Background: an optimization exercise with open tools, aiming at small area, a short achievable clock period and few clock cycles per item. Do not read the settings as production practice. RTL that was checked went through simulation tests only; none was proved equivalent to the original. Not every run is shown, and edits may drop behaviour that the tests do not exercise. Function not checked in runs 1, 5 and 8 to 15: the RTL went through the layout flow alone.

==> design/flow/design.v <==
module huff_tables (
    input  logic        dc,
    input  logic        chroma,
    input  logic [3:0]  run,
    input  logic [3:0]  size,
    output logic [4:0]  len,
    output logic [15:0] code
);
always_comb begin
    len = 5'd0;
    code = 16'd0;
    case ({dc, chroma, size})
    6'b0_0_0000: if (&run) begin len = 5'd11; code = 16'b0000011111111001; end
        else begin len = 5'd4; code = 16'b0000000000001010; end
    6'b0_0_0001:
        case (run)
        4'd0: begin len = 5'd2; code = 16'b0000000000000000; end
        4'd1: begin len = 5'd4; code = 16'b0000000000001100; end
        4'd2: begin len = 5'd5; code = 16'b0000000000011100; end
        4'd3: begin len = 5'd6; code = 16'b0000000000111010; end
        4'd4: begin len = 5'd6; code = 16'b0000000000111011; end
        4'd5: begin len = 5'd7; code = 16'b0000000001111010; end
        4'd6: begin len = 5'd7; code = 16'b0000000001111011; end
        4'd7: begin len = 5'd8; code = 16'b0000000011111010; end
        4'd8: begin len = 5'd9; code = 16'b0000000111111000; end
        4'd9: begin len = 5'd9; code = 16'b0000000111111001; end
        4'd10: begin len = 5'd9; code = 16'b0000000111111010; end
        4'd11: begin len = 5'd10; code = 16'b0000001111111001; end
        4'd12: begin len = 5'd10; code = 16'b0000001111111010; end
        4'd13: begin len = 5'd11; code = 16'b0000011111111000; end
        4'd14: begin len = 5'd16; code = 16'b1111111111101011; end
        4'd15: begin len = 5'd16; code = 16'b1111111111110101; end
        endcase
    6'b0_0_0010:
        case (run)
        4'd0: begin len = 5'd2; code = 16'b0000000000000001; end
        4'd1: begin len = 5'd5; code = 16'b0000000000011011; end
        4'd2: begin len = 5'd8; code = 16'b0000000011111001; end
        4'd3: begin len = 5'd9; code = 16'b0000000111110111; end
        4'd4: begin len = 5'd10; code = 16'b0000001111111000; end
        4'd5: begin len = 5'd11; code = 16'b0000011111110111; end
        4'd6: begin len = 5'd12; code = 16'b0000111111110110; end
        4'd7: begin len = 5'd12; code = 16'b0000111111110111; end
        4'd8: begin len = 5'd15; code = 16'b0111111111000000; end
        4'd9: begin len = 5'd16; code = 16'b1111111110111110; end
        4'd10: begin len = 5'd16; code = 16'b1111111111000111; end
        4'd11: begin len = 5'd16; code = 16'b1111111111010000; end
        4'd12: begin len = 5'd16; code = 16'b1111111111011001; end
        4'd13: begin len = 5'd16; code = 16'b1111111111100010; end
        4'd14: begin len = 5'd16; code = 16'b1111111111101100; end
        4'd15: begin len = 5'd16; code = 16'b1111111111110110; end
        endcase
    6'b0_0_0011:
        case (run)
        4'd0: begin len = 5'd3; code = 16'b0000000000000100; end
        4'd1: begin len = 5'd7; code = 16'b0000000001111001; end
        4'd2: begin len = 5'd10; code = 16'b0000001111110111; end
        4'd3: begin len = 5'd12; code = 16'b0000111111110101; end
        4'd4: begin len = 5'd16; code = 16'b1111111110010110; end
        4'd5: begin len = 5'd16; code = 16'b1111111110011110; end
        4'd6: begin len = 5'd16; code = 16'b1111111110100110; end
        4'd7: begin len = 5'd16; code = 16'b1111111110101110; end
        4'd8: begin len = 5'd16; code = 16'b1111111110110110; end
        4'd9: begin len = 5'd16; code = 16'b1111111110111111; end
        4'd10: begin len = 5'd16; code = 16'b1111111111001000; end
        4'd11: begin len = 5'd16; code = 16'b1111111111010001; end
        4'd12: begin len = 5'd16; code = 16'b1111111111011010; end
        4'd13: begin len = 5'd16; code = 16'b1111111111100011; end
        4'd14: begin len = 5'd16; code = 16'b1111111111101101; end
        4'd15: begin len = 5'd16; code = 16'b1111111111110111; end
        endcase
    6'b0_0_0100:
        case (run)
        4'd0: begin len = 5'd4; code = 16'b0000000000001011; end
        4'd1: begin len = 5'd9; code = 16'b0000000111110110; end
        4'd2: begin len = 5'd12; code = 16'b0000111111110100; end
        4'd3: begin len = 5'd16; code = 16'b1111111110001111; end
        4'd4: begin len = 5'd16; code = 16'b1111111110010111; end
        4'd5: begin len = 5'd16; code = 16'b1111111110011111; end
        4'd6: begin len = 5'd16; code = 16'b1111111110100111; end
        4'd7: begin len = 5'd16; code = 16'b1111111110101111; end
        4'd8: begin len = 5'd16; code = 16'b1111111110110111; end
        4'd9: begin len = 5'd16; code = 16'b1111111111000000; end
        4'd10: begin len = 5'd16; code = 16'b1111111111001001; end
        4'd11: begin len = 5'd16; code = 16'b1111111111010010; end
        4'd12: begin len = 5'd16; code = 16'b1111111111011011; end
        4'd13: begin len = 5'd16; code = 16'b1111111111100100; end
        4'd14: begin len = 5'd16; code = 16'b1111111111101110; end
        4'd15: begin len = 5'd16; code = 16'b1111111111111000; end
        endcase
    6'b0_0_0101:
        case (run)
        4'd0: begin len = 5'd5; code = 16'b0000000000011010; end
        4'd1: begin len = 5'd11; code = 16'b0000011111110110; end
        4'd2: begin len = 5'd16; code = 16'b1111111110001001; end
        4'd3: begin len = 5'd16; code = 16'b1111111110010000; end
        4'd4: begin len = 5'd16; code = 16'b1111111110011000; end
        4'd5: begin len = 5'd16; code = 16'b1111111110100000; end
        4'd6: begin len = 5'd16; code = 16'b1111111110101000; end
        4'd7: begin len = 5'd16; code = 16'b1111111110110000; end
        4'd8: begin len = 5'd16; code = 16'b1111111110111000; end
        4'd9: begin len = 5'd16; code = 16'b1111111111000001; end
        4'd10: begin len = 5'd16; code = 16'b1111111111001010; end
        4'd11: begin len = 5'd16; code = 16'b1111111111010011; end
        4'd12: begin len = 5'd16; code = 16'b1111111111011100; end
        4'd13: begin len = 5'd16; code = 16'b1111111111100101; end
        4'd14: begin len = 5'd16; code = 16'b1111111111101111; end
        4'd15: begin len = 5'd16; code = 16'b1111111111111001; end
        endcase
    6'b0_0_0110:
        case (run)
        4'd0: begin len = 5'd7; code = 16'b0000000001111000; end
        4'd1: begin len = 5'd16; code = 16'b1111111110000100; end
        4'd2: begin len = 5'd16; code = 16'b1111111110001010; end
        4'd3: begin len = 5'd16; code = 16'b1111111110010001; end
        4'd4: begin len = 5'd16; code = 16'b1111111110011001; end
        4'd5: begin len = 5'd16; code = 16'b1111111110100001; end
        4'd6: begin len = 5'd16; code = 16'b1111111110101001; end
        4'd7: begin len = 5'd16; code = 16'b1111111110110001; end
        4'd8: begin len = 5'd16; code = 16'b1111111110111001; end
        4'd9: begin len = 5'd16; code = 16'b1111111111000010; end
        4'd10: begin len = 5'd16; code = 16'b1111111111001011; end
        4'd11: begin len = 5'd16; code = 16'b1111111111010100; end
        4'd12: begin len = 5'd16; code = 16'b1111111111011101; end
        4'd13: begin len = 5'd16; code = 16'b1111111111100110; end
        4'd14: begin len = 5'd16; code = 16'b1111111111110000; end
        4'd15: begin len = 5'd16; code = 16'b1111111111111010; end
        endcase
    6'b0_0_0111:
        case (run)
        4'd0: begin len = 5'd8; code = 16'b0000000011111000; end
        4'd1: begin len = 5'd16; code = 16'b1111111110000101; end
        4'd2: begin len = 5'd16; code = 16'b1111111110001011; end
        4'd3: begin len = 5'd16; code = 16'b1111111110010010; end
        4'd4: begin len = 5'd16; code = 16'b1111111110011010; end
        4'd5: begin len = 5'd16; code = 16'b1111111110100010; end
        4'd6: begin len = 5'd16; code = 16'b1111111110101010; end
        4'd7: begin len = 5'd16; code = 16'b1111111110110010; end
        4'd8: begin len = 5'd16; code = 16'b1111111110111010; end
        4'd9: begin len = 5'd16; code = 16'b1111111111000011; end
        4'd10: begin len = 5'd16; code = 16'b1111111111001100; end
        4'd11: begin len = 5'd16; code = 16'b1111111111010101; end
        4'd12: begin len = 5'd16; code = 16'b1111111111011110; end
        4'd13: begin len = 5'd16; code = 16'b1111111111100111; end
        4'd14: begin len = 5'd16; code = 16'b1111111111110001; end
        4'd15: begin len = 5'd16; code = 16'b1111111111111011; end
        endcase
    6'b0_0_1000:
        case (run)
        4'd0: begin len = 5'd10; code = 16'b0000001111110110; end
        4'd1: begin len = 5'd16; code = 16'b1111111110000110; end
        4'd2: begin len = 5'd16; code = 16'b1111111110001100; end
        4'd3: begin len = 5'd16; code = 16'b1111111110010011; end
        4'd4: begin len = 5'd16; code = 16'b1111111110011011; end
        4'd5: begin len = 5'd16; code = 16'b1111111110100011; end
        4'd6: begin len = 5'd16; code = 16'b1111111110101011; end
        4'd7: begin len = 5'd16; code = 16'b1111111110110011; end
        4'd8: begin len = 5'd16; code = 16'b1111111110111011; end
        4'd9: begin len = 5'd16; code = 16'b1111111111000100; end
        4'd10: begin len = 5'd16; code = 16'b1111111111001101; end
        4'd11: begin len = 5'd16; code = 16'b1111111111010110; end
        4'd12: begin len = 5'd16; code = 16'b1111111111011111; end
        4'd13: begin len = 5'd16; code = 16'b1111111111101000; end
        4'd14: begin len = 5'd16; code = 16'b1111111111110010; end
        4'd15: begin len = 5'd16; code = 16'b1111111111111100; end
        endcase
    6'b0_0_1001:
        case (run)
        4'd0: begin len = 5'd16; code = 16'b1111111110000010; end
        4'd1: begin len = 5'd16; code = 16'b1111111110000111; end
        4'd2: begin len = 5'd16; code = 16'b1111111110001101; end
        4'd3: begin len = 5'd16; code = 16'b1111111110010100; end
        4'd4: begin len = 5'd16; code = 16'b1111111110011100; end
        4'd5: begin len = 5'd16; code = 16'b1111111110100100; end
        4'd6: begin len = 5'd16; code = 16'b1111111110101100; end
        4'd7: begin len = 5'd16; code = 16'b1111111110110100; end
        4'd8: begin len = 5'd16; code = 16'b1111111110111100; end
        4'd9: begin len = 5'd16; code = 16'b1111111111000101; end
        4'd10: begin len = 5'd16; code = 16'b1111111111001110; end
        4'd11: begin len = 5'd16; code = 16'b1111111111010111; end
        4'd12: begin len = 5'd16; code = 16'b1111111111100000; end
        4'd13: begin len = 5'd16; code = 16'b1111111111101001; end
        4'd14: begin len = 5'd16; code = 16'b1111111111110011; end
        4'd15: begin len = 5'd16; code = 16'b1111111111111101; end
        endcase
    6'b0_0_1010:
        case (run)
        4'd0: begin len = 5'd16; code = 16'b1111111110000011; end
        4'd1: begin len = 5'd16; code = 16'b1111111110001000; end
        4'd2: begin len = 5'd16; code = 16'b1111111110001110; end
        4'd3: begin len = 5'd16; code = 16'b1111111110010101; end
        4'd4: begin len = 5'd16; code = 16'b1111111110011101; end
        4'd5: begin len = 5'd16; code = 16'b1111111110100101; end
        4'd6: begin len = 5'd16; code = 16'b1111111110101101; end
        4'd7: begin len = 5'd16; code = 16'b1111111110110101; end
        4'd8: begin len = 5'd16; code = 16'b1111111110111101; end
        4'd9: begin len = 5'd16; code = 16'b1111111111000110; end
        4'd10: begin len = 5'd16; code = 16'b1111111111001111; end
        4'd11: begin len = 5'd16; code = 16'b1111111111011000; end
        4'd12: begin len = 5'd16; code = 16'b1111111111100001; end
        4'd13: begin len = 5'd16; code = 16'b1111111111101010; end
        4'd14: begin len = 5'd16; code = 16'b1111111111110100; end
        4'd15: begin len = 5'd16; code = 16'b1111111111111110; end
        endcase
    6'b0_1_0000: if (&run) begin len = 5'd10; code = 16'b0000001111111010; end
        else begin len = 5'd2; code = 16'b0000000000000000; end
    6'b0_1_0001:
        case (run)
        4'd0: begin len = 5'd2; code = 16'b0000000000000001; end
        4'd1: begin len = 5'd4; code = 16'b0000000000001011; end
        4'd2: begin len = 5'd5; code = 16'b0000000000011010; end
        4'd3: begin len = 5'd5; code = 16'b0000000000011011; end
        4'd4: begin len = 5'd6; code = 16'b0000000000111010; end
        4'd5: begin len = 5'd6; code = 16'b0000000000111011; end
        4'd6: begin len = 5'd7; code = 16'b0000000001111001; end
        4'd7: begin len = 5'd7; code = 16'b0000000001111010; end
        4'd8: begin len = 5'd8; code = 16'b0000000011111001; end
        4'd9: begin len = 5'd9; code = 16'b0000000111110111; end
        4'd10: begin len = 5'd9; code = 16'b0000000111111000; end
        4'd11: begin len = 5'd9; code = 16'b0000000111111001; end
        4'd12: begin len = 5'd9; code = 16'b0000000111111010; end
        4'd13: begin len = 5'd11; code = 16'b0000011111111001; end
        4'd14: begin len = 5'd14; code = 16'b0011111111100000; end
        4'd15: begin len = 5'd15; code = 16'b0111111111000011; end
        endcase
    6'b0_1_0010:
        case (run)
        4'd0: begin len = 5'd3; code = 16'b0000000000000100; end
        4'd1: begin len = 5'd6; code = 16'b0000000000111001; end
        4'd2: begin len = 5'd8; code = 16'b0000000011110111; end
        4'd3: begin len = 5'd8; code = 16'b0000000011111000; end
        4'd4: begin len = 5'd9; code = 16'b0000000111110110; end
        4'd5: begin len = 5'd10; code = 16'b0000001111111001; end
        4'd6: begin len = 5'd11; code = 16'b0000011111110111; end
        4'd7: begin len = 5'd11; code = 16'b0000011111111000; end
        4'd8: begin len = 5'd16; code = 16'b1111111110110111; end
        4'd9: begin len = 5'd16; code = 16'b1111111111000000; end
        4'd10: begin len = 5'd16; code = 16'b1111111111001001; end
        4'd11: begin len = 5'd16; code = 16'b1111111111010010; end
        4'd12: begin len = 5'd16; code = 16'b1111111111011011; end
        4'd13: begin len = 5'd16; code = 16'b1111111111100100; end
        4'd14: begin len = 5'd16; code = 16'b1111111111101101; end
        4'd15: begin len = 5'd16; code = 16'b1111111111110110; end
        endcase
    6'b0_1_0011:
        case (run)
        4'd0: begin len = 5'd4; code = 16'b0000000000001010; end
        4'd1: begin len = 5'd8; code = 16'b0000000011110110; end
        4'd2: begin len = 5'd10; code = 16'b0000001111110111; end
        4'd3: begin len = 5'd10; code = 16'b0000001111111000; end
        4'd4: begin len = 5'd16; code = 16'b1111111110010111; end
        4'd5: begin len = 5'd16; code = 16'b1111111110011111; end
        4'd6: begin len = 5'd16; code = 16'b1111111110100111; end
        4'd7: begin len = 5'd16; code = 16'b1111111110101111; end
        4'd8: begin len = 5'd16; code = 16'b1111111110111000; end
        4'd9: begin len = 5'd16; code = 16'b1111111111000001; end
        4'd10: begin len = 5'd16; code = 16'b1111111111001010; end
        4'd11: begin len = 5'd16; code = 16'b1111111111010011; end
        4'd12: begin len = 5'd16; code = 16'b1111111111011100; end
        4'd13: begin len = 5'd16; code = 16'b1111111111100101; end
        4'd14: begin len = 5'd16; code = 16'b1111111111101110; end
        4'd15: begin len = 5'd16; code = 16'b1111111111110111; end
        endcase
    6'b0_1_0100:
        case (run)
        4'd0: begin len = 5'd5; code = 16'b0000000000011000; end
        4'd1: begin len = 5'd9; code = 16'b0000000111110101; end
        4'd2: begin len = 5'd12; code = 16'b0000111111110110; end
        4'd3: begin len = 5'd12; code = 16'b0000111111110111; end
        4'd4: begin len = 5'd16; code = 16'b1111111110011000; end
        4'd5: begin len = 5'd16; code = 16'b1111111110100000; end
        4'd6: begin len = 5'd16; code = 16'b1111111110101000; end
        4'd7: begin len = 5'd16; code = 16'b1111111110110000; end
        4'd8: begin len = 5'd16; code = 16'b1111111110111001; end
        4'd9: begin len = 5'd16; code = 16'b1111111111000010; end
        4'd10: begin len = 5'd16; code = 16'b1111111111001011; end
        4'd11: begin len = 5'd16; code = 16'b1111111111010100; end
        4'd12: begin len = 5'd16; code = 16'b1111111111011101; end
        4'd13: begin len = 5'd16; code = 16'b1111111111100110; end
        4'd14: begin len = 5'd16; code = 16'b1111111111101111; end
        4'd15: begin len = 5'd16; code = 16'b1111111111111000; end
        endcase
    6'b0_1_0101:
        case (run)
        4'd0: begin len = 5'd5; code = 16'b0000000000011001; end
        4'd1: begin len = 5'd11; code = 16'b0000011111110110; end
        4'd2: begin len = 5'd15; code = 16'b0111111111000010; end
        4'd3: begin len = 5'd16; code = 16'b1111111110010001; end
        4'd4: begin len = 5'd16; code = 16'b1111111110011001; end
        4'd5: begin len = 5'd16; code = 16'b1111111110100001; end
        4'd6: begin len = 5'd16; code = 16'b1111111110101001; end
        4'd7: begin len = 5'd16; code = 16'b1111111110110001; end
        4'd8: begin len = 5'd16; code = 16'b1111111110111010; end
        4'd9: begin len = 5'd16; code = 16'b1111111111000011; end
        4'd10: begin len = 5'd16; code = 16'b1111111111001100; end
        4'd11: begin len = 5'd16; code = 16'b1111111111010101; end
        4'd12: begin len = 5'd16; code = 16'b1111111111011110; end
        4'd13: begin len = 5'd16; code = 16'b1111111111100111; end
        4'd14: begin len = 5'd16; code = 16'b1111111111110000; end
        4'd15: begin len = 5'd16; code = 16'b1111111111111001; end
        endcase
    6'b0_1_0110:
        case (run)
        4'd0: begin len = 5'd6; code = 16'b0000000000111000; end
        4'd1: begin len = 5'd12; code = 16'b0000111111110101; end
        4'd2: begin len = 5'd16; code = 16'b1111111110001100; end
        4'd3: begin len = 5'd16; code = 16'b1111111110010010; end
        4'd4: begin len = 5'd16; code = 16'b1111111110011010; end
        4'd5: begin len = 5'd16; code = 16'b1111111110100010; end
        4'd6: begin len = 5'd16; code = 16'b1111111110101010; end
        4'd7: begin len = 5'd16; code = 16'b1111111110110010; end
        4'd8: begin len = 5'd16; code = 16'b1111111110111011; end
        4'd9: begin len = 5'd16; code = 16'b1111111111000100; end
        4'd10: begin len = 5'd16; code = 16'b1111111111001101; end
        4'd11: begin len = 5'd16; code = 16'b1111111111010110; end
        4'd12: begin len = 5'd16; code = 16'b1111111111011111; end
        4'd13: begin len = 5'd16; code = 16'b1111111111101000; end
        4'd14: begin len = 5'd16; code = 16'b1111111111110001; end
        4'd15: begin len = 5'd16; code = 16'b1111111111111010; end
        endcase
    6'b0_1_0111:
        case (run)
        4'd0: begin len = 5'd7; code = 16'b0000000001111000; end
        4'd1: begin len = 5'd16; code = 16'b1111111110001000; end
        4'd2: begin len = 5'd16; code = 16'b1111111110001101; end
        4'd3: begin len = 5'd16; code = 16'b1111111110010011; end
        4'd4: begin len = 5'd16; code = 16'b1111111110011011; end
        4'd5: begin len = 5'd16; code = 16'b1111111110100011; end
        4'd6: begin len = 5'd16; code = 16'b1111111110101011; end
        4'd7: begin len = 5'd16; code = 16'b1111111110110011; end
        4'd8: begin len = 5'd16; code = 16'b1111111110111100; end
        4'd9: begin len = 5'd16; code = 16'b1111111111000101; end
        4'd10: begin len = 5'd16; code = 16'b1111111111001110; end
        4'd11: begin len = 5'd16; code = 16'b1111111111010111; end
        4'd12: begin len = 5'd16; code = 16'b1111111111100000; end
        4'd13: begin len = 5'd16; code = 16'b1111111111101001; end
        4'd14: begin len = 5'd16; code = 16'b1111111111110010; end
        4'd15: begin len = 5'd16; code = 16'b1111111111111011; end
        endcase
    6'b0_1_1000:
        case (run)
        4'd0: begin len = 5'd9; code = 16'b0000000111110100; end
        4'd1: begin len = 5'd16; code = 16'b1111111110001001; end
        4'd2: begin len = 5'd16; code = 16'b1111111110001110; end
        4'd3: begin len = 5'd16; code = 16'b1111111110010100; end
        4'd4: begin len = 5'd16; code = 16'b1111111110011100; end
        4'd5: begin len = 5'd16; code = 16'b1111111110100100; end
        4'd6: begin len = 5'd16; code = 16'b1111111110101100; end
        4'd7: begin len = 5'd16; code = 16'b1111111110110100; end
        4'd8: begin len = 5'd16; code = 16'b1111111110111101; end
        4'd9: begin len = 5'd16; code = 16'b1111111111000110; end
        4'd10: begin len = 5'd16; code = 16'b1111111111001111; end
        4'd11: begin len = 5'd16; code = 16'b1111111111011000; end
        4'd12: begin len = 5'd16; code = 16'b1111111111100001; end
        4'd13: begin len = 5'd16; code = 16'b1111111111101010; end
        4'd14: begin len = 5'd16; code = 16'b1111111111110011; end
        4'd15: begin len = 5'd16; code = 16'b1111111111111100; end
        endcase
    6'b0_1_1001:
        case (run)
        4'd0: begin len = 5'd10; code = 16'b0000001111110110; end
        4'd1: begin len = 5'd16; code = 16'b1111111110001010; end
        4'd2: begin len = 5'd16; code = 16'b1111111110001111; end
        4'd3: begin len = 5'd16; code = 16'b1111111110010101; end
        4'd4: begin len = 5'd16; code = 16'b1111111110011101; end
        4'd5: begin len = 5'd16; code = 16'b1111111110100101; end
        4'd6: begin len = 5'd16; code = 16'b1111111110101101; end
        4'd7: begin len = 5'd16; code = 16'b1111111110110101; end
        4'd8: begin len = 5'd16; code = 16'b1111111110111110; end
        4'd9: begin len = 5'd16; code = 16'b1111111111000111; end
        4'd10: begin len = 5'd16; code = 16'b1111111111010000; end
        4'd11: begin len = 5'd16; code = 16'b1111111111011001; end
        4'd12: begin len = 5'd16; code = 16'b1111111111100010; end
        4'd13: begin len = 5'd16; code = 16'b1111111111101011; end
        4'd14: begin len = 5'd16; code = 16'b1111111111110100; end
        4'd15: begin len = 5'd16; code = 16'b1111111111111101; end
        endcase
    6'b0_1_1010:
        case (run)
        4'd0: begin len = 5'd12; code = 16'b0000111111110100; end
        4'd1: begin len = 5'd16; code = 16'b1111111110001011; end
        4'd2: begin len = 5'd16; code = 16'b1111111110010000; end
        4'd3: begin len = 5'd16; code = 16'b1111111110010110; end
        4'd4: begin len = 5'd16; code = 16'b1111111110011110; end
        4'd5: begin len = 5'd16; code = 16'b1111111110100110; end
        4'd6: begin len = 5'd16; code = 16'b1111111110101110; end
        4'd7: begin len = 5'd16; code = 16'b1111111110110110; end
        4'd8: begin len = 5'd16; code = 16'b1111111110111111; end
        4'd9: begin len = 5'd16; code = 16'b1111111111001000; end
        4'd10: begin len = 5'd16; code = 16'b1111111111010001; end
        4'd11: begin len = 5'd16; code = 16'b1111111111011010; end
        4'd12: begin len = 5'd16; code = 16'b1111111111100011; end
        4'd13: begin len = 5'd16; code = 16'b1111111111101100; end
        4'd14: begin len = 5'd16; code = 16'b1111111111110101; end
        4'd15: begin len = 5'd16; code = 16'b1111111111111110; end
        endcase
    6'b1_0_0000: begin len = 5'd2; code = 16'b0000000000000000; end
    6'b1_0_0001: begin len = 5'd3; code = 16'b0000000000000010; end
    6'b1_0_0010: begin len = 5'd3; code = 16'b0000000000000011; end
    6'b1_0_0011: begin len = 5'd3; code = 16'b0000000000000100; end
    6'b1_0_0100: begin len = 5'd3; code = 16'b0000000000000101; end
    6'b1_0_0101: begin len = 5'd3; code = 16'b0000000000000110; end
    6'b1_0_0110: begin len = 5'd4; code = 16'b0000000000001110; end
    6'b1_0_0111: begin len = 5'd5; code = 16'b0000000000011110; end
    6'b1_0_1000: begin len = 5'd6; code = 16'b0000000000111110; end
    6'b1_0_1001: begin len = 5'd7; code = 16'b0000000001111110; end
    6'b1_0_1010: begin len = 5'd8; code = 16'b0000000011111110; end
    6'b1_0_1011: begin len = 5'd9; code = 16'b0000000111111110; end
    6'b1_1_0000: begin len = 5'd2; code = 16'b0000000000000000; end
    6'b1_1_0001: begin len = 5'd2; code = 16'b0000000000000001; end
    6'b1_1_0010: begin len = 5'd2; code = 16'b0000000000000010; end
    6'b1_1_0011: begin len = 5'd3; code = 16'b0000000000000110; end
    6'b1_1_0100: begin len = 5'd4; code = 16'b0000000000001110; end
    6'b1_1_0101: begin len = 5'd5; code = 16'b0000000000011110; end
    6'b1_1_0110: begin len = 5'd6; code = 16'b0000000000111110; end
    6'b1_1_0111: begin len = 5'd7; code = 16'b0000000001111110; end
    6'b1_1_1000: begin len = 5'd8; code = 16'b0000000011111110; end
    6'b1_1_1001: begin len = 5'd9; code = 16'b0000000111111110; end
    6'b1_1_1010: begin len = 5'd10; code = 16'b0000001111111110; end
    6'b1_1_1011: begin len = 5'd11; code = 16'b0000011111111110; end
    default: ;
    endcase
end
endmodule
module entropy #(
    parameter int DEPTH = 4                 
) (
    input  logic signed [10:0]  q0,
    input  logic signed [10:0]  q1,
    input  logic                q_valid,
    output logic                q_hold,
    input  logic [4:0]          q_cnt,
    input  logic [1:0]          q_chroma,
    input  logic                q_last_mcu,
    output logic [25:0]         out_chunk,      
    output logic [4:0]          out_len,        
    output logic                out_last,       
    output logic                out_valid,
    input  logic                out_take,       
    input  logic                clk,
    input  logic                resetn
);
localparam int AW = 2;                   
typedef struct packed {
    logic               last;
    logic               dc;
    logic [1:0]         chroma;
    logic [1:0]         zrl;
    logic [3:0]         run;
    logic [10:0]        val;
} entry_t;
logic [5:0]     run_r;            
logic           take;
logic           is_dc, is_end, nz0, nz1;
logic           e0, e1;
logic [5:0]     run1;
entry_t         ent0, ent1;
always_comb begin
    take   = q_valid & ~q_hold;
    is_dc  = q_cnt == 5'd0;
    is_end = &q_cnt;
    nz0    = |q0;
    nz1    = |q1;
    e0     = is_dc | nz0;
    e1     = is_end | nz1;
    run1   = e0 ? 6'd0 : run_r + 6'd1;
    ent0.last   = 1'b0;
    ent0.dc     = is_dc;
    ent0.chroma = q_chroma;
    ent0.zrl    = is_dc ? 2'd0 : run_r[5:4];
    ent0.run    = is_dc ? 4'd0 : run_r[3:0];
    ent0.val    = q0;
    ent1.last   = is_end & q_last_mcu;
    ent1.dc     = 1'b0;
    ent1.chroma = q_chroma;
    ent1.zrl    = nz1 ? run1[5:4] : 2'd0;       
    ent1.run    = nz1 ? run1[3:0] : 4'd0;
    ent1.val    = q1;
end
always_ff @(posedge clk)
    if (take)
        run_r <= nz1 ? 6'd0 : run1 + 6'd1;
logic [DEPTH-1:0][20:0] mem;      
logic [AW-1:0]  wp, rp;
logic [AW:0]    cnt, cnt_next, cnt_push, cnt_pop;
logic           hold_next;
logic           pop;
logic [1:0]     npush;
entry_t         first;
entry_t         head;
always_comb begin
    npush    = take ? {1'b0, e0} + {1'b0, e1} : 2'd0;
    first    = e0 ? ent0 : ent1;
    head     = mem[rp];
    cnt_push = cnt + {{(AW-1){1'b0}}, npush};
    cnt_pop  = cnt_push - (AW+1)'(1);
    cnt_next = pop ? cnt_pop : cnt_push;
    hold_next = pop ? (cnt_pop > (AW+1)'(DEPTH - 2)) : (cnt_push > (AW+1)'(DEPTH - 2));
end
always_ff @(posedge clk) begin
    for (int i = 0; i < DEPTH; i++) begin
        if (take & (e0 | e1) & wp == AW'(i))
            mem[i] <= first;
        else if (take & e0 & e1 & wp + AW'(1) == AW'(i))
            mem[i] <= ent1;
    end
end
always_ff @(posedge clk)
    if (!resetn) begin
        wp     <= '0;
        rp     <= '0;
        cnt    <= '0;
        q_hold <= 1'b0;
    end else begin
        wp     <= wp + AW'(npush);
        rp     <= rp + AW'(pop);
        cnt    <= cnt_next;
        q_hold <= hold_next;
    end
function automatic [3:0] bit_length(input logic [10:0] m);
    bit_length = 0;
    for (int k = 0; k < 11; k++)
        if (m[k])
            bit_length = 4'(k + 1);
endfunction
logic signed [10:0] pred0, pred1, pred2;    
logic [1:0]         zc;           
logic               s_valid, s_ready;
logic               s_dc, s_chroma, s_last, s_zrl;
logic [3:0]         a_run, a_size;
logic [3:0]         s_run, s_size;
logic [10:0]        s_amp;
logic               h_valid, h_zrl;
logic signed [11:0] v, vn;
logic signed [10:0] p;
logic [10:0]        mag, smear;
logic [3:0]         size;
logic               c_ready;
always_comb begin
    h_valid = cnt != '0;
    h_zrl   = head.zrl != zc;
    case (head.dc ? head.chroma : 2'd3)
        2'd0: p = pred0;
        2'd1: p = pred1;
        2'd2: p = pred2;
        default: p = 11'sd0;
    endcase
    v       = {head.val[10], head.val} - {p[10], p};
    vn      = {p[10], p} - {head.val[10], head.val};
    mag     = v[11] ? vn[10:0] : v[10:0];
    size    = bit_length(mag);
    smear   = mag;
    for (int k = 9; k >= 0; k--)
        smear[k] = smear[k] | smear[k+1];
    s_ready = ~s_valid | c_ready;
    pop     = h_valid & s_ready & ~h_zrl;
end
always_ff @(posedge clk)
    if (!resetn) begin
        s_valid <= 1'b0;
        zc      <= 2'd0;
        pred0   <= '0;
        pred1   <= '0;
        pred2   <= '0;
    end else if (s_ready) begin
        s_valid <= h_valid;
        if (h_valid) begin
            if (h_zrl)
                zc <= zc + 2'd1;
            else begin
                zc <= 2'd0;
                if (head.last) begin
                    pred0 <= '0;
                    pred1 <= '0;
                    pred2 <= '0;
                end else if (head.dc)
                    case (head.chroma)
                        2'd0: pred0 <= head.val;
                        2'd1: pred1 <= head.val;
                        default: pred2 <= head.val;
                    endcase
            end
        end
    end
always_ff @(posedge clk)
    if (s_ready & h_valid) begin
        s_dc     <= head.dc;
        s_chroma <= |head.chroma;
        s_last   <= head.last & ~h_zrl;
        s_zrl    <= h_zrl;
        s_run    <= head.run;
        s_size   <= size;
        s_amp    <= h_zrl ? 11'h0 : (v[11] ? mag ^ smear : mag);
    end
logic [4:0]     code_len;
logic [15:0]    code;
always_comb begin
    a_run  = s_zrl ? 4'hf : s_run;
    a_size = s_zrl ? 4'h0 : s_size;
end
huff_tables ht (
    .dc     (s_dc),
    .chroma (s_chroma),
    .run    (a_run),
    .size   (a_size),
    .len    (code_len),
    .code   (code)
);
always_comb c_ready = ~out_valid | out_take;
always_ff @(posedge clk)
    if (!resetn)
        out_valid <= 1'b0;
    else if (c_ready)
        out_valid <= s_valid;
always_ff @(posedge clk)
    if (c_ready & s_valid) begin
        out_chunk <= (26'(code) << a_size) | 26'(s_amp);
        out_len   <= code_len + 5'(a_size);
        out_last  <= s_last;
    end
endmodule
module byte_pack #(
    parameter int W = 33                    
) (
    input  logic [25:0]         chunk,          
    input  logic [4:0]          chunk_len,
    input  logic                chunk_last,
    input  logic                chunk_valid,
    output logic                chunk_take,
    output logic [31:0]         out_data,
    output logic                out_tlast,
    output logic                out_valid,
    input  logic                out_hold,
    input  logic                clk,
    input  logic                resetn
);
localparam int NW = 6;                   
logic [W-1:0]   acc;             
logic [NW-1:0]  n;               
logic           flush;           
logic           stuffp;          
logic [23:0]    asm_r;           
logic [1:0]     k;               
logic [NW-4:0]  full;
logic           part;
logic [1:0]     avail;           
logic [15:0]    pad, tb;
logic [7:0]     b0, b1;
logic           ff0, ff1;
always_comb begin
    full  = n[NW-1:3];
    part  = flush & (n[2:0] != 3'd0);
    avail = (full >= 2) ? 2'd2 : 2'(full) + 2'(part);
    if (avail > 2'd2) avail = 2'd2;
    pad   = (flush && n < NW'(16)) ? (16'hffff >> n[3:0]) : 16'h0;
    tb    = acc[W-1 -: 16] | pad;
    b0    = tb[15:8];
    b1    = tb[7:0];
    ff0   = &b0;
    ff1   = &b1;
end
logic [1:0]     e;               
logic [1:0]     d;               
logic [7:0]     x0, x1;
logic           stuffp_n;
always_comb begin
    x0 = 8'h00; x1 = 8'h00; e = 2'd0; d = 2'd0; stuffp_n = 1'b0;
    if (stuffp) begin
        x0 = 8'h00;
        if (avail != 2'd0) begin
            x1 = b0; e = 2'd2; d = 2'd1; stuffp_n = ff0;
        end else begin
            e = 2'd1;
        end
    end else if (avail != 2'd0) begin
        x0 = b0;
        if (ff0) begin
            x1 = 8'h00; e = 2'd2; d = 2'd1;
        end else if (avail == 2'd2) begin
            x1 = b1; e = 2'd2; d = 2'd2; stuffp_n = ff1;
        end else begin
            e = 2'd1; d = 2'd1;
        end
    end
end
logic [NW-1:0]  n_d;
logic [2:0]     t;
logic           done, push, go;
logic [31:0]    word;
always_comb begin
    case (d)
        2'd0: n_d = n;
        2'd1: n_d = (n > NW'(8))  ? n - NW'(8)  : '0;
        default: n_d = (n > NW'(16)) ? n - NW'(16) : '0;
    endcase
    t     = {1'b0, k} + {1'b0, e};
    done  = flush & (n_d == '0) & ~stuffp_n;
    push  = (t >= 3'd4) | (done & (t != 3'd0));
    go    = ~(push & out_valid);
    case (k)
        2'd0: word = {x0, x1, 16'hffff};
        2'd1: word = {asm_r[23:16], x0, x1, 8'hff};
        2'd2: word = {asm_r[23:8], x0, x1};
        default: word = {asm_r, x0};
    endcase
    if (t < 3'd4) begin
        if (t <= 3'd1) word[23:16] = 8'hff;
        if (t <= 3'd2) word[15:8]  = 8'hff;
        if (t <= 3'd3) word[7:0]   = 8'hff;
    end
end
logic [W+15:0]  ext, ext_d, ins;
logic           fit;
logic [NW:0]    nl;
logic [NW-1:0]  n_new;
logic           fit0, fit1, fit2;
logic [NW-1:0]  nl0, nl1, nl2;
always_comb begin
    nl    = (NW+1)'(n) + (NW+1)'(chunk_len);
    fit0  = nl <= (NW+1)'(W);
    fit1  = nl <= (NW+1)'(W + 8);
    fit2  = nl <= (NW+1)'(W + 16);
    nl0   = NW'(nl);
    nl1   = NW'(nl - (NW+1)'(8));
    nl2   = NW'(nl - (NW+1)'(16));
    case (d)
        2'd0: fit = fit0;
        2'd1: fit = fit1;
        default: fit = fit2;
    endcase
    chunk_take = chunk_valid & ~flush & go & fit;
    ins   = (W+16)'(chunk) << (W + 16 - nl);
    ext   = {acc, 16'h0} | (chunk_take ? ins : '0);
    case (go ? d : 2'd0)
        2'd0: ext_d = ext;
        2'd1: ext_d = ext << 8;
        default: ext_d = ext << 16;
    endcase
    if (chunk_take)
        case (d)
            2'd0: n_new = nl0;
            2'd1: n_new = nl1;
            default: n_new = nl2;
        endcase
    else
        n_new = n_d;
end
always_ff @(posedge clk)
    if (!resetn) begin
        acc       <= '0;
        n         <= '0;
        flush     <= 1'b0;
        stuffp    <= 1'b0;
        k         <= 2'd0;
        out_valid <= 1'b0;
    end else begin
        if (out_valid & ~out_hold)
            out_valid <= 1'b0;
        if (go) begin
            acc    <= ext_d[W+15 -: W];
            n      <= n_new;
            stuffp <= stuffp_n;
            if (chunk_take & chunk_last)
                flush <= 1'b1;
            else if (done & (t <= 3'd4))
                flush <= 1'b0;
            if (push) begin
                out_valid <= 1'b1;
                k         <= (t == 3'd5) ? 2'd1 : 2'd0;
            end else
                k         <= t[1:0];
        end
    end
always_ff @(posedge clk)
    if (go) begin
        if (push) begin
            out_data  <= word;
            out_tlast <= done & (t <= 3'd4);
            asm_r[23:16] <= x1;           
        end else
            case (k)
                2'd0: asm_r[23:8] <= {x0, x1};
                2'd1: asm_r[15:0] <= {x0, x1};
                2'd2: asm_r[7:0] <= x0;
                default: ;
            endcase
    end
endmodule
module jenc_backend (
    input  logic               clk,
    input  logic               resetn,
    input  logic signed [10:0] q0,
    input  logic signed [10:0] q1,
    input  logic               q_valid,
    output logic               q_hold,
    input  logic [4:0]         q_cnt,
    input  logic [1:0]         q_chroma,
    input  logic               q_last_mcu,
    output logic [31:0]        out_data,
    output logic               out_tlast,
    output logic               out_valid,
    input  logic               out_hold
);
logic [25:0]    chunk;
logic [4:0]     chunk_len;
logic           chunk_last;
logic           chunk_valid;
logic           chunk_take;
entropy entropy (
    .q0             (q0),
    .q1             (q1),
    .q_valid        (q_valid),
    .q_hold         (q_hold),
    .q_cnt          (q_cnt),
    .q_chroma       (q_chroma),
    .q_last_mcu     (q_last_mcu),
    .out_chunk      (chunk),
    .out_len        (chunk_len),
    .out_last       (chunk_last),
    .out_valid      (chunk_valid),
    .out_take       (chunk_take),
    .clk            (clk),
    .resetn         (resetn)
);
byte_pack byte_pack (
    .chunk          (chunk),
    .chunk_len      (chunk_len),
    .chunk_last     (chunk_last),
    .chunk_valid    (chunk_valid),
    .chunk_take     (chunk_take),
    .out_data       (out_data),
    .out_tlast      (out_tlast),
    .out_valid      (out_valid),
    .out_hold       (out_hold),
    .clk            (clk),
    .resetn         (resetn)
);
endmodule
==> design/flow/run.sh <==
#!/bin/bash
# synth_recipe.tcl (not shown) runs the flow's synth.tcl, then flattens the netlist and writes it again
# the make line also repeats each setting of config.mk as NAME=value (left out here)
make -C /OpenROAD-flow-scripts/flow DESIGN_CONFIG=/design/flow/config.mk WORK_HOME=/design/flow/orfs CLKGATE_MAP_FILE= SYNTH_SCRIPT=/design/flow/synth_recipe.tcl finish
==> design/flow/config.mk <==
export PLATFORM = sky130hd
export DESIGN_NAME = jenc_backend
export DESIGN_NICKNAME = jenc_backend
export VERILOG_FILES = /design/flow/design.v
export SDC_FILE = /design/flow/constraint.sdc
export NUM_CORES = 4
export LEC_CHECK = 0
export CAP_MARGIN = 20
export CORE_MARGIN = 2
export CORE_UTILIZATION = 40
export PLACE_DENSITY = 0.6
export SLEW_MARGIN = 20
==> design/flow/constraint.sdc <==
create_clock -name core_clock -period 9.5 [get_ports {clk}]
set_input_delay 1.9000 -clock core_clock [delete_from_list [all_inputs] [get_ports {clk}]]
set_output_delay 1.9000 -clock core_clock [all_outputs]
set_load 0.01 [all_outputs]
==> impl_results.html, run 1 <==
<table>
<tr><th>Metric</th><th>Value</th></tr>
<tr><th colspan="2">Detailed routing</th></tr>
<tr><td>Final routed DRC violation total</td><td>0</td></tr>
<tr><td>Met3 wire len</td><td>7940 um</td></tr>
<tr><th colspan="2">Clock tree</th></tr>
<tr><td>CTS Buffer Depth</td><td>3</td></tr>
<tr><th colspan="2">Critical path</th></tr>
<tr><td>Setup CP Type</td><td>reg -&gt; reg</td></tr>
<tr><td>R2R Path End</td><td>entropy.out_chunk[7]</td></tr>
<tr><td>Crit path capture type</td><td>register</td></tr>
<tr><td>Total stage count of the critical path</td><td>14</td></tr>
<tr><td>Number of cells on the worst reg-to-reg path</td><td>14</td></tr>
<tr><td>Delay of the slowest cell on the worst path</td><td>1.10 ns</td></tr>
<tr><td>Crit path cell chain</td><td>buf_4, or2_2, inv_1, ha_1, buf_4, and2_1, o21ai_0, nand2_1, or4_1, a41oi_1, o41ai_1, a2bb2oi_1, mux2_2, a221o_1</td></tr>
<tr><th colspan="2">Layout</th></tr>
<tr><td>Nonclk inv count</td><td>67</td></tr>
<tr><td>Clock-cell share of area</td><td>4.11%</td></tr>
<tr><td>Layout Nets</td><td>2786</td></tr>
<tr><td>Non-Filler Instances</td><td>3466</td></tr>
<tr><td>Clock tree buffer count of the final layout</td><td>45</td></tr>
<tr><td>FF+latch count</td><td>291</td></tr>
<tr><th colspan="2">Floorplan</th></tr>
<tr><td>Horizontal die dimension</td><td>246 um</td></tr>
<tr><td>Effective utilization at floorplan</td><td>40.5%</td></tr>
<tr><th colspan="2">Global routing</th></tr>
<tr><td>Maximum number of pins on one net before global-route repair</td><td>77</td></tr>
<tr><td>Global-route total usage across every layer</td><td>28.4%</td></tr>
<tr><td>Peak-usage layer in the global routing report</td><td>met2</td></tr>
<tr><th colspan="2">Placement</th></tr>
<tr><td>Placed cell areas</td><td>24800 um^2</td></tr>
<tr><td>Pre-CTS setup slack</td><td>3.22 ns</td></tr>
<tr><th colspan="2">Logic synthesis</th></tr>
<tr><td>Synthesized-area fraction occupied by and/or/nand/nor cells</td><td>20.0%</td></tr>
<tr><td>Synthesized cell area</td><td>23500 um^2</td></tr>
<tr><td>Total of warnings raised by yosys</td><td>3</td></tr>
<tr><td>Leading cell type by number of instances after synthesis</td><td>nand2_1</td></tr>
<tr><td>Total of flip-flops plus latches after synthesis</td><td>291</td></tr>
<tr><td>Portion of the post-synthesis area used by sequential elements</td><td>33.4%</td></tr>
<tr><th colspan="2">STA</th></tr>
<tr><td>Ratio of final minimum period to clock period</td><td>63.3%</td></tr>
<tr><td>Worst-margin pin slew</td><td>1.19 ns</td></tr>
<tr><td>Final hold violations</td><td>0</td></tr>
<tr><th colspan="2">Outcome</th></tr>
<tr><td>Outcome</td><td>complete, no violations</td></tr>
<tr><th colspan="2">Flow run</th></tr>
<tr><td>Count of max-cap constraint violations</td><td>0</td></tr>
</table>
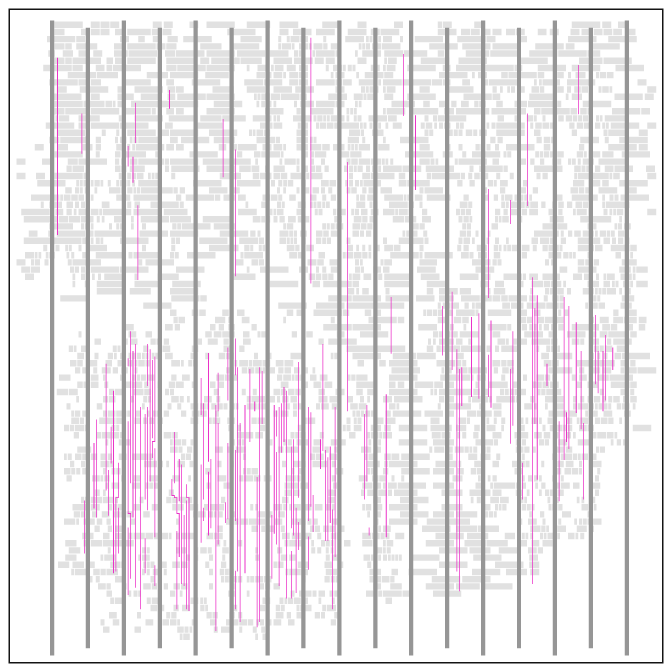
**Above:** run 1 (metal 4).
Supply wires on this layer in grey. Cells faint in the background.
longest straight run = 116 um
main direction = vertical
nets with wire on the layer = 105
wire length on this layer = 4540 um
share of all routed wire = 5.1%
Via Count: 23100
final wirelength: 88200 um

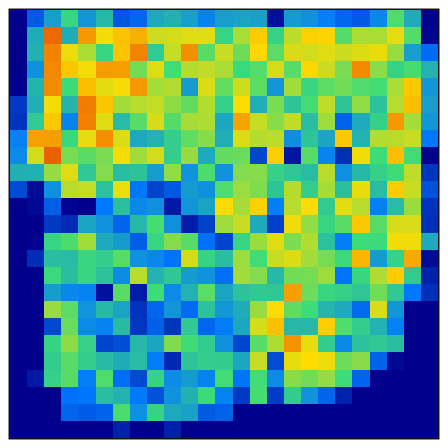
**Above:** run 1 (cell density map).
25 x 25 tiles, from dark blue (low) to red (high), 0 to 100% covered.
nearly empty tiles = 14%
fullest tile = 89%
mean over tiles = 41%
tiles over 75% full = 7.5%

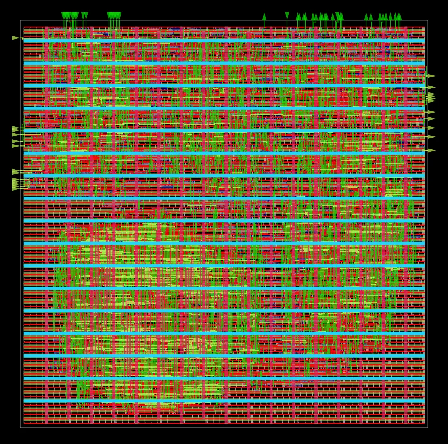
**Above:** run 1 (final layout).
Final Util: 44.6%
DIE HEIGHT: 246 um
I/O pin cnt: 69

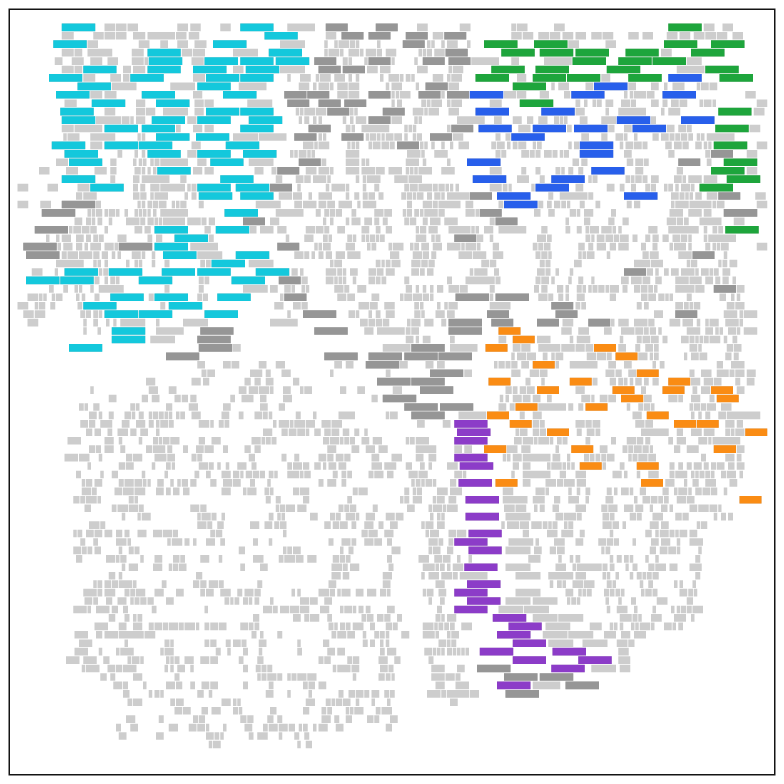
**Above:** run 1 (register map, names as in the netlist).
Other sequential cells in the stronger grey, the rest of the logic in the fainter grey.
blue -> byte_pack.asm_r  # placed flops 24, where north-east
purple -> entropy.out_chunk  # placed flops 26
cyan -> entropy.mem  # placed flops 84, where north-west
green -> byte_pack.out_data  # placed flops 32, where north-east
orange -> byte_pack.acc  # placed flops 33, where east
not coloured = 92
register share of the cell area: 30.3%
area used by sequential logic in the layout: 7850 um^2

**Run 1: metal layers overlaid**

Scale bar: 50 um.
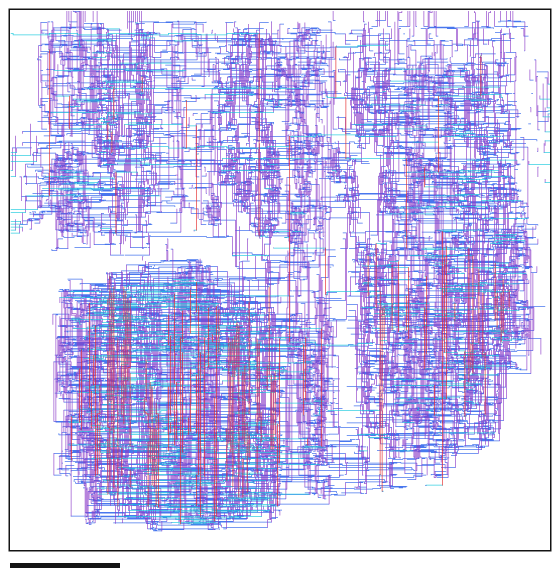

==> inputs of run 2 (changes only) <==
--- a/design/flow/design.v
+++ b/design/flow/design.v
@@ -482,26 +482,37 @@
         run_r <= nz1 ? 6'd0 : run1 + 6'd1;
 logic [DEPTH-1:0][20:0] mem;      
 logic [AW-1:0]  wp, rp;
-logic [AW:0]    cnt, cnt_next, cnt_push, cnt_pop;
+logic [AW:0]    cnt, cnt_next;
+logic [AW:0]    cnt_c [4];
+logic [3:0]     hold_c;
+logic           push1, push2;
 logic           hold_next;
 logic           pop;
-logic [1:0]     npush;
 entry_t         first;
 entry_t         head;
 always_comb begin
-    npush    = take ? {1'b0, e0} + {1'b0, e1} : 2'd0;
     first    = e0 ? ent0 : ent1;
     head     = mem[rp];
-    cnt_push = cnt + {{(AW-1){1'b0}}, npush};
-    cnt_pop  = cnt_push - (AW+1)'(1);
-    cnt_next = pop ? cnt_pop : cnt_push;
-    hold_next = pop ? (cnt_pop > (AW+1)'(DEPTH - 2)) : (cnt_push > (AW+1)'(DEPTH - 2));
+    push1    = take & (e0 ^ e1);
+    push2    = take & e0 & e1;
+    for (int j = 0; j < 4; j++) begin
+        cnt_c[j]  = cnt + (AW+1)'(j) - (AW+1)'(1);
+        hold_c[j] = cnt_c[j] > (AW+1)'(DEPTH - 2);
+    end
+    case ({push2, push1, pop})
+        3'b000: begin cnt_next = cnt_c[1]; hold_next = hold_c[1]; end
+        3'b001: begin cnt_next = cnt_c[0]; hold_next = hold_c[0]; end
+        3'b010: begin cnt_next = cnt_c[2]; hold_next = hold_c[2]; end
+        3'b011: begin cnt_next = cnt_c[1]; hold_next = hold_c[1]; end
+        3'b100: begin cnt_next = cnt_c[3]; hold_next = hold_c[3]; end
+        default: begin cnt_next = cnt_c[2]; hold_next = hold_c[2]; end
+    endcase
 end
 always_ff @(posedge clk) begin
     for (int i = 0; i < DEPTH; i++) begin
-        if (take & (e0 | e1) & wp == AW'(i))
+        if (take & wp == AW'(i))
             mem[i] <= first;
-        else if (take & e0 & e1 & wp + AW'(1) == AW'(i))
+        else if (take & wp + AW'(1) == AW'(i))
             mem[i] <= ent1;
     end
 end
@@ -512,29 +523,31 @@
         cnt    <= '0;
         q_hold <= 1'b0;
     end else begin
-        wp     <= wp + AW'(npush);
+        if (push2)
+            wp <= wp + AW'(2);
+        else if (push1)
+            wp <= wp + AW'(1);
         rp     <= rp + AW'(pop);
         cnt    <= cnt_next;
         q_hold <= hold_next;
     end
-function automatic [3:0] bit_length(input logic [10:0] m);
-    bit_length = 0;
-    for (int k = 0; k < 11; k++)
-        if (m[k])
-            bit_length = 4'(k + 1);
+function automatic [11:0] sub12(input logic [11:0] a, input logic [11:0] b);
+    logic [6:0] lo;
+    logic [5:0] hi0, hi1;
+    lo  = {1'b0, a[5:0]} + {1'b0, ~b[5:0]} + 7'd1;
+    hi0 = a[11:6] + ~b[11:6];
+    hi1 = a[11:6] + ~b[11:6] + 6'd1;
+    sub12 = {lo[6] ? hi1 : hi0, lo[5:0]};
 endfunction
 logic signed [10:0] pred0, pred1, pred2;    
 logic [1:0]         zc;           
 logic               s_valid, s_ready;
-logic               s_dc, s_chroma, s_last, s_zrl;
-logic [3:0]         a_run, a_size;
-logic [3:0]         s_run, s_size;
-logic [10:0]        s_amp;
+logic               s_dc, s_chroma, s_last, s_zrl, s_neg;
+logic [3:0]         s_run;
+logic [10:0]        s_mag;
 logic               h_valid, h_zrl;
 logic signed [11:0] v, vn;
 logic signed [10:0] p;
-logic [10:0]        mag, smear;
-logic [3:0]         size;
 logic               c_ready;
 always_comb begin
     h_valid = cnt != '0;
@@ -545,13 +558,8 @@
         2'd2: p = pred2;
         default: p = 11'sd0;
     endcase
-    v       = {head.val[10], head.val} - {p[10], p};
-    vn      = {p[10], p} - {head.val[10], head.val};
-    mag     = v[11] ? vn[10:0] : v[10:0];
-    size    = bit_length(mag);
-    smear   = mag;
-    for (int k = 9; k >= 0; k--)
-        smear[k] = smear[k] | smear[k+1];
+    v       = sub12({head.val[10], head.val}, {p[10], p});
+    vn      = sub12({p[10], p}, {head.val[10], head.val});
     s_ready = ~s_valid | c_ready;
     pop     = h_valid & s_ready & ~h_zrl;
 end
@@ -589,20 +597,32 @@
         s_last   <= head.last & ~h_zrl;
         s_zrl    <= h_zrl;
         s_run    <= head.run;
-        s_size   <= size;
-        s_amp    <= h_zrl ? 11'h0 : (v[11] ? mag ^ smear : mag);
+        s_neg    <= v[11];
+        s_mag    <= h_zrl ? 11'h0 : (v[11] ? vn[10:0] : v[10:0]);
     end
+function automatic [3:0] bit_length(input logic [10:0] m);
+    bit_length = 0;
+    for (int k = 0; k < 11; k++)
+        if (m[k])
+            bit_length = 4'(k + 1);
+endfunction
+logic [3:0]     size, a_run;
+logic [10:0]    smear, amp;
 logic [4:0]     code_len;
 logic [15:0]    code;
 always_comb begin
-    a_run  = s_zrl ? 4'hf : s_run;
-    a_size = s_zrl ? 4'h0 : s_size;
+    size  = bit_length(s_mag);
+    smear = s_mag;
+    for (int k = 9; k >= 0; k--)
+        smear[k] = smear[k] | smear[k+1];
+    amp   = s_neg ? s_mag ^ smear : s_mag;
+    a_run = s_zrl ? 4'hf : s_run;
 end
 huff_tables ht (
     .dc     (s_dc),
     .chroma (s_chroma),
     .run    (a_run),
-    .size   (a_size),
+    .size   (size),
     .len    (code_len),
     .code   (code)
 );
@@ -614,8 +634,8 @@
         out_valid <= s_valid;
 always_ff @(posedge clk)
     if (c_ready & s_valid) begin
-        out_chunk <= (26'(code) << a_size) | 26'(s_amp);
-        out_len   <= code_len + 5'(a_size);
+        out_chunk <= (26'(code) << size) | 26'(amp);
+        out_len   <= code_len + 5'(size);
         out_last  <= s_last;
     end
 endmodule
@@ -639,7 +659,6 @@
 logic [NW-1:0]  n;               
 logic           flush;           
 logic           stuffp;          
-logic [23:0]    asm_r;           
 logic [1:0]     k;               
 logic [NW-4:0]  full;
 logic           part;
@@ -663,20 +682,26 @@
 logic [1:0]     d;               
 logic [7:0]     x0, x1;
 logic           stuffp_n;
+logic           one;             
 always_comb begin
+    one = &k;
     x0 = 8'h00; x1 = 8'h00; e = 2'd0; d = 2'd0; stuffp_n = 1'b0;
-    if (stuffp) begin
+    if (out_valid) begin
+        stuffp_n = stuffp;
+    end else if (stuffp) begin
         x0 = 8'h00;
-        if (avail != 2'd0) begin
+        if (avail != 2'd0 && !one) begin
             x1 = b0; e = 2'd2; d = 2'd1; stuffp_n = ff0;
         end else begin
             e = 2'd1;
         end
     end else if (avail != 2'd0) begin
         x0 = b0;
-        if (ff0) begin
+        if (ff0 & one) begin
+            e = 2'd1; d = 2'd1; stuffp_n = 1'b1;
+        end else if (ff0) begin
             x1 = 8'h00; e = 2'd2; d = 2'd1;
-        end else if (avail == 2'd2) begin
+        end else if (avail == 2'd2 && !one) begin
             x1 = b1; e = 2'd2; d = 2'd2; stuffp_n = ff1;
         end else begin
             e = 2'd1; d = 2'd1;
@@ -696,41 +721,38 @@
     t     = {1'b0, k} + {1'b0, e};
     done  = flush & (n_d == '0) & ~stuffp_n;
     push  = (t >= 3'd4) | (done & (t != 3'd0));
-    go    = ~(push & out_valid);
+    go    = 1'b1;
+    word  = out_data;
     case (k)
-        2'd0: word = {x0, x1, 16'hffff};
-        2'd1: word = {asm_r[23:16], x0, x1, 8'hff};
-        2'd2: word = {asm_r[23:8], x0, x1};
-        default: word = {asm_r, x0};
+        2'd0: word[31:16] = {x0, x1};
+        2'd1: word[23:8]  = {x0, x1};
+        2'd2: word[15:0]  = {x0, x1};
+        default: word[7:0] = x0;
     endcase
-    if (t < 3'd4) begin
+    if (push & (t < 3'd4)) begin
         if (t <= 3'd1) word[23:16] = 8'hff;
         if (t <= 3'd2) word[15:8]  = 8'hff;
         if (t <= 3'd3) word[7:0]   = 8'hff;
     end
 end
-logic [W+15:0]  ext, ext_d, ins;
+logic [W+7:0]   ext, ext_d, ins;
 logic           fit;
 logic [NW:0]    nl;
 logic [NW-1:0]  n_new;
-logic           fit0, fit1, fit2;
+logic           fit0, fit1, dge1;
 logic [NW-1:0]  nl0, nl1, nl2;
 always_comb begin
     nl    = (NW+1)'(n) + (NW+1)'(chunk_len);
     fit0  = nl <= (NW+1)'(W);
     fit1  = nl <= (NW+1)'(W + 8);
-    fit2  = nl <= (NW+1)'(W + 16);
+    dge1  = ~out_valid & (avail != 2'd0) & ~(stuffp & one);
     nl0   = NW'(nl);
     nl1   = NW'(nl - (NW+1)'(8));
     nl2   = NW'(nl - (NW+1)'(16));
-    case (d)
-        2'd0: fit = fit0;
-        2'd1: fit = fit1;
-        default: fit = fit2;
-    endcase
+    fit   = fit0 | (dge1 & fit1);
     chunk_take = chunk_valid & ~flush & go & fit;
-    ins   = (W+16)'(chunk) << (W + 16 - nl);
-    ext   = {acc, 16'h0} | (chunk_take ? ins : '0);
+    ins   = (W+8)'(chunk) << (W + 8 - nl);
+    ext   = {acc, 8'h0} | (chunk_take ? ins : '0);
     case (go ? d : 2'd0)
         2'd0: ext_d = ext;
         2'd1: ext_d = ext << 8;
@@ -757,7 +779,7 @@
         if (out_valid & ~out_hold)
             out_valid <= 1'b0;
         if (go) begin
-            acc    <= ext_d[W+15 -: W];
+            acc    <= ext_d[W+7 -: W];
             n      <= n_new;
             stuffp <= stuffp_n;
             if (chunk_take & chunk_last)
@@ -766,24 +788,15 @@
                 flush <= 1'b0;
             if (push) begin
                 out_valid <= 1'b1;
-                k         <= (t == 3'd5) ? 2'd1 : 2'd0;
+                k         <= 2'd0;
             end else
                 k         <= t[1:0];
         end
     end
 always_ff @(posedge clk)
-    if (go) begin
-        if (push) begin
-            out_data  <= word;
-            out_tlast <= done & (t <= 3'd4);
-            asm_r[23:16] <= x1;           
-        end else
-            case (k)
-                2'd0: asm_r[23:8] <= {x0, x1};
-                2'd1: asm_r[15:0] <= {x0, x1};
-                2'd2: asm_r[7:0] <= x0;
-                default: ;
-            endcase
+    if (e != 2'd0) begin
+        out_data  <= word;
+        out_tlast <= done;
     end
 endmodule
 module jenc_backend (
--- a/design/flow/config.mk
+++ b/design/flow/config.mk
@@ -5,8 +5,12 @@
 export SDC_FILE = /design/flow/constraint.sdc
 export NUM_CORES = 4
 export LEC_CHECK = 0
+export ABC_AREA = 1
 export CAP_MARGIN = 20
 export CORE_MARGIN = 2
-export CORE_UTILIZATION = 40
-export PLACE_DENSITY = 0.6
+export CORE_UTILIZATION = 55
+export CTS_CLUSTER_DIAMETER = 100
+export CTS_CLUSTER_SIZE = 20
+export PLACE_DENSITY = 0.7
+export SETUP_SLACK_MARGIN = 5
 export SLEW_MARGIN = 20
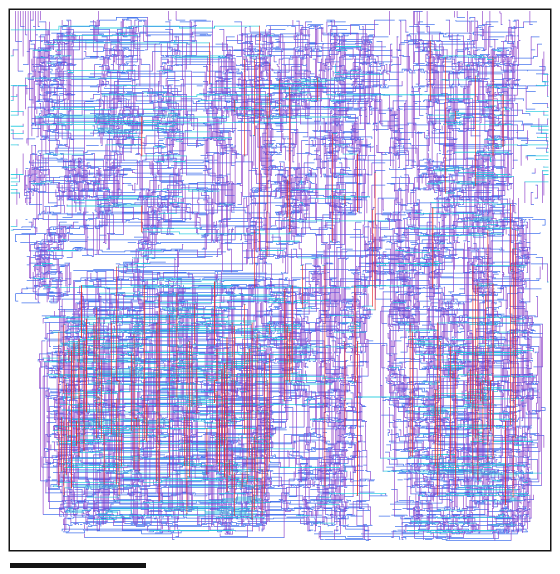
**Above:** run 2 (metal layers overlaid).
Scale bar: 50 um.
cyan -> met3  # wire length 7360 um
purple -> met2  # wire length 32.8 mm
red -> met4  # wire length 4130 um
blue -> met1  # wire length 28.6 mm
post-detailed-route wirelength per cell: 20.1 um
final wirelength: 72900 um

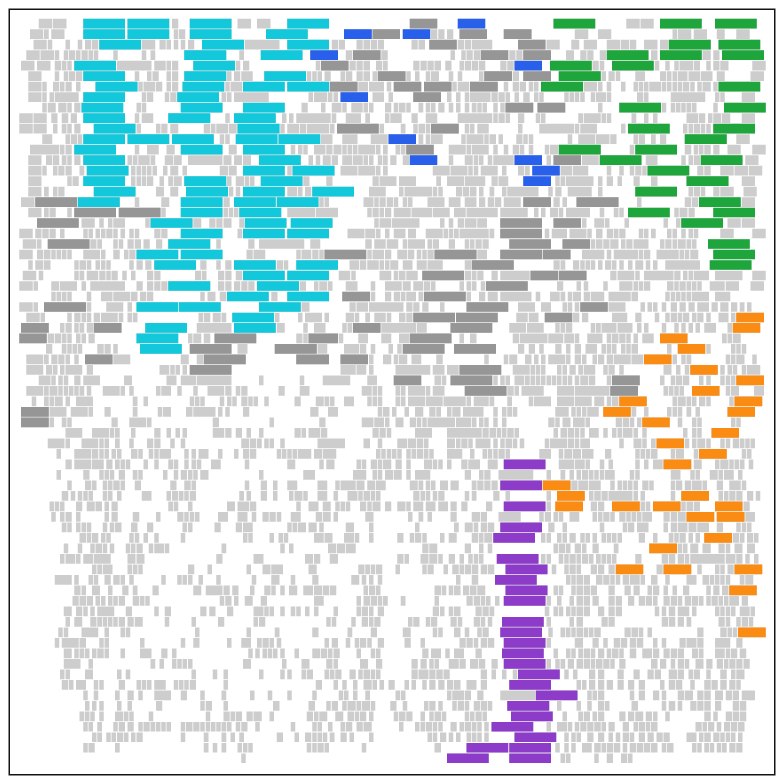
**Above:** run 2 (register map, names as in the netlist).
Other sequential cells in the stronger grey, the rest of the logic in the fainter grey.
green -> byte_pack.out_data  # placed flops 32, where north-east
cyan -> entropy.mem  # placed flops 84, where north-west
orange -> byte_pack.acc  # placed flops 33
blue -> entropy.pred0  # placed flops 11, where north
purple -> entropy.out_chunk  # placed flops 26
not coloured = 78

==> run 2 against run 1 <==
  * Wire length fell by 17%
  * Hold slack better by 0.0036 ns
  * Synthesized cell count up 13%
==> impl_results.html, run 2 <==
<table>
<tr><th>Metric</th><th>Value</th></tr>
<tr><th colspan="2">Outcome</th></tr>
<tr><td>Outcome</td><td>complete, no violations</td></tr>
<tr><th colspan="2">Layout</th></tr>
<tr><td>Layout Nets</td><td>3231</td></tr>
<tr><td>FF+latch count</td><td>264</td></tr>
<tr><td>Final Util</td><td>61.4%</td></tr>
<tr><td>Register share of the cell area</td><td>30.7%</td></tr>
<tr><td>Clock-cell share of area</td><td>2.36%</td></tr>
<tr><td>Area used by sequential logic in the layout</td><td>7040 um^2</td></tr>
<tr><td>Non-Filler Instances</td><td>3635</td></tr>
<tr><th colspan="2">STA</th></tr>
<tr><td>Final hold violations</td><td>0</td></tr>
<tr><td>Worst-margin pin slew</td><td>1.05 ns</td></tr>
<tr><td>Ratio of final minimum period to clock period</td><td>46.1%</td></tr>
<tr><td>Max Clock Skew</td><td>0.0461 ns</td></tr>
<tr><th colspan="2">Critical path</th></tr>
<tr><td>Number of cells on the worst reg-to-reg path</td><td>27</td></tr>
<tr><td>R2R Path End</td><td>entropy.s_mag[3]</td></tr>
<tr><td>Delay of the slowest cell on the worst path</td><td>0.39 ns</td></tr>
<tr><td>Total stage count of the critical path</td><td>27</td></tr>
<tr><td>Setup CP Type</td><td>reg -&gt; reg</td></tr>
<tr><td>Crit path capture type</td><td>register</td></tr>
<tr><th colspan="2">Logic synthesis</th></tr>
<tr><td>Synthesized cell area</td><td>20700 um^2</td></tr>
<tr><td>Leading cell type by number of instances after synthesis</td><td>nand2_1</td></tr>
<tr><td>Synthesized-area fraction occupied by and/or/nand/nor cells</td><td>34.5%</td></tr>
<tr><td>Synthesized instance count</td><td>3081</td></tr>
<tr><td>Portion of the post-synthesis area used by sequential elements</td><td>34.0%</td></tr>
<tr><td>Total of warnings raised by yosys</td><td>4</td></tr>
<tr><th colspan="2">Placement</th></tr>
<tr><td>Pre-CTS setup slack</td><td>3.96 ns</td></tr>
<tr><td>Placed cell areas</td><td>21700 um^2</td></tr>
<tr><th colspan="2">Floorplan</th></tr>
<tr><td>I/O pin cnt</td><td>69</td></tr>
<tr><td>Effective utilization at floorplan</td><td>55.4%</td></tr>
<tr><td>Horizontal die dimension</td><td>198 um</td></tr>
<tr><td>DIE HEIGHT</td><td>198 um</td></tr>
<tr><th colspan="2">Global routing</th></tr>
<tr><td>Maximum number of pins on one net before global-route repair</td><td>51</td></tr>
<tr><td>Global-route total usage across every layer</td><td>35.8%</td></tr>
<tr><th colspan="2">Detailed routing</th></tr>
<tr><td>Met3 wire len</td><td>7360 um</td></tr>
<tr><td>Final routed DRC violation total</td><td>0</td></tr>
<tr><th colspan="2">Flow run</th></tr>
<tr><td>Count of max-cap constraint violations</td><td>0</td></tr>
</table>
Testbench counts for the RTL of run 2, summed over its fixed seeds: cycles 26,041, blocks 768.
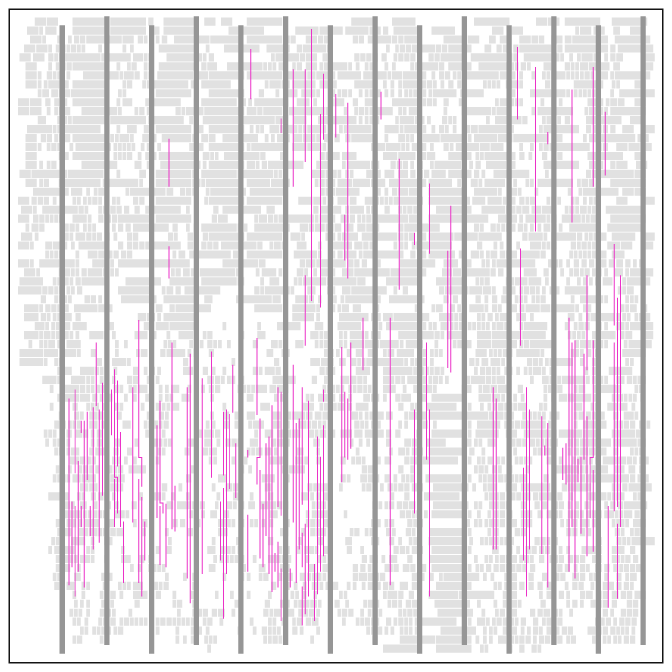
**Above:** run 2 (metal 4).
Supply wires on this layer in grey. Cells faint in the background.
nets with wire on the layer = 113
main direction = vertical
share of all routed wire = 5.7%
longest straight run = 82.3 um
Via Count: 22200

**Run 2: CTS result over the die**

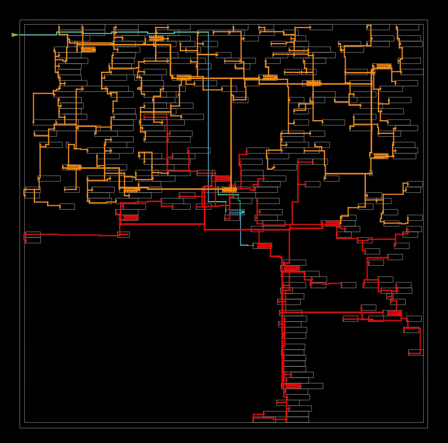

==> inputs of run 3 (changes only) <==
--- a/design/flow/config.mk
+++ b/design/flow/config.mk
@@ -14,3 +14,4 @@
 export PLACE_DENSITY = 0.7
 export SETUP_SLACK_MARGIN = 5
 export SLEW_MARGIN = 20
+export TNS_END_PERCENT = 10
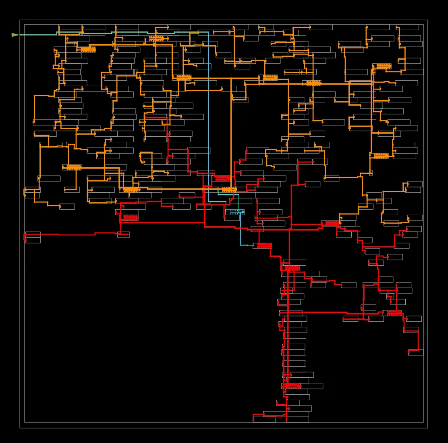
**Above:** run 3 (CTS result over the die).
cell at the root of the clock tree: clkbuf_16
total clock sinks: 264
FF+latch count: 264
number of clock buffers inserted by TritonCTS: 18

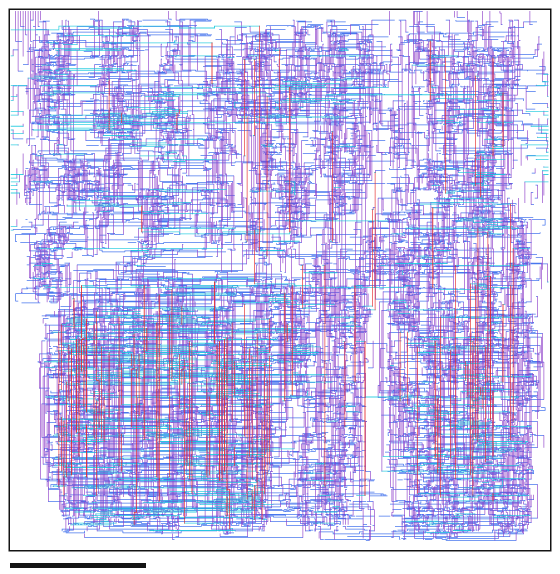
**Above:** run 3 (metal layers overlaid).
Scale bar: 50 um.
blue -> met1  # wire length 28.6 mm
red -> met4  # wire length 4140 um
cyan -> met3  # wire length 7400 um
purple -> met2  # wire length 32.8 mm

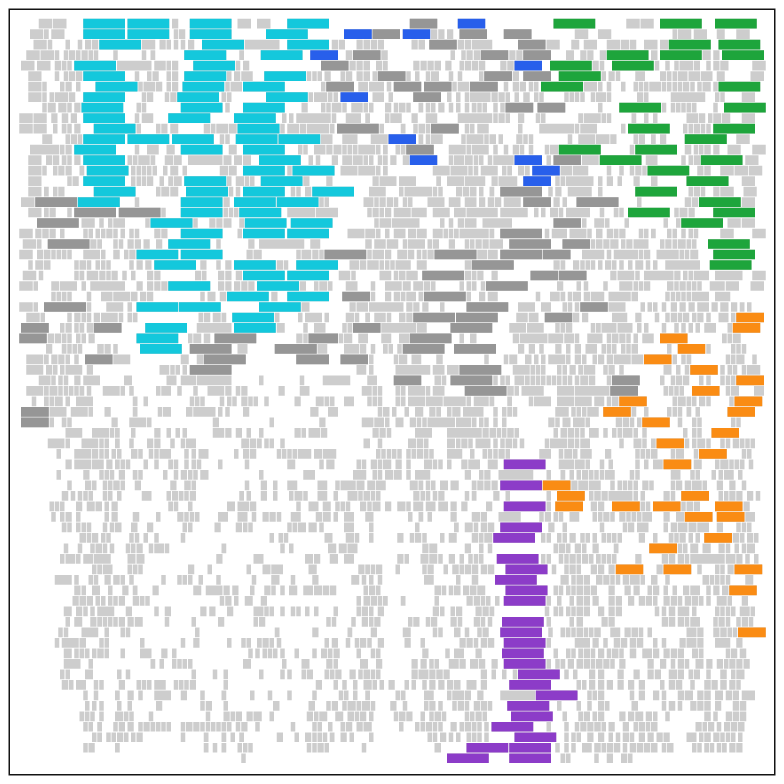
**Above:** run 3 (register map, names as in the netlist).
Other sequential cells in the stronger grey, the rest of the logic in the fainter grey.
purple -> entropy.out_chunk  # placed flops 26
cyan -> entropy.mem  # placed flops 84, where north-west
orange -> byte_pack.acc  # placed flops 33
blue -> entropy.pred0  # placed flops 11, where north
green -> byte_pack.out_data  # placed flops 32, where north-east
not coloured = 78

==> run 3 against run 2 <==
  * Still clean on timing, DRC and antenna
  * Die area did not move
  * Cell area is 0.51% lower
  * First-iteration DRC count shrank 0.41%
  * Core utilization shrank 0.31 points
  * Critical path depth is the same
  * Global-route usage decreased by 0.063 points
  * Clock skew is 0.00066 ns higher
  * Synthesized area unchanged
  * Sequential cell count is the same
  * Largest cell class unchanged
==> impl_results.html, run 3 <==
<table>
<tr><th>Metric</th><th>Value</th></tr>
<tr><th colspan="2">Global routing</th></tr>
<tr><td>Global-route total usage across every layer</td><td>35.7%</td></tr>
<tr><td>Number of antenna violations at the first check in global routing</td><td>0</td></tr>
<tr><td>Peak-usage layer in the global routing report</td><td>met2</td></tr>
<tr><th colspan="2">Critical path</th></tr>
<tr><td>Delay of the slowest cell on the worst path</td><td>0.39 ns</td></tr>
<tr><td>R2R Path End</td><td>entropy.s_mag[3]</td></tr>
<tr><td>Most common cell on crit path</td><td>nor2_1</td></tr>
<tr><td>Crit path capture type</td><td>register</td></tr>
<tr><td>Family with the most delay on the worst path</td><td>compound AO/OA/AOI/OAI gates</td></tr>
<tr><td>Total stage count of the critical path</td><td>27</td></tr>
<tr><th colspan="2">Logic synthesis</th></tr>
<tr><td>Synthesized instance count</td><td>3081</td></tr>
<tr><td>Fraction of the mapped netlist area in adder cells</td><td>5.33%</td></tr>
<tr><td>Synthesized cell area</td><td>20700 um^2</td></tr>
<tr><td>Synthesized-area fraction occupied by and/or/nand/nor cells</td><td>34.5%</td></tr>
<tr><td>Complex-gate fraction of the synthesized area</td><td>15.5%</td></tr>
<tr><td>Total of warnings raised by yosys</td><td>4</td></tr>
<tr><td>Portion of the post-synthesis area used by sequential elements</td><td>34.0%</td></tr>
<tr><td>Leading cell type by number of instances after synthesis</td><td>nand2_1</td></tr>
<tr><th colspan="2">STA</th></tr>
<tr><td>Max Clock Skew</td><td>0.0467 ns</td></tr>
<tr><td>Ratio of final minimum period to clock period</td><td>46.9%</td></tr>
<tr><td>Final hold violations</td><td>0</td></tr>
<tr><td>Worst-margin pin slew</td><td>1.06 ns</td></tr>
<tr><th colspan="2">Outcome</th></tr>
<tr><td>Outcome</td><td>complete, no violations</td></tr>
<tr><th colspan="2">Layout</th></tr>
<tr><td>Clock-cell share of area</td><td>2.37%</td></tr>
<tr><td>Clock tree buffer count of the final layout</td><td>27</td></tr>
<tr><td>Fraction of area in multi-input gates</td><td>52.4%</td></tr>
<tr><td>Register share of the cell area</td><td>30.8%</td></tr>
<tr><td>Area used by sequential logic in the layout</td><td>7040 um^2</td></tr>
<tr><td>Nonclk inv count</td><td>386</td></tr>
<tr><td>N_diodes</td><td>0</td></tr>
<tr><td>Final Util</td><td>61.1%</td></tr>
<tr><th colspan="2">Floorplan</th></tr>
<tr><td>Effective utilization at floorplan</td><td>55.4%</td></tr>
<tr><th colspan="2">Detailed routing</th></tr>
<tr><td>Final wirelength</td><td>72900 um</td></tr>
<tr><td>Post-detailed-route wirelength per cell</td><td>20.1 um</td></tr>
<tr><td>Via Count</td><td>22300</td></tr>
<tr><td>Post-DRT Antenna Nets</td><td>0</td></tr>
<tr><td>Final routed DRC violation total</td><td>0</td></tr>
<tr><th colspan="2">Clock tree</th></tr>
<tr><td>CTS Buffer Depth</td><td>3</td></tr>
<tr><th colspan="2">Placement</th></tr>
<tr><td>Pre-CTS setup slack</td><td>3.96 ns</td></tr>
</table>
**Run 3: final layout**

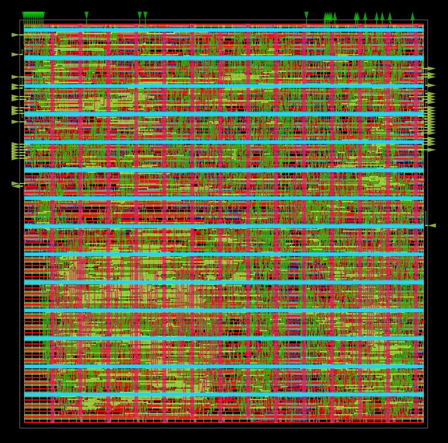

==> inputs of run 4 (changes only) <==
--- a/design/flow/config.mk
+++ b/design/flow/config.mk
@@ -8,10 +8,9 @@
 export ABC_AREA = 1
 export CAP_MARGIN = 20
 export CORE_MARGIN = 2
-export CORE_UTILIZATION = 55
+export CORE_UTILIZATION = 65
 export CTS_CLUSTER_DIAMETER = 100
 export CTS_CLUSTER_SIZE = 20
-export PLACE_DENSITY = 0.7
+export PLACE_DENSITY = 0.8
 export SETUP_SLACK_MARGIN = 5
 export SLEW_MARGIN = 20
-export TNS_END_PERCENT = 10
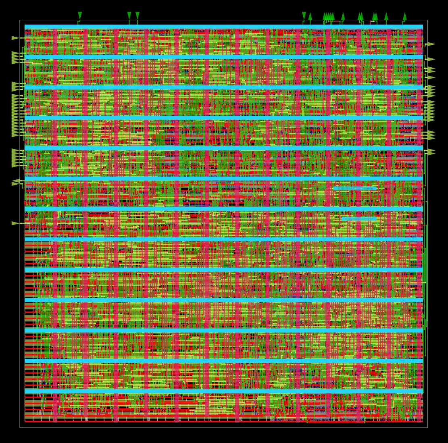
**Above:** run 4 (final layout).
die area: 33300 um^2
Non-Filler Instances: 3555
DIE HEIGHT: 182 um

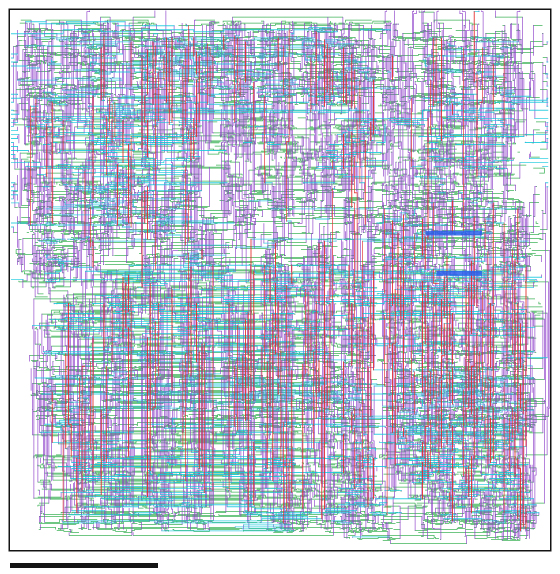
**Above:** run 4 (metal layers overlaid).
Scale bar: 50 um.
cyan -> met3  # wire length 11000 um
green -> met1  # wire length 27.7 mm
blue -> met5  # wire length 31.3 um
red -> met4  # wire length 6720 um
purple -> met2  # wire length 35.5 mm

==> run 4 against run 3 <==
  * Still clean
  * Core utilization increased by 12 points
  * Register-to-register slack about the same
  * Sequential share of layout area decreased by 0.40 points
==> impl_results.html, run 4 <==
<table>
<tr><th>Metric</th><th>Value</th></tr>
<tr><th colspan="2">Critical path</th></tr>
<tr><td>Setup CP Type</td><td>in -&gt; reg</td></tr>
<tr><td>Total stage count of the critical path</td><td>8</td></tr>
<tr><td>Family with the most delay on the worst path</td><td>simple AND/OR/NAND/NOR gates</td></tr>
<tr><td>Most common cell on crit path</td><td>inv_1</td></tr>
<tr><td>R2R Path End</td><td>byte_pack.acc[26]</td></tr>
<tr><td>Crit path cell chain</td><td>clkdlybuf4s50_1, inv_1, nor2_1, nand2_1, inv_1, nand2_1, inv_1, o22ai_1</td></tr>
<tr><th colspan="2">Logic synthesis</th></tr>
<tr><td>Total of warnings raised by yosys</td><td>4</td></tr>
<tr><td>Synthesized cell area</td><td>20700 um^2</td></tr>
<tr><td>Fraction of the mapped netlist area in adder cells</td><td>5.33%</td></tr>
<tr><td>Leading cell type by number of instances after synthesis</td><td>nand2_1</td></tr>
<tr><td>Portion of the post-synthesis area used by sequential elements</td><td>34.0%</td></tr>
<tr><td>Synthesized instance count</td><td>3081</td></tr>
<tr><td>Synthesized-area fraction occupied by and/or/nand/nor cells</td><td>34.5%</td></tr>
<tr><td>Complex-gate fraction of the synthesized area</td><td>15.5%</td></tr>
<tr><th colspan="2">STA</th></tr>
<tr><td>Final hold violations</td><td>0</td></tr>
<tr><td>Max Clock Skew</td><td>0.0298 ns</td></tr>
<tr><td>Worst-margin pin slew</td><td>1.17 ns</td></tr>
<tr><th colspan="2">Layout</th></tr>
<tr><td>Final Util</td><td>73.5%</td></tr>
<tr><td>Layout Nets</td><td>3256</td></tr>
<tr><td>Clock-cell share of area</td><td>2.39%</td></tr>
<tr><td>Register share of the cell area</td><td>30.4%</td></tr>
<tr><td>Clock tree buffer count of the final layout</td><td>29</td></tr>
<tr><td>Fraction of area in multi-input gates</td><td>52.3%</td></tr>
<tr><td>FF+latch count</td><td>264</td></tr>
<tr><td>Nonclk inv count</td><td>386</td></tr>
<tr><td>N_diodes</td><td>3</td></tr>
<tr><td>Area used by sequential logic in the layout</td><td>7040 um^2</td></tr>
<tr><th colspan="2">Detailed routing</th></tr>
<tr><td>Via Count</td><td>24400</td></tr>
<tr><td>Final routed DRC violation total</td><td>0</td></tr>
<tr><td>Final wirelength</td><td>80900 um</td></tr>
<tr><td>Post-DRT Antenna Nets</td><td>0</td></tr>
<tr><td>Post-detailed-route wirelength per cell</td><td>22.8 um</td></tr>
<tr><th colspan="2">Global routing</th></tr>
<tr><td>Global-route total usage across every layer</td><td>46.4%</td></tr>
<tr><td>Number of antenna violations at the first check in global routing</td><td>5</td></tr>
<tr><th colspan="2">Flow run</th></tr>
<tr><td>Count of max-cap constraint violations</td><td>0</td></tr>
<tr><th colspan="2">Clock tree</th></tr>
<tr><td>Cell at the root of the clock tree</td><td>clkbuf_16</td></tr>
<tr><td>Number of clock buffers inserted by TritonCTS</td><td>18</td></tr>
<tr><td>Total clock sinks</td><td>264</td></tr>
<tr><td>CTS Buffer Depth</td><td>3</td></tr>
<tr><th colspan="2">Outcome</th></tr>
<tr><td>Outcome</td><td>complete, no violations</td></tr>
<tr><th colspan="2">Placement</th></tr>
<tr><td>Placed cell areas</td><td>21500 um^2</td></tr>
<tr><th colspan="2">Floorplan</th></tr>
<tr><td>I/O pin cnt</td><td>69</td></tr>
<tr><td>Effective utilization at floorplan</td><td>65.8%</td></tr>
</table>
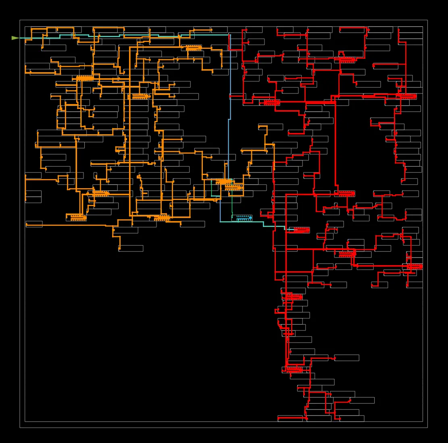
**Above:** run 4 (CTS result over the die).
H-Tree Depth: 1

**Run 4: register map, names as in the netlist**

Other sequential cells in the stronger grey, the rest of the logic in the fainter grey.
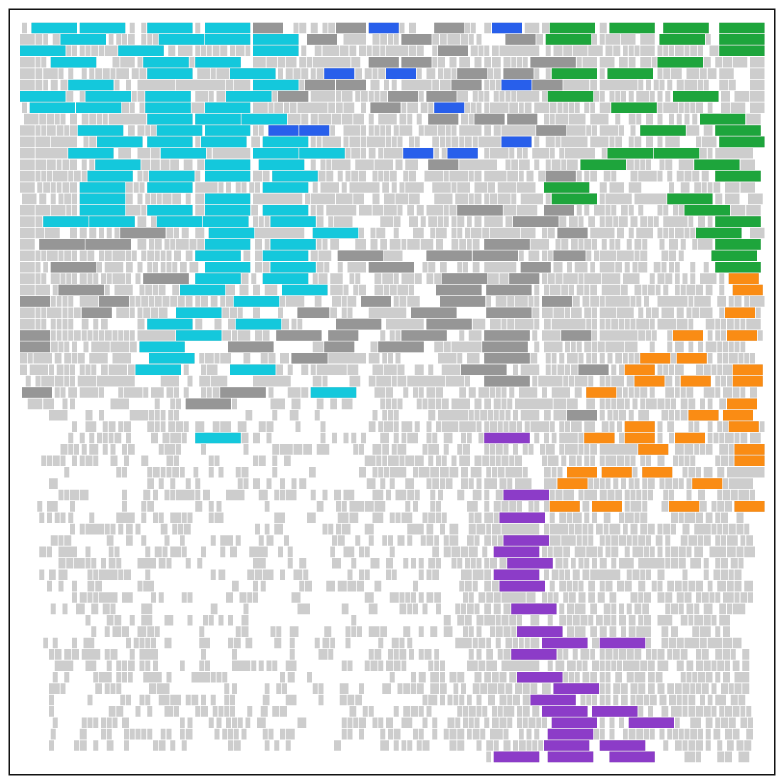

==> inputs of run 5 (changes only) <==
--- a/design/flow/design.v
+++ b/design/flow/design.v
@@ -686,7 +686,7 @@
 always_comb begin
     one = &k;
     x0 = 8'h00; x1 = 8'h00; e = 2'd0; d = 2'd0; stuffp_n = 1'b0;
-    if (out_valid) begin
+    if (out_valid & out_hold) begin
         stuffp_n = stuffp;
     end else if (stuffp) begin
         x0 = 8'h00;
--- a/design/flow/config.mk
+++ b/design/flow/config.mk
@@ -8,9 +8,9 @@
 export ABC_AREA = 1
 export CAP_MARGIN = 20
 export CORE_MARGIN = 2
-export CORE_UTILIZATION = 65
+export CORE_UTILIZATION = 55
 export CTS_CLUSTER_DIAMETER = 100
 export CTS_CLUSTER_SIZE = 20
-export PLACE_DENSITY = 0.8
-export SETUP_SLACK_MARGIN = 5
+export PLACE_DENSITY = 0.7
+export SETUP_SLACK_MARGIN = 4
 export SLEW_MARGIN = 20
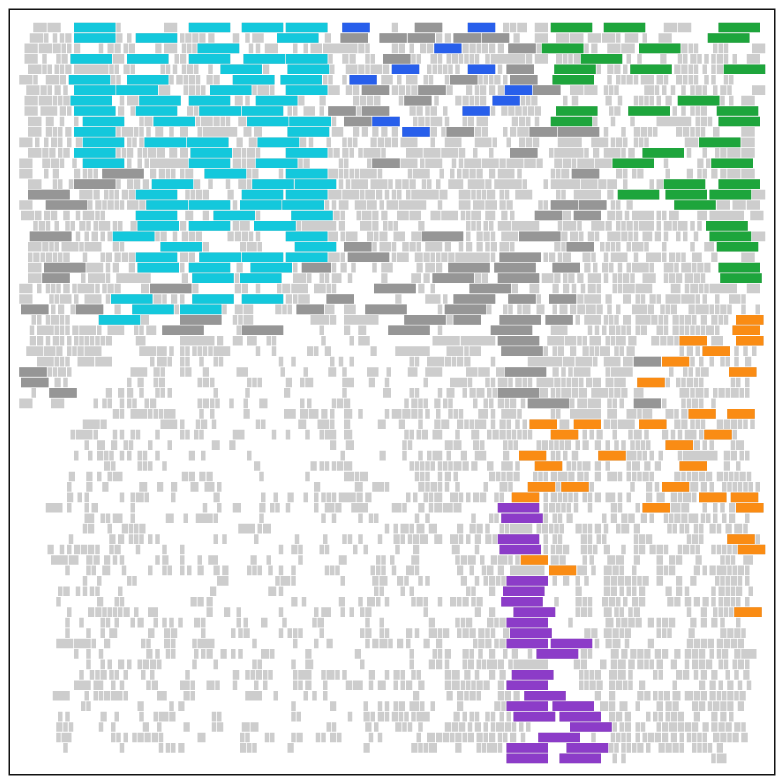
**Above:** run 5 (register map, names as in the netlist).
Other sequential cells in the stronger grey, the rest of the logic in the fainter grey.
cyan -> entropy.mem  # placed flops 84, where north-west
orange -> byte_pack.acc  # placed flops 33, where east
green -> byte_pack.out_data  # placed flops 32, where north-east
blue -> entropy.pred0  # placed flops 11, where north
purple -> entropy.out_chunk  # placed flops 26

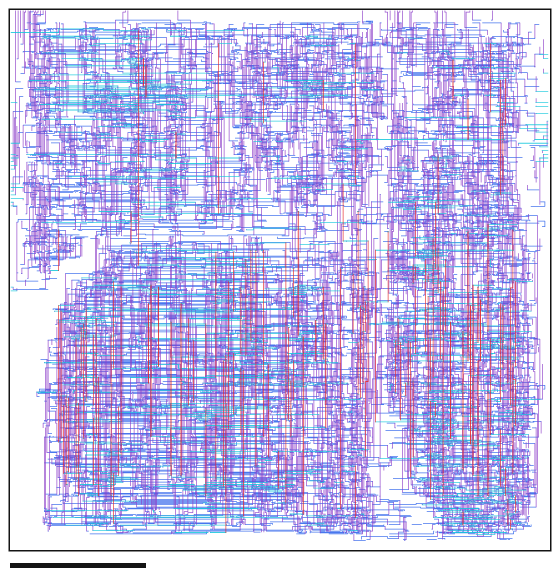
**Above:** run 5 (metal layers overlaid).
Scale bar: 50 um.
purple -> met2  # wire length 35.0 mm
cyan -> met3  # wire length 7250 um
red -> met4  # wire length 4290 um
blue -> met1  # wire length 30.1 mm
Via Count: 22600
global-route total usage across every layer: 38.3%
final wirelength: 76600 um
post-detailed-route wirelength per cell: 20.9 um

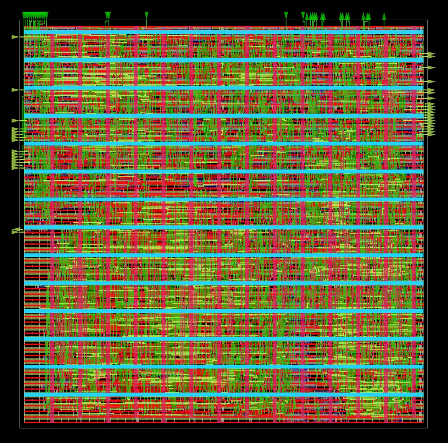
**Above:** run 5 (final layout).
area of all placed cells without fillers: 22500 um^2
DIE HEIGHT: 199 um
horizontal die dimension: 199 um
floorplan row count: 71
Final Util: 59.9%

==> run 5 against run 4 <==
  * First-iteration DRC count down 42%
  * Cell area down 2.8%
  * Die area up 19%
  * Synthesized cell count up 1.9%
  * Count of clock-buffer cells in the layout down 2
  * Critical path depth up 18
==> impl_results.html, run 5 <==
<table>
<tr><th>Metric</th><th>Value</th></tr>
<tr><th colspan="2">Logic synthesis</th></tr>
<tr><td>Synthesized cell area</td><td>20900 um^2</td></tr>
<tr><td>Complex-gate fraction of the synthesized area</td><td>14.8%</td></tr>
<tr><td>Total of warnings raised by yosys</td><td>4</td></tr>
<tr><td>Synthesized instance count</td><td>3141</td></tr>
<tr><td>Portion of the post-synthesis area used by sequential elements</td><td>33.6%</td></tr>
<tr><td>Leading cell type by number of instances after synthesis</td><td>nand2_1</td></tr>
<tr><th colspan="2">Outcome</th></tr>
<tr><td>Outcome</td><td>complete, no violations</td></tr>
<tr><th colspan="2">Layout</th></tr>
<tr><td>Fraction of area in multi-input gates</td><td>53.2%</td></tr>
<tr><td>Nonclk inv count</td><td>378</td></tr>
<tr><td>Clock tree buffer count of the final layout</td><td>27</td></tr>
<tr><td>Layout Nets</td><td>3253</td></tr>
<tr><td>Register share of the cell area</td><td>31.3%</td></tr>
<tr><th colspan="2">Critical path</th></tr>
<tr><td>Setup CP Type</td><td>reg -&gt; reg</td></tr>
<tr><td>Delay of the slowest cell on the worst path</td><td>0.45 ns</td></tr>
<tr><td>Family with the most delay on the worst path</td><td>compound AO/OA/AOI/OAI gates</td></tr>
<tr><td>Crit path capture type</td><td>register</td></tr>
<tr><td>Most common cell on crit path</td><td>nor2_1</td></tr>
<tr><td>Number of cells on the worst reg-to-reg path</td><td>26</td></tr>
<tr><th colspan="2">Global routing</th></tr>
<tr><td>Number of antenna violations at the first check in global routing</td><td>0</td></tr>
<tr><td>Peak-usage layer in the global routing report</td><td>met2</td></tr>
<tr><th colspan="2">Detailed routing</th></tr>
<tr><td>Met3 wire len</td><td>7250 um</td></tr>
<tr><th colspan="2">Placement</th></tr>
<tr><td>Placed cell areas</td><td>21900 um^2</td></tr>
<tr><th colspan="2">Clock tree</th></tr>
<tr><td>CTS Buffer Depth</td><td>3</td></tr>
<tr><td>Number of clock buffers inserted by TritonCTS</td><td>17</td></tr>
<tr><th colspan="2">STA</th></tr>
<tr><td>Final hold violations</td><td>0</td></tr>
<tr><td>Max Clock Skew</td><td>0.0264 ns</td></tr>
<tr><th colspan="2">Floorplan</th></tr>
<tr><td>I/O pin cnt</td><td>69</td></tr>
<tr><td>Die area</td><td>39600 um^2</td></tr>
<tr><th colspan="2">Flow run</th></tr>
<tr><td>Count of max-cap constraint violations</td><td>0</td></tr>
</table>
**Run 5: cell density map**

20 x 20 tiles, from dark blue (low) to red (high), 0 to 100% covered.
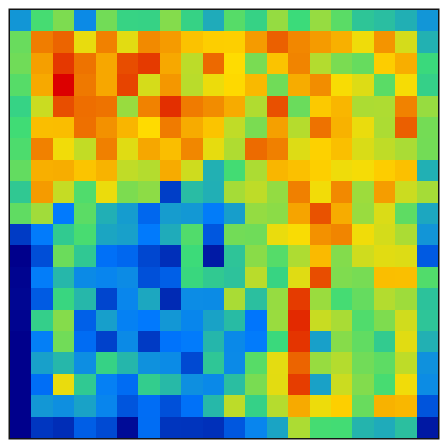

==> inputs of run 6 (changes only) <==
--- a/design/flow/design.v
+++ b/design/flow/design.v
@@ -686,7 +686,7 @@
 always_comb begin
     one = &k;
     x0 = 8'h00; x1 = 8'h00; e = 2'd0; d = 2'd0; stuffp_n = 1'b0;
-    if (out_valid & out_hold) begin
+    if (out_valid) begin
         stuffp_n = stuffp;
     end else if (stuffp) begin
         x0 = 8'h00;
==> design/flow/flow/run.sh (new file) <==
#!/bin/bash
set -euo pipefail
sed 's/SETUP_SLACK_MARGIN=[0-9.]*/SETUP_SLACK_MARGIN=6/' standard.sh > standard_m.sh
grep -q 'SETUP_SLACK_MARGIN=6 ' standard_m.sh
bash standard_m.sh > standard.log 2>&1
==> design/flow/standard.sh (new file) <==
#!/bin/bash
# synth_recipe.tcl (not shown) runs the flow's synth.tcl, then flattens the netlist and writes it again
# the make line also repeats each setting of config.mk as NAME=value (left out here)
make -C /OpenROAD-flow-scripts/flow DESIGN_CONFIG=/design/flow/config.mk WORK_HOME=/design/flow/orfs CLKGATE_MAP_FILE= SYNTH_SCRIPT=/design/flow/synth_recipe.tcl "${@:-finish}"
--- a/design/flow/config.mk
+++ b/design/flow/config.mk
@@ -12,5 +12,5 @@
 export CTS_CLUSTER_DIAMETER = 100
 export CTS_CLUSTER_SIZE = 20
 export PLACE_DENSITY = 0.7
-export SETUP_SLACK_MARGIN = 4
+export SETUP_SLACK_MARGIN = 5
 export SLEW_MARGIN = 20
removed: design/flow/run.sh
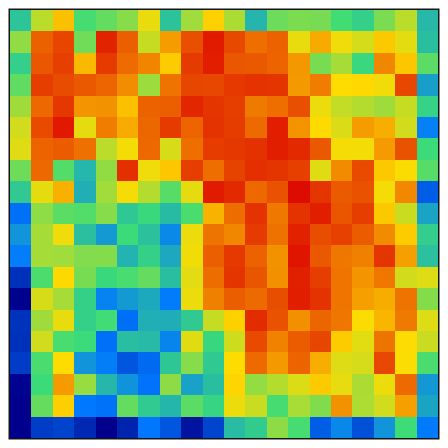
**Above:** run 6 (cell density map).
20 x 20 tiles, from dark blue (low) to red (high), 0 to 100% covered.
fullest tile = 99%
mean over tiles = 68%
emptiest ninth of the die = south-west
nearly empty tiles = 1.3%
tiles over 75% full = 46%
effective utilization at floorplan: 55.4%
Final Util: 72.6%
floorplan core area: 37400 um^2

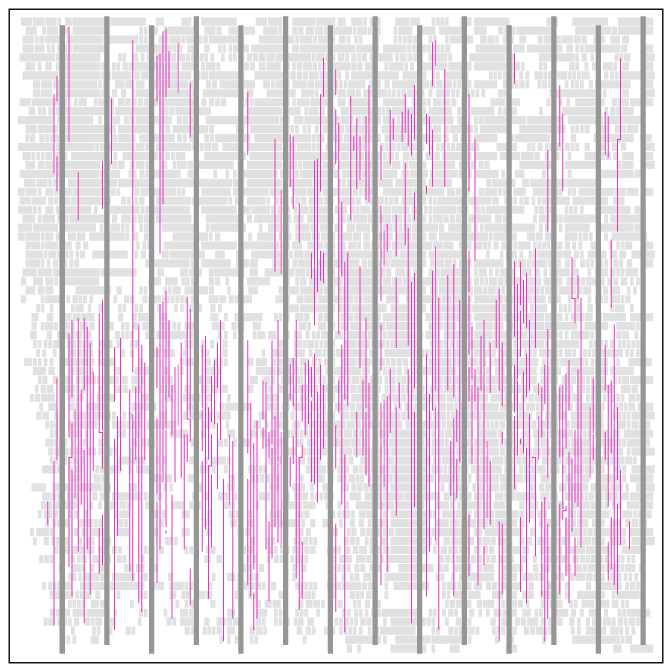
**Above:** run 6 (metal 4).
Supply wires on this layer in grey. Cells faint in the background.
nets with wire on the layer = 240
share of all routed wire = 8.7%
longest straight run = 103 um
wire length on this layer = 7670 um
main direction = vertical

==> run 6 against run 5 <==
  * Via count rose by 9.8%
  * Setup slack improved by 0.48 ns
  * Critical path depth fell by 5
  * Clock skew rose by 0.019 ns
  * Non-clock buffer count rose by 255
  * Critical endpoint is now byte_pack.acc[14]
  * Register-to-register slack improved by 0.48 ns
  * Still clean on timing, DRC and antenna
  * Synthesized cell count fell by 1.9%
  * Cell area rose by 21%
  * Largest cell class unchanged
  * Core utilization rose by 13 points
  * Hold slack improved by 0.041 ns
==> impl_results.html, run 6 <==
<table>
<tr><th>Metric</th><th>Value</th></tr>
<tr><th colspan="2">Layout</th></tr>
<tr><td>Nonclk inv count</td><td>390</td></tr>
<tr><td>Clock-cell share of area</td><td>1.86%</td></tr>
<tr><td>Area used by sequential logic in the layout</td><td>7060 um^2</td></tr>
<tr><td>Clock tree buffer count of the final layout</td><td>27</td></tr>
<tr><td>FF+latch count</td><td>264</td></tr>
<tr><td>Register share of the cell area</td><td>26.0%</td></tr>
<tr><td>N_diodes</td><td>0</td></tr>
<tr><th colspan="2">STA</th></tr>
<tr><td>Worst-margin pin slew</td><td>1.20 ns</td></tr>
<tr><td>Final hold violations</td><td>0</td></tr>
<tr><td>Max Clock Skew</td><td>0.0457 ns</td></tr>
<tr><td>Ratio of final minimum period to clock period</td><td>48.9%</td></tr>
<tr><th colspan="2">Clock tree</th></tr>
<tr><td>Cell at the root of the clock tree</td><td>clkbuf_16</td></tr>
<tr><td>CTS Buffer Depth</td><td>3</td></tr>
<tr><td>Number of clock buffers inserted by TritonCTS</td><td>17</td></tr>
<tr><td>H-Tree Depth</td><td>1</td></tr>
<tr><th colspan="2">Critical path</th></tr>
<tr><td>Total stage count of the critical path</td><td>21</td></tr>
<tr><td>Crit path capture type</td><td>register</td></tr>
<tr><td>Delay of the slowest cell on the worst path</td><td>0.56 ns</td></tr>
<tr><td>Crit path cell chain</td><td>ha_2, fa_2, buf_12, clkinvlp_4, ha_2, inv_2, o21ai_1, a211oi_2, nand2_1, nand2_4, inv_8, buf_6, nand3_4, buf_6, nor2_4, buf_12, nand2_2, nand3b_1, buf_4, nand2_2, a31oi_1</td></tr>
<tr><td>Number of cells on the worst reg-to-reg path</td><td>21</td></tr>
<tr><td>Setup CP Type</td><td>reg -&gt; reg</td></tr>
<tr><td>R2R Path End</td><td>byte_pack.acc[14]</td></tr>
<tr><td>Family with the most delay on the worst path</td><td>simple AND/OR/NAND/NOR gates</td></tr>
<tr><th colspan="2">Flow run</th></tr>
<tr><td>Count of max-cap constraint violations</td><td>0</td></tr>
<tr><th colspan="2">Floorplan</th></tr>
<tr><td>I/O pin cnt</td><td>69</td></tr>
<tr><td>Die area</td><td>39200 um^2</td></tr>
<tr><td>DIE HEIGHT</td><td>198 um</td></tr>
<tr><td>Horizontal die dimension</td><td>198 um</td></tr>
<tr><td>Floorplan row count</td><td>71</td></tr>
<tr><th colspan="2">Logic synthesis</th></tr>
<tr><td>Leading cell type by number of instances after synthesis</td><td>nand2_1</td></tr>
<tr><td>Total of warnings raised by yosys</td><td>4</td></tr>
<tr><th colspan="2">Global routing</th></tr>
<tr><td>Peak-usage layer in the global routing report</td><td>met2</td></tr>
<tr><td>Number of antenna violations at the first check in global routing</td><td>2</td></tr>
<tr><td>Global-route total usage across every layer</td><td>40.9%</td></tr>
<tr><th colspan="2">Placement</th></tr>
<tr><td>Placed cell areas</td><td>21800 um^2</td></tr>
<tr><th colspan="2">Detailed routing</th></tr>
<tr><td>Final routed DRC violation total</td><td>0</td></tr>
<tr><td>Post-DRT Antenna Nets</td><td>0</td></tr>
<tr><td>Met3 wire len</td><td>9940 um</td></tr>
<tr><td>Final wirelength</td><td>88500 um</td></tr>
<tr><td>Post-detailed-route wirelength per cell</td><td>22.9 um</td></tr>
<tr><th colspan="2">Outcome</th></tr>
<tr><td>Outcome</td><td>complete, no violations</td></tr>
</table>
Testbench counts for the RTL of run 6, summed over its fixed seeds: cycles 26,041, blocks 768.
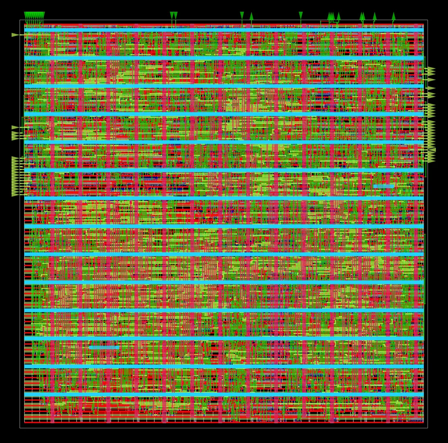
**Above:** run 6 (final layout).
area of all placed cells without fillers: 27100 um^2
Non-Filler Instances: 3872

==> inputs of run 7 (changes only) <==
==> design/flow/flow/run.sh (replaced) <==
#!/bin/bash
set -euo pipefail
sed 's/SETUP_SLACK_MARGIN=[0-9.]*/SETUP_SLACK_MARGIN=7/' standard.sh > standard_m.sh
grep -q 'SETUP_SLACK_MARGIN=7 ' standard_m.sh
bash standard_m.sh > standard.log 2>&1
==> run 7 against run 6 <==
  * The flow now stops in global routing
  * Synthesized cell count unchanged
  * Synthesized area is the same
==> impl_results.html, run 7 <==
<table>
<tr><th>Metric</th><th>Value</th></tr>
<tr><th colspan="2">Outcome</th></tr>
<tr><td>Outcome</td><td>aborted with a tool error</td></tr>
<tr><td>Failed at</td><td>global routing</td></tr>
<tr><td>Tool error</td><td>[ERROR GRT-0232] Routing congestion too high. Check the congestion heatmap in the GUI.</td></tr>
<tr><th colspan="2">Floorplan</th></tr>
<tr><td>Effective utilization at floorplan</td><td>55.4%</td></tr>
<tr><td>DIE HEIGHT</td><td>198 um</td></tr>
<tr><td>Floorplan row count</td><td>71</td></tr>
<tr><td>I/O pin cnt</td><td>69</td></tr>
<tr><td>Horizontal die dimension</td><td>198 um</td></tr>
<tr><th colspan="2">Clock tree</th></tr>
<tr><td>H-Tree Depth</td><td>1</td></tr>
<tr><td>Total clock sinks</td><td>264</td></tr>
<tr><td>CTS Buffer Depth</td><td>3</td></tr>
<tr><td>Cell at the root of the clock tree</td><td>clkbuf_16</td></tr>
<tr><td>Number of clock buffers inserted by TritonCTS</td><td>17</td></tr>
<tr><th colspan="2">Logic synthesis</th></tr>
<tr><td>Total of warnings raised by yosys</td><td>4</td></tr>
<tr><td>Fraction of the mapped netlist area in adder cells</td><td>5.33%</td></tr>
<tr><td>Synthesized-area fraction occupied by and/or/nand/nor cells</td><td>34.5%</td></tr>
<tr><td>Synthesized cell area</td><td>20700 um^2</td></tr>
<tr><td>Synthesized instance count</td><td>3081</td></tr>
<tr><td>Share of flip-flops with an asynchronous set or reset</td><td>0%</td></tr>
<tr><td>Leading cell type by number of instances after synthesis</td><td>nand2_1</td></tr>
<tr><td>Post-Synth XOR/XNOR Area</td><td>1.27%</td></tr>
<tr><td>Total of flip-flops plus latches after synthesis</td><td>264</td></tr>
<tr><td>Average instance area after synthesis</td><td>6.72 um^2</td></tr>
<tr><td>Portion of the post-synthesis area used by sequential elements</td><td>34.0%</td></tr>
<tr><td>Complex-gate fraction of the synthesized area</td><td>15.5%</td></tr>
<tr><th colspan="2">STA</th></tr>
<tr><td>Worst endpoint type</td><td>register data pin</td></tr>
<tr><td>Worst-path endpoint after global-route repair_timing</td><td>byte_pack.acc[25]$_SDFF_PN0_/D</td></tr>
<tr><th colspan="2">Placement</th></tr>
<tr><td>Pre-CTS setup slack</td><td>4.38 ns</td></tr>
<tr><td>Placed cell areas</td><td>22500 um^2</td></tr>
<tr><th colspan="2">Global routing</th></tr>
<tr><td>Peak-usage layer in the global routing report</td><td>met2</td></tr>
<tr><td>Maximum number of pins on one net before global-route repair</td><td>50</td></tr>
<tr><td>Global-route total usage across every layer</td><td>73.8%</td></tr>
<tr><td>Congestion Overflow GR</td><td>72</td></tr>
</table>
==> inputs of run 8 (changes only) <==
--- a/design/flow/design.v
+++ b/design/flow/design.v
@@ -482,37 +482,26 @@
         run_r <= nz1 ? 6'd0 : run1 + 6'd1;
 logic [DEPTH-1:0][20:0] mem;      
 logic [AW-1:0]  wp, rp;
-logic [AW:0]    cnt, cnt_next;
-logic [AW:0]    cnt_c [4];
-logic [3:0]     hold_c;
-logic           push1, push2;
+logic [AW:0]    cnt, cnt_next, cnt_push, cnt_pop;
 logic           hold_next;
 logic           pop;
+logic [1:0]     npush;
 entry_t         first;
 entry_t         head;
 always_comb begin
+    npush    = take ? {1'b0, e0} + {1'b0, e1} : 2'd0;
     first    = e0 ? ent0 : ent1;
     head     = mem[rp];
-    push1    = take & (e0 ^ e1);
-    push2    = take & e0 & e1;
-    for (int j = 0; j < 4; j++) begin
-        cnt_c[j]  = cnt + (AW+1)'(j) - (AW+1)'(1);
-        hold_c[j] = cnt_c[j] > (AW+1)'(DEPTH - 2);
-    end
-    case ({push2, push1, pop})
-        3'b000: begin cnt_next = cnt_c[1]; hold_next = hold_c[1]; end
-        3'b001: begin cnt_next = cnt_c[0]; hold_next = hold_c[0]; end
-        3'b010: begin cnt_next = cnt_c[2]; hold_next = hold_c[2]; end
-        3'b011: begin cnt_next = cnt_c[1]; hold_next = hold_c[1]; end
-        3'b100: begin cnt_next = cnt_c[3]; hold_next = hold_c[3]; end
-        default: begin cnt_next = cnt_c[2]; hold_next = hold_c[2]; end
-    endcase
+    cnt_push = cnt + {{(AW-1){1'b0}}, npush};
+    cnt_pop  = cnt_push - (AW+1)'(1);
+    cnt_next = pop ? cnt_pop : cnt_push;
+    hold_next = pop ? (cnt_pop > (AW+1)'(DEPTH - 2)) : (cnt_push > (AW+1)'(DEPTH - 2));
 end
 always_ff @(posedge clk) begin
     for (int i = 0; i < DEPTH; i++) begin
-        if (take & wp == AW'(i))
+        if (take & (e0 | e1) & wp == AW'(i))
             mem[i] <= first;
-        else if (take & wp + AW'(1) == AW'(i))
+        else if (take & e0 & e1 & wp + AW'(1) == AW'(i))
             mem[i] <= ent1;
     end
 end
@@ -523,22 +512,11 @@
         cnt    <= '0;
         q_hold <= 1'b0;
     end else begin
-        if (push2)
-            wp <= wp + AW'(2);
-        else if (push1)
-            wp <= wp + AW'(1);
+        wp     <= wp + AW'(npush);
         rp     <= rp + AW'(pop);
         cnt    <= cnt_next;
         q_hold <= hold_next;
     end
-function automatic [11:0] sub12(input logic [11:0] a, input logic [11:0] b);
-    logic [6:0] lo;
-    logic [5:0] hi0, hi1;
-    lo  = {1'b0, a[5:0]} + {1'b0, ~b[5:0]} + 7'd1;
-    hi0 = a[11:6] + ~b[11:6];
-    hi1 = a[11:6] + ~b[11:6] + 6'd1;
-    sub12 = {lo[6] ? hi1 : hi0, lo[5:0]};
-endfunction
 logic signed [10:0] pred0, pred1, pred2;    
 logic [1:0]         zc;           
 logic               s_valid, s_ready;
@@ -558,8 +536,8 @@
         2'd2: p = pred2;
         default: p = 11'sd0;
     endcase
-    v       = sub12({head.val[10], head.val}, {p[10], p});
-    vn      = sub12({p[10], p}, {head.val[10], head.val});
+    v       = {head.val[10], head.val} - {p[10], p};
+    vn      = {p[10], p} - {head.val[10], head.val};
     s_ready = ~s_valid | c_ready;
     pop     = h_valid & s_ready & ~h_zrl;
 end
@@ -640,7 +618,7 @@
     end
 endmodule
 module byte_pack #(
-    parameter int W = 33                    
+    parameter int W = 40                    
 ) (
     input  logic [25:0]         chunk,          
     input  logic [4:0]          chunk_len,
@@ -655,63 +633,66 @@
     input  logic                resetn
 );
 localparam int NW = 6;                   
-logic [W-1:0]   acc;             
+logic [W-1:0]   acc;
 logic [NW-1:0]  n;               
 logic           flush;           
 logic           stuffp;          
 logic [1:0]     k;               
+logic [W+15:0]  accx;
+logic [15:0]    win, pad, tb;
 logic [NW-4:0]  full;
 logic           part;
 logic [1:0]     avail;           
-logic [15:0]    pad, tb;
 logic [7:0]     b0, b1;
 logic           ff0, ff1;
 always_comb begin
+    accx  = {acc, 16'h0};
+    win   = accx[n +: 16];
     full  = n[NW-1:3];
     part  = flush & (n[2:0] != 3'd0);
-    avail = (full >= 2) ? 2'd2 : 2'(full) + 2'(part);
-    if (avail > 2'd2) avail = 2'd2;
+    if (full >= 2)
+        avail = 2'd2;
+    else if (full == 1)
+        avail = part ? 2'd2 : 2'd1;
+    else
+        avail = {1'b0, part};
     pad   = (flush && n < NW'(16)) ? (16'hffff >> n[3:0]) : 16'h0;
-    tb    = acc[W-1 -: 16] | pad;
+    tb    = win | pad;
     b0    = tb[15:8];
     b1    = tb[7:0];
     ff0   = &b0;
     ff1   = &b1;
 end
-logic [1:0]     e;               
-logic [1:0]     d;               
+logic [1:0]     e, d;
 logic [7:0]     x0, x1;
 logic           stuffp_n;
 logic           one;             
 always_comb begin
     one = &k;
-    x0 = 8'h00; x1 = 8'h00; e = 2'd0; d = 2'd0; stuffp_n = 1'b0;
+    x0 = 8'h00; x1 = 8'h00; e = 2'd0; d = 2'd0; stuffp_n = stuffp;
     if (out_valid) begin
-        stuffp_n = stuffp;
     end else if (stuffp) begin
-        x0 = 8'h00;
+        x0 = 8'h00; e = 2'd1; stuffp_n = 1'b0;
         if (avail != 2'd0 && !one) begin
             x1 = b0; e = 2'd2; d = 2'd1; stuffp_n = ff0;
-        end else begin
-            e = 2'd1;
         end
     end else if (avail != 2'd0) begin
-        x0 = b0;
+        x0 = b0; e = 2'd1; d = 2'd1;
         if (ff0 & one) begin
-            e = 2'd1; d = 2'd1; stuffp_n = 1'b1;
+            stuffp_n = 1'b1;
         end else if (ff0) begin
-            x1 = 8'h00; e = 2'd2; d = 2'd1;
+            x1 = 8'h00; e = 2'd2;
         end else if (avail == 2'd2 && !one) begin
             x1 = b1; e = 2'd2; d = 2'd2; stuffp_n = ff1;
-        end else begin
-            e = 2'd1; d = 2'd1;
         end
     end
 end
-logic [NW-1:0]  n_d;
+logic [NW-1:0]  n_d, n_new;
 logic [2:0]     t;
-logic           done, push, go;
+logic           done, push;
 logic [31:0]    word;
+logic [NW:0]    nl;
+logic           fit;
 always_comb begin
     case (d)
         2'd0: n_d = n;
@@ -721,7 +702,6 @@
     t     = {1'b0, k} + {1'b0, e};
     done  = flush & (n_d == '0) & ~stuffp_n;
     push  = (t >= 3'd4) | (done & (t != 3'd0));
-    go    = 1'b1;
     word  = out_data;
     case (k)
         2'd0: word[31:16] = {x0, x1};
@@ -734,42 +714,16 @@
         if (t <= 3'd2) word[15:8]  = 8'hff;
         if (t <= 3'd3) word[7:0]   = 8'hff;
     end
+    nl         = (NW+1)'(n) + (NW+1)'(chunk_len);
+    fit        = nl <= (NW+1)'(W);
+    chunk_take = chunk_valid & ~flush & fit;
+    n_new      = chunk_take ? NW'(nl - (NW+1)'(8 * d)) : n_d;
 end
-logic [W+7:0]   ext, ext_d, ins;
-logic           fit;
-logic [NW:0]    nl;
-logic [NW-1:0]  n_new;
-logic           fit0, fit1, dge1;
-logic [NW-1:0]  nl0, nl1, nl2;
-always_comb begin
-    nl    = (NW+1)'(n) + (NW+1)'(chunk_len);
-    fit0  = nl <= (NW+1)'(W);
-    fit1  = nl <= (NW+1)'(W + 8);
-    dge1  = ~out_valid & (avail != 2'd0) & ~(stuffp & one);
-    nl0   = NW'(nl);
-    nl1   = NW'(nl - (NW+1)'(8));
-    nl2   = NW'(nl - (NW+1)'(16));
-    fit   = fit0 | (dge1 & fit1);
-    chunk_take = chunk_valid & ~flush & go & fit;
-    ins   = (W+8)'(chunk) << (W + 8 - nl);
-    ext   = {acc, 8'h0} | (chunk_take ? ins : '0);
-    case (go ? d : 2'd0)
-        2'd0: ext_d = ext;
-        2'd1: ext_d = ext << 8;
-        default: ext_d = ext << 16;
-    endcase
+always_ff @(posedge clk)
     if (chunk_take)
-        case (d)
-            2'd0: n_new = nl0;
-            2'd1: n_new = nl1;
-            default: n_new = nl2;
-        endcase
-    else
-        n_new = n_d;
-end
+        acc <= (acc << chunk_len) | W'(chunk);
 always_ff @(posedge clk)
     if (!resetn) begin
-        acc       <= '0;
         n         <= '0;
         flush     <= 1'b0;
         stuffp    <= 1'b0;
@@ -778,20 +732,17 @@
     end else begin
         if (out_valid & ~out_hold)
             out_valid <= 1'b0;
-        if (go) begin
-            acc    <= ext_d[W+7 -: W];
-            n      <= n_new;
-            stuffp <= stuffp_n;
-            if (chunk_take & chunk_last)
-                flush <= 1'b1;
-            else if (done & (t <= 3'd4))
-                flush <= 1'b0;
-            if (push) begin
-                out_valid <= 1'b1;
-                k         <= 2'd0;
-            end else
-                k         <= t[1:0];
-        end
+        n      <= n_new;
+        stuffp <= stuffp_n;
+        if (chunk_take & chunk_last)
+            flush <= 1'b1;
+        else if (done & push)
+            flush <= 1'b0;
+        if (push) begin
+            out_valid <= 1'b1;
+            k         <= 2'd0;
+        end else
+            k         <= t[1:0];
     end
 always_ff @(posedge clk)
     if (e != 2'd0) begin
==> design/flow/run.sh (new file) <==
#!/bin/bash
# synth_recipe.tcl (not shown) runs the flow's synth.tcl, then flattens the netlist and writes it again
# the make line also repeats each setting of config.mk as NAME=value (left out here)
make -C /OpenROAD-flow-scripts/flow DESIGN_CONFIG=/design/flow/config.mk WORK_HOME=/design/flow/orfs CLKGATE_MAP_FILE= SYNTH_SCRIPT=/design/flow/synth_recipe.tcl finish
==> design/flow/config.mk (replaced) <==
export PLATFORM = sky130hd
export DESIGN_NAME = jenc_backend
export DESIGN_NICKNAME = jenc_backend
export VERILOG_FILES = /design/flow/design.v
export SDC_FILE = /design/flow/constraint.sdc
export NUM_CORES = 4
export LEC_CHECK = 0
export ABC_AREA = 1
export CAP_MARGIN = 20
export CORE_MARGIN = 2
export CORE_UTILIZATION = 40
export PLACE_DENSITY = 0.6
export SETUP_SLACK_MARGIN = 4
export SLEW_MARGIN = 20
removed: design/flow/flow/run.sh
removed: design/flow/standard.sh
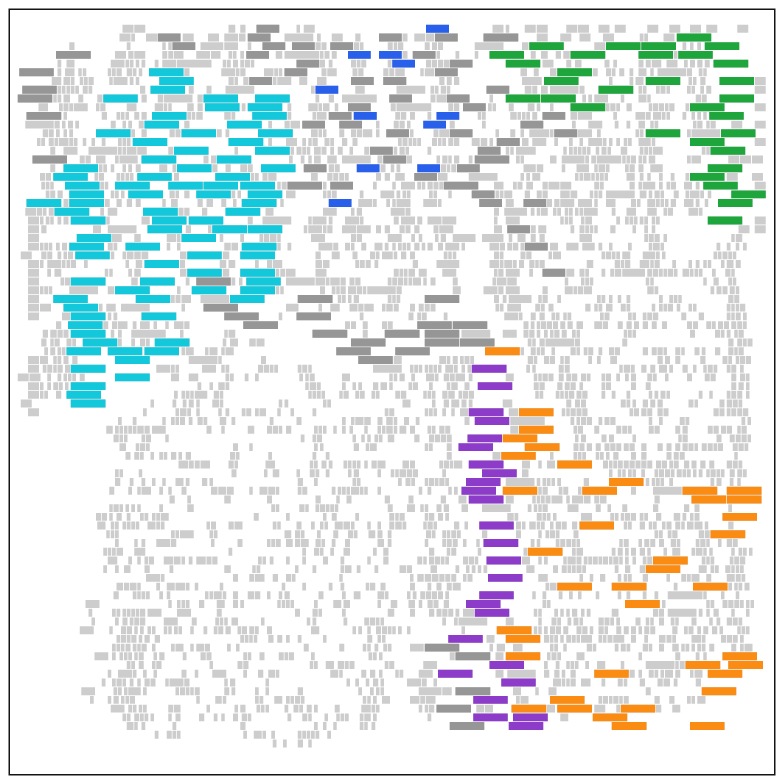
**Above:** run 8 (register map, names as in the netlist).
Other sequential cells in the stronger grey, the rest of the logic in the fainter grey.
cyan -> entropy.mem  # placed flops 84
green -> byte_pack.out_data  # placed flops 32, where north-east
orange -> byte_pack.acc  # placed flops 40
blue -> entropy.pred0  # placed flops 11, where north
purple -> entropy.out_chunk  # placed flops 26
not coloured = 78

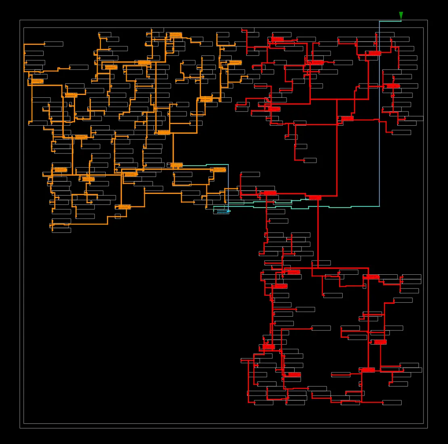
**Above:** run 8 (CTS result over the die).
number of clock buffers inserted by TritonCTS: 31
total clock sinks: 271
FF+latch count: 271

==> run 8 against run 7 <==
  * Now clean on timing, DRC and antenna
  * Synthesized cell count rose by 5.6%
  * Synthesized area rose by 6.2%
==> impl_results.html, run 8 <==
<table>
<tr><th>Metric</th><th>Value</th></tr>
<tr><th colspan="2">Critical path</th></tr>
<tr><td>Setup CP Type</td><td>in -&gt; reg</td></tr>
<tr><td>Family with the most delay on the worst path</td><td>simple AND/OR/NAND/NOR gates</td></tr>
<tr><td>Crit path capture type</td><td>register</td></tr>
<tr><td>Total stage count of the critical path</td><td>15</td></tr>
<tr><th colspan="2">Floorplan</th></tr>
<tr><td>I/O pin cnt</td><td>69</td></tr>
<tr><td>DIE HEIGHT</td><td>238 um</td></tr>
<tr><td>Floorplan row count</td><td>85</td></tr>
<tr><th colspan="2">Logic synthesis</th></tr>
<tr><td>Synthesized cell area</td><td>22000 um^2</td></tr>
<tr><td>Fraction of the mapped netlist area in adder cells</td><td>4.45%</td></tr>
<tr><td>Synthesized instance count</td><td>3254</td></tr>
<tr><td>Complex-gate fraction of the synthesized area</td><td>17.4%</td></tr>
<tr><th colspan="2">STA</th></tr>
<tr><td>Ratio of final minimum period to clock period</td><td>55.1%</td></tr>
<tr><td>Max Clock Skew</td><td>0.0201 ns</td></tr>
<tr><td>Worst-margin pin slew</td><td>1.12 ns</td></tr>
<tr><th colspan="2">Layout</th></tr>
<tr><td>Fraction of area in multi-input gates</td><td>51.7%</td></tr>
<tr><td>Area used by sequential logic in the layout</td><td>7580 um^2</td></tr>
<tr><td>Clock tree buffer count of the final layout</td><td>34</td></tr>
<tr><td>Area of all placed cells without fillers</td><td>24300 um^2</td></tr>
<tr><th colspan="2">Outcome</th></tr>
<tr><td>Outcome</td><td>complete, no violations</td></tr>
<tr><th colspan="2">Global routing</th></tr>
<tr><td>Congestion Overflow GR</td><td>0</td></tr>
<tr><th colspan="2">Detailed routing</th></tr>
<tr><td>Final wirelength</td><td>81300 um</td></tr>
<tr><th colspan="2">Placement</th></tr>
<tr><td>Pre-CTS setup slack</td><td>3.20 ns</td></tr>
</table>
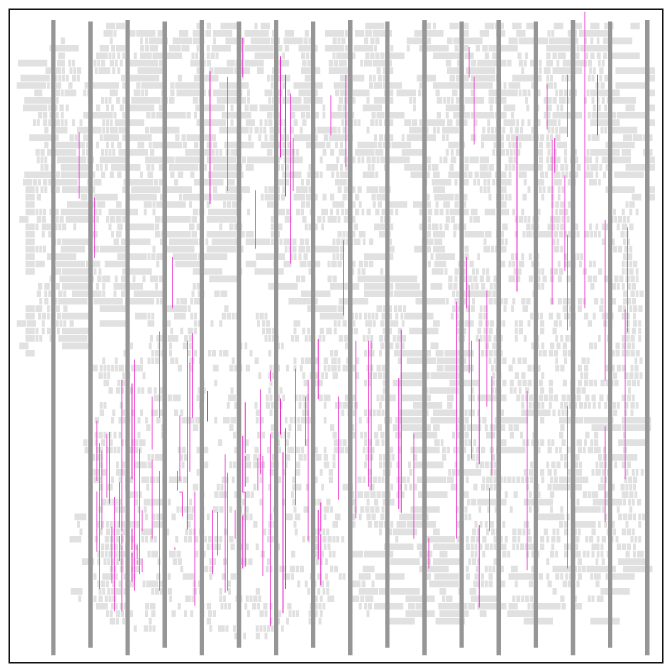
**Above:** run 8 (metal 4).
Supply wires on this layer in grey. Cells faint in the background.
main direction = vertical
wire length on this layer = 3490 um
nets with wire on the layer = 79

**Run 8: metal layers overlaid**

Scale bar: 50 um.
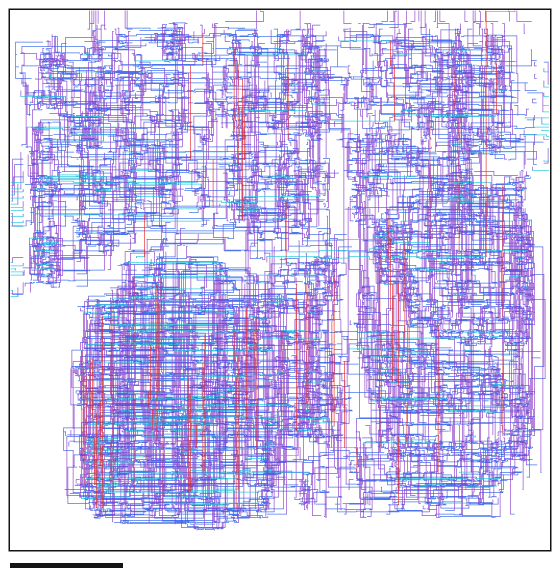

==> inputs of run 9 (changes only) <==
--- a/design/flow/config.mk
+++ b/design/flow/config.mk
@@ -9,6 +9,8 @@
 export CAP_MARGIN = 20
 export CORE_MARGIN = 2
 export CORE_UTILIZATION = 40
+export CTS_BUF_LIST = sky130_fd_sc_hd__clkbuf_4 sky130_fd_sc_hd__clkbuf_8
+export CTS_CLUSTER_SIZE = 30
 export PLACE_DENSITY = 0.6
 export SETUP_SLACK_MARGIN = 4
 export SLEW_MARGIN = 20
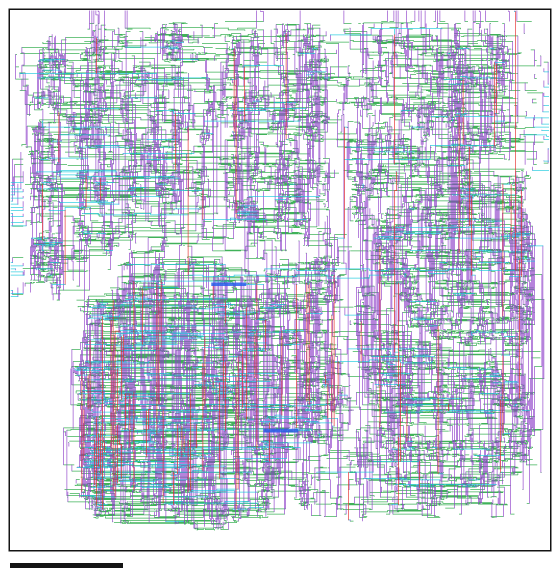
**Above:** run 9 (metal layers overlaid).
Scale bar: 50 um.
blue -> met5  # wire length 27.6 um
cyan -> met3  # wire length 5510 um
red -> met4  # wire length 3450 um
purple -> met2  # wire length 38.2 mm
green -> met1  # wire length 34.6 mm

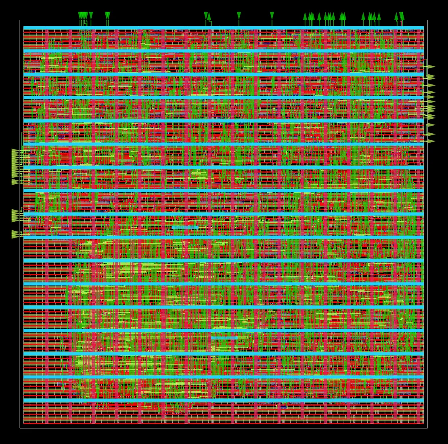
**Above:** run 9 (final layout).
horizontal die dimension: 238 um
final wirelength: 81900 um
Final Util: 45.0%
DIE HEIGHT: 238 um

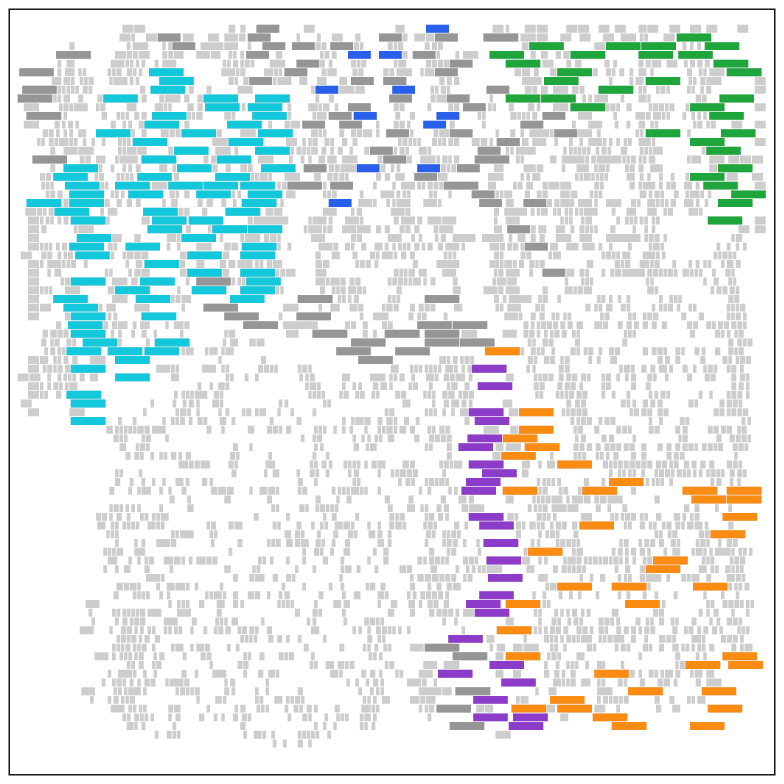
**Above:** run 9 (register map, names as in the netlist).
Other sequential cells in the stronger grey, the rest of the logic in the fainter grey.
purple -> entropy.out_chunk  # placed flops 26
blue -> entropy.pred0  # placed flops 11, where north
cyan -> entropy.mem  # placed flops 84
orange -> byte_pack.acc  # placed flops 40
green -> byte_pack.out_data  # placed flops 32, where north-east
not coloured = 78
register share of the cell area: 31.2%
area used by sequential logic in the layout: 7580 um^2

==> run 9 against run 8 <==
  * First-iteration DRC count decreased by 1.9%
  * Cell area fell by 0.17%
  * Core utilization decreased by 0.079 points
  * Count of clock-buffer cells in the layout rose by 38
  * Critical endpoint unchanged
  * Largest cell class unchanged
  * Critical path depth unchanged
  * Maximum frequency is 0.93% higher
==> impl_results.html, run 9 <==
<table>
<tr><th>Metric</th><th>Value</th></tr>
<tr><th colspan="2">Placement</th></tr>
<tr><td>Placed cell areas</td><td>23200 um^2</td></tr>
<tr><td>Pre-CTS setup slack</td><td>3.20 ns</td></tr>
<tr><th colspan="2">Floorplan</th></tr>
<tr><td>Floorplan row count</td><td>85</td></tr>
<tr><td>I/O pin cnt</td><td>69</td></tr>
<tr><td>Die area</td><td>56800 um^2</td></tr>
<tr><td>Floorplan core area</td><td>54000 um^2</td></tr>
<tr><th colspan="2">Global routing</th></tr>
<tr><td>Congestion Overflow GR</td><td>0</td></tr>
<tr><td>Number of antenna violations at the first check in global routing</td><td>3</td></tr>
<tr><th colspan="2">Outcome</th></tr>
<tr><td>Outcome</td><td>complete, no violations</td></tr>
<tr><th colspan="2">Detailed routing</th></tr>
<tr><td>Post-DRT Antenna Nets</td><td>0</td></tr>
<tr><td>Post-detailed-route wirelength per cell</td><td>20.5 um</td></tr>
<tr><td>Via Count</td><td>23300</td></tr>
<tr><td>Final routed DRC violation total</td><td>0</td></tr>
<tr><th colspan="2">Logic synthesis</th></tr>
<tr><td>Total of flip-flops plus latches after synthesis</td><td>271</td></tr>
<tr><td>Post-Synth XOR/XNOR Area</td><td>0.757%</td></tr>
<tr><td>Total of warnings raised by yosys</td><td>3</td></tr>
<tr><td>Complex-gate fraction of the synthesized area</td><td>17.4%</td></tr>
<tr><td>Synthesized-area fraction occupied by and/or/nand/nor cells</td><td>34.0%</td></tr>
<tr><td>Fraction of the mapped netlist area in adder cells</td><td>4.45%</td></tr>
<tr><td>Synthesized cell area</td><td>22000 um^2</td></tr>
<tr><td>Share of flip-flops with an asynchronous set or reset</td><td>0%</td></tr>
<tr><td>Portion of the post-synthesis area used by sequential elements</td><td>34.5%</td></tr>
<tr><td>Leading cell type by number of instances after synthesis</td><td>nand2_1</td></tr>
<tr><th colspan="2">Critical path</th></tr>
<tr><td>Crit path cell chain</td><td>clkdlybuf4s50_1, or4_1, nor4_2, inv_2, nor2_1, ha_1, inv_1, nor2_1, ha_1, fa_1, ha_1, or2_2, o22ai_1, nand2_1, nand2_1</td></tr>
<tr><td>Setup CP Type</td><td>in -&gt; reg</td></tr>
<tr><td>Number of cells on the worst reg-to-reg path</td><td>18</td></tr>
<tr><td>Delay of the slowest cell on the worst path</td><td>0.61 ns</td></tr>
<tr><th colspan="2">Layout</th></tr>
<tr><td>Nonclk inv count</td><td>331</td></tr>
<tr><td>Clock-cell share of area</td><td>4.29%</td></tr>
<tr><td>Clock tree buffer count of the final layout</td><td>72</td></tr>
<tr><th colspan="2">STA</th></tr>
<tr><td>Worst-margin pin slew</td><td>1.15 ns</td></tr>
<tr><th colspan="2">Clock tree</th></tr>
<tr><td>Cell at the root of the clock tree</td><td>clkbuf_8</td></tr>
<tr><td>Number of clock buffers inserted by TritonCTS</td><td>49</td></tr>
<tr><td>Total clock sinks</td><td>271</td></tr>
<tr><td>H-Tree Depth</td><td>2</td></tr>
<tr><td>CTS Buffer Depth</td><td>3</td></tr>
<tr><th colspan="2">Flow run</th></tr>
<tr><td>Count of max-cap constraint violations</td><td>0</td></tr>
</table>
**Run 9: metal 4**

Supply wires on this layer in grey. Cells faint in the background.
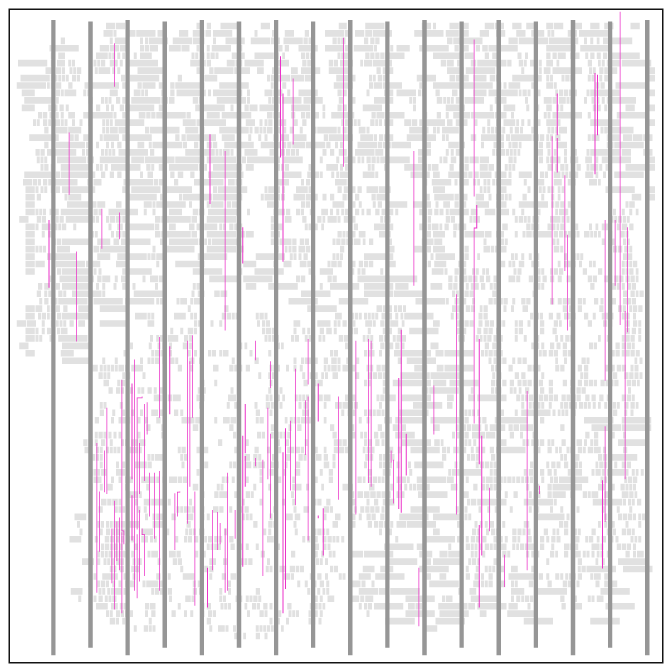

==> run 10: a larger rewrite; changed files in full <==
==> design/flow/design.v <==
module huff_tables (
    input  logic        dc,
    input  logic        chroma,
    input  logic [3:0]  run,
    input  logic [3:0]  size,
    output logic [4:0]  len,
    output logic [15:0] code
);
always_comb begin
    len = 5'd0;
    code = 16'd0;
    case ({dc, chroma, size})
    6'b0_0_0000: if (&run) begin len = 5'd11; code = 16'b1111111100100000; end
        else begin len = 5'd4; code = 16'b1010000000000000; end
    6'b0_0_0001:
        case (run)
        4'd0: begin len = 5'd2; code = 16'b0000000000000000; end
        4'd1: begin len = 5'd4; code = 16'b1100000000000000; end
        4'd2: begin len = 5'd5; code = 16'b1110000000000000; end
        4'd3: begin len = 5'd6; code = 16'b1110100000000000; end
        4'd4: begin len = 5'd6; code = 16'b1110110000000000; end
        4'd5: begin len = 5'd7; code = 16'b1111010000000000; end
        4'd6: begin len = 5'd7; code = 16'b1111011000000000; end
        4'd7: begin len = 5'd8; code = 16'b1111101000000000; end
        4'd8: begin len = 5'd9; code = 16'b1111110000000000; end
        4'd9: begin len = 5'd9; code = 16'b1111110010000000; end
        4'd10: begin len = 5'd9; code = 16'b1111110100000000; end
        4'd11: begin len = 5'd10; code = 16'b1111111001000000; end
        4'd12: begin len = 5'd10; code = 16'b1111111010000000; end
        4'd13: begin len = 5'd11; code = 16'b1111111100000000; end
        4'd14: begin len = 5'd16; code = 16'b1111111111101011; end
        4'd15: begin len = 5'd16; code = 16'b1111111111110101; end
        endcase
    6'b0_0_0010:
        case (run)
        4'd0: begin len = 5'd2; code = 16'b0100000000000000; end
        4'd1: begin len = 5'd5; code = 16'b1101100000000000; end
        4'd2: begin len = 5'd8; code = 16'b1111100100000000; end
        4'd3: begin len = 5'd9; code = 16'b1111101110000000; end
        4'd4: begin len = 5'd10; code = 16'b1111111000000000; end
        4'd5: begin len = 5'd11; code = 16'b1111111011100000; end
        4'd6: begin len = 5'd12; code = 16'b1111111101100000; end
        4'd7: begin len = 5'd12; code = 16'b1111111101110000; end
        4'd8: begin len = 5'd15; code = 16'b1111111110000000; end
        4'd9: begin len = 5'd16; code = 16'b1111111110111110; end
        4'd10: begin len = 5'd16; code = 16'b1111111111000111; end
        4'd11: begin len = 5'd16; code = 16'b1111111111010000; end
        4'd12: begin len = 5'd16; code = 16'b1111111111011001; end
        4'd13: begin len = 5'd16; code = 16'b1111111111100010; end
        4'd14: begin len = 5'd16; code = 16'b1111111111101100; end
        4'd15: begin len = 5'd16; code = 16'b1111111111110110; end
        endcase
    6'b0_0_0011:
        case (run)
        4'd0: begin len = 5'd3; code = 16'b1000000000000000; end
        4'd1: begin len = 5'd7; code = 16'b1111001000000000; end
        4'd2: begin len = 5'd10; code = 16'b1111110111000000; end
        4'd3: begin len = 5'd12; code = 16'b1111111101010000; end
        4'd4: begin len = 5'd16; code = 16'b1111111110010110; end
        4'd5: begin len = 5'd16; code = 16'b1111111110011110; end
        4'd6: begin len = 5'd16; code = 16'b1111111110100110; end
        4'd7: begin len = 5'd16; code = 16'b1111111110101110; end
        4'd8: begin len = 5'd16; code = 16'b1111111110110110; end
        4'd9: begin len = 5'd16; code = 16'b1111111110111111; end
        4'd10: begin len = 5'd16; code = 16'b1111111111001000; end
        4'd11: begin len = 5'd16; code = 16'b1111111111010001; end
        4'd12: begin len = 5'd16; code = 16'b1111111111011010; end
        4'd13: begin len = 5'd16; code = 16'b1111111111100011; end
        4'd14: begin len = 5'd16; code = 16'b1111111111101101; end
        4'd15: begin len = 5'd16; code = 16'b1111111111110111; end
        endcase
    6'b0_0_0100:
        case (run)
        4'd0: begin len = 5'd4; code = 16'b1011000000000000; end
        4'd1: begin len = 5'd9; code = 16'b1111101100000000; end
        4'd2: begin len = 5'd12; code = 16'b1111111101000000; end
        4'd3: begin len = 5'd16; code = 16'b1111111110001111; end
        4'd4: begin len = 5'd16; code = 16'b1111111110010111; end
        4'd5: begin len = 5'd16; code = 16'b1111111110011111; end
        4'd6: begin len = 5'd16; code = 16'b1111111110100111; end
        4'd7: begin len = 5'd16; code = 16'b1111111110101111; end
        4'd8: begin len = 5'd16; code = 16'b1111111110110111; end
        4'd9: begin len = 5'd16; code = 16'b1111111111000000; end
        4'd10: begin len = 5'd16; code = 16'b1111111111001001; end
        4'd11: begin len = 5'd16; code = 16'b1111111111010010; end
        4'd12: begin len = 5'd16; code = 16'b1111111111011011; end
        4'd13: begin len = 5'd16; code = 16'b1111111111100100; end
        4'd14: begin len = 5'd16; code = 16'b1111111111101110; end
        4'd15: begin len = 5'd16; code = 16'b1111111111111000; end
        endcase
    6'b0_0_0101:
        case (run)
        4'd0: begin len = 5'd5; code = 16'b1101000000000000; end
        4'd1: begin len = 5'd11; code = 16'b1111111011000000; end
        4'd2: begin len = 5'd16; code = 16'b1111111110001001; end
        4'd3: begin len = 5'd16; code = 16'b1111111110010000; end
        4'd4: begin len = 5'd16; code = 16'b1111111110011000; end
        4'd5: begin len = 5'd16; code = 16'b1111111110100000; end
        4'd6: begin len = 5'd16; code = 16'b1111111110101000; end
        4'd7: begin len = 5'd16; code = 16'b1111111110110000; end
        4'd8: begin len = 5'd16; code = 16'b1111111110111000; end
        4'd9: begin len = 5'd16; code = 16'b1111111111000001; end
        4'd10: begin len = 5'd16; code = 16'b1111111111001010; end
        4'd11: begin len = 5'd16; code = 16'b1111111111010011; end
        4'd12: begin len = 5'd16; code = 16'b1111111111011100; end
        4'd13: begin len = 5'd16; code = 16'b1111111111100101; end
        4'd14: begin len = 5'd16; code = 16'b1111111111101111; end
        4'd15: begin len = 5'd16; code = 16'b1111111111111001; end
        endcase
    6'b0_0_0110:
        case (run)
        4'd0: begin len = 5'd7; code = 16'b1111000000000000; end
        4'd1: begin len = 5'd16; code = 16'b1111111110000100; end
        4'd2: begin len = 5'd16; code = 16'b1111111110001010; end
        4'd3: begin len = 5'd16; code = 16'b1111111110010001; end
        4'd4: begin len = 5'd16; code = 16'b1111111110011001; end
        4'd5: begin len = 5'd16; code = 16'b1111111110100001; end
        4'd6: begin len = 5'd16; code = 16'b1111111110101001; end
        4'd7: begin len = 5'd16; code = 16'b1111111110110001; end
        4'd8: begin len = 5'd16; code = 16'b1111111110111001; end
        4'd9: begin len = 5'd16; code = 16'b1111111111000010; end
        4'd10: begin len = 5'd16; code = 16'b1111111111001011; end
        4'd11: begin len = 5'd16; code = 16'b1111111111010100; end
        4'd12: begin len = 5'd16; code = 16'b1111111111011101; end
        4'd13: begin len = 5'd16; code = 16'b1111111111100110; end
        4'd14: begin len = 5'd16; code = 16'b1111111111110000; end
        4'd15: begin len = 5'd16; code = 16'b1111111111111010; end
        endcase
    6'b0_0_0111:
        case (run)
        4'd0: begin len = 5'd8; code = 16'b1111100000000000; end
        4'd1: begin len = 5'd16; code = 16'b1111111110000101; end
        4'd2: begin len = 5'd16; code = 16'b1111111110001011; end
        4'd3: begin len = 5'd16; code = 16'b1111111110010010; end
        4'd4: begin len = 5'd16; code = 16'b1111111110011010; end
        4'd5: begin len = 5'd16; code = 16'b1111111110100010; end
        4'd6: begin len = 5'd16; code = 16'b1111111110101010; end
        4'd7: begin len = 5'd16; code = 16'b1111111110110010; end
        4'd8: begin len = 5'd16; code = 16'b1111111110111010; end
        4'd9: begin len = 5'd16; code = 16'b1111111111000011; end
        4'd10: begin len = 5'd16; code = 16'b1111111111001100; end
        4'd11: begin len = 5'd16; code = 16'b1111111111010101; end
        4'd12: begin len = 5'd16; code = 16'b1111111111011110; end
        4'd13: begin len = 5'd16; code = 16'b1111111111100111; end
        4'd14: begin len = 5'd16; code = 16'b1111111111110001; end
        4'd15: begin len = 5'd16; code = 16'b1111111111111011; end
        endcase
    6'b0_0_1000:
        case (run)
        4'd0: begin len = 5'd10; code = 16'b1111110110000000; end
        4'd1: begin len = 5'd16; code = 16'b1111111110000110; end
        4'd2: begin len = 5'd16; code = 16'b1111111110001100; end
        4'd3: begin len = 5'd16; code = 16'b1111111110010011; end
        4'd4: begin len = 5'd16; code = 16'b1111111110011011; end
        4'd5: begin len = 5'd16; code = 16'b1111111110100011; end
        4'd6: begin len = 5'd16; code = 16'b1111111110101011; end
        4'd7: begin len = 5'd16; code = 16'b1111111110110011; end
        4'd8: begin len = 5'd16; code = 16'b1111111110111011; end
        4'd9: begin len = 5'd16; code = 16'b1111111111000100; end
        4'd10: begin len = 5'd16; code = 16'b1111111111001101; end
        4'd11: begin len = 5'd16; code = 16'b1111111111010110; end
        4'd12: begin len = 5'd16; code = 16'b1111111111011111; end
        4'd13: begin len = 5'd16; code = 16'b1111111111101000; end
        4'd14: begin len = 5'd16; code = 16'b1111111111110010; end
        4'd15: begin len = 5'd16; code = 16'b1111111111111100; end
        endcase
    6'b0_0_1001:
        case (run)
        4'd0: begin len = 5'd16; code = 16'b1111111110000010; end
        4'd1: begin len = 5'd16; code = 16'b1111111110000111; end
        4'd2: begin len = 5'd16; code = 16'b1111111110001101; end
        4'd3: begin len = 5'd16; code = 16'b1111111110010100; end
        4'd4: begin len = 5'd16; code = 16'b1111111110011100; end
        4'd5: begin len = 5'd16; code = 16'b1111111110100100; end
        4'd6: begin len = 5'd16; code = 16'b1111111110101100; end
        4'd7: begin len = 5'd16; code = 16'b1111111110110100; end
        4'd8: begin len = 5'd16; code = 16'b1111111110111100; end
        4'd9: begin len = 5'd16; code = 16'b1111111111000101; end
        4'd10: begin len = 5'd16; code = 16'b1111111111001110; end
        4'd11: begin len = 5'd16; code = 16'b1111111111010111; end
        4'd12: begin len = 5'd16; code = 16'b1111111111100000; end
        4'd13: begin len = 5'd16; code = 16'b1111111111101001; end
        4'd14: begin len = 5'd16; code = 16'b1111111111110011; end
        4'd15: begin len = 5'd16; code = 16'b1111111111111101; end
        endcase
    6'b0_0_1010:
        case (run)
        4'd0: begin len = 5'd16; code = 16'b1111111110000011; end
        4'd1: begin len = 5'd16; code = 16'b1111111110001000; end
        4'd2: begin len = 5'd16; code = 16'b1111111110001110; end
        4'd3: begin len = 5'd16; code = 16'b1111111110010101; end
        4'd4: begin len = 5'd16; code = 16'b1111111110011101; end
        4'd5: begin len = 5'd16; code = 16'b1111111110100101; end
        4'd6: begin len = 5'd16; code = 16'b1111111110101101; end
        4'd7: begin len = 5'd16; code = 16'b1111111110110101; end
        4'd8: begin len = 5'd16; code = 16'b1111111110111101; end
        4'd9: begin len = 5'd16; code = 16'b1111111111000110; end
        4'd10: begin len = 5'd16; code = 16'b1111111111001111; end
        4'd11: begin len = 5'd16; code = 16'b1111111111011000; end
        4'd12: begin len = 5'd16; code = 16'b1111111111100001; end
        4'd13: begin len = 5'd16; code = 16'b1111111111101010; end
        4'd14: begin len = 5'd16; code = 16'b1111111111110100; end
        4'd15: begin len = 5'd16; code = 16'b1111111111111110; end
        endcase
    6'b0_1_0000: if (&run) begin len = 5'd10; code = 16'b1111111010000000; end
        else begin len = 5'd2; code = 16'b0000000000000000; end
    6'b0_1_0001:
        case (run)
        4'd0: begin len = 5'd2; code = 16'b0100000000000000; end
        4'd1: begin len = 5'd4; code = 16'b1011000000000000; end
        4'd2: begin len = 5'd5; code = 16'b1101000000000000; end
        4'd3: begin len = 5'd5; code = 16'b1101100000000000; end
        4'd4: begin len = 5'd6; code = 16'b1110100000000000; end
        4'd5: begin len = 5'd6; code = 16'b1110110000000000; end
        4'd6: begin len = 5'd7; code = 16'b1111001000000000; end
        4'd7: begin len = 5'd7; code = 16'b1111010000000000; end
        4'd8: begin len = 5'd8; code = 16'b1111100100000000; end
        4'd9: begin len = 5'd9; code = 16'b1111101110000000; end
        4'd10: begin len = 5'd9; code = 16'b1111110000000000; end
        4'd11: begin len = 5'd9; code = 16'b1111110010000000; end
        4'd12: begin len = 5'd9; code = 16'b1111110100000000; end
        4'd13: begin len = 5'd11; code = 16'b1111111100100000; end
        4'd14: begin len = 5'd14; code = 16'b1111111110000000; end
        4'd15: begin len = 5'd15; code = 16'b1111111110000110; end
        endcase
    6'b0_1_0010:
        case (run)
        4'd0: begin len = 5'd3; code = 16'b1000000000000000; end
        4'd1: begin len = 5'd6; code = 16'b1110010000000000; end
        4'd2: begin len = 5'd8; code = 16'b1111011100000000; end
        4'd3: begin len = 5'd8; code = 16'b1111100000000000; end
        4'd4: begin len = 5'd9; code = 16'b1111101100000000; end
        4'd5: begin len = 5'd10; code = 16'b1111111001000000; end
        4'd6: begin len = 5'd11; code = 16'b1111111011100000; end
        4'd7: begin len = 5'd11; code = 16'b1111111100000000; end
        4'd8: begin len = 5'd16; code = 16'b1111111110110111; end
        4'd9: begin len = 5'd16; code = 16'b1111111111000000; end
        4'd10: begin len = 5'd16; code = 16'b1111111111001001; end
        4'd11: begin len = 5'd16; code = 16'b1111111111010010; end
        4'd12: begin len = 5'd16; code = 16'b1111111111011011; end
        4'd13: begin len = 5'd16; code = 16'b1111111111100100; end
        4'd14: begin len = 5'd16; code = 16'b1111111111101101; end
        4'd15: begin len = 5'd16; code = 16'b1111111111110110; end
        endcase
    6'b0_1_0011:
        case (run)
        4'd0: begin len = 5'd4; code = 16'b1010000000000000; end
        4'd1: begin len = 5'd8; code = 16'b1111011000000000; end
        4'd2: begin len = 5'd10; code = 16'b1111110111000000; end
        4'd3: begin len = 5'd10; code = 16'b1111111000000000; end
        4'd4: begin len = 5'd16; code = 16'b1111111110010111; end
        4'd5: begin len = 5'd16; code = 16'b1111111110011111; end
        4'd6: begin len = 5'd16; code = 16'b1111111110100111; end
        4'd7: begin len = 5'd16; code = 16'b1111111110101111; end
        4'd8: begin len = 5'd16; code = 16'b1111111110111000; end
        4'd9: begin len = 5'd16; code = 16'b1111111111000001; end
        4'd10: begin len = 5'd16; code = 16'b1111111111001010; end
        4'd11: begin len = 5'd16; code = 16'b1111111111010011; end
        4'd12: begin len = 5'd16; code = 16'b1111111111011100; end
        4'd13: begin len = 5'd16; code = 16'b1111111111100101; end
        4'd14: begin len = 5'd16; code = 16'b1111111111101110; end
        4'd15: begin len = 5'd16; code = 16'b1111111111110111; end
        endcase
    6'b0_1_0100:
        case (run)
        4'd0: begin len = 5'd5; code = 16'b1100000000000000; end
        4'd1: begin len = 5'd9; code = 16'b1111101010000000; end
        4'd2: begin len = 5'd12; code = 16'b1111111101100000; end
        4'd3: begin len = 5'd12; code = 16'b1111111101110000; end
        4'd4: begin len = 5'd16; code = 16'b1111111110011000; end
        4'd5: begin len = 5'd16; code = 16'b1111111110100000; end
        4'd6: begin len = 5'd16; code = 16'b1111111110101000; end
        4'd7: begin len = 5'd16; code = 16'b1111111110110000; end
        4'd8: begin len = 5'd16; code = 16'b1111111110111001; end
        4'd9: begin len = 5'd16; code = 16'b1111111111000010; end
        4'd10: begin len = 5'd16; code = 16'b1111111111001011; end
        4'd11: begin len = 5'd16; code = 16'b1111111111010100; end
        4'd12: begin len = 5'd16; code = 16'b1111111111011101; end
        4'd13: begin len = 5'd16; code = 16'b1111111111100110; end
        4'd14: begin len = 5'd16; code = 16'b1111111111101111; end
        4'd15: begin len = 5'd16; code = 16'b1111111111111000; end
        endcase
    6'b0_1_0101:
        case (run)
        4'd0: begin len = 5'd5; code = 16'b1100100000000000; end
        4'd1: begin len = 5'd11; code = 16'b1111111011000000; end
        4'd2: begin len = 5'd15; code = 16'b1111111110000100; end
        4'd3: begin len = 5'd16; code = 16'b1111111110010001; end
        4'd4: begin len = 5'd16; code = 16'b1111111110011001; end
        4'd5: begin len = 5'd16; code = 16'b1111111110100001; end
        4'd6: begin len = 5'd16; code = 16'b1111111110101001; end
        4'd7: begin len = 5'd16; code = 16'b1111111110110001; end
        4'd8: begin len = 5'd16; code = 16'b1111111110111010; end
        4'd9: begin len = 5'd16; code = 16'b1111111111000011; end
        4'd10: begin len = 5'd16; code = 16'b1111111111001100; end
        4'd11: begin len = 5'd16; code = 16'b1111111111010101; end
        4'd12: begin len = 5'd16; code = 16'b1111111111011110; end
        4'd13: begin len = 5'd16; code = 16'b1111111111100111; end
        4'd14: begin len = 5'd16; code = 16'b1111111111110000; end
        4'd15: begin len = 5'd16; code = 16'b1111111111111001; end
        endcase
    6'b0_1_0110:
        case (run)
        4'd0: begin len = 5'd6; code = 16'b1110000000000000; end
        4'd1: begin len = 5'd12; code = 16'b1111111101010000; end
        4'd2: begin len = 5'd16; code = 16'b1111111110001100; end
        4'd3: begin len = 5'd16; code = 16'b1111111110010010; end
        4'd4: begin len = 5'd16; code = 16'b1111111110011010; end
        4'd5: begin len = 5'd16; code = 16'b1111111110100010; end
        4'd6: begin len = 5'd16; code = 16'b1111111110101010; end
        4'd7: begin len = 5'd16; code = 16'b1111111110110010; end
        4'd8: begin len = 5'd16; code = 16'b1111111110111011; end
        4'd9: begin len = 5'd16; code = 16'b1111111111000100; end
        4'd10: begin len = 5'd16; code = 16'b1111111111001101; end
        4'd11: begin len = 5'd16; code = 16'b1111111111010110; end
        4'd12: begin len = 5'd16; code = 16'b1111111111011111; end
        4'd13: begin len = 5'd16; code = 16'b1111111111101000; end
        4'd14: begin len = 5'd16; code = 16'b1111111111110001; end
        4'd15: begin len = 5'd16; code = 16'b1111111111111010; end
        endcase
    6'b0_1_0111:
        case (run)
        4'd0: begin len = 5'd7; code = 16'b1111000000000000; end
        4'd1: begin len = 5'd16; code = 16'b1111111110001000; end
        4'd2: begin len = 5'd16; code = 16'b1111111110001101; end
        4'd3: begin len = 5'd16; code = 16'b1111111110010011; end
        4'd4: begin len = 5'd16; code = 16'b1111111110011011; end
        4'd5: begin len = 5'd16; code = 16'b1111111110100011; end
        4'd6: begin len = 5'd16; code = 16'b1111111110101011; end
        4'd7: begin len = 5'd16; code = 16'b1111111110110011; end
        4'd8: begin len = 5'd16; code = 16'b1111111110111100; end
        4'd9: begin len = 5'd16; code = 16'b1111111111000101; end
        4'd10: begin len = 5'd16; code = 16'b1111111111001110; end
        4'd11: begin len = 5'd16; code = 16'b1111111111010111; end
        4'd12: begin len = 5'd16; code = 16'b1111111111100000; end
        4'd13: begin len = 5'd16; code = 16'b1111111111101001; end
        4'd14: begin len = 5'd16; code = 16'b1111111111110010; end
        4'd15: begin len = 5'd16; code = 16'b1111111111111011; end
        endcase
    6'b0_1_1000:
        case (run)
        4'd0: begin len = 5'd9; code = 16'b1111101000000000; end
        4'd1: begin len = 5'd16; code = 16'b1111111110001001; end
        4'd2: begin len = 5'd16; code = 16'b1111111110001110; end
        4'd3: begin len = 5'd16; code = 16'b1111111110010100; end
        4'd4: begin len = 5'd16; code = 16'b1111111110011100; end
        4'd5: begin len = 5'd16; code = 16'b1111111110100100; end
        4'd6: begin len = 5'd16; code = 16'b1111111110101100; end
        4'd7: begin len = 5'd16; code = 16'b1111111110110100; end
        4'd8: begin len = 5'd16; code = 16'b1111111110111101; end
        4'd9: begin len = 5'd16; code = 16'b1111111111000110; end
        4'd10: begin len = 5'd16; code = 16'b1111111111001111; end
        4'd11: begin len = 5'd16; code = 16'b1111111111011000; end
        4'd12: begin len = 5'd16; code = 16'b1111111111100001; end
        4'd13: begin len = 5'd16; code = 16'b1111111111101010; end
        4'd14: begin len = 5'd16; code = 16'b1111111111110011; end
        4'd15: begin len = 5'd16; code = 16'b1111111111111100; end
        endcase
    6'b0_1_1001:
        case (run)
        4'd0: begin len = 5'd10; code = 16'b1111110110000000; end
        4'd1: begin len = 5'd16; code = 16'b1111111110001010; end
        4'd2: begin len = 5'd16; code = 16'b1111111110001111; end
        4'd3: begin len = 5'd16; code = 16'b1111111110010101; end
        4'd4: begin len = 5'd16; code = 16'b1111111110011101; end
        4'd5: begin len = 5'd16; code = 16'b1111111110100101; end
        4'd6: begin len = 5'd16; code = 16'b1111111110101101; end
        4'd7: begin len = 5'd16; code = 16'b1111111110110101; end
        4'd8: begin len = 5'd16; code = 16'b1111111110111110; end
        4'd9: begin len = 5'd16; code = 16'b1111111111000111; end
        4'd10: begin len = 5'd16; code = 16'b1111111111010000; end
        4'd11: begin len = 5'd16; code = 16'b1111111111011001; end
        4'd12: begin len = 5'd16; code = 16'b1111111111100010; end
        4'd13: begin len = 5'd16; code = 16'b1111111111101011; end
        4'd14: begin len = 5'd16; code = 16'b1111111111110100; end
        4'd15: begin len = 5'd16; code = 16'b1111111111111101; end
        endcase
    6'b0_1_1010:
        case (run)
        4'd0: begin len = 5'd12; code = 16'b1111111101000000; end
        4'd1: begin len = 5'd16; code = 16'b1111111110001011; end
        4'd2: begin len = 5'd16; code = 16'b1111111110010000; end
        4'd3: begin len = 5'd16; code = 16'b1111111110010110; end
        4'd4: begin len = 5'd16; code = 16'b1111111110011110; end
        4'd5: begin len = 5'd16; code = 16'b1111111110100110; end
        4'd6: begin len = 5'd16; code = 16'b1111111110101110; end
        4'd7: begin len = 5'd16; code = 16'b1111111110110110; end
        4'd8: begin len = 5'd16; code = 16'b1111111110111111; end
        4'd9: begin len = 5'd16; code = 16'b1111111111001000; end
        4'd10: begin len = 5'd16; code = 16'b1111111111010001; end
        4'd11: begin len = 5'd16; code = 16'b1111111111011010; end
        4'd12: begin len = 5'd16; code = 16'b1111111111100011; end
        4'd13: begin len = 5'd16; code = 16'b1111111111101100; end
        4'd14: begin len = 5'd16; code = 16'b1111111111110101; end
        4'd15: begin len = 5'd16; code = 16'b1111111111111110; end
        endcase
    6'b1_0_0000: begin len = 5'd2; code = 16'b0000000000000000; end
    6'b1_0_0001: begin len = 5'd3; code = 16'b0100000000000000; end
    6'b1_0_0010: begin len = 5'd3; code = 16'b0110000000000000; end
    6'b1_0_0011: begin len = 5'd3; code = 16'b1000000000000000; end
    6'b1_0_0100: begin len = 5'd3; code = 16'b1010000000000000; end
    6'b1_0_0101: begin len = 5'd3; code = 16'b1100000000000000; end
    6'b1_0_0110: begin len = 5'd4; code = 16'b1110000000000000; end
    6'b1_0_0111: begin len = 5'd5; code = 16'b1111000000000000; end
    6'b1_0_1000: begin len = 5'd6; code = 16'b1111100000000000; end
    6'b1_0_1001: begin len = 5'd7; code = 16'b1111110000000000; end
    6'b1_0_1010: begin len = 5'd8; code = 16'b1111111000000000; end
    6'b1_0_1011: begin len = 5'd9; code = 16'b1111111100000000; end
    6'b1_1_0000: begin len = 5'd2; code = 16'b0000000000000000; end
    6'b1_1_0001: begin len = 5'd2; code = 16'b0100000000000000; end
    6'b1_1_0010: begin len = 5'd2; code = 16'b1000000000000000; end
    6'b1_1_0011: begin len = 5'd3; code = 16'b1100000000000000; end
    6'b1_1_0100: begin len = 5'd4; code = 16'b1110000000000000; end
    6'b1_1_0101: begin len = 5'd5; code = 16'b1111000000000000; end
    6'b1_1_0110: begin len = 5'd6; code = 16'b1111100000000000; end
    6'b1_1_0111: begin len = 5'd7; code = 16'b1111110000000000; end
    6'b1_1_1000: begin len = 5'd8; code = 16'b1111111000000000; end
    6'b1_1_1001: begin len = 5'd9; code = 16'b1111111100000000; end
    6'b1_1_1010: begin len = 5'd10; code = 16'b1111111110000000; end
    6'b1_1_1011: begin len = 5'd11; code = 16'b1111111111000000; end
    default: ;
    endcase
end
endmodule
module entropy #(
    parameter int DEPTH = 4                 
) (
    input  logic signed [10:0]  q0,
    input  logic signed [10:0]  q1,
    input  logic                q_valid,
    output logic                q_hold,
    input  logic [4:0]          q_cnt,
    input  logic [1:0]          q_chroma,
    input  logic                q_last_mcu,
    output logic [25:0]         out_chunk,      
    output logic [4:0]          out_len,        
    output logic                out_last,       
    output logic                out_valid,
    input  logic                out_take,       
    input  logic                clk,
    input  logic                resetn
);
localparam int AW = 2;                   
typedef struct packed {
    logic               last;
    logic               dc;
    logic [1:0]         chroma;
    logic [1:0]         zrl;
    logic [3:0]         run;
    logic [10:0]        val;
} entry_t;
logic [5:0]     run_r;            
logic           take;
logic           is_dc, is_end, nz0, nz1;
logic           e0, e1;
logic [5:0]     run1;
entry_t         ent0, ent1;
always_comb begin
    take   = q_valid & ~q_hold;
    is_dc  = q_cnt == 5'd0;
    is_end = &q_cnt;
    nz0    = |q0;
    nz1    = |q1;
    e0     = is_dc | nz0;
    e1     = is_end | nz1;
    run1   = e0 ? 6'd0 : run_r + 6'd1;
    ent0.last   = 1'b0;
    ent0.dc     = is_dc;
    ent0.chroma = q_chroma;
    ent0.zrl    = is_dc ? 2'd0 : run_r[5:4];
    ent0.run    = is_dc ? 4'd0 : run_r[3:0];
    ent0.val    = q0;
    ent1.last   = is_end & q_last_mcu;
    ent1.dc     = 1'b0;
    ent1.chroma = q_chroma;
    ent1.zrl    = nz1 ? run1[5:4] : 2'd0;       
    ent1.run    = nz1 ? run1[3:0] : 4'd0;
    ent1.val    = q1;
end
always_ff @(posedge clk)
    if (take)
        run_r <= nz1 ? 6'd0 : run1 + 6'd1;
logic [DEPTH-1:0][20:0] mem;      
logic [AW-1:0]  wp, rp;
logic [AW:0]    cnt, cnt_next;
logic [AW:0]    cnt_c [4];
logic [3:0]     hold_c;
logic           push1, push2;
logic           hold_next;
logic           pop;
entry_t         first;
entry_t         head;
always_comb begin
    first    = e0 ? ent0 : ent1;
    head     = mem[rp];
    push1    = take & (e0 ^ e1);
    push2    = take & e0 & e1;
    for (int j = 0; j < 4; j++) begin
        cnt_c[j]  = cnt + (AW+1)'(j) - (AW+1)'(1);
        hold_c[j] = cnt_c[j] > (AW+1)'(DEPTH - 2);
    end
    case ({push2, push1, pop})
        3'b000: begin cnt_next = cnt_c[1]; hold_next = hold_c[1]; end
        3'b001: begin cnt_next = cnt_c[0]; hold_next = hold_c[0]; end
        3'b010: begin cnt_next = cnt_c[2]; hold_next = hold_c[2]; end
        3'b011: begin cnt_next = cnt_c[1]; hold_next = hold_c[1]; end
        3'b100: begin cnt_next = cnt_c[3]; hold_next = hold_c[3]; end
        default: begin cnt_next = cnt_c[2]; hold_next = hold_c[2]; end
    endcase
end
always_ff @(posedge clk) begin
    for (int i = 0; i < DEPTH; i++) begin
        if (take & wp == AW'(i))
            mem[i] <= first;
        else if (take & wp + AW'(1) == AW'(i))
            mem[i] <= ent1;
    end
end
always_ff @(posedge clk)
    if (!resetn) begin
        wp     <= '0;
        rp     <= '0;
        cnt    <= '0;
        q_hold <= 1'b0;
    end else begin
        if (push2)
            wp <= wp + AW'(2);
        else if (push1)
            wp <= wp + AW'(1);
        rp     <= rp + AW'(pop);
        cnt    <= cnt_next;
        q_hold <= hold_next;
    end
function automatic [11:0] sub12(input logic [11:0] a, input logic [11:0] b);
    logic [6:0] lo;
    logic [5:0] hi0, hi1;
    lo  = {1'b0, a[5:0]} + {1'b0, ~b[5:0]} + 7'd1;
    hi0 = a[11:6] + ~b[11:6];
    hi1 = a[11:6] + ~b[11:6] + 6'd1;
    sub12 = {lo[6] ? hi1 : hi0, lo[5:0]};
endfunction
logic signed [10:0] pred0, pred1, pred2;    
logic [1:0]         zc;           
logic               s_valid, s_ready;
logic               s_dc, s_chroma, s_last, s_zrl, s_neg;
logic [3:0]         s_run;
logic [10:0]        s_mag;
logic               h_valid, h_zrl;
logic signed [11:0] v, vn;
logic signed [10:0] p;
logic               c_ready;
always_comb begin
    h_valid = cnt != '0;
    h_zrl   = head.zrl != zc;
    case (head.dc ? head.chroma : 2'd3)
        2'd0: p = pred0;
        2'd1: p = pred1;
        2'd2: p = pred2;
        default: p = 11'sd0;
    endcase
    v       = sub12({head.val[10], head.val}, {p[10], p});
    vn      = sub12({p[10], p}, {head.val[10], head.val});
    s_ready = ~s_valid | c_ready;
    pop     = h_valid & s_ready & ~h_zrl;
end
always_ff @(posedge clk)
    if (!resetn) begin
        s_valid <= 1'b0;
        zc      <= 2'd0;
        pred0   <= '0;
        pred1   <= '0;
        pred2   <= '0;
    end else if (s_ready) begin
        s_valid <= h_valid;
        if (h_valid) begin
            if (h_zrl)
                zc <= zc + 2'd1;
            else begin
                zc <= 2'd0;
                if (head.last) begin
                    pred0 <= '0;
                    pred1 <= '0;
                    pred2 <= '0;
                end else if (head.dc)
                    case (head.chroma)
                        2'd0: pred0 <= head.val;
                        2'd1: pred1 <= head.val;
                        default: pred2 <= head.val;
                    endcase
            end
        end
    end
always_ff @(posedge clk)
    if (s_ready & h_valid) begin
        s_dc     <= head.dc;
        s_chroma <= |head.chroma;
        s_last   <= head.last & ~h_zrl;
        s_zrl    <= h_zrl;
        s_run    <= head.run;
        s_neg    <= v[11];
        s_mag    <= h_zrl ? 11'h0 : (v[11] ? vn[10:0] : v[10:0]);
    end
function automatic [3:0] bit_length(input logic [10:0] m);
    bit_length = 0;
    for (int k = 0; k < 11; k++)
        if (m[k])
            bit_length = 4'(k + 1);
endfunction
logic [3:0]     size, a_run;
logic [10:0]    norm, top, amp_l;
logic [4:0]     code_len;
logic [15:0]    code;
always_comb begin
    size  = bit_length(s_mag);
    norm  = s_mag << (4'd11 - size);
    top   = ~(11'h7ff >> size);
    amp_l = s_neg ? norm ^ top : norm;
    a_run = s_zrl ? 4'hf : s_run;
end
huff_tables ht (
    .dc     (s_dc),
    .chroma (s_chroma),
    .run    (a_run),
    .size   (size),
    .len    (code_len),
    .code   (code)
);
always_comb c_ready = ~out_valid | out_take;
always_ff @(posedge clk)
    if (!resetn)
        out_valid <= 1'b0;
    else if (c_ready)
        out_valid <= s_valid;
always_ff @(posedge clk)
    if (c_ready & s_valid) begin
        out_chunk <= {code, 10'h0} | ({amp_l, 15'h0} >> code_len);
        out_len   <= code_len + 5'(size);
        out_last  <= s_last;
    end
endmodule
module byte_pack #(
    parameter int W = 33                    
) (
    input  logic [25:0]         chunk,          
    input  logic [4:0]          chunk_len,
    input  logic                chunk_last,
    input  logic                chunk_valid,
    output logic                chunk_take,
    output logic [31:0]         out_data,
    output logic                out_tlast,
    output logic                out_valid,
    input  logic                out_hold,
    input  logic                clk,
    input  logic                resetn
);
localparam int NW = 6;                   
logic [W-1:0]   acc;             
logic [NW-1:0]  n;               
logic           flush;           
logic           stuffp;          
logic [1:0]     k;               
logic [NW-4:0]  full;
logic           part;
logic [1:0]     avail;           
logic [15:0]    pad, tb;
logic [7:0]     b0, b1;
logic           ff0, ff1;
always_comb begin
    full  = n[NW-1:3];
    part  = flush & (n[2:0] != 3'd0);
    avail = (full >= 2) ? 2'd2 : 2'(full) + 2'(part);
    if (avail > 2'd2) avail = 2'd2;
    pad   = (flush && n < NW'(16)) ? (16'hffff >> n[3:0]) : 16'h0;
    tb    = acc[W-1 -: 16] | pad;
    b0    = tb[15:8];
    b1    = tb[7:0];
    ff0   = &b0;
    ff1   = &b1;
end
logic [1:0]     e;               
logic [1:0]     d;               
logic [7:0]     x0, x1;
logic           stuffp_n;
logic           one;             
always_comb begin
    one = &k;
    x0 = 8'h00; x1 = 8'h00; e = 2'd0; d = 2'd0; stuffp_n = 1'b0;
    if (out_valid) begin
        stuffp_n = stuffp;
    end else if (stuffp) begin
        x0 = 8'h00;
        if (avail != 2'd0 && !one) begin
            x1 = b0; e = 2'd2; d = 2'd1; stuffp_n = ff0;
        end else begin
            e = 2'd1;
        end
    end else if (avail != 2'd0) begin
        x0 = b0;
        if (ff0 & one) begin
            e = 2'd1; d = 2'd1; stuffp_n = 1'b1;
        end else if (ff0) begin
            x1 = 8'h00; e = 2'd2; d = 2'd1;
        end else if (avail == 2'd2 && !one) begin
            x1 = b1; e = 2'd2; d = 2'd2; stuffp_n = ff1;
        end else begin
            e = 2'd1; d = 2'd1;
        end
    end
end
logic [NW-1:0]  n_d;
logic [2:0]     t;
logic           done, push, go;
logic [31:0]    word;
always_comb begin
    case (d)
        2'd0: n_d = n;
        2'd1: n_d = (n > NW'(8))  ? n - NW'(8)  : '0;
        default: n_d = (n > NW'(16)) ? n - NW'(16) : '0;
    endcase
    t     = {1'b0, k} + {1'b0, e};
    done  = flush & (n_d == '0) & ~stuffp_n;
    push  = (t >= 3'd4) | (done & (t != 3'd0));
    go    = 1'b1;
    word  = out_data;
    case (k)
        2'd0: word[31:16] = {x0, x1};
        2'd1: word[23:8]  = {x0, x1};
        2'd2: word[15:0]  = {x0, x1};
        default: word[7:0] = x0;
    endcase
    if (push & (t < 3'd4)) begin
        if (t <= 3'd1) word[23:16] = 8'hff;
        if (t <= 3'd2) word[15:8]  = 8'hff;
        if (t <= 3'd3) word[7:0]   = 8'hff;
    end
end
logic [W+7:0]   ext, ext_d, ins;
logic           fit;
logic [NW:0]    nl;
logic [NW-1:0]  n_new;
logic           fit0, fit1, dge1;
logic [NW-1:0]  nl0, nl1, nl2;
always_comb begin
    nl    = (NW+1)'(n) + (NW+1)'(chunk_len);
    fit0  = nl <= (NW+1)'(W);
    fit1  = nl <= (NW+1)'(W + 8);
    dge1  = ~out_valid & (avail != 2'd0) & ~(stuffp & one);
    nl0   = NW'(nl);
    nl1   = NW'(nl - (NW+1)'(8));
    nl2   = NW'(nl - (NW+1)'(16));
    fit   = fit0 | (dge1 & fit1);
    chunk_take = chunk_valid & ~flush & go & fit;
    ins   = {chunk, (W-18)'(0)} >> n;
    ext   = {acc, 8'h0} | (chunk_take ? ins : '0);
    case (go ? d : 2'd0)
        2'd0: ext_d = ext;
        2'd1: ext_d = ext << 8;
        default: ext_d = ext << 16;
    endcase
    if (chunk_take)
        case (d)
            2'd0: n_new = nl0;
            2'd1: n_new = nl1;
            default: n_new = nl2;
        endcase
    else
        n_new = n_d;
end
always_ff @(posedge clk)
    if (!resetn) begin
        acc       <= '0;
        n         <= '0;
        flush     <= 1'b0;
        stuffp    <= 1'b0;
        k         <= 2'd0;
        out_valid <= 1'b0;
    end else begin
        if (out_valid & ~out_hold)
            out_valid <= 1'b0;
        if (go) begin
            acc    <= ext_d[W+7 -: W];
            n      <= n_new;
            stuffp <= stuffp_n;
            if (chunk_take & chunk_last)
                flush <= 1'b1;
            else if (done & (t <= 3'd4))
                flush <= 1'b0;
            if (push) begin
                out_valid <= 1'b1;
                k         <= 2'd0;
            end else
                k         <= t[1:0];
        end
    end
always_ff @(posedge clk)
    if (e != 2'd0) begin
        out_data  <= word;
        out_tlast <= done;
    end
endmodule
module jenc_backend (
    input  logic               clk,
    input  logic               resetn,
    input  logic signed [10:0] q0,
    input  logic signed [10:0] q1,
    input  logic               q_valid,
    output logic               q_hold,
    input  logic [4:0]         q_cnt,
    input  logic [1:0]         q_chroma,
    input  logic               q_last_mcu,
    output logic [31:0]        out_data,
    output logic               out_tlast,
    output logic               out_valid,
    input  logic               out_hold
);
logic [25:0]    chunk;
logic [4:0]     chunk_len;
logic           chunk_last;
logic           chunk_valid;
logic           chunk_take;
entropy entropy (
    .q0             (q0),
    .q1             (q1),
    .q_valid        (q_valid),
    .q_hold         (q_hold),
    .q_cnt          (q_cnt),
    .q_chroma       (q_chroma),
    .q_last_mcu     (q_last_mcu),
    .out_chunk      (chunk),
    .out_len        (chunk_len),
    .out_last       (chunk_last),
    .out_valid      (chunk_valid),
    .out_take       (chunk_take),
    .clk            (clk),
    .resetn         (resetn)
);
byte_pack byte_pack (
    .chunk          (chunk),
    .chunk_len      (chunk_len),
    .chunk_last     (chunk_last),
    .chunk_valid    (chunk_valid),
    .chunk_take     (chunk_take),
    .out_data       (out_data),
    .out_tlast      (out_tlast),
    .out_valid      (out_valid),
    .out_hold       (out_hold),
    .clk            (clk),
    .resetn         (resetn)
);
endmodule
==> design/flow/config.mk <==
export PLATFORM = sky130hd
export DESIGN_NAME = jenc_backend
export DESIGN_NICKNAME = jenc_backend
export VERILOG_FILES = /design/flow/design.v
export SDC_FILE = /design/flow/constraint.sdc
export NUM_CORES = 4
export LEC_CHECK = 0
export ABC_AREA = 1
export CAP_MARGIN = 20
export CORE_MARGIN = 2
export CORE_UTILIZATION = 40
export PLACE_DENSITY = 0.6
export SETUP_SLACK_MARGIN = 4
export SLEW_MARGIN = 20
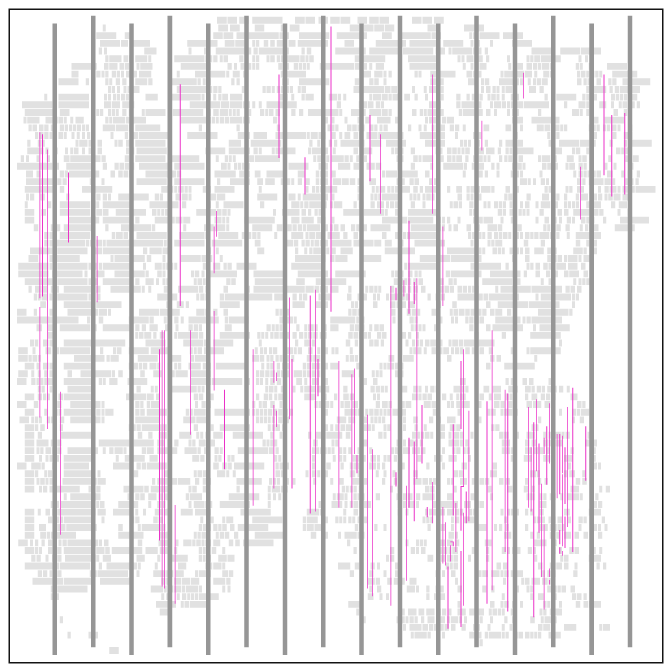
**Above:** run 10 (metal 4).
Supply wires on this layer in grey. Cells faint in the background.
nets with wire on the layer = 84
main direction = vertical
final wirelength: 72500 um
Via Count: 21600

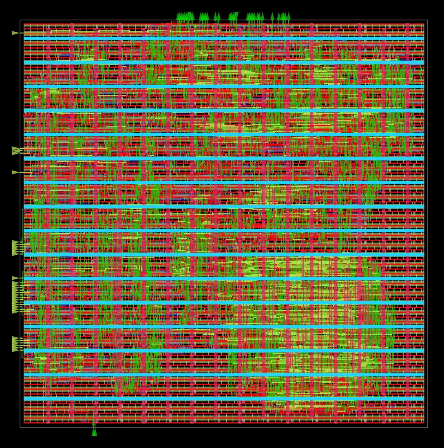
**Above:** run 10 (final layout).
Final Util: 44.7%
area of all placed cells without fillers: 22800 um^2
horizontal die dimension: 231 um
die area: 53200 um^2

==> run 10 against run 9 <==
  * Synthesized area shrank 6.4%
  * Core utilization shrank 0.26 points
  * First-iteration DRC count grew 21%
  * Critical path type is now reg -> reg
==> impl_results.html, run 10 <==
<table>
<tr><th>Metric</th><th>Value</th></tr>
<tr><th colspan="2">Floorplan</th></tr>
<tr><td>I/O pin cnt</td><td>69</td></tr>
<tr><td>Floorplan core area</td><td>51100 um^2</td></tr>
<tr><th colspan="2">STA</th></tr>
<tr><td>Final hold violations</td><td>0</td></tr>
<tr><td>Worst-margin pin slew</td><td>1.18 ns</td></tr>
<tr><th colspan="2">Layout</th></tr>
<tr><td>N_diodes</td><td>1</td></tr>
<tr><td>Area used by sequential logic in the layout</td><td>7040 um^2</td></tr>
<tr><td>Layout Nets</td><td>3110</td></tr>
<tr><td>Non-Filler Instances</td><td>3690</td></tr>
<tr><td>Nonclk inv count</td><td>378</td></tr>
<tr><th colspan="2">Logic synthesis</th></tr>
<tr><td>Synthesized instance count</td><td>2981</td></tr>
<tr><td>Post-Synth XOR/XNOR Area</td><td>1.11%</td></tr>
<tr><td>Total of warnings raised by yosys</td><td>4</td></tr>
<tr><td>Total of flip-flops plus latches after synthesis</td><td>264</td></tr>
<tr><th colspan="2">Global routing</th></tr>
<tr><td>Peak-usage layer in the global routing report</td><td>met2</td></tr>
<tr><td>Global-route total usage across every layer</td><td>26.4%</td></tr>
<tr><td>Congestion Overflow GR</td><td>0</td></tr>
<tr><th colspan="2">Detailed routing</th></tr>
<tr><td>Final routed DRC violation total</td><td>0</td></tr>
<tr><td>Met3 wire len</td><td>6920 um</td></tr>
<tr><th colspan="2">Critical path</th></tr>
<tr><td>Crit path capture type</td><td>register</td></tr>
<tr><td>Delay of the slowest cell on the worst path</td><td>0.64 ns</td></tr>
<tr><td>Setup CP Type</td><td>reg -&gt; reg</td></tr>
<tr><th colspan="2">Clock tree</th></tr>
<tr><td>Total clock sinks</td><td>264</td></tr>
<tr><td>CTS Buffer Depth</td><td>3</td></tr>
<tr><th colspan="2">Outcome</th></tr>
<tr><td>Outcome</td><td>complete, no violations</td></tr>
</table>
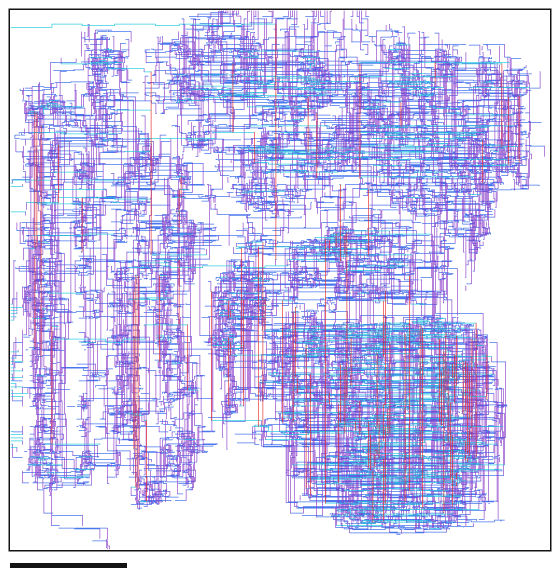
**Above:** run 10 (metal layers overlaid).
Scale bar: 50 um.
red -> met4  # wire length 3340 um
cyan -> met3  # wire length 6920 um
purple -> met2  # wire length 32.3 mm
blue -> met1  # wire length 30.0 mm

**Run 10: cell density map**

23 x 23 tiles, from dark blue (low) to red (high), 0 to 100% covered.
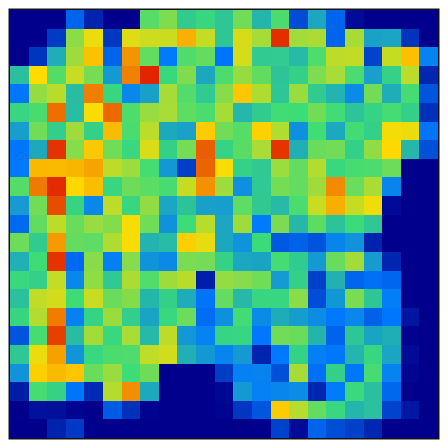

==> inputs of run 11 (changes only) <==
--- a/design/flow/config.mk
+++ b/design/flow/config.mk
@@ -8,7 +8,9 @@
 export ABC_AREA = 1
 export CAP_MARGIN = 20
 export CORE_MARGIN = 2
-export CORE_UTILIZATION = 40
-export PLACE_DENSITY = 0.6
+export CORE_UTILIZATION = 55
+export CTS_CLUSTER_DIAMETER = 100
+export CTS_CLUSTER_SIZE = 20
+export PLACE_DENSITY = 0.7
 export SETUP_SLACK_MARGIN = 4
 export SLEW_MARGIN = 20
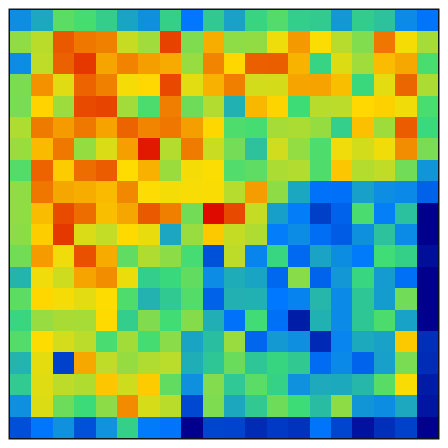
**Above:** run 11 (cell density map).
20 x 20 tiles, from dark blue (low) to red (high), 0 to 100% covered.
emptiest ninth of the die = south-east
mean over tiles = 55%
tiles over 75% full = 23%

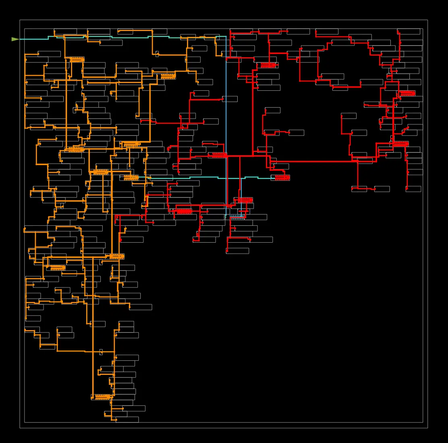
**Above:** run 11 (CTS result over the die).
number of clock buffers inserted by TritonCTS: 17
total clock sinks: 264
FF+latch count: 264

==> run 11 against run 10 <==
  * Cell area is 3.5% lower
  * Die area shrank 27%
  * Still clean on timing, DRC and antenna
  * Clock skew barely moved
  * Maximum frequency is 4.7% lower
  * Final cell count shrank 6.6%
  * First-iteration DRC count rose by 19%
  * Core utilization is 15 points higher
==> impl_results.html, run 11 <==
<table>
<tr><th>Metric</th><th>Value</th></tr>
<tr><th colspan="2">Clock tree</th></tr>
<tr><td>CTS Buffer Depth</td><td>3</td></tr>
<tr><td>Cell at the root of the clock tree</td><td>clkbuf_16</td></tr>
<tr><td>H-Tree Depth</td><td>1</td></tr>
<tr><th colspan="2">Critical path</th></tr>
<tr><td>Setup CP Type</td><td>reg -&gt; reg</td></tr>
<tr><td>Family with the most delay on the worst path</td><td>simple AND/OR/NAND/NOR gates</td></tr>
<tr><td>Crit path capture type</td><td>register</td></tr>
<tr><td>Most common cell on crit path</td><td>nor2_1</td></tr>
<tr><td>Crit path cell chain</td><td>nor2_4, buf_4, clkinv_1, buf_4, nor2_1, inv_1, nor2_1, inv_1, o22ai_1, nor2_1, nand4_1, ha_1, a21oi_1, nand2_1, xor2_1</td></tr>
<tr><th colspan="2">Layout</th></tr>
<tr><td>Clock tree buffer count of the final layout</td><td>27</td></tr>
<tr><td>Area of all placed cells without fillers</td><td>22000 um^2</td></tr>
<tr><td>Layout Nets</td><td>3093</td></tr>
<tr><td>Non-Filler Instances</td><td>3447</td></tr>
<tr><td>Nonclk inv count</td><td>378</td></tr>
<tr><td>Clock-cell share of area</td><td>2.24%</td></tr>
<tr><td>N_diodes</td><td>0</td></tr>
<tr><th colspan="2">Outcome</th></tr>
<tr><td>Outcome</td><td>complete, no violations</td></tr>
<tr><th colspan="2">Detailed routing</th></tr>
<tr><td>Final wirelength</td><td>72800 um</td></tr>
<tr><td>Post-detailed-route wirelength per cell</td><td>21.1 um</td></tr>
<tr><td>Via Count</td><td>21700</td></tr>
<tr><th colspan="2">Logic synthesis</th></tr>
<tr><td>Portion of the post-synthesis area used by sequential elements</td><td>34.2%</td></tr>
<tr><td>Total of flip-flops plus latches after synthesis</td><td>264</td></tr>
<tr><td>Fraction of the mapped netlist area in adder cells</td><td>5.79%</td></tr>
<tr><th colspan="2">Floorplan</th></tr>
<tr><td>Effective utilization at floorplan</td><td>56.0%</td></tr>
<tr><td>Die area</td><td>39000 um^2</td></tr>
<tr><td>DIE HEIGHT</td><td>197 um</td></tr>
<tr><td>Floorplan core area</td><td>36700 um^2</td></tr>
<tr><th colspan="2">Global routing</th></tr>
<tr><td>Peak-usage layer in the global routing report</td><td>met2</td></tr>
<tr><td>Maximum number of pins on one net before global-route repair</td><td>61</td></tr>
<tr><td>Congestion Overflow GR</td><td>0</td></tr>
<tr><td>Global-route total usage across every layer</td><td>36.8%</td></tr>
<tr><th colspan="2">STA</th></tr>
<tr><td>Worst-margin pin slew</td><td>1.06 ns</td></tr>
<tr><th colspan="2">Placement</th></tr>
<tr><td>Pre-CTS setup slack</td><td>3.96 ns</td></tr>
</table>
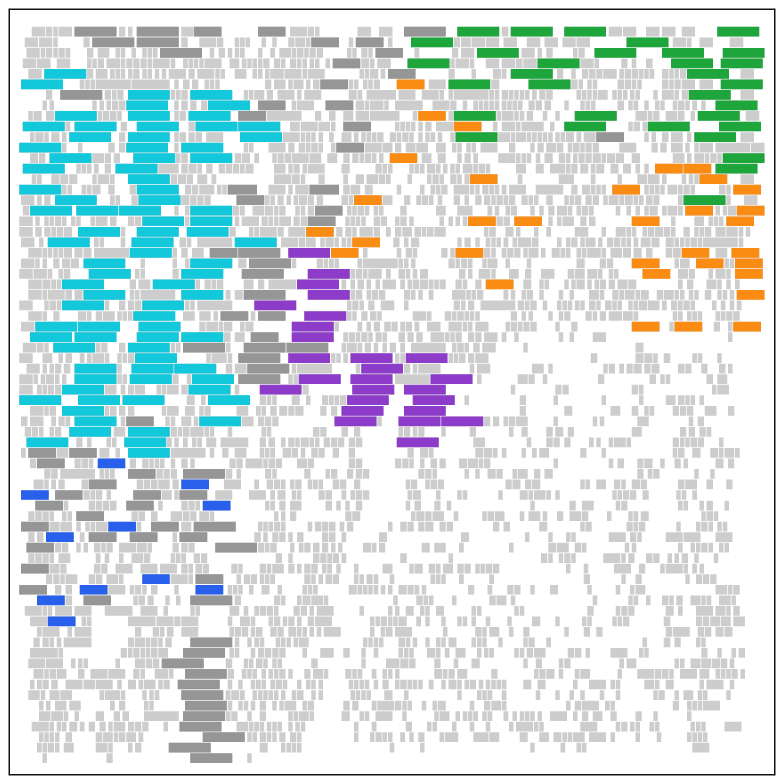
**Above:** run 11 (register map, names as in the netlist).
Other sequential cells in the stronger grey, the rest of the logic in the fainter grey.
purple -> entropy.out_chunk  # placed flops 26, where centre
green -> byte_pack.out_data  # placed flops 32, where north-east
orange -> byte_pack.acc  # placed flops 33
cyan -> entropy.mem  # placed flops 84
blue -> entropy.pred0  # placed flops 11
Final Util: 60.0%
register share of the cell area: 31.9%
area used by sequential logic in the layout: 7040 um^2

**Run 11: metal layers overlaid**

Scale bar: 50 um.
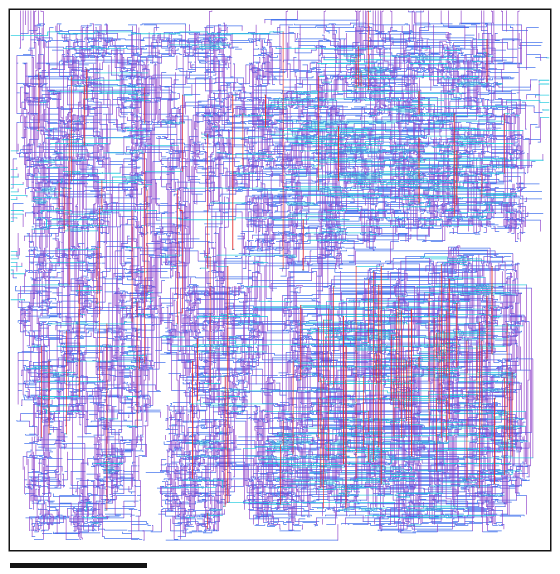

==> inputs of run 12 (changes only) <==
--- a/design/flow/design.v
+++ b/design/flow/design.v
@@ -481,7 +481,12 @@
     if (take)
         run_r <= nz1 ? 6'd0 : run1 + 6'd1;
 logic [DEPTH-1:0][20:0] mem;      
-logic [AW-1:0]  wp, rp;
+logic [DEPTH-1:0] wp, rp;         
+function automatic [20:0] rd_mux(input logic [DEPTH-1:0][20:0] m, input logic [DEPTH-1:0] sel);
+    rd_mux = '0;
+    for (int i = 0; i < DEPTH; i++)
+        rd_mux = rd_mux | (m[i] & {21{sel[i]}});
+endfunction
 logic [AW:0]    cnt, cnt_next;
 logic [AW:0]    cnt_c [4];
 logic [3:0]     hold_c;
@@ -492,7 +497,7 @@
 entry_t         head;
 always_comb begin
     first    = e0 ? ent0 : ent1;
-    head     = mem[rp];
+    head     = rd_mux(mem, rp);
     push1    = take & (e0 ^ e1);
     push2    = take & e0 & e1;
     for (int j = 0; j < 4; j++) begin
@@ -510,24 +515,25 @@
 end
 always_ff @(posedge clk) begin
     for (int i = 0; i < DEPTH; i++) begin
-        if (take & wp == AW'(i))
+        if (take & wp[i])
             mem[i] <= first;
-        else if (take & wp + AW'(1) == AW'(i))
+        else if (take & wp[(i + DEPTH - 1) % DEPTH])
             mem[i] <= ent1;
     end
 end
 always_ff @(posedge clk)
     if (!resetn) begin
-        wp     <= '0;
-        rp     <= '0;
+        wp     <= DEPTH'(1);
+        rp     <= DEPTH'(1);
         cnt    <= '0;
         q_hold <= 1'b0;
     end else begin
         if (push2)
-            wp <= wp + AW'(2);
+            wp <= {wp[DEPTH-3:0], wp[DEPTH-1:DEPTH-2]};
         else if (push1)
-            wp <= wp + AW'(1);
-        rp     <= rp + AW'(pop);
+            wp <= {wp[DEPTH-2:0], wp[DEPTH-1]};
+        if (pop)
+            rp <= {rp[DEPTH-2:0], rp[DEPTH-1]};
         cnt    <= cnt_next;
         q_hold <= hold_next;
     end
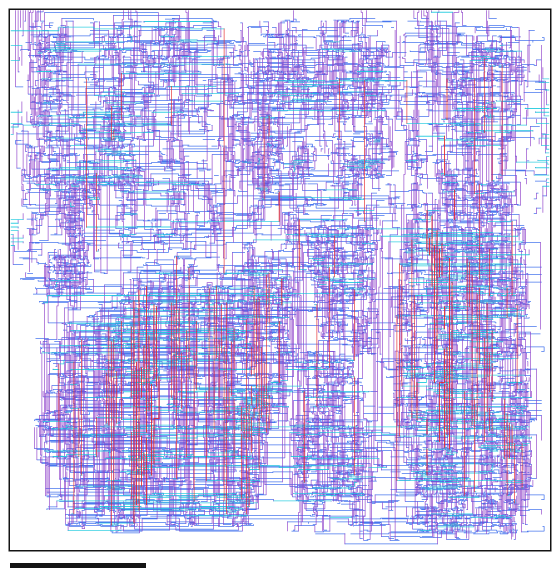
**Above:** run 12 (metal layers overlaid).
Scale bar: 50 um.
blue -> met1  # wire length 28.1 mm
cyan -> met3  # wire length 6970 um
red -> met4  # wire length 4200 um
purple -> met2  # wire length 32.6 mm

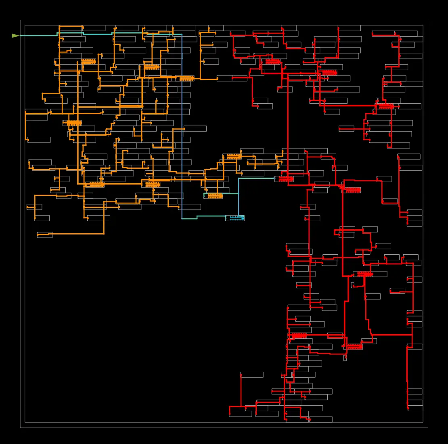
**Above:** run 12 (CTS result over the die).
total clock sinks: 268
FF+latch count: 268

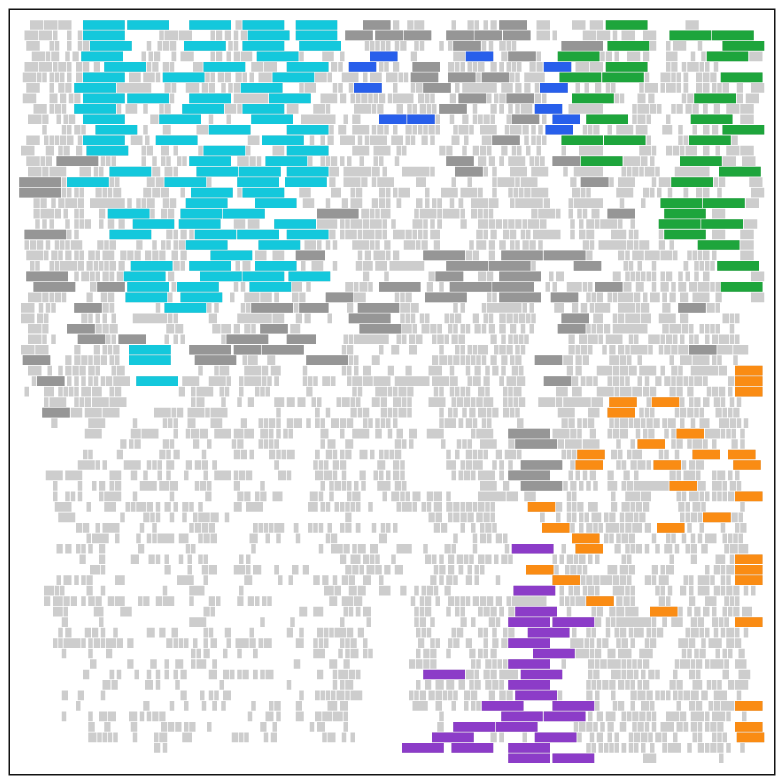
**Above:** run 12 (register map, names as in the netlist).
Other sequential cells in the stronger grey, the rest of the logic in the fainter grey.
orange -> byte_pack.acc  # placed flops 33
purple -> entropy.out_chunk  # placed flops 26
blue -> entropy.pred0  # placed flops 11
cyan -> entropy.mem  # placed flops 84, where north-west
green -> byte_pack.out_data  # placed flops 32, where north-east

==> run 12 against run 11 <==
  * Wire length is 1.3% lower
  * Synthesized cell count is 1.1% higher
  * First-iteration DRC count is 12% lower
  * Global-route usage is 0.69 points lower
  * Count of clock-buffer cells in the layout is 1 higher
  * Setup slack better by 0.30 ns
  * Die area is 1.0% higher
  * Sequential cell count is 4 higher
  * Maximum frequency is 5.9% higher
  * Critical path type unchanged
  * Critical endpoint is now entropy.out_len[4]
==> impl_results.html, run 12 <==
<table>
<tr><th>Metric</th><th>Value</th></tr>
<tr><th colspan="2">Outcome</th></tr>
<tr><td>Outcome</td><td>complete, no violations</td></tr>
<tr><th colspan="2">Layout</th></tr>
<tr><td>Final Util</td><td>59.4%</td></tr>
<tr><td>Area of all placed cells without fillers</td><td>22200 um^2</td></tr>
<tr><td>Layout Nets</td><td>3120</td></tr>
<tr><td>Area used by sequential logic in the layout</td><td>7120 um^2</td></tr>
<tr><td>Non-Filler Instances</td><td>3518</td></tr>
<tr><td>Clock-cell share of area</td><td>2.20%</td></tr>
<tr><th colspan="2">Floorplan</th></tr>
<tr><td>I/O pin cnt</td><td>69</td></tr>
<tr><td>Die area</td><td>39400 um^2</td></tr>
<tr><td>Effective utilization at floorplan</td><td>55.6%</td></tr>
<tr><td>Horizontal die dimension</td><td>198 um</td></tr>
<tr><td>Floorplan row count</td><td>71</td></tr>
<tr><th colspan="2">Critical path</th></tr>
<tr><td>Most common cell on crit path</td><td>nand2_1</td></tr>
<tr><td>Delay of the slowest cell on the worst path</td><td>0.50 ns</td></tr>
<tr><td>Family with the most delay on the worst path</td><td>simple AND/OR/NAND/NOR gates</td></tr>
<tr><td>Setup CP Type</td><td>reg -&gt; reg</td></tr>
<tr><th colspan="2">Detailed routing</th></tr>
<tr><td>Final routed DRC violation total</td><td>0</td></tr>
<tr><td>Via Count</td><td>21900</td></tr>
<tr><td>Post-DRT Antenna Nets</td><td>0</td></tr>
<tr><td>Met3 wire len</td><td>6970 um</td></tr>
<tr><td>Post-detailed-route wirelength per cell</td><td>20.4 um</td></tr>
<tr><td>Final wirelength</td><td>71900 um</td></tr>
<tr><th colspan="2">Clock tree</th></tr>
<tr><td>CTS Buffer Depth</td><td>3</td></tr>
<tr><td>Cell at the root of the clock tree</td><td>clkbuf_16</td></tr>
<tr><td>H-Tree Depth</td><td>1</td></tr>
<tr><th colspan="2">Flow run</th></tr>
<tr><td>Count of max-cap constraint violations</td><td>0</td></tr>
<tr><th colspan="2">Logic synthesis</th></tr>
<tr><td>Fraction of the mapped netlist area in adder cells</td><td>5.61%</td></tr>
<tr><td>Synthesized instance count</td><td>3015</td></tr>
<tr><td>Average instance area after synthesis</td><td>6.89 um^2</td></tr>
<tr><td>Synthesized cell area</td><td>20800 um^2</td></tr>
<tr><td>Leading cell type by number of instances after synthesis</td><td>nand2_1</td></tr>
<tr><td>Share of flip-flops with an asynchronous set or reset</td><td>0%</td></tr>
<tr><th colspan="2">Global routing</th></tr>
<tr><td>Global-route total usage across every layer</td><td>36.1%</td></tr>
<tr><td>Maximum number of pins on one net before global-route repair</td><td>66</td></tr>
<tr><th colspan="2">STA</th></tr>
<tr><td>Ratio of final minimum period to clock period</td><td>53.5%</td></tr>
<tr><td>Max Clock Skew</td><td>0.0277 ns</td></tr>
<tr><td>Worst-margin pin slew</td><td>1.09 ns</td></tr>
<tr><td>Final hold violations</td><td>0</td></tr>
<tr><th colspan="2">Placement</th></tr>
<tr><td>Pre-CTS setup slack</td><td>4.31 ns</td></tr>
</table>
**Run 12: cell density map**

20 x 20 tiles, from dark blue (low) to red (high), 0 to 100% covered.
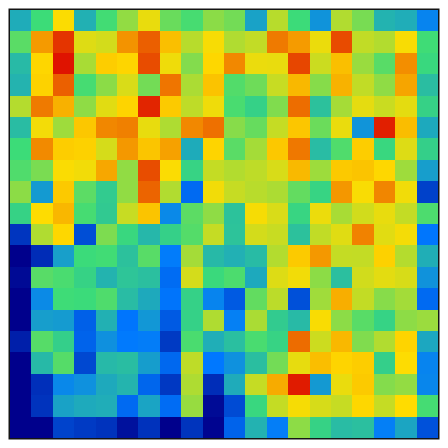

==> inputs of run 13 (changes only) <==
--- a/design/flow/design.v
+++ b/design/flow/design.v
@@ -691,7 +691,7 @@
 always_comb begin
     one = &k;
     x0 = 8'h00; x1 = 8'h00; e = 2'd0; d = 2'd0; stuffp_n = 1'b0;
-    if (out_valid) begin
+    if (out_valid & out_hold) begin
         stuffp_n = stuffp;
     end else if (stuffp) begin
         x0 = 8'h00;
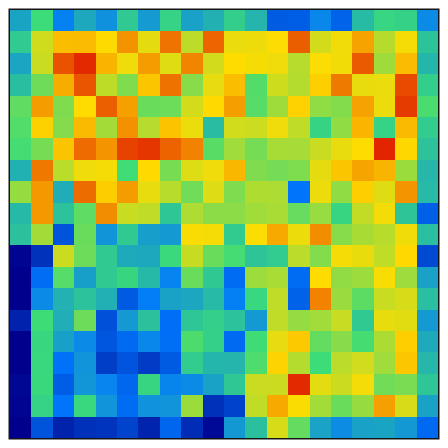
**Above:** run 13 (cell density map).
20 x 20 tiles, from dark blue (low) to red (high), 0 to 100% covered.
mean over tiles = 55%
fullest tile = 96%
nearly empty tiles = 2.2%
tiles over 75% full = 18%

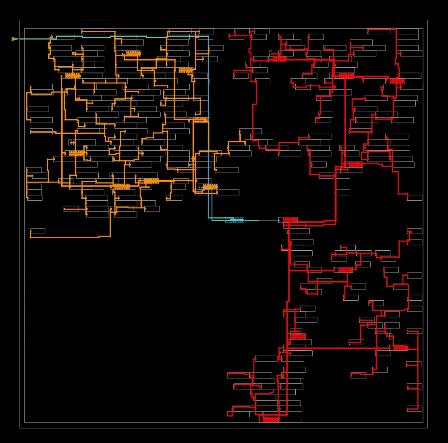
**Above:** run 13 (CTS result over the die).
number of clock buffers inserted by TritonCTS: 18

==> run 13 against run 12 <==
  * Still clean
  * Register-to-register slack improved by 0.10 ns
  * Sequential share of layout area is 0.46 points lower
  * Hold slack gained 0.055 ns
  * Critical path type unchanged
==> impl_results.html, run 13 <==
<table>
<tr><th>Metric</th><th>Value</th></tr>
<tr><th colspan="2">Global routing</th></tr>
<tr><td>Global-route total usage across every layer</td><td>34.3%</td></tr>
<tr><td>Peak-usage layer in the global routing report</td><td>met2</td></tr>
<tr><td>Congestion Overflow GR</td><td>0</td></tr>
<tr><td>Number of antenna violations at the first check in global routing</td><td>0</td></tr>
<tr><th colspan="2">Critical path</th></tr>
<tr><td>Setup CP Type</td><td>reg -&gt; reg</td></tr>
<tr><td>Total stage count of the critical path</td><td>19</td></tr>
<tr><td>Crit path capture type</td><td>register</td></tr>
<tr><td>Delay of the slowest cell on the worst path</td><td>0.46 ns</td></tr>
<tr><td>Most common cell on crit path</td><td>nand2_1</td></tr>
<tr><td>Family with the most delay on the worst path</td><td>simple AND/OR/NAND/NOR gates</td></tr>
<tr><td>R2R Path End</td><td>entropy.out_len[4]</td></tr>
<tr><td>Number of cells on the worst reg-to-reg path</td><td>19</td></tr>
<tr><th colspan="2">Layout</th></tr>
<tr><td>Layout Nets</td><td>3126</td></tr>
<tr><td>FF+latch count</td><td>268</td></tr>
<tr><td>Clock-cell share of area</td><td>2.46%</td></tr>
<tr><td>Register share of the cell area</td><td>31.6%</td></tr>
<tr><td>Non-Filler Instances</td><td>3526</td></tr>
<tr><th colspan="2">Placement</th></tr>
<tr><td>Pre-CTS setup slack</td><td>4.17 ns</td></tr>
<tr><td>Placed cell areas</td><td>22000 um^2</td></tr>
<tr><th colspan="2">Clock tree</th></tr>
<tr><td>H-Tree Depth</td><td>1</td></tr>
<tr><td>CTS Buffer Depth</td><td>3</td></tr>
<tr><td>Cell at the root of the clock tree</td><td>clkbuf_16</td></tr>
<tr><th colspan="2">STA</th></tr>
<tr><td>Max Clock Skew</td><td>0.0278 ns</td></tr>
<tr><td>Final hold violations</td><td>0</td></tr>
<tr><th colspan="2">Logic synthesis</th></tr>
<tr><td>Portion of the post-synthesis area used by sequential elements</td><td>33.7%</td></tr>
<tr><td>Leading cell type by number of instances after synthesis</td><td>nand2_1</td></tr>
<tr><td>Share of flip-flops with an asynchronous set or reset</td><td>0%</td></tr>
<tr><td>Complex-gate fraction of the synthesized area</td><td>18.3%</td></tr>
<tr><th colspan="2">Floorplan</th></tr>
<tr><td>Horizontal die dimension</td><td>200 um</td></tr>
<tr><td>I/O pin cnt</td><td>69</td></tr>
<tr><td>DIE HEIGHT</td><td>200 um</td></tr>
<tr><td>Die area</td><td>40000 um^2</td></tr>
<tr><th colspan="2">Detailed routing</th></tr>
<tr><td>Met3 wire len</td><td>5920 um</td></tr>
<tr><td>Post-detailed-route wirelength per cell</td><td>19.8 um</td></tr>
<tr><th colspan="2">Outcome</th></tr>
<tr><td>Outcome</td><td>complete, no violations</td></tr>
</table>
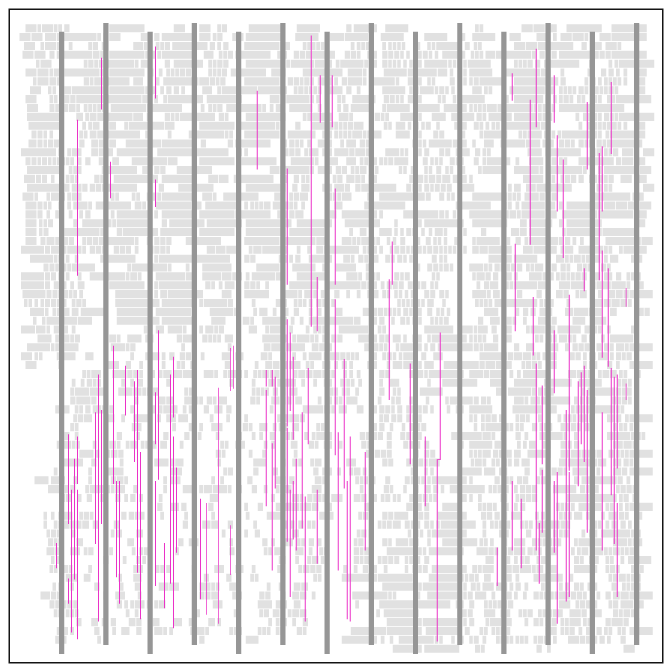
**Above:** run 13 (metal 4).
Supply wires on this layer in grey. Cells faint in the background.
main direction = vertical
longest straight run = 89.1 um
final wirelength: 69700 um
Via Count: 21600

**Run 13: register map, names as in the netlist**

Other sequential cells in the stronger grey, the rest of the logic in the fainter grey.
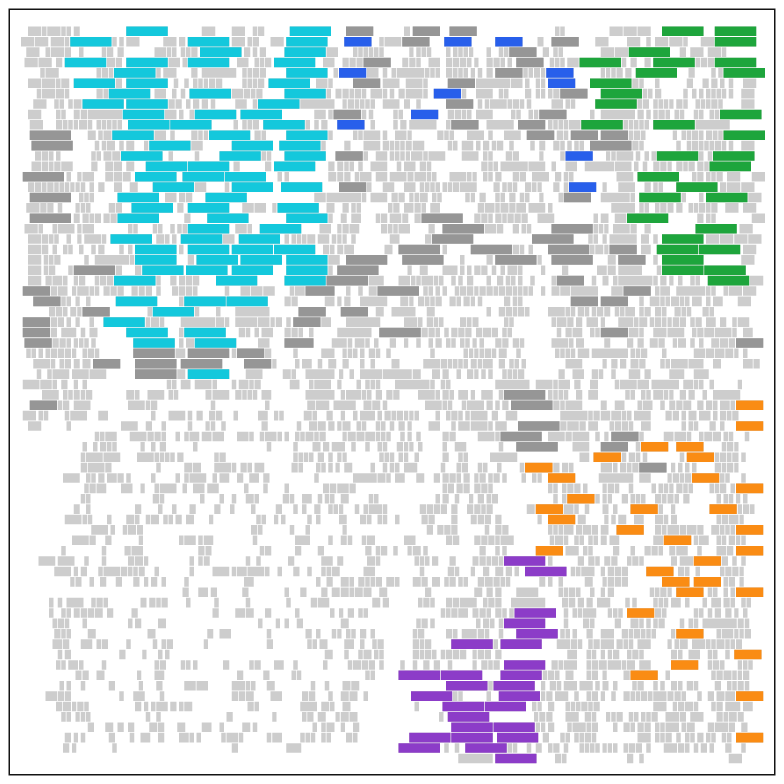

==> inputs of run 14 (changes only) <==
--- a/design/flow/config.mk
+++ b/design/flow/config.mk
@@ -12,5 +12,5 @@
 export CTS_CLUSTER_DIAMETER = 100
 export CTS_CLUSTER_SIZE = 20
 export PLACE_DENSITY = 0.7
-export SETUP_SLACK_MARGIN = 4
+export SETUP_SLACK_MARGIN = 5
 export SLEW_MARGIN = 20
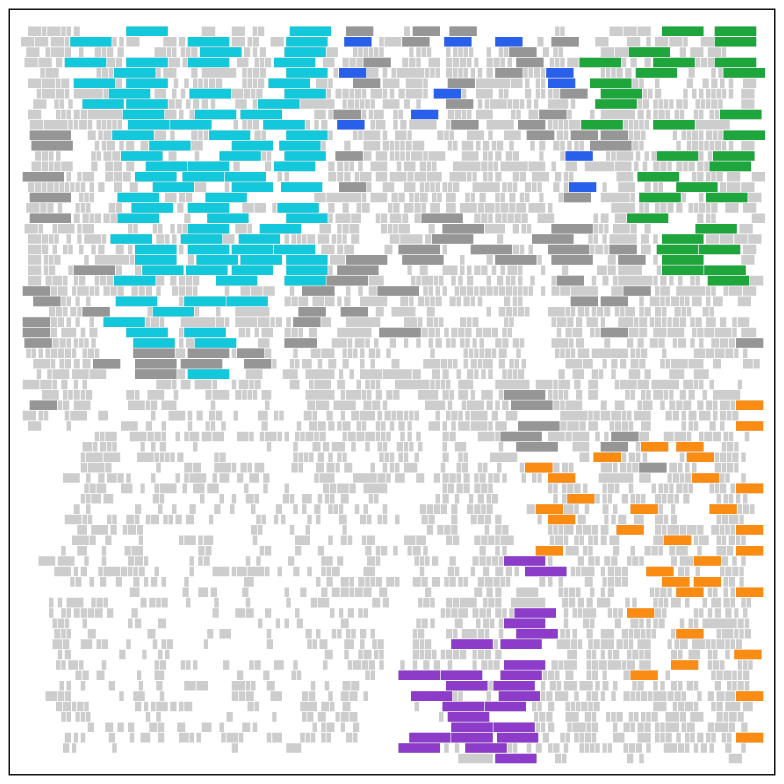
**Above:** run 14 (register map, names as in the netlist).
Other sequential cells in the stronger grey, the rest of the logic in the fainter grey.
blue -> entropy.pred0  # placed flops 11, where north
green -> byte_pack.out_data  # placed flops 32, where north-east
cyan -> entropy.mem  # placed flops 84, where north-west
purple -> entropy.out_chunk  # placed flops 26
orange -> byte_pack.acc  # placed flops 33
Final Util: 60.6%
register share of the cell area: 31.1%
area used by sequential logic in the layout: 7120 um^2

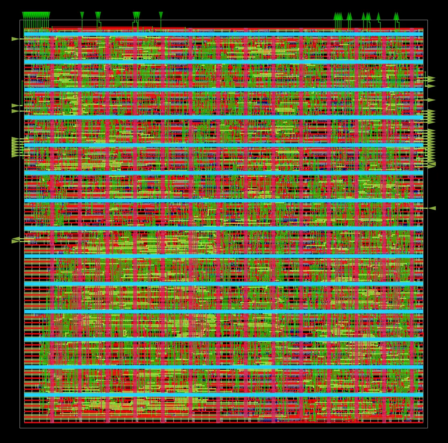
**Above:** run 14 (final layout).
area of all placed cells without fillers: 22900 um^2
DIE HEIGHT: 200 um
die area: 40000 um^2

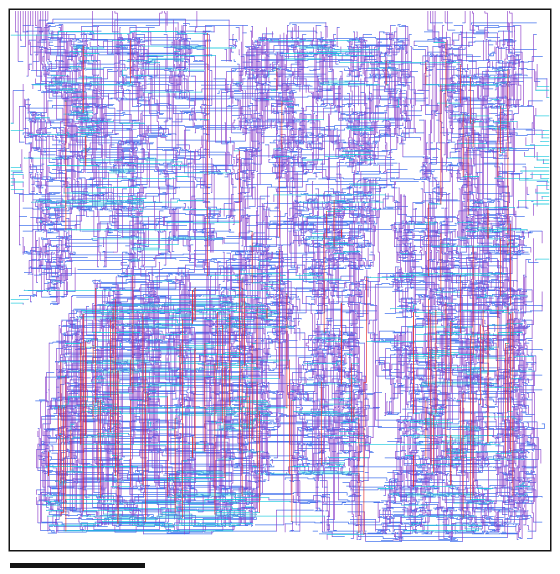
**Above:** run 14 (metal layers overlaid).
Scale bar: 50 um.
purple -> met2  # wire length 32.7 mm
cyan -> met3  # wire length 6040 um
red -> met4  # wire length 3670 um
blue -> met1  # wire length 28.2 mm
global-route total usage across every layer: 34.4%
final wirelength: 70600 um
post-detailed-route wirelength per cell: 19.9 um
Via Count: 21700

==> run 14 against run 13 <==
  * Still clean
  * Core utilization is 0.86 points higher
  * Sequential share of layout area shrank 0.43 points
  * Via count up 0.61%
  * Final cell count increased by 0.48%
  * First-iteration DRC count is 3.5% higher
  * Sequential cell count stayed put
  * Maximum frequency up 10%
==> impl_results.html, run 14 <==
<table>
<tr><th>Metric</th><th>Value</th></tr>
<tr><th colspan="2">Layout</th></tr>
<tr><td>Clock tree buffer count of the final layout</td><td>29</td></tr>
<tr><td>Layout Nets</td><td>3142</td></tr>
<tr><td>N_diodes</td><td>1</td></tr>
<tr><th colspan="2">Logic synthesis</th></tr>
<tr><td>Complex-gate fraction of the synthesized area</td><td>18.3%</td></tr>
<tr><td>Total of flip-flops plus latches after synthesis</td><td>268</td></tr>
<tr><td>Leading cell type by number of instances after synthesis</td><td>nand2_1</td></tr>
<tr><td>Total of warnings raised by yosys</td><td>4</td></tr>
<tr><td>Fraction of the mapped netlist area in adder cells</td><td>5.52%</td></tr>
<tr><td>Synthesized cell area</td><td>21100 um^2</td></tr>
<tr><th colspan="2">Detailed routing</th></tr>
<tr><td>Met3 wire len</td><td>6040 um</td></tr>
<tr><td>Final routed DRC violation total</td><td>0</td></tr>
<tr><td>Post-DRT Antenna Nets</td><td>0</td></tr>
<tr><th colspan="2">Critical path</th></tr>
<tr><td>Number of cells on the worst reg-to-reg path</td><td>10</td></tr>
<tr><td>R2R Path End</td><td>entropy.out_chunk[14]</td></tr>
<tr><td>Crit path cell chain</td><td>nor2_2, buf_4, inv_1, buf_4, nor3_1, a211oi_1, a2111oi_0, nand3_1, a21oi_1, nand2_1</td></tr>
<tr><td>Family with the most delay on the worst path</td><td>compound AO/OA/AOI/OAI gates</td></tr>
<tr><td>Total stage count of the critical path</td><td>10</td></tr>
<tr><th colspan="2">Clock tree</th></tr>
<tr><td>CTS Buffer Depth</td><td>3</td></tr>
<tr><td>Total clock sinks</td><td>268</td></tr>
<tr><td>H-Tree Depth</td><td>1</td></tr>
<tr><th colspan="2">Floorplan</th></tr>
<tr><td>Horizontal die dimension</td><td>200 um</td></tr>
<tr><td>Effective utilization at floorplan</td><td>56.0%</td></tr>
<tr><td>I/O pin cnt</td><td>69</td></tr>
<tr><td>Floorplan core area</td><td>37800 um^2</td></tr>
<tr><th colspan="2">Global routing</th></tr>
<tr><td>Congestion Overflow GR</td><td>0</td></tr>
<tr><td>Number of antenna violations at the first check in global routing</td><td>1</td></tr>
<tr><td>Peak-usage layer in the global routing report</td><td>met2</td></tr>
<tr><th colspan="2">STA</th></tr>
<tr><td>Final hold violations</td><td>0</td></tr>
<tr><td>Ratio of final minimum period to clock period</td><td>47.6%</td></tr>
<tr><td>Max Clock Skew</td><td>0.0303 ns</td></tr>
<tr><th colspan="2">Placement</th></tr>
<tr><td>Placed cell areas</td><td>22000 um^2</td></tr>
<tr><th colspan="2">Outcome</th></tr>
<tr><td>Outcome</td><td>complete, no violations</td></tr>
</table>
**Run 14: CTS result over the die**

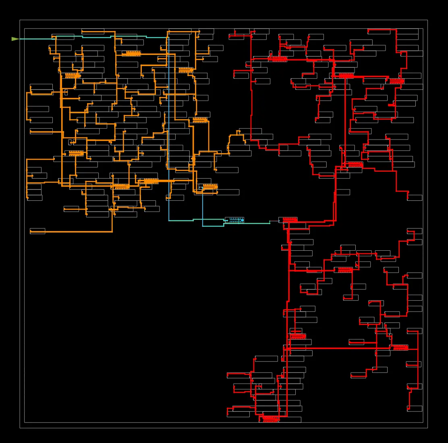

==> inputs of run 15 (changes only) <==
--- a/design/flow/design.v
+++ b/design/flow/design.v
@@ -480,11 +480,15 @@
 always_ff @(posedge clk)
     if (take)
         run_r <= nz1 ? 6'd0 : run1 + 6'd1;
-logic [DEPTH-1:0][20:0] mem;      
-logic [DEPTH-1:0] wp, rp;         
-function automatic [20:0] rd_mux(input logic [DEPTH-1:0][20:0] m, input logic [DEPTH-1:0] sel);
+localparam int NS = DEPTH - 1;
+logic [NS-1:0][20:0] mem;         
+logic [NS-1:0]  wp, rp;           
+logic [1:0]     sc, sc_next;      
+logic           hv;               
+logic           refill;
+function automatic [20:0] rd_mux(input logic [NS-1:0][20:0] m, input logic [NS-1:0] sel);
     rd_mux = '0;
-    for (int i = 0; i < DEPTH; i++)
+    for (int i = 0; i < NS; i++)
         rd_mux = rd_mux | (m[i] & {21{sel[i]}});
 endfunction
 logic [AW:0]    cnt, cnt_next;
@@ -494,10 +498,9 @@
 logic           hold_next;
 logic           pop;
 entry_t         first;
-entry_t         head;
+entry_t         head, head_next;
 always_comb begin
     first    = e0 ? ent0 : ent1;
-    head     = rd_mux(mem, rp);
     push1    = take & (e0 ^ e1);
     push2    = take & e0 & e1;
     for (int j = 0; j < 4; j++) begin
@@ -512,28 +515,44 @@
         3'b100: begin cnt_next = cnt_c[3]; hold_next = hold_c[3]; end
         default: begin cnt_next = cnt_c[2]; hold_next = hold_c[2]; end
     endcase
+    refill    = (~hv | pop) & ((sc != 2'd0) | push1 | push2);
+    head_next = (sc != 2'd0) ? rd_mux(mem, rp) : first;
+    case ({push2, push1, refill})
+        3'b000: sc_next = sc;
+        3'b001: sc_next = sc - 2'd1;
+        3'b010: sc_next = sc + 2'd1;
+        3'b011: sc_next = sc;
+        3'b100: sc_next = sc + 2'd2;
+        default: sc_next = sc + 2'd1;
+    endcase
 end
 always_ff @(posedge clk) begin
-    for (int i = 0; i < DEPTH; i++) begin
+    for (int i = 0; i < NS; i++) begin
         if (take & wp[i])
             mem[i] <= first;
-        else if (take & wp[(i + DEPTH - 1) % DEPTH])
+        else if (take & wp[(i + NS - 1) % NS])
             mem[i] <= ent1;
     end
+    if (refill)
+        head <= head_next;
 end
 always_ff @(posedge clk)
     if (!resetn) begin
-        wp     <= DEPTH'(1);
-        rp     <= DEPTH'(1);
+        wp     <= NS'(1);
+        rp     <= NS'(1);
+        sc     <= 2'd0;
+        hv     <= 1'b0;
         cnt    <= '0;
         q_hold <= 1'b0;
     end else begin
         if (push2)
-            wp <= {wp[DEPTH-3:0], wp[DEPTH-1:DEPTH-2]};
+            wp <= {wp[NS-3:0], wp[NS-1:NS-2]};
         else if (push1)
-            wp <= {wp[DEPTH-2:0], wp[DEPTH-1]};
-        if (pop)
-            rp <= {rp[DEPTH-2:0], rp[DEPTH-1]};
+            wp <= {wp[NS-2:0], wp[NS-1]};
+        if (refill)
+            rp <= {rp[NS-2:0], rp[NS-1]};
+        sc     <= sc_next;
+        hv     <= refill | (hv & ~pop);
         cnt    <= cnt_next;
         q_hold <= hold_next;
     end
@@ -556,7 +575,7 @@
 logic signed [10:0] p;
 logic               c_ready;
 always_comb begin
-    h_valid = cnt != '0;
+    h_valid = hv;
     h_zrl   = head.zrl != zc;
     case (head.dc ? head.chroma : 2'd3)
         2'd0: p = pred0;
--- a/design/flow/config.mk
+++ b/design/flow/config.mk
@@ -12,5 +12,5 @@
 export CTS_CLUSTER_DIAMETER = 100
 export CTS_CLUSTER_SIZE = 20
 export PLACE_DENSITY = 0.7
-export SETUP_SLACK_MARGIN = 5
+export SETUP_SLACK_MARGIN = 4
 export SLEW_MARGIN = 20
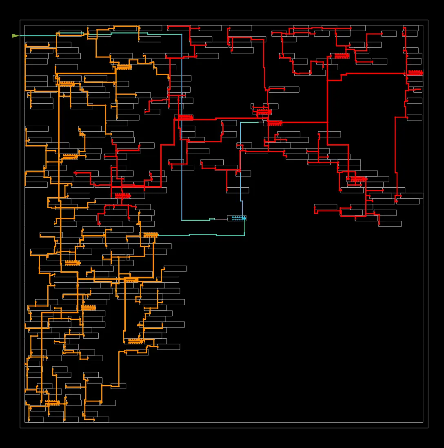
**Above:** run 15 (CTS result over the die).
FF+latch count: 269
total clock sinks: 269
number of clock buffers inserted by TritonCTS: 17

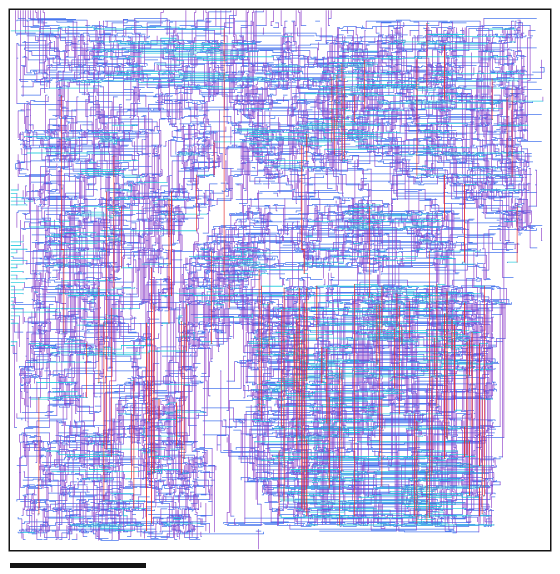
**Above:** run 15 (metal layers overlaid).
Scale bar: 50 um.
cyan -> met3  # wire length 7710 um
purple -> met2  # wire length 31.4 mm
blue -> met1  # wire length 29.0 mm
red -> met4  # wire length 3460 um
Via Count: 21900
global-route total usage across every layer: 35.8%
post-detailed-route wirelength per cell: 20.2 um
final wirelength: 71600 um

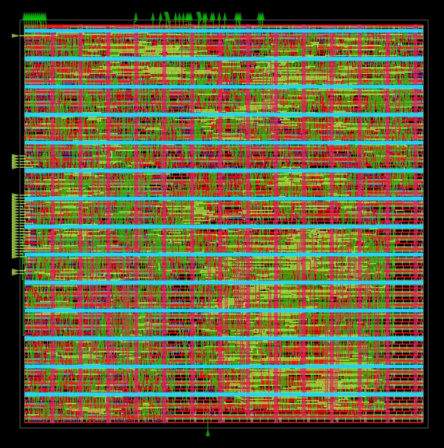
**Above:** run 15 (final layout).
die area: 39400 um^2
Non-Filler Instances: 3536
DIE HEIGHT: 198 um
Final Util: 59.5%
horizontal die dimension: 198 um

==> run 15 against run 14 <==
  * Die area fell by 1.7%
  * First-iteration DRC count up 6.8%
  * Critical path type unchanged
  * Highest routed layer unchanged
==> impl_results.html, run 15 <==
<table>
<tr><th>Metric</th><th>Value</th></tr>
<tr><th colspan="2">Floorplan</th></tr>
<tr><td>I/O pin cnt</td><td>69</td></tr>
<tr><td>Floorplan row count</td><td>71</td></tr>
<tr><td>Floorplan core area</td><td>37400 um^2</td></tr>
<tr><th colspan="2">Critical path</th></tr>
<tr><td>R2R Path End</td><td>entropy.out_len[4]</td></tr>
<tr><td>Delay of the slowest cell on the worst path</td><td>0.72 ns</td></tr>
<tr><td>Total stage count of the critical path</td><td>14</td></tr>
<tr><td>Most common cell on crit path</td><td>nor2_1</td></tr>
<tr><td>Number of cells on the worst reg-to-reg path</td><td>14</td></tr>
<tr><td>Setup CP Type</td><td>reg -&gt; reg</td></tr>
<tr><td>Crit path cell chain</td><td>nor2_1, nand2_1, nor2_1, inv_2, ha_1, nand4_1, nor2_1, nor4_1, nand2_1, nor2_2, inv_2, ha_1, a21oi_1, xnor2_1</td></tr>
<tr><th colspan="2">Outcome</th></tr>
<tr><td>Outcome</td><td>complete, no violations</td></tr>
<tr><th colspan="2">Detailed routing</th></tr>
<tr><td>Highest layer used for signal routing</td><td>met4</td></tr>
<tr><td>Post-DRT Antenna Nets</td><td>0</td></tr>
<tr><td>Met3 wire len</td><td>7710 um</td></tr>
<tr><td>Final routed DRC violation total</td><td>0</td></tr>
<tr><th colspan="2">Layout</th></tr>
<tr><td>Register share of the cell area</td><td>32.1%</td></tr>
<tr><td>Nonclk inv count</td><td>367</td></tr>
<tr><td>Area used by sequential logic in the layout</td><td>7140 um^2</td></tr>
<tr><td>Layout Nets</td><td>3133</td></tr>
<tr><td>Area of all placed cells without fillers</td><td>22200 um^2</td></tr>
<tr><td>Clock-cell share of area</td><td>2.25%</td></tr>
<tr><td>N_diodes</td><td>1</td></tr>
<tr><td>Fraction of area in multi-input gates</td><td>52.7%</td></tr>
<tr><td>Clock tree buffer count of the final layout</td><td>27</td></tr>
<tr><td>Leading cell types in the layout, fill and taps excluded</td><td>nand2_1 (762), inv_1 (345), nor2_1 (320), o21ai_0 (258), nand3_1 (212)</td></tr>
<tr><th colspan="2">Logic synthesis</th></tr>
<tr><td>Number of library cell types mapped by synthesis</td><td>68</td></tr>
<tr><td>Average instance area after synthesis</td><td>6.87 um^2</td></tr>
<tr><td>Synthesized-area fraction occupied by and/or/nand/nor cells</td><td>30.3%</td></tr>
<tr><td>Total of flip-flops plus latches after synthesis</td><td>269</td></tr>
<tr><td>Fraction of the mapped netlist area in adder cells</td><td>5.43%</td></tr>
<tr><td>Leading cell type by number of instances after synthesis</td><td>nand2_1</td></tr>
<tr><td>Complex-gate fraction of the synthesized area</td><td>18.4%</td></tr>
<tr><td>Synthesized cell area</td><td>20800 um^2</td></tr>
<tr><td>Portion of the post-synthesis area used by sequential elements</td><td>34.3%</td></tr>
<tr><td>Post-Synth XOR/XNOR Area</td><td>1.05%</td></tr>
<tr><td>Share of flip-flops with an asynchronous set or reset</td><td>0%</td></tr>
<tr><th colspan="2">STA</th></tr>
<tr><td>Max Clock Skew</td><td>0.0316 ns</td></tr>
<tr><td>Worst-margin pin slew</td><td>1.09 ns</td></tr>
<tr><td>Final hold violations</td><td>0</td></tr>
<tr><td>Ratio of final minimum period to clock period</td><td>54.9%</td></tr>
<tr><th colspan="2">Global routing</th></tr>
<tr><td>Congestion Overflow GR</td><td>0</td></tr>
<tr><td>Maximum number of pins on one net before global-route repair</td><td>57</td></tr>
<tr><td>Number of antenna violations at the first check in global routing</td><td>0</td></tr>
<tr><th colspan="2">Clock tree</th></tr>
<tr><td>H-Tree Depth</td><td>1</td></tr>
<tr><td>CTS Buffer Depth</td><td>3</td></tr>
<tr><th colspan="2">Placement</th></tr>
<tr><td>Placed cell areas</td><td>21700 um^2</td></tr>
<tr><td>Pre-CTS setup slack</td><td>4.08 ns</td></tr>
</table>
**Run 15: cell density map**

20 x 20 tiles, from dark blue (low) to red (high), 0 to 100% covered.
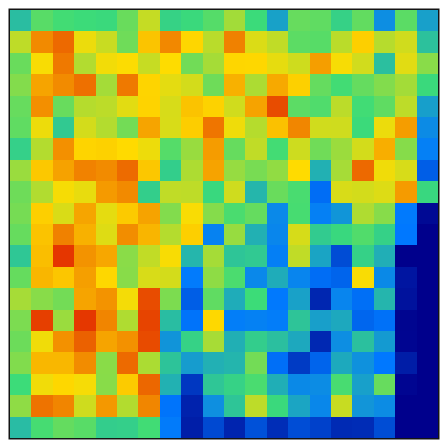

==> run 16: too many edits to list; what changed since run 15 <==
design/flow/design.v: 875 -> 876 lines; modules unchanged: 1
  huff_tables: edited, 424 -> 424 lines
  entropy: edited, 241 -> 242 lines
  byte_pack: edited, 160 -> 160 lines
==> module byte_pack as of run 16 <==
module byte_pack #(
    parameter int W = 33                    
) (
    input  logic [25:0]         chunk,          
    input  logic [4:0]          chunk_len,
    input  logic                chunk_last,
    input  logic                chunk_valid,
    output logic                chunk_take,
    output logic [31:0]         out_data,
    output logic                out_tlast,
    output logic                out_valid,
    input  logic                out_hold,
    input  logic                clk,
    input  logic                resetn
);
localparam int NW = 6;                   
logic [W-1:0]   acc;             
logic [NW-1:0]  n;               
logic           flush;           
logic           stuffp;          
logic [1:0]     k;               
logic [NW-4:0]  full;
logic           part;
logic [1:0]     avail;           
logic [15:0]    pad, tb;
logic [7:0]     b0, b1;
logic           ff0, ff1;
always_comb begin
    full  = n[NW-1:3];
    part  = flush & (n[2:0] != 3'd0);
    avail = (full >= 2) ? 2'd2 : 2'(full) + 2'(part);
    if (avail > 2'd2) avail = 2'd2;
    pad   = (flush && n < NW'(16)) ? (16'hffff >> n[3:0]) : 16'h0;
    tb    = acc[W-1 -: 16] | pad;
    b0    = tb[15:8];
    b1    = tb[7:0];
    ff0   = &b0;
    ff1   = &b1;
end
logic [1:0]     e;               
logic [1:0]     d;               
logic [7:0]     x0, x1;
logic           stuffp_n;
logic           one;             
always_comb begin
    one = &k;
    x0 = 8'h00; x1 = 8'h00; e = 2'd0; d = 2'd0; stuffp_n = 1'b0;
    if (out_valid & out_hold) begin
        stuffp_n = stuffp;
    end else if (stuffp) begin
        x0 = 8'h00;
        if (avail != 2'd0 && !one) begin
            x1 = b0; e = 2'd2; d = 2'd1; stuffp_n = ff0;
        end else begin
            e = 2'd1;
        end
    end else if (avail != 2'd0) begin
        x0 = b0;
        if (ff0 & one) begin
            e = 2'd1; d = 2'd1; stuffp_n = 1'b1;
        end else if (ff0) begin
            x1 = 8'h00; e = 2'd2; d = 2'd1;
        end else if (avail == 2'd2 && !one) begin
            x1 = b1; e = 2'd2; d = 2'd2; stuffp_n = ff1;
        end else begin
            e = 2'd1; d = 2'd1;
        end
    end
end
logic [NW-1:0]  n_d;
logic [2:0]     t;
logic           done, push, go;
logic [31:0]    word;
always_comb begin
    case (d)
        2'd0: n_d = n;
        2'd1: n_d = (n > NW'(8))  ? n - NW'(8)  : '0;
        default: n_d = (n > NW'(16)) ? n - NW'(16) : '0;
    endcase
    t     = {1'b0, k} + {1'b0, e};
    done  = flush & (n_d == '0) & ~stuffp_n;
    push  = (t >= 3'd4) | (done & (t != 3'd0));
    go    = 1'b1;
    word  = out_data;
    case (k)
        2'd0: word[31:16] = {x0, x1};
        2'd1: word[23:8]  = {x0, x1};
        2'd2: word[15:0]  = {x0, x1};
        default: word[7:0] = x0;
    endcase
    if (push & (t < 3'd4)) begin
        if (t <= 3'd1) word[23:16] = 8'hff;
        if (t <= 3'd2) word[15:8]  = 8'hff;
        if (t <= 3'd3) word[7:0]   = 8'hff;
    end
end
logic [W+7:0]   ext, ext_d, ins;
logic           fit;
logic [NW:0]    nl;
logic [NW-1:0]  n_new;
logic           fit0, fit1, dge1;
logic [NW-1:0]  nl0, nl1, nl2;
always_comb begin
    nl    = (NW+1)'(n) + (NW+1)'(chunk_len);
    fit0  = nl <= (NW+1)'(W);
    fit1  = nl <= (NW+1)'(W + 8);
    dge1  = ~out_valid & (avail != 2'd0) & ~(stuffp & one);
    nl0   = NW'(nl);
    nl1   = NW'(nl - (NW+1)'(8));
    nl2   = NW'(nl - (NW+1)'(16));
    fit   = fit0 | (dge1 & fit1);
    chunk_take = chunk_valid & ~flush & go & fit;
    ins   = (W+8)'(chunk) << (W + 8 - nl);
    ext   = {acc, 8'h0} | (chunk_take ? ins : '0);
    case (go ? d : 2'd0)
        2'd0: ext_d = ext;
        2'd1: ext_d = ext << 8;
        default: ext_d = ext << 16;
    endcase
    if (chunk_take)
        case (d)
            2'd0: n_new = nl0;
            2'd1: n_new = nl1;
            default: n_new = nl2;
        endcase
    else
        n_new = n_d;
end
always_ff @(posedge clk)
    if (!resetn) begin
        acc       <= '0;
        n         <= '0;
        flush     <= 1'b0;
        stuffp    <= 1'b0;
        k         <= 2'd0;
        out_valid <= 1'b0;
    end else begin
        if (out_valid & ~out_hold)
            out_valid <= 1'b0;
        if (go) begin
            acc    <= ext_d[W+7 -: W];
            n      <= n_new;
            stuffp <= stuffp_n;
            if (chunk_take & chunk_last)
                flush <= 1'b1;
            else if (done & (t <= 3'd4))
                flush <= 1'b0;
            if (push) begin
                out_valid <= 1'b1;
                k         <= 2'd0;
            end else
                k         <= t[1:0];
        end
    end
always_ff @(posedge clk)
    if (e != 2'd0) begin
        out_data  <= word;
        out_tlast <= done;
    end
endmodule
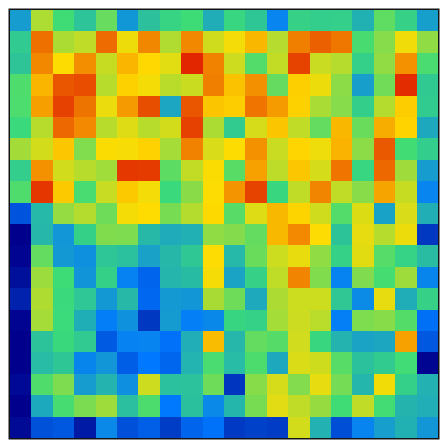
**Above:** run 16 (cell density map).
20 x 20 tiles, from dark blue (low) to red (high), 0 to 100% covered.
tiles over 75% full = 18%
emptiest ninth of the die = south-west
fullest tile = 96%
mean over tiles = 55%

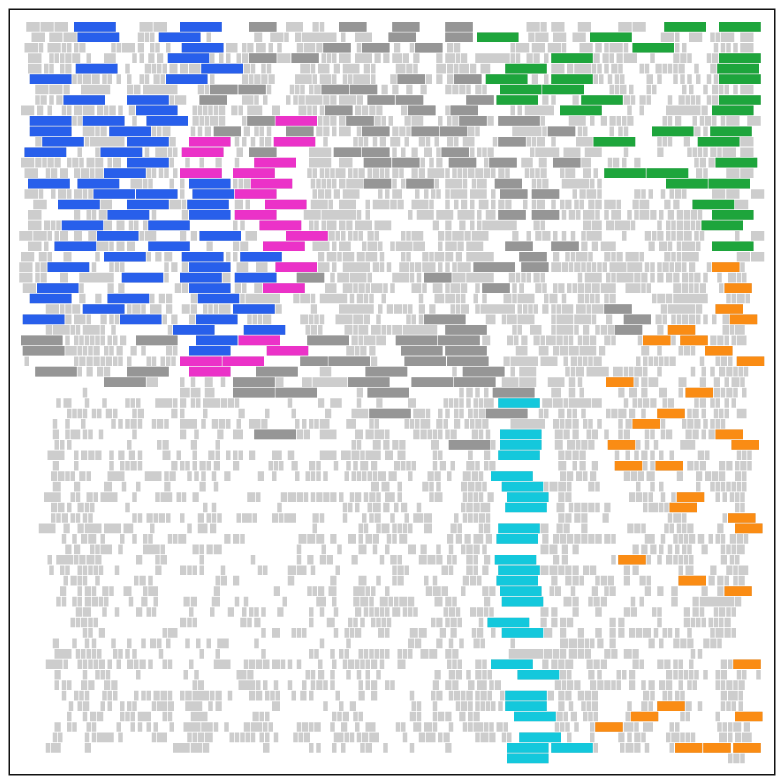
**Above:** run 16 (register map, names as in the netlist).
Other sequential cells in the stronger grey, the rest of the logic in the fainter grey.
blue -> entropy.mem  # placed flops 63
magenta -> entropy.head  # placed flops 21
green -> byte_pack.out_data  # placed flops 32, where north-east
cyan -> entropy.out_chunk  # placed flops 26
orange -> byte_pack.acc  # placed flops 33
not coloured = 94
register share of the cell area: 31.9%
area used by sequential logic in the layout: 7140 um^2
Final Util: 59.6%

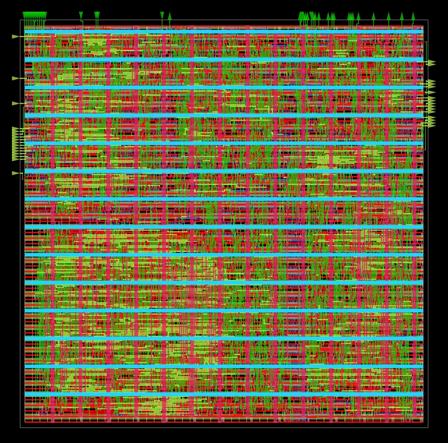
**Above:** run 16 (final layout).
area of all placed cells without fillers: 22400 um^2
DIE HEIGHT: 199 um
horizontal die dimension: 199 um
final wirelength: 72600 um

==> run 16 against run 15 <==
  * Sequential share of layout area shrank 0.16 points
  * Critical path depth shrank 4
  * Global-route usage grew 0.45 points
  * Via count grew 2.0%
  * Non-clock buffer count shrank 1
  * Still clean
  * Count of clock-buffer cells in the layout is the same
  * Highest routed layer unchanged
  * Cell area grew 0.46%
==> impl_results.html, run 16 <==
<table>
<tr><th>Metric</th><th>Value</th></tr>
<tr><th colspan="2">Logic synthesis</th></tr>
<tr><td>Leading cell type by number of instances after synthesis</td><td>nand2_1</td></tr>
<tr><td>Fraction of the mapped netlist area in adder cells</td><td>5.07%</td></tr>
<tr><td>Synthesized cell area</td><td>20900 um^2</td></tr>
<tr><td>Synthesized-area fraction occupied by and/or/nand/nor cells</td><td>36.5%</td></tr>
<tr><td>Portion of the post-synthesis area used by sequential elements</td><td>34.2%</td></tr>
<tr><td>Post-Synth XOR/XNOR Area</td><td>0.833%</td></tr>
<tr><td>Complex-gate fraction of the synthesized area</td><td>14.5%</td></tr>
<tr><td>Total of warnings raised by yosys</td><td>4</td></tr>
<tr><td>Average instance area after synthesis</td><td>6.71 um^2</td></tr>
<tr><td>Number of library cell types mapped by synthesis</td><td>67</td></tr>
<tr><td>Total of flip-flops plus latches after synthesis</td><td>269</td></tr>
<tr><th colspan="2">Clock tree</th></tr>
<tr><td>Cell at the root of the clock tree</td><td>clkbuf_16</td></tr>
<tr><td>H-Tree Depth</td><td>1</td></tr>
<tr><td>CTS Buffer Depth</td><td>3</td></tr>
<tr><td>Total clock sinks</td><td>269</td></tr>
<tr><th colspan="2">STA</th></tr>
<tr><td>Final hold violations</td><td>0</td></tr>
<tr><td>Worst-margin pin slew</td><td>1.11 ns</td></tr>
<tr><td>Ratio of final minimum period to clock period</td><td>54.7%</td></tr>
<tr><td>Max Clock Skew</td><td>0.0350 ns</td></tr>
<tr><th colspan="2">Critical path</th></tr>
<tr><td>Family with the most delay on the worst path</td><td>simple AND/OR/NAND/NOR gates</td></tr>
<tr><td>R2R Path End</td><td>byte_pack.acc[9]</td></tr>
<tr><td>Setup CP Type</td><td>in -&gt; reg</td></tr>
<tr><td>Crit path cell chain</td><td>clkdlybuf4s50_1, nor3_1, nand3_1, nand3_1, nor2_1, nor2_1, inv_1, nand2_1, nand2_4, inv_1</td></tr>
<tr><td>Delay of the slowest cell on the worst path</td><td>0.74 ns</td></tr>
<tr><td>Crit path capture type</td><td>register</td></tr>
<tr><td>Slowest-stage cell, CP</td><td>nand3_1</td></tr>
<tr><td>Number of cells on the worst reg-to-reg path</td><td>19</td></tr>
<tr><th colspan="2">Global routing</th></tr>
<tr><td>Global-route total usage across every layer</td><td>36.3%</td></tr>
<tr><td>Number of antenna violations at the first check in global routing</td><td>0</td></tr>
<tr><td>Congestion Overflow GR</td><td>0</td></tr>
<tr><td>Peak-usage layer in the global routing report</td><td>met2</td></tr>
<tr><td>Maximum number of pins on one net before global-route repair</td><td>60</td></tr>
<tr><th colspan="2">Layout</th></tr>
<tr><td>Clock-cell share of area</td><td>2.13%</td></tr>
<tr><td>FF+latch count</td><td>269</td></tr>
<tr><td>Leading cell types in the layout, fill and taps excluded</td><td>nand2_1 (773), nand3_1 (387), nor2_1 (380), inv_1 (326), a21oi_1 (186)</td></tr>
<tr><td>Fraction of area in multi-input gates</td><td>53.4%</td></tr>
<tr><td>N_diodes</td><td>0</td></tr>
<tr><td>Nonclk inv count</td><td>348</td></tr>
<tr><td>Non-Filler Instances</td><td>3620</td></tr>
<tr><td>Layout Nets</td><td>3214</td></tr>
<tr><th colspan="2">Detailed routing</th></tr>
<tr><td>Highest layer used for signal routing</td><td>met4</td></tr>
<tr><td>Final routed DRC violation total</td><td>0</td></tr>
<tr><td>Via Count</td><td>22400</td></tr>
<tr><td>Post-DRT Antenna Nets</td><td>0</td></tr>
<tr><td>Met3 wire len</td><td>7180 um</td></tr>
<tr><td>Post-detailed-route wirelength per cell</td><td>20.1 um</td></tr>
<tr><th colspan="2">Floorplan</th></tr>
<tr><td>I/O pin cnt</td><td>69</td></tr>
<tr><td>Effective utilization at floorplan</td><td>55.7%</td></tr>
<tr><td>Floorplan core area</td><td>37500 um^2</td></tr>
<tr><td>Die area</td><td>39500 um^2</td></tr>
<tr><td>Floorplan row count</td><td>71</td></tr>
<tr><th colspan="2">Outcome</th></tr>
<tr><td>Outcome</td><td>complete, no violations</td></tr>
<tr><th colspan="2">Flow run</th></tr>
<tr><td>Count of max-cap constraint violations</td><td>0</td></tr>
</table>
Testbench counts for the RTL of run 16, summed over its fixed seeds: cycles 25,756, blocks 768.
**Run 16: metal layers overlaid**

Scale bar: 50 um.
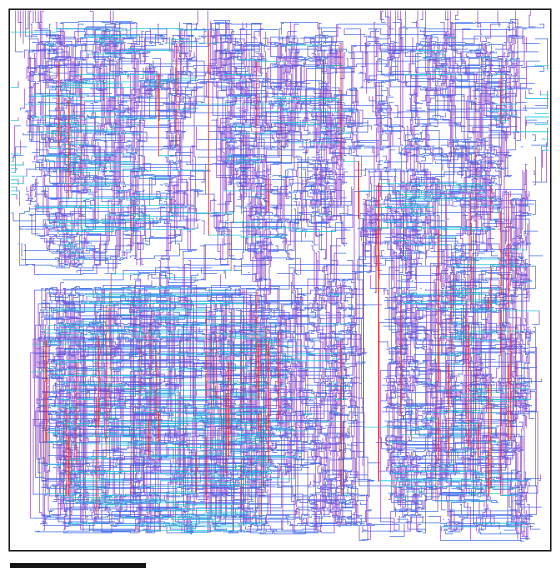

==> inputs of run 17 (changes only) <==
--- a/design/flow/config.mk
+++ b/design/flow/config.mk
@@ -12,5 +12,5 @@
 export CTS_CLUSTER_DIAMETER = 100
 export CTS_CLUSTER_SIZE = 20
 export PLACE_DENSITY = 0.7
-export SETUP_SLACK_MARGIN = 4
+export SETUP_SLACK_MARGIN = 5
 export SLEW_MARGIN = 20
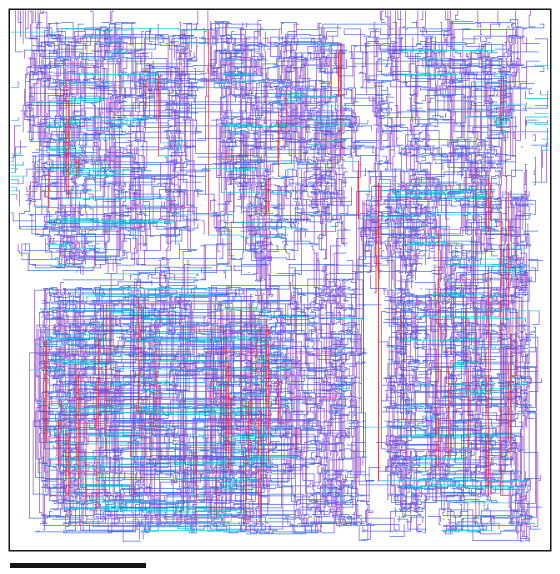
**Above:** run 17 (metal layers overlaid).
Scale bar: 50 um.
cyan -> met3  # wire length 7090 um
red -> met4  # wire length 3550 um
purple -> met2  # wire length 33.6 mm
blue -> met1  # wire length 28.8 mm

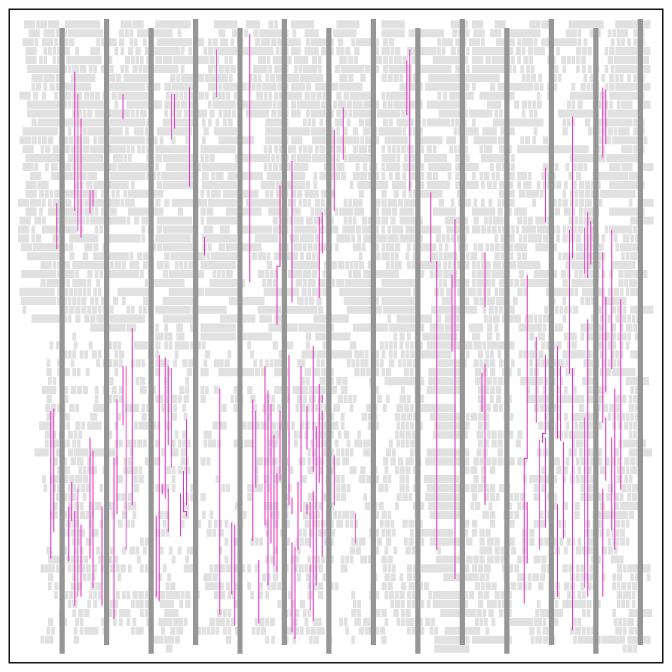
**Above:** run 17 (metal 4).
Supply wires on this layer in grey. Cells faint in the background.
share of all routed wire = 4.9%
wire length on this layer = 3550 um
nets with wire on the layer = 93
main direction = vertical

==> run 17 against run 16 <==
  * Cell area up 1.3%
  * Core utilization up 0.75 points
  * Via count about the same
  * Synthesized cell count unchanged
  * Count of clock-buffer cells in the layout unchanged
  * Largest cell class unchanged
==> impl_results.html, run 17 <==
<table>
<tr><th>Metric</th><th>Value</th></tr>
<tr><th colspan="2">Logic synthesis</th></tr>
<tr><td>Post-Synth XOR/XNOR Area</td><td>0.833%</td></tr>
<tr><td>Synthesized cell area</td><td>20900 um^2</td></tr>
<tr><td>Total of flip-flops plus latches after synthesis</td><td>269</td></tr>
<tr><td>Average instance area after synthesis</td><td>6.71 um^2</td></tr>
<tr><td>Number of library cell types mapped by synthesis</td><td>67</td></tr>
<tr><td>Fraction of the mapped netlist area in adder cells</td><td>5.07%</td></tr>
<tr><td>Portion of the post-synthesis area used by sequential elements</td><td>34.2%</td></tr>
<tr><td>Share of flip-flops with an asynchronous set or reset</td><td>0%</td></tr>
<tr><th colspan="2">Global routing</th></tr>
<tr><td>Peak-usage layer in the global routing report</td><td>met2</td></tr>
<tr><td>Number of antenna violations at the first check in global routing</td><td>0</td></tr>
<tr><td>Congestion Overflow GR</td><td>0</td></tr>
<tr><td>Maximum number of pins on one net before global-route repair</td><td>60</td></tr>
<tr><td>Global-route total usage across every layer</td><td>36.4%</td></tr>
<tr><th colspan="2">Detailed routing</th></tr>
<tr><td>Post-detailed-route wirelength per cell</td><td>20.1 um</td></tr>
<tr><td>Final routed DRC violation total</td><td>0</td></tr>
<tr><td>Met3 wire len</td><td>7090 um</td></tr>
<tr><td>Highest layer used for signal routing</td><td>met4</td></tr>
<tr><th colspan="2">Flow run</th></tr>
<tr><td>Count of max-cap constraint violations</td><td>0</td></tr>
<tr><th colspan="2">Floorplan</th></tr>
<tr><td>DIE HEIGHT</td><td>199 um</td></tr>
<tr><td>Floorplan row count</td><td>71</td></tr>
<tr><td>Floorplan core area</td><td>37500 um^2</td></tr>
<tr><th colspan="2">Critical path</th></tr>
<tr><td>Delay of the slowest cell on the worst path</td><td>0.54 ns</td></tr>
<tr><td>Most common cell on crit path</td><td>nor2_1</td></tr>
<tr><td>Family with the most delay on the worst path</td><td>simple AND/OR/NAND/NOR gates</td></tr>
<tr><td>Crit path cell chain</td><td>nor2_2, buf_4, inv_1, nor2_1, inv_1, nor2_1, inv_1, nand2_1, nand3b_1, nor2_1, nand3b_1, nor2_1, nand3_1, nand2_1, nand2_1, nand3_1, nand3_1</td></tr>
<tr><td>Setup CP Type</td><td>reg -&gt; reg</td></tr>
<tr><td>R2R Path End</td><td>entropy.out_chunk[5]</td></tr>
<tr><th colspan="2">Layout</th></tr>
<tr><td>FF+latch count</td><td>269</td></tr>
<tr><td>Layout Nets</td><td>3230</td></tr>
<tr><td>Nonclk inv count</td><td>349</td></tr>
<tr><td>N_diodes</td><td>0</td></tr>
<tr><td>Area used by sequential logic in the layout</td><td>7140 um^2</td></tr>
<tr><td>Clock tree buffer count of the final layout</td><td>27</td></tr>
<tr><td>Register share of the cell area</td><td>31.5%</td></tr>
<tr><th colspan="2">Clock tree</th></tr>
<tr><td>Total clock sinks</td><td>269</td></tr>
<tr><td>CTS Buffer Depth</td><td>3</td></tr>
<tr><th colspan="2">Outcome</th></tr>
<tr><td>Outcome</td><td>complete, no violations</td></tr>
<tr><th colspan="2">Placement</th></tr>
<tr><td>Placed cell areas</td><td>21900 um^2</td></tr>
<tr><td>Pre-CTS setup slack</td><td>3.91 ns</td></tr>
</table>
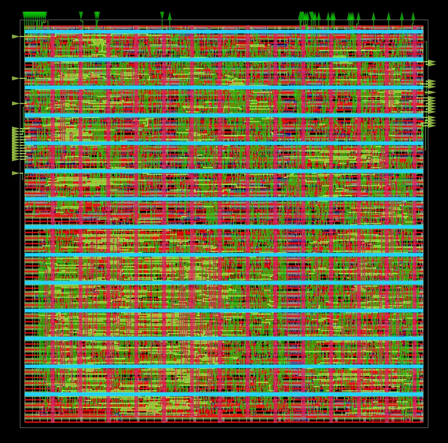
**Above:** run 17 (final layout).
area of all placed cells without fillers: 22600 um^2
Final Util: 60.4%
final wirelength: 73000 um
Non-Filler Instances: 3636

**Run 17: register map, names as in the netlist**

Other sequential cells in the stronger grey, the rest of the logic in the fainter grey.
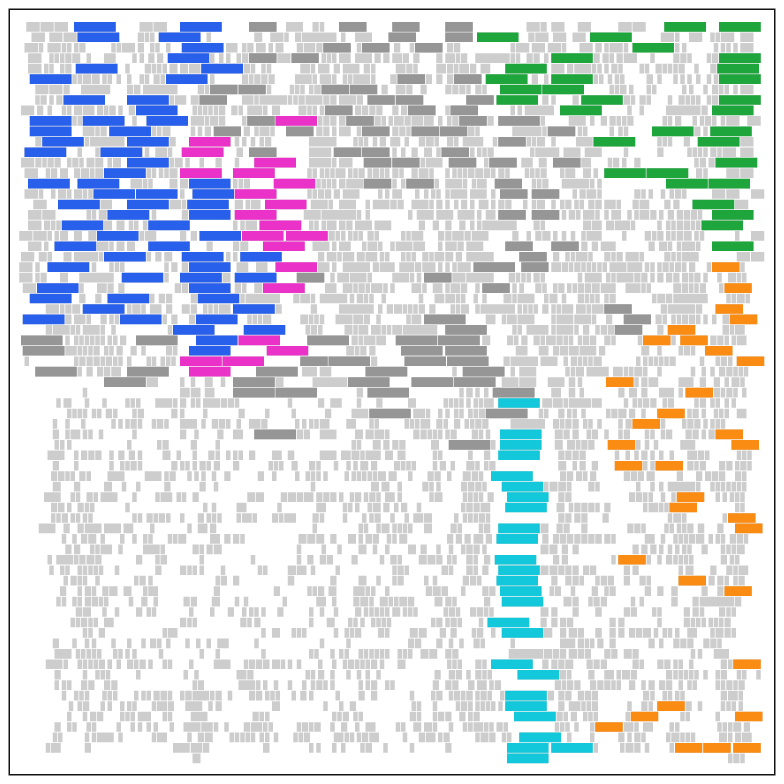

==> inputs of run 18 (changes only) <==
--- a/design/flow/config.mk
+++ b/design/flow/config.mk
@@ -10,7 +10,7 @@
 export CORE_MARGIN = 2
 export CORE_UTILIZATION = 55
 export CTS_CLUSTER_DIAMETER = 100
-export CTS_CLUSTER_SIZE = 20
+export CTS_CLUSTER_SIZE = 26
 export PLACE_DENSITY = 0.7
 export SETUP_SLACK_MARGIN = 5
 export SLEW_MARGIN = 20
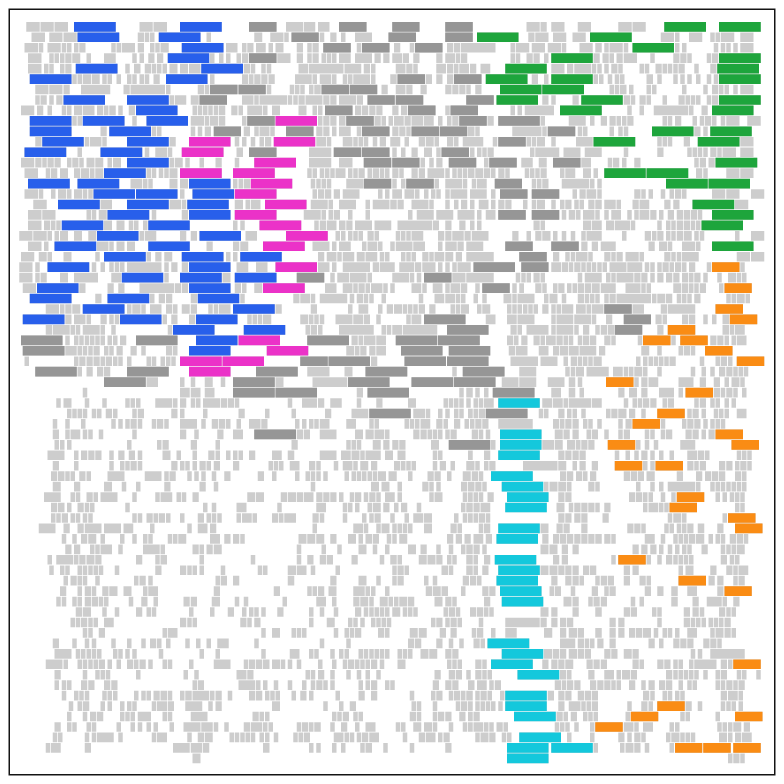
**Above:** run 18 (register map, names as in the netlist).
Other sequential cells in the stronger grey, the rest of the logic in the fainter grey.
cyan -> entropy.out_chunk  # placed flops 26
magenta -> entropy.head  # placed flops 21
orange -> byte_pack.acc  # placed flops 33
blue -> entropy.mem  # placed flops 63
green -> byte_pack.out_data  # placed flops 32, where north-east

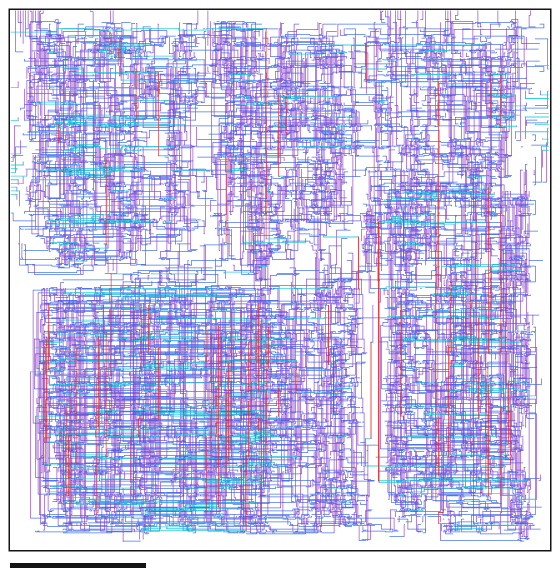
**Above:** run 18 (metal layers overlaid).
Scale bar: 50 um.
purple -> met2  # wire length 33.2 mm
red -> met4  # wire length 3500 um
blue -> met1  # wire length 28.9 mm
cyan -> met3  # wire length 7220 um

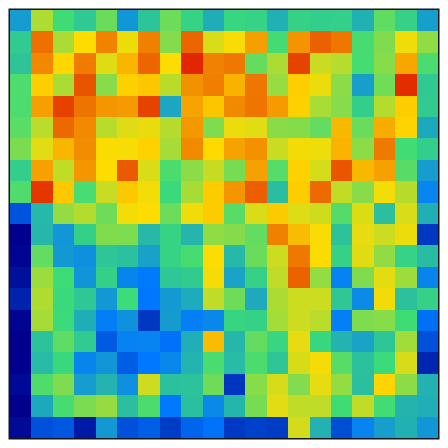
**Above:** run 18 (cell density map).
20 x 20 tiles, from dark blue (low) to red (high), 0 to 100% covered.
mean over tiles = 56%
emptiest ninth of the die = south-west
tiles over 75% full = 20%
nearly empty tiles = 1.8%
fullest tile = 96%

==> run 18 against run 17 <==
  * Clock skew shrank 0.0029 ns
  * First-iteration DRC count decreased by 0.27%
  * Sequential cell count did not move
  * Sequential share of layout area barely moved
  * Critical endpoint is now entropy.out_chunk[11]
  * Still clean on timing, DRC and antenna
  * Wire length is 0.33% lower
  * Count of clock-buffer cells in the layout is 7 lower
  * Critical path type unchanged
  * Register-to-register slack gained 0.04 ns
  * Maximum frequency is 0.99% higher
  * Final cell count stayed put
==> impl_results.html, run 18 <==
<table>
<tr><th>Metric</th><th>Value</th></tr>
<tr><th colspan="2">Flow run</th></tr>
<tr><td>Count of max-cap constraint violations</td><td>0</td></tr>
<tr><th colspan="2">Floorplan</th></tr>
<tr><td>Die area</td><td>39500 um^2</td></tr>
<tr><td>I/O pin cnt</td><td>69</td></tr>
<tr><th colspan="2">Layout</th></tr>
<tr><td>Leading cell types in the layout, fill and taps excluded</td><td>nand2_1 (769), nand3_1 (385), nor2_1 (372), inv_1 (322), a21oi_1 (186)</td></tr>
<tr><td>Clock-cell share of area</td><td>2.00%</td></tr>
<tr><td>Clock tree buffer count of the final layout</td><td>20</td></tr>
<tr><th colspan="2">Logic synthesis</th></tr>
<tr><td>Complex-gate fraction of the synthesized area</td><td>14.5%</td></tr>
<tr><td>Share of flip-flops with an asynchronous set or reset</td><td>0%</td></tr>
<tr><td>Synthesized cell area</td><td>20900 um^2</td></tr>
<tr><td>Total of flip-flops plus latches after synthesis</td><td>269</td></tr>
<tr><td>Post-Synth XOR/XNOR Area</td><td>0.833%</td></tr>
<tr><td>Portion of the post-synthesis area used by sequential elements</td><td>34.2%</td></tr>
<tr><th colspan="2">Global routing</th></tr>
<tr><td>Congestion Overflow GR</td><td>0</td></tr>
<tr><td>Number of antenna violations at the first check in global routing</td><td>0</td></tr>
<tr><th colspan="2">Outcome</th></tr>
<tr><td>Outcome</td><td>complete, no violations</td></tr>
<tr><th colspan="2">Detailed routing</th></tr>
<tr><td>Via Count</td><td>22500</td></tr>
<tr><td>Met3 wire len</td><td>7220 um</td></tr>
<tr><th colspan="2">Critical path</th></tr>
<tr><td>Family with the most delay on the worst path</td><td>simple AND/OR/NAND/NOR gates</td></tr>
<tr><td>Slowest-stage cell, CP</td><td>edfxtp_1</td></tr>
<tr><td>Delay of the slowest cell on the worst path</td><td>0.54 ns</td></tr>
<tr><th colspan="2">STA</th></tr>
<tr><td>Worst-margin pin slew</td><td>1.05 ns</td></tr>
<tr><td>Final hold violations</td><td>0</td></tr>
<tr><th colspan="2">Clock tree</th></tr>
<tr><td>CTS Buffer Depth</td><td>3</td></tr>
</table>

==> layout pictures side by side <==
CTS result over the die.
shot_01.png
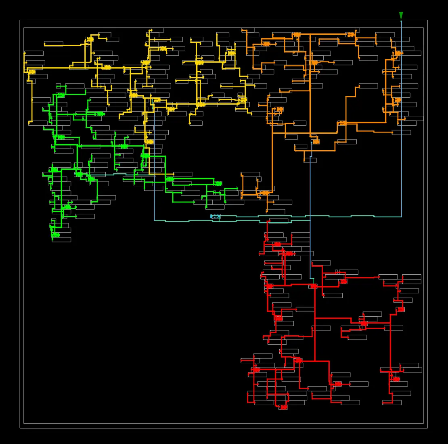
shot_02.png
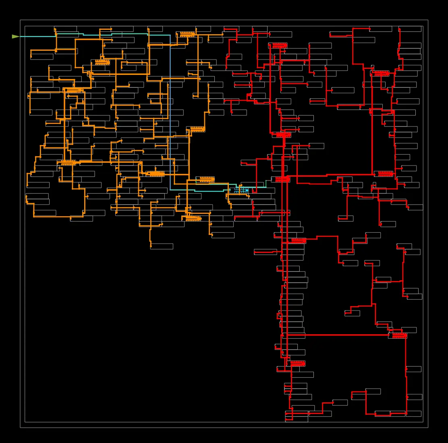
shot_03.png
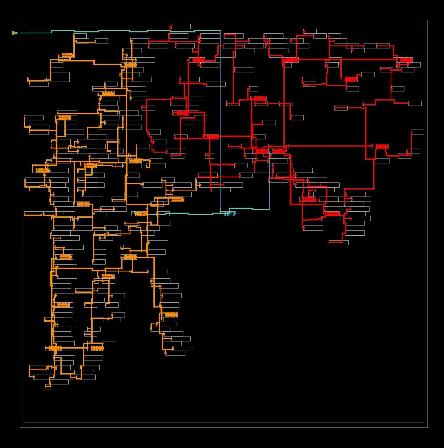
shot_01.png -> run 9
shot_03.png -> run 10
shot_02.png -> run 17

## port drivers added, routing unchanged
Ports are ideal in the flow. The routed layouts listed here were re-timed in OpenROAD. Step 1 assumes that a clkbuf_16 drives the clock port and a buf_2 every other input. Step 2, shift: input delay + t, output delay - t, t = (earliest + latest rising clock arrival at the registers) / 2. This alone moves slack from input paths to output paths. a / b / c = ideal / step 1 / step 2; a / b = the first two.
run	shift t [ns]	setup WS [ns]	worst setup path at the end
run 1	0.606	3.485 / 3.485 / 3.421	input to register
run 2	0.565	5.116 / 5.116 / 4.627	input to register
run 3	0.566	5.042 / 5.042 / 4.610	input to register
run 4	0.574	5.008 / 5.043 / 4.469	input to register
run 5	0.564	4.371 / 4.371 / 4.371	register to register
run 6	0.589	4.853 / 4.853 / 4.853	register to register
run 8	0.633	4.262 / 4.306 / 3.673	input to register
run 9	0.671	4.311 / 4.347 / 3.680	input to register
run 10	0.637	4.365 / 4.365 / 4.289	input to register
run 11	0.569	4.112 / 4.112 / 4.112	register to register
run 12	0.552	4.413 / 4.413 / 4.413	register to register
run 13	0.571	4.514 / 4.514 / 4.442	input to register
run 14	0.569	4.981 / 4.981 / 4.669	input to register
run 15	0.581	4.289 / 4.289 / 4.102	input to register
run 16	0.547	4.302 / 4.333 / 3.785	input to register
run 17	0.546	5.034 / 5.034 / 4.675	input to register
run 18	0.549	5.078 / 5.078 / 4.706	input to register
After both steps setup and hold are still met in every run listed. For run 9, which loses most, drivers alone change the setup slack by +0.036 ns; drivers and shift together by -0.631 ns.
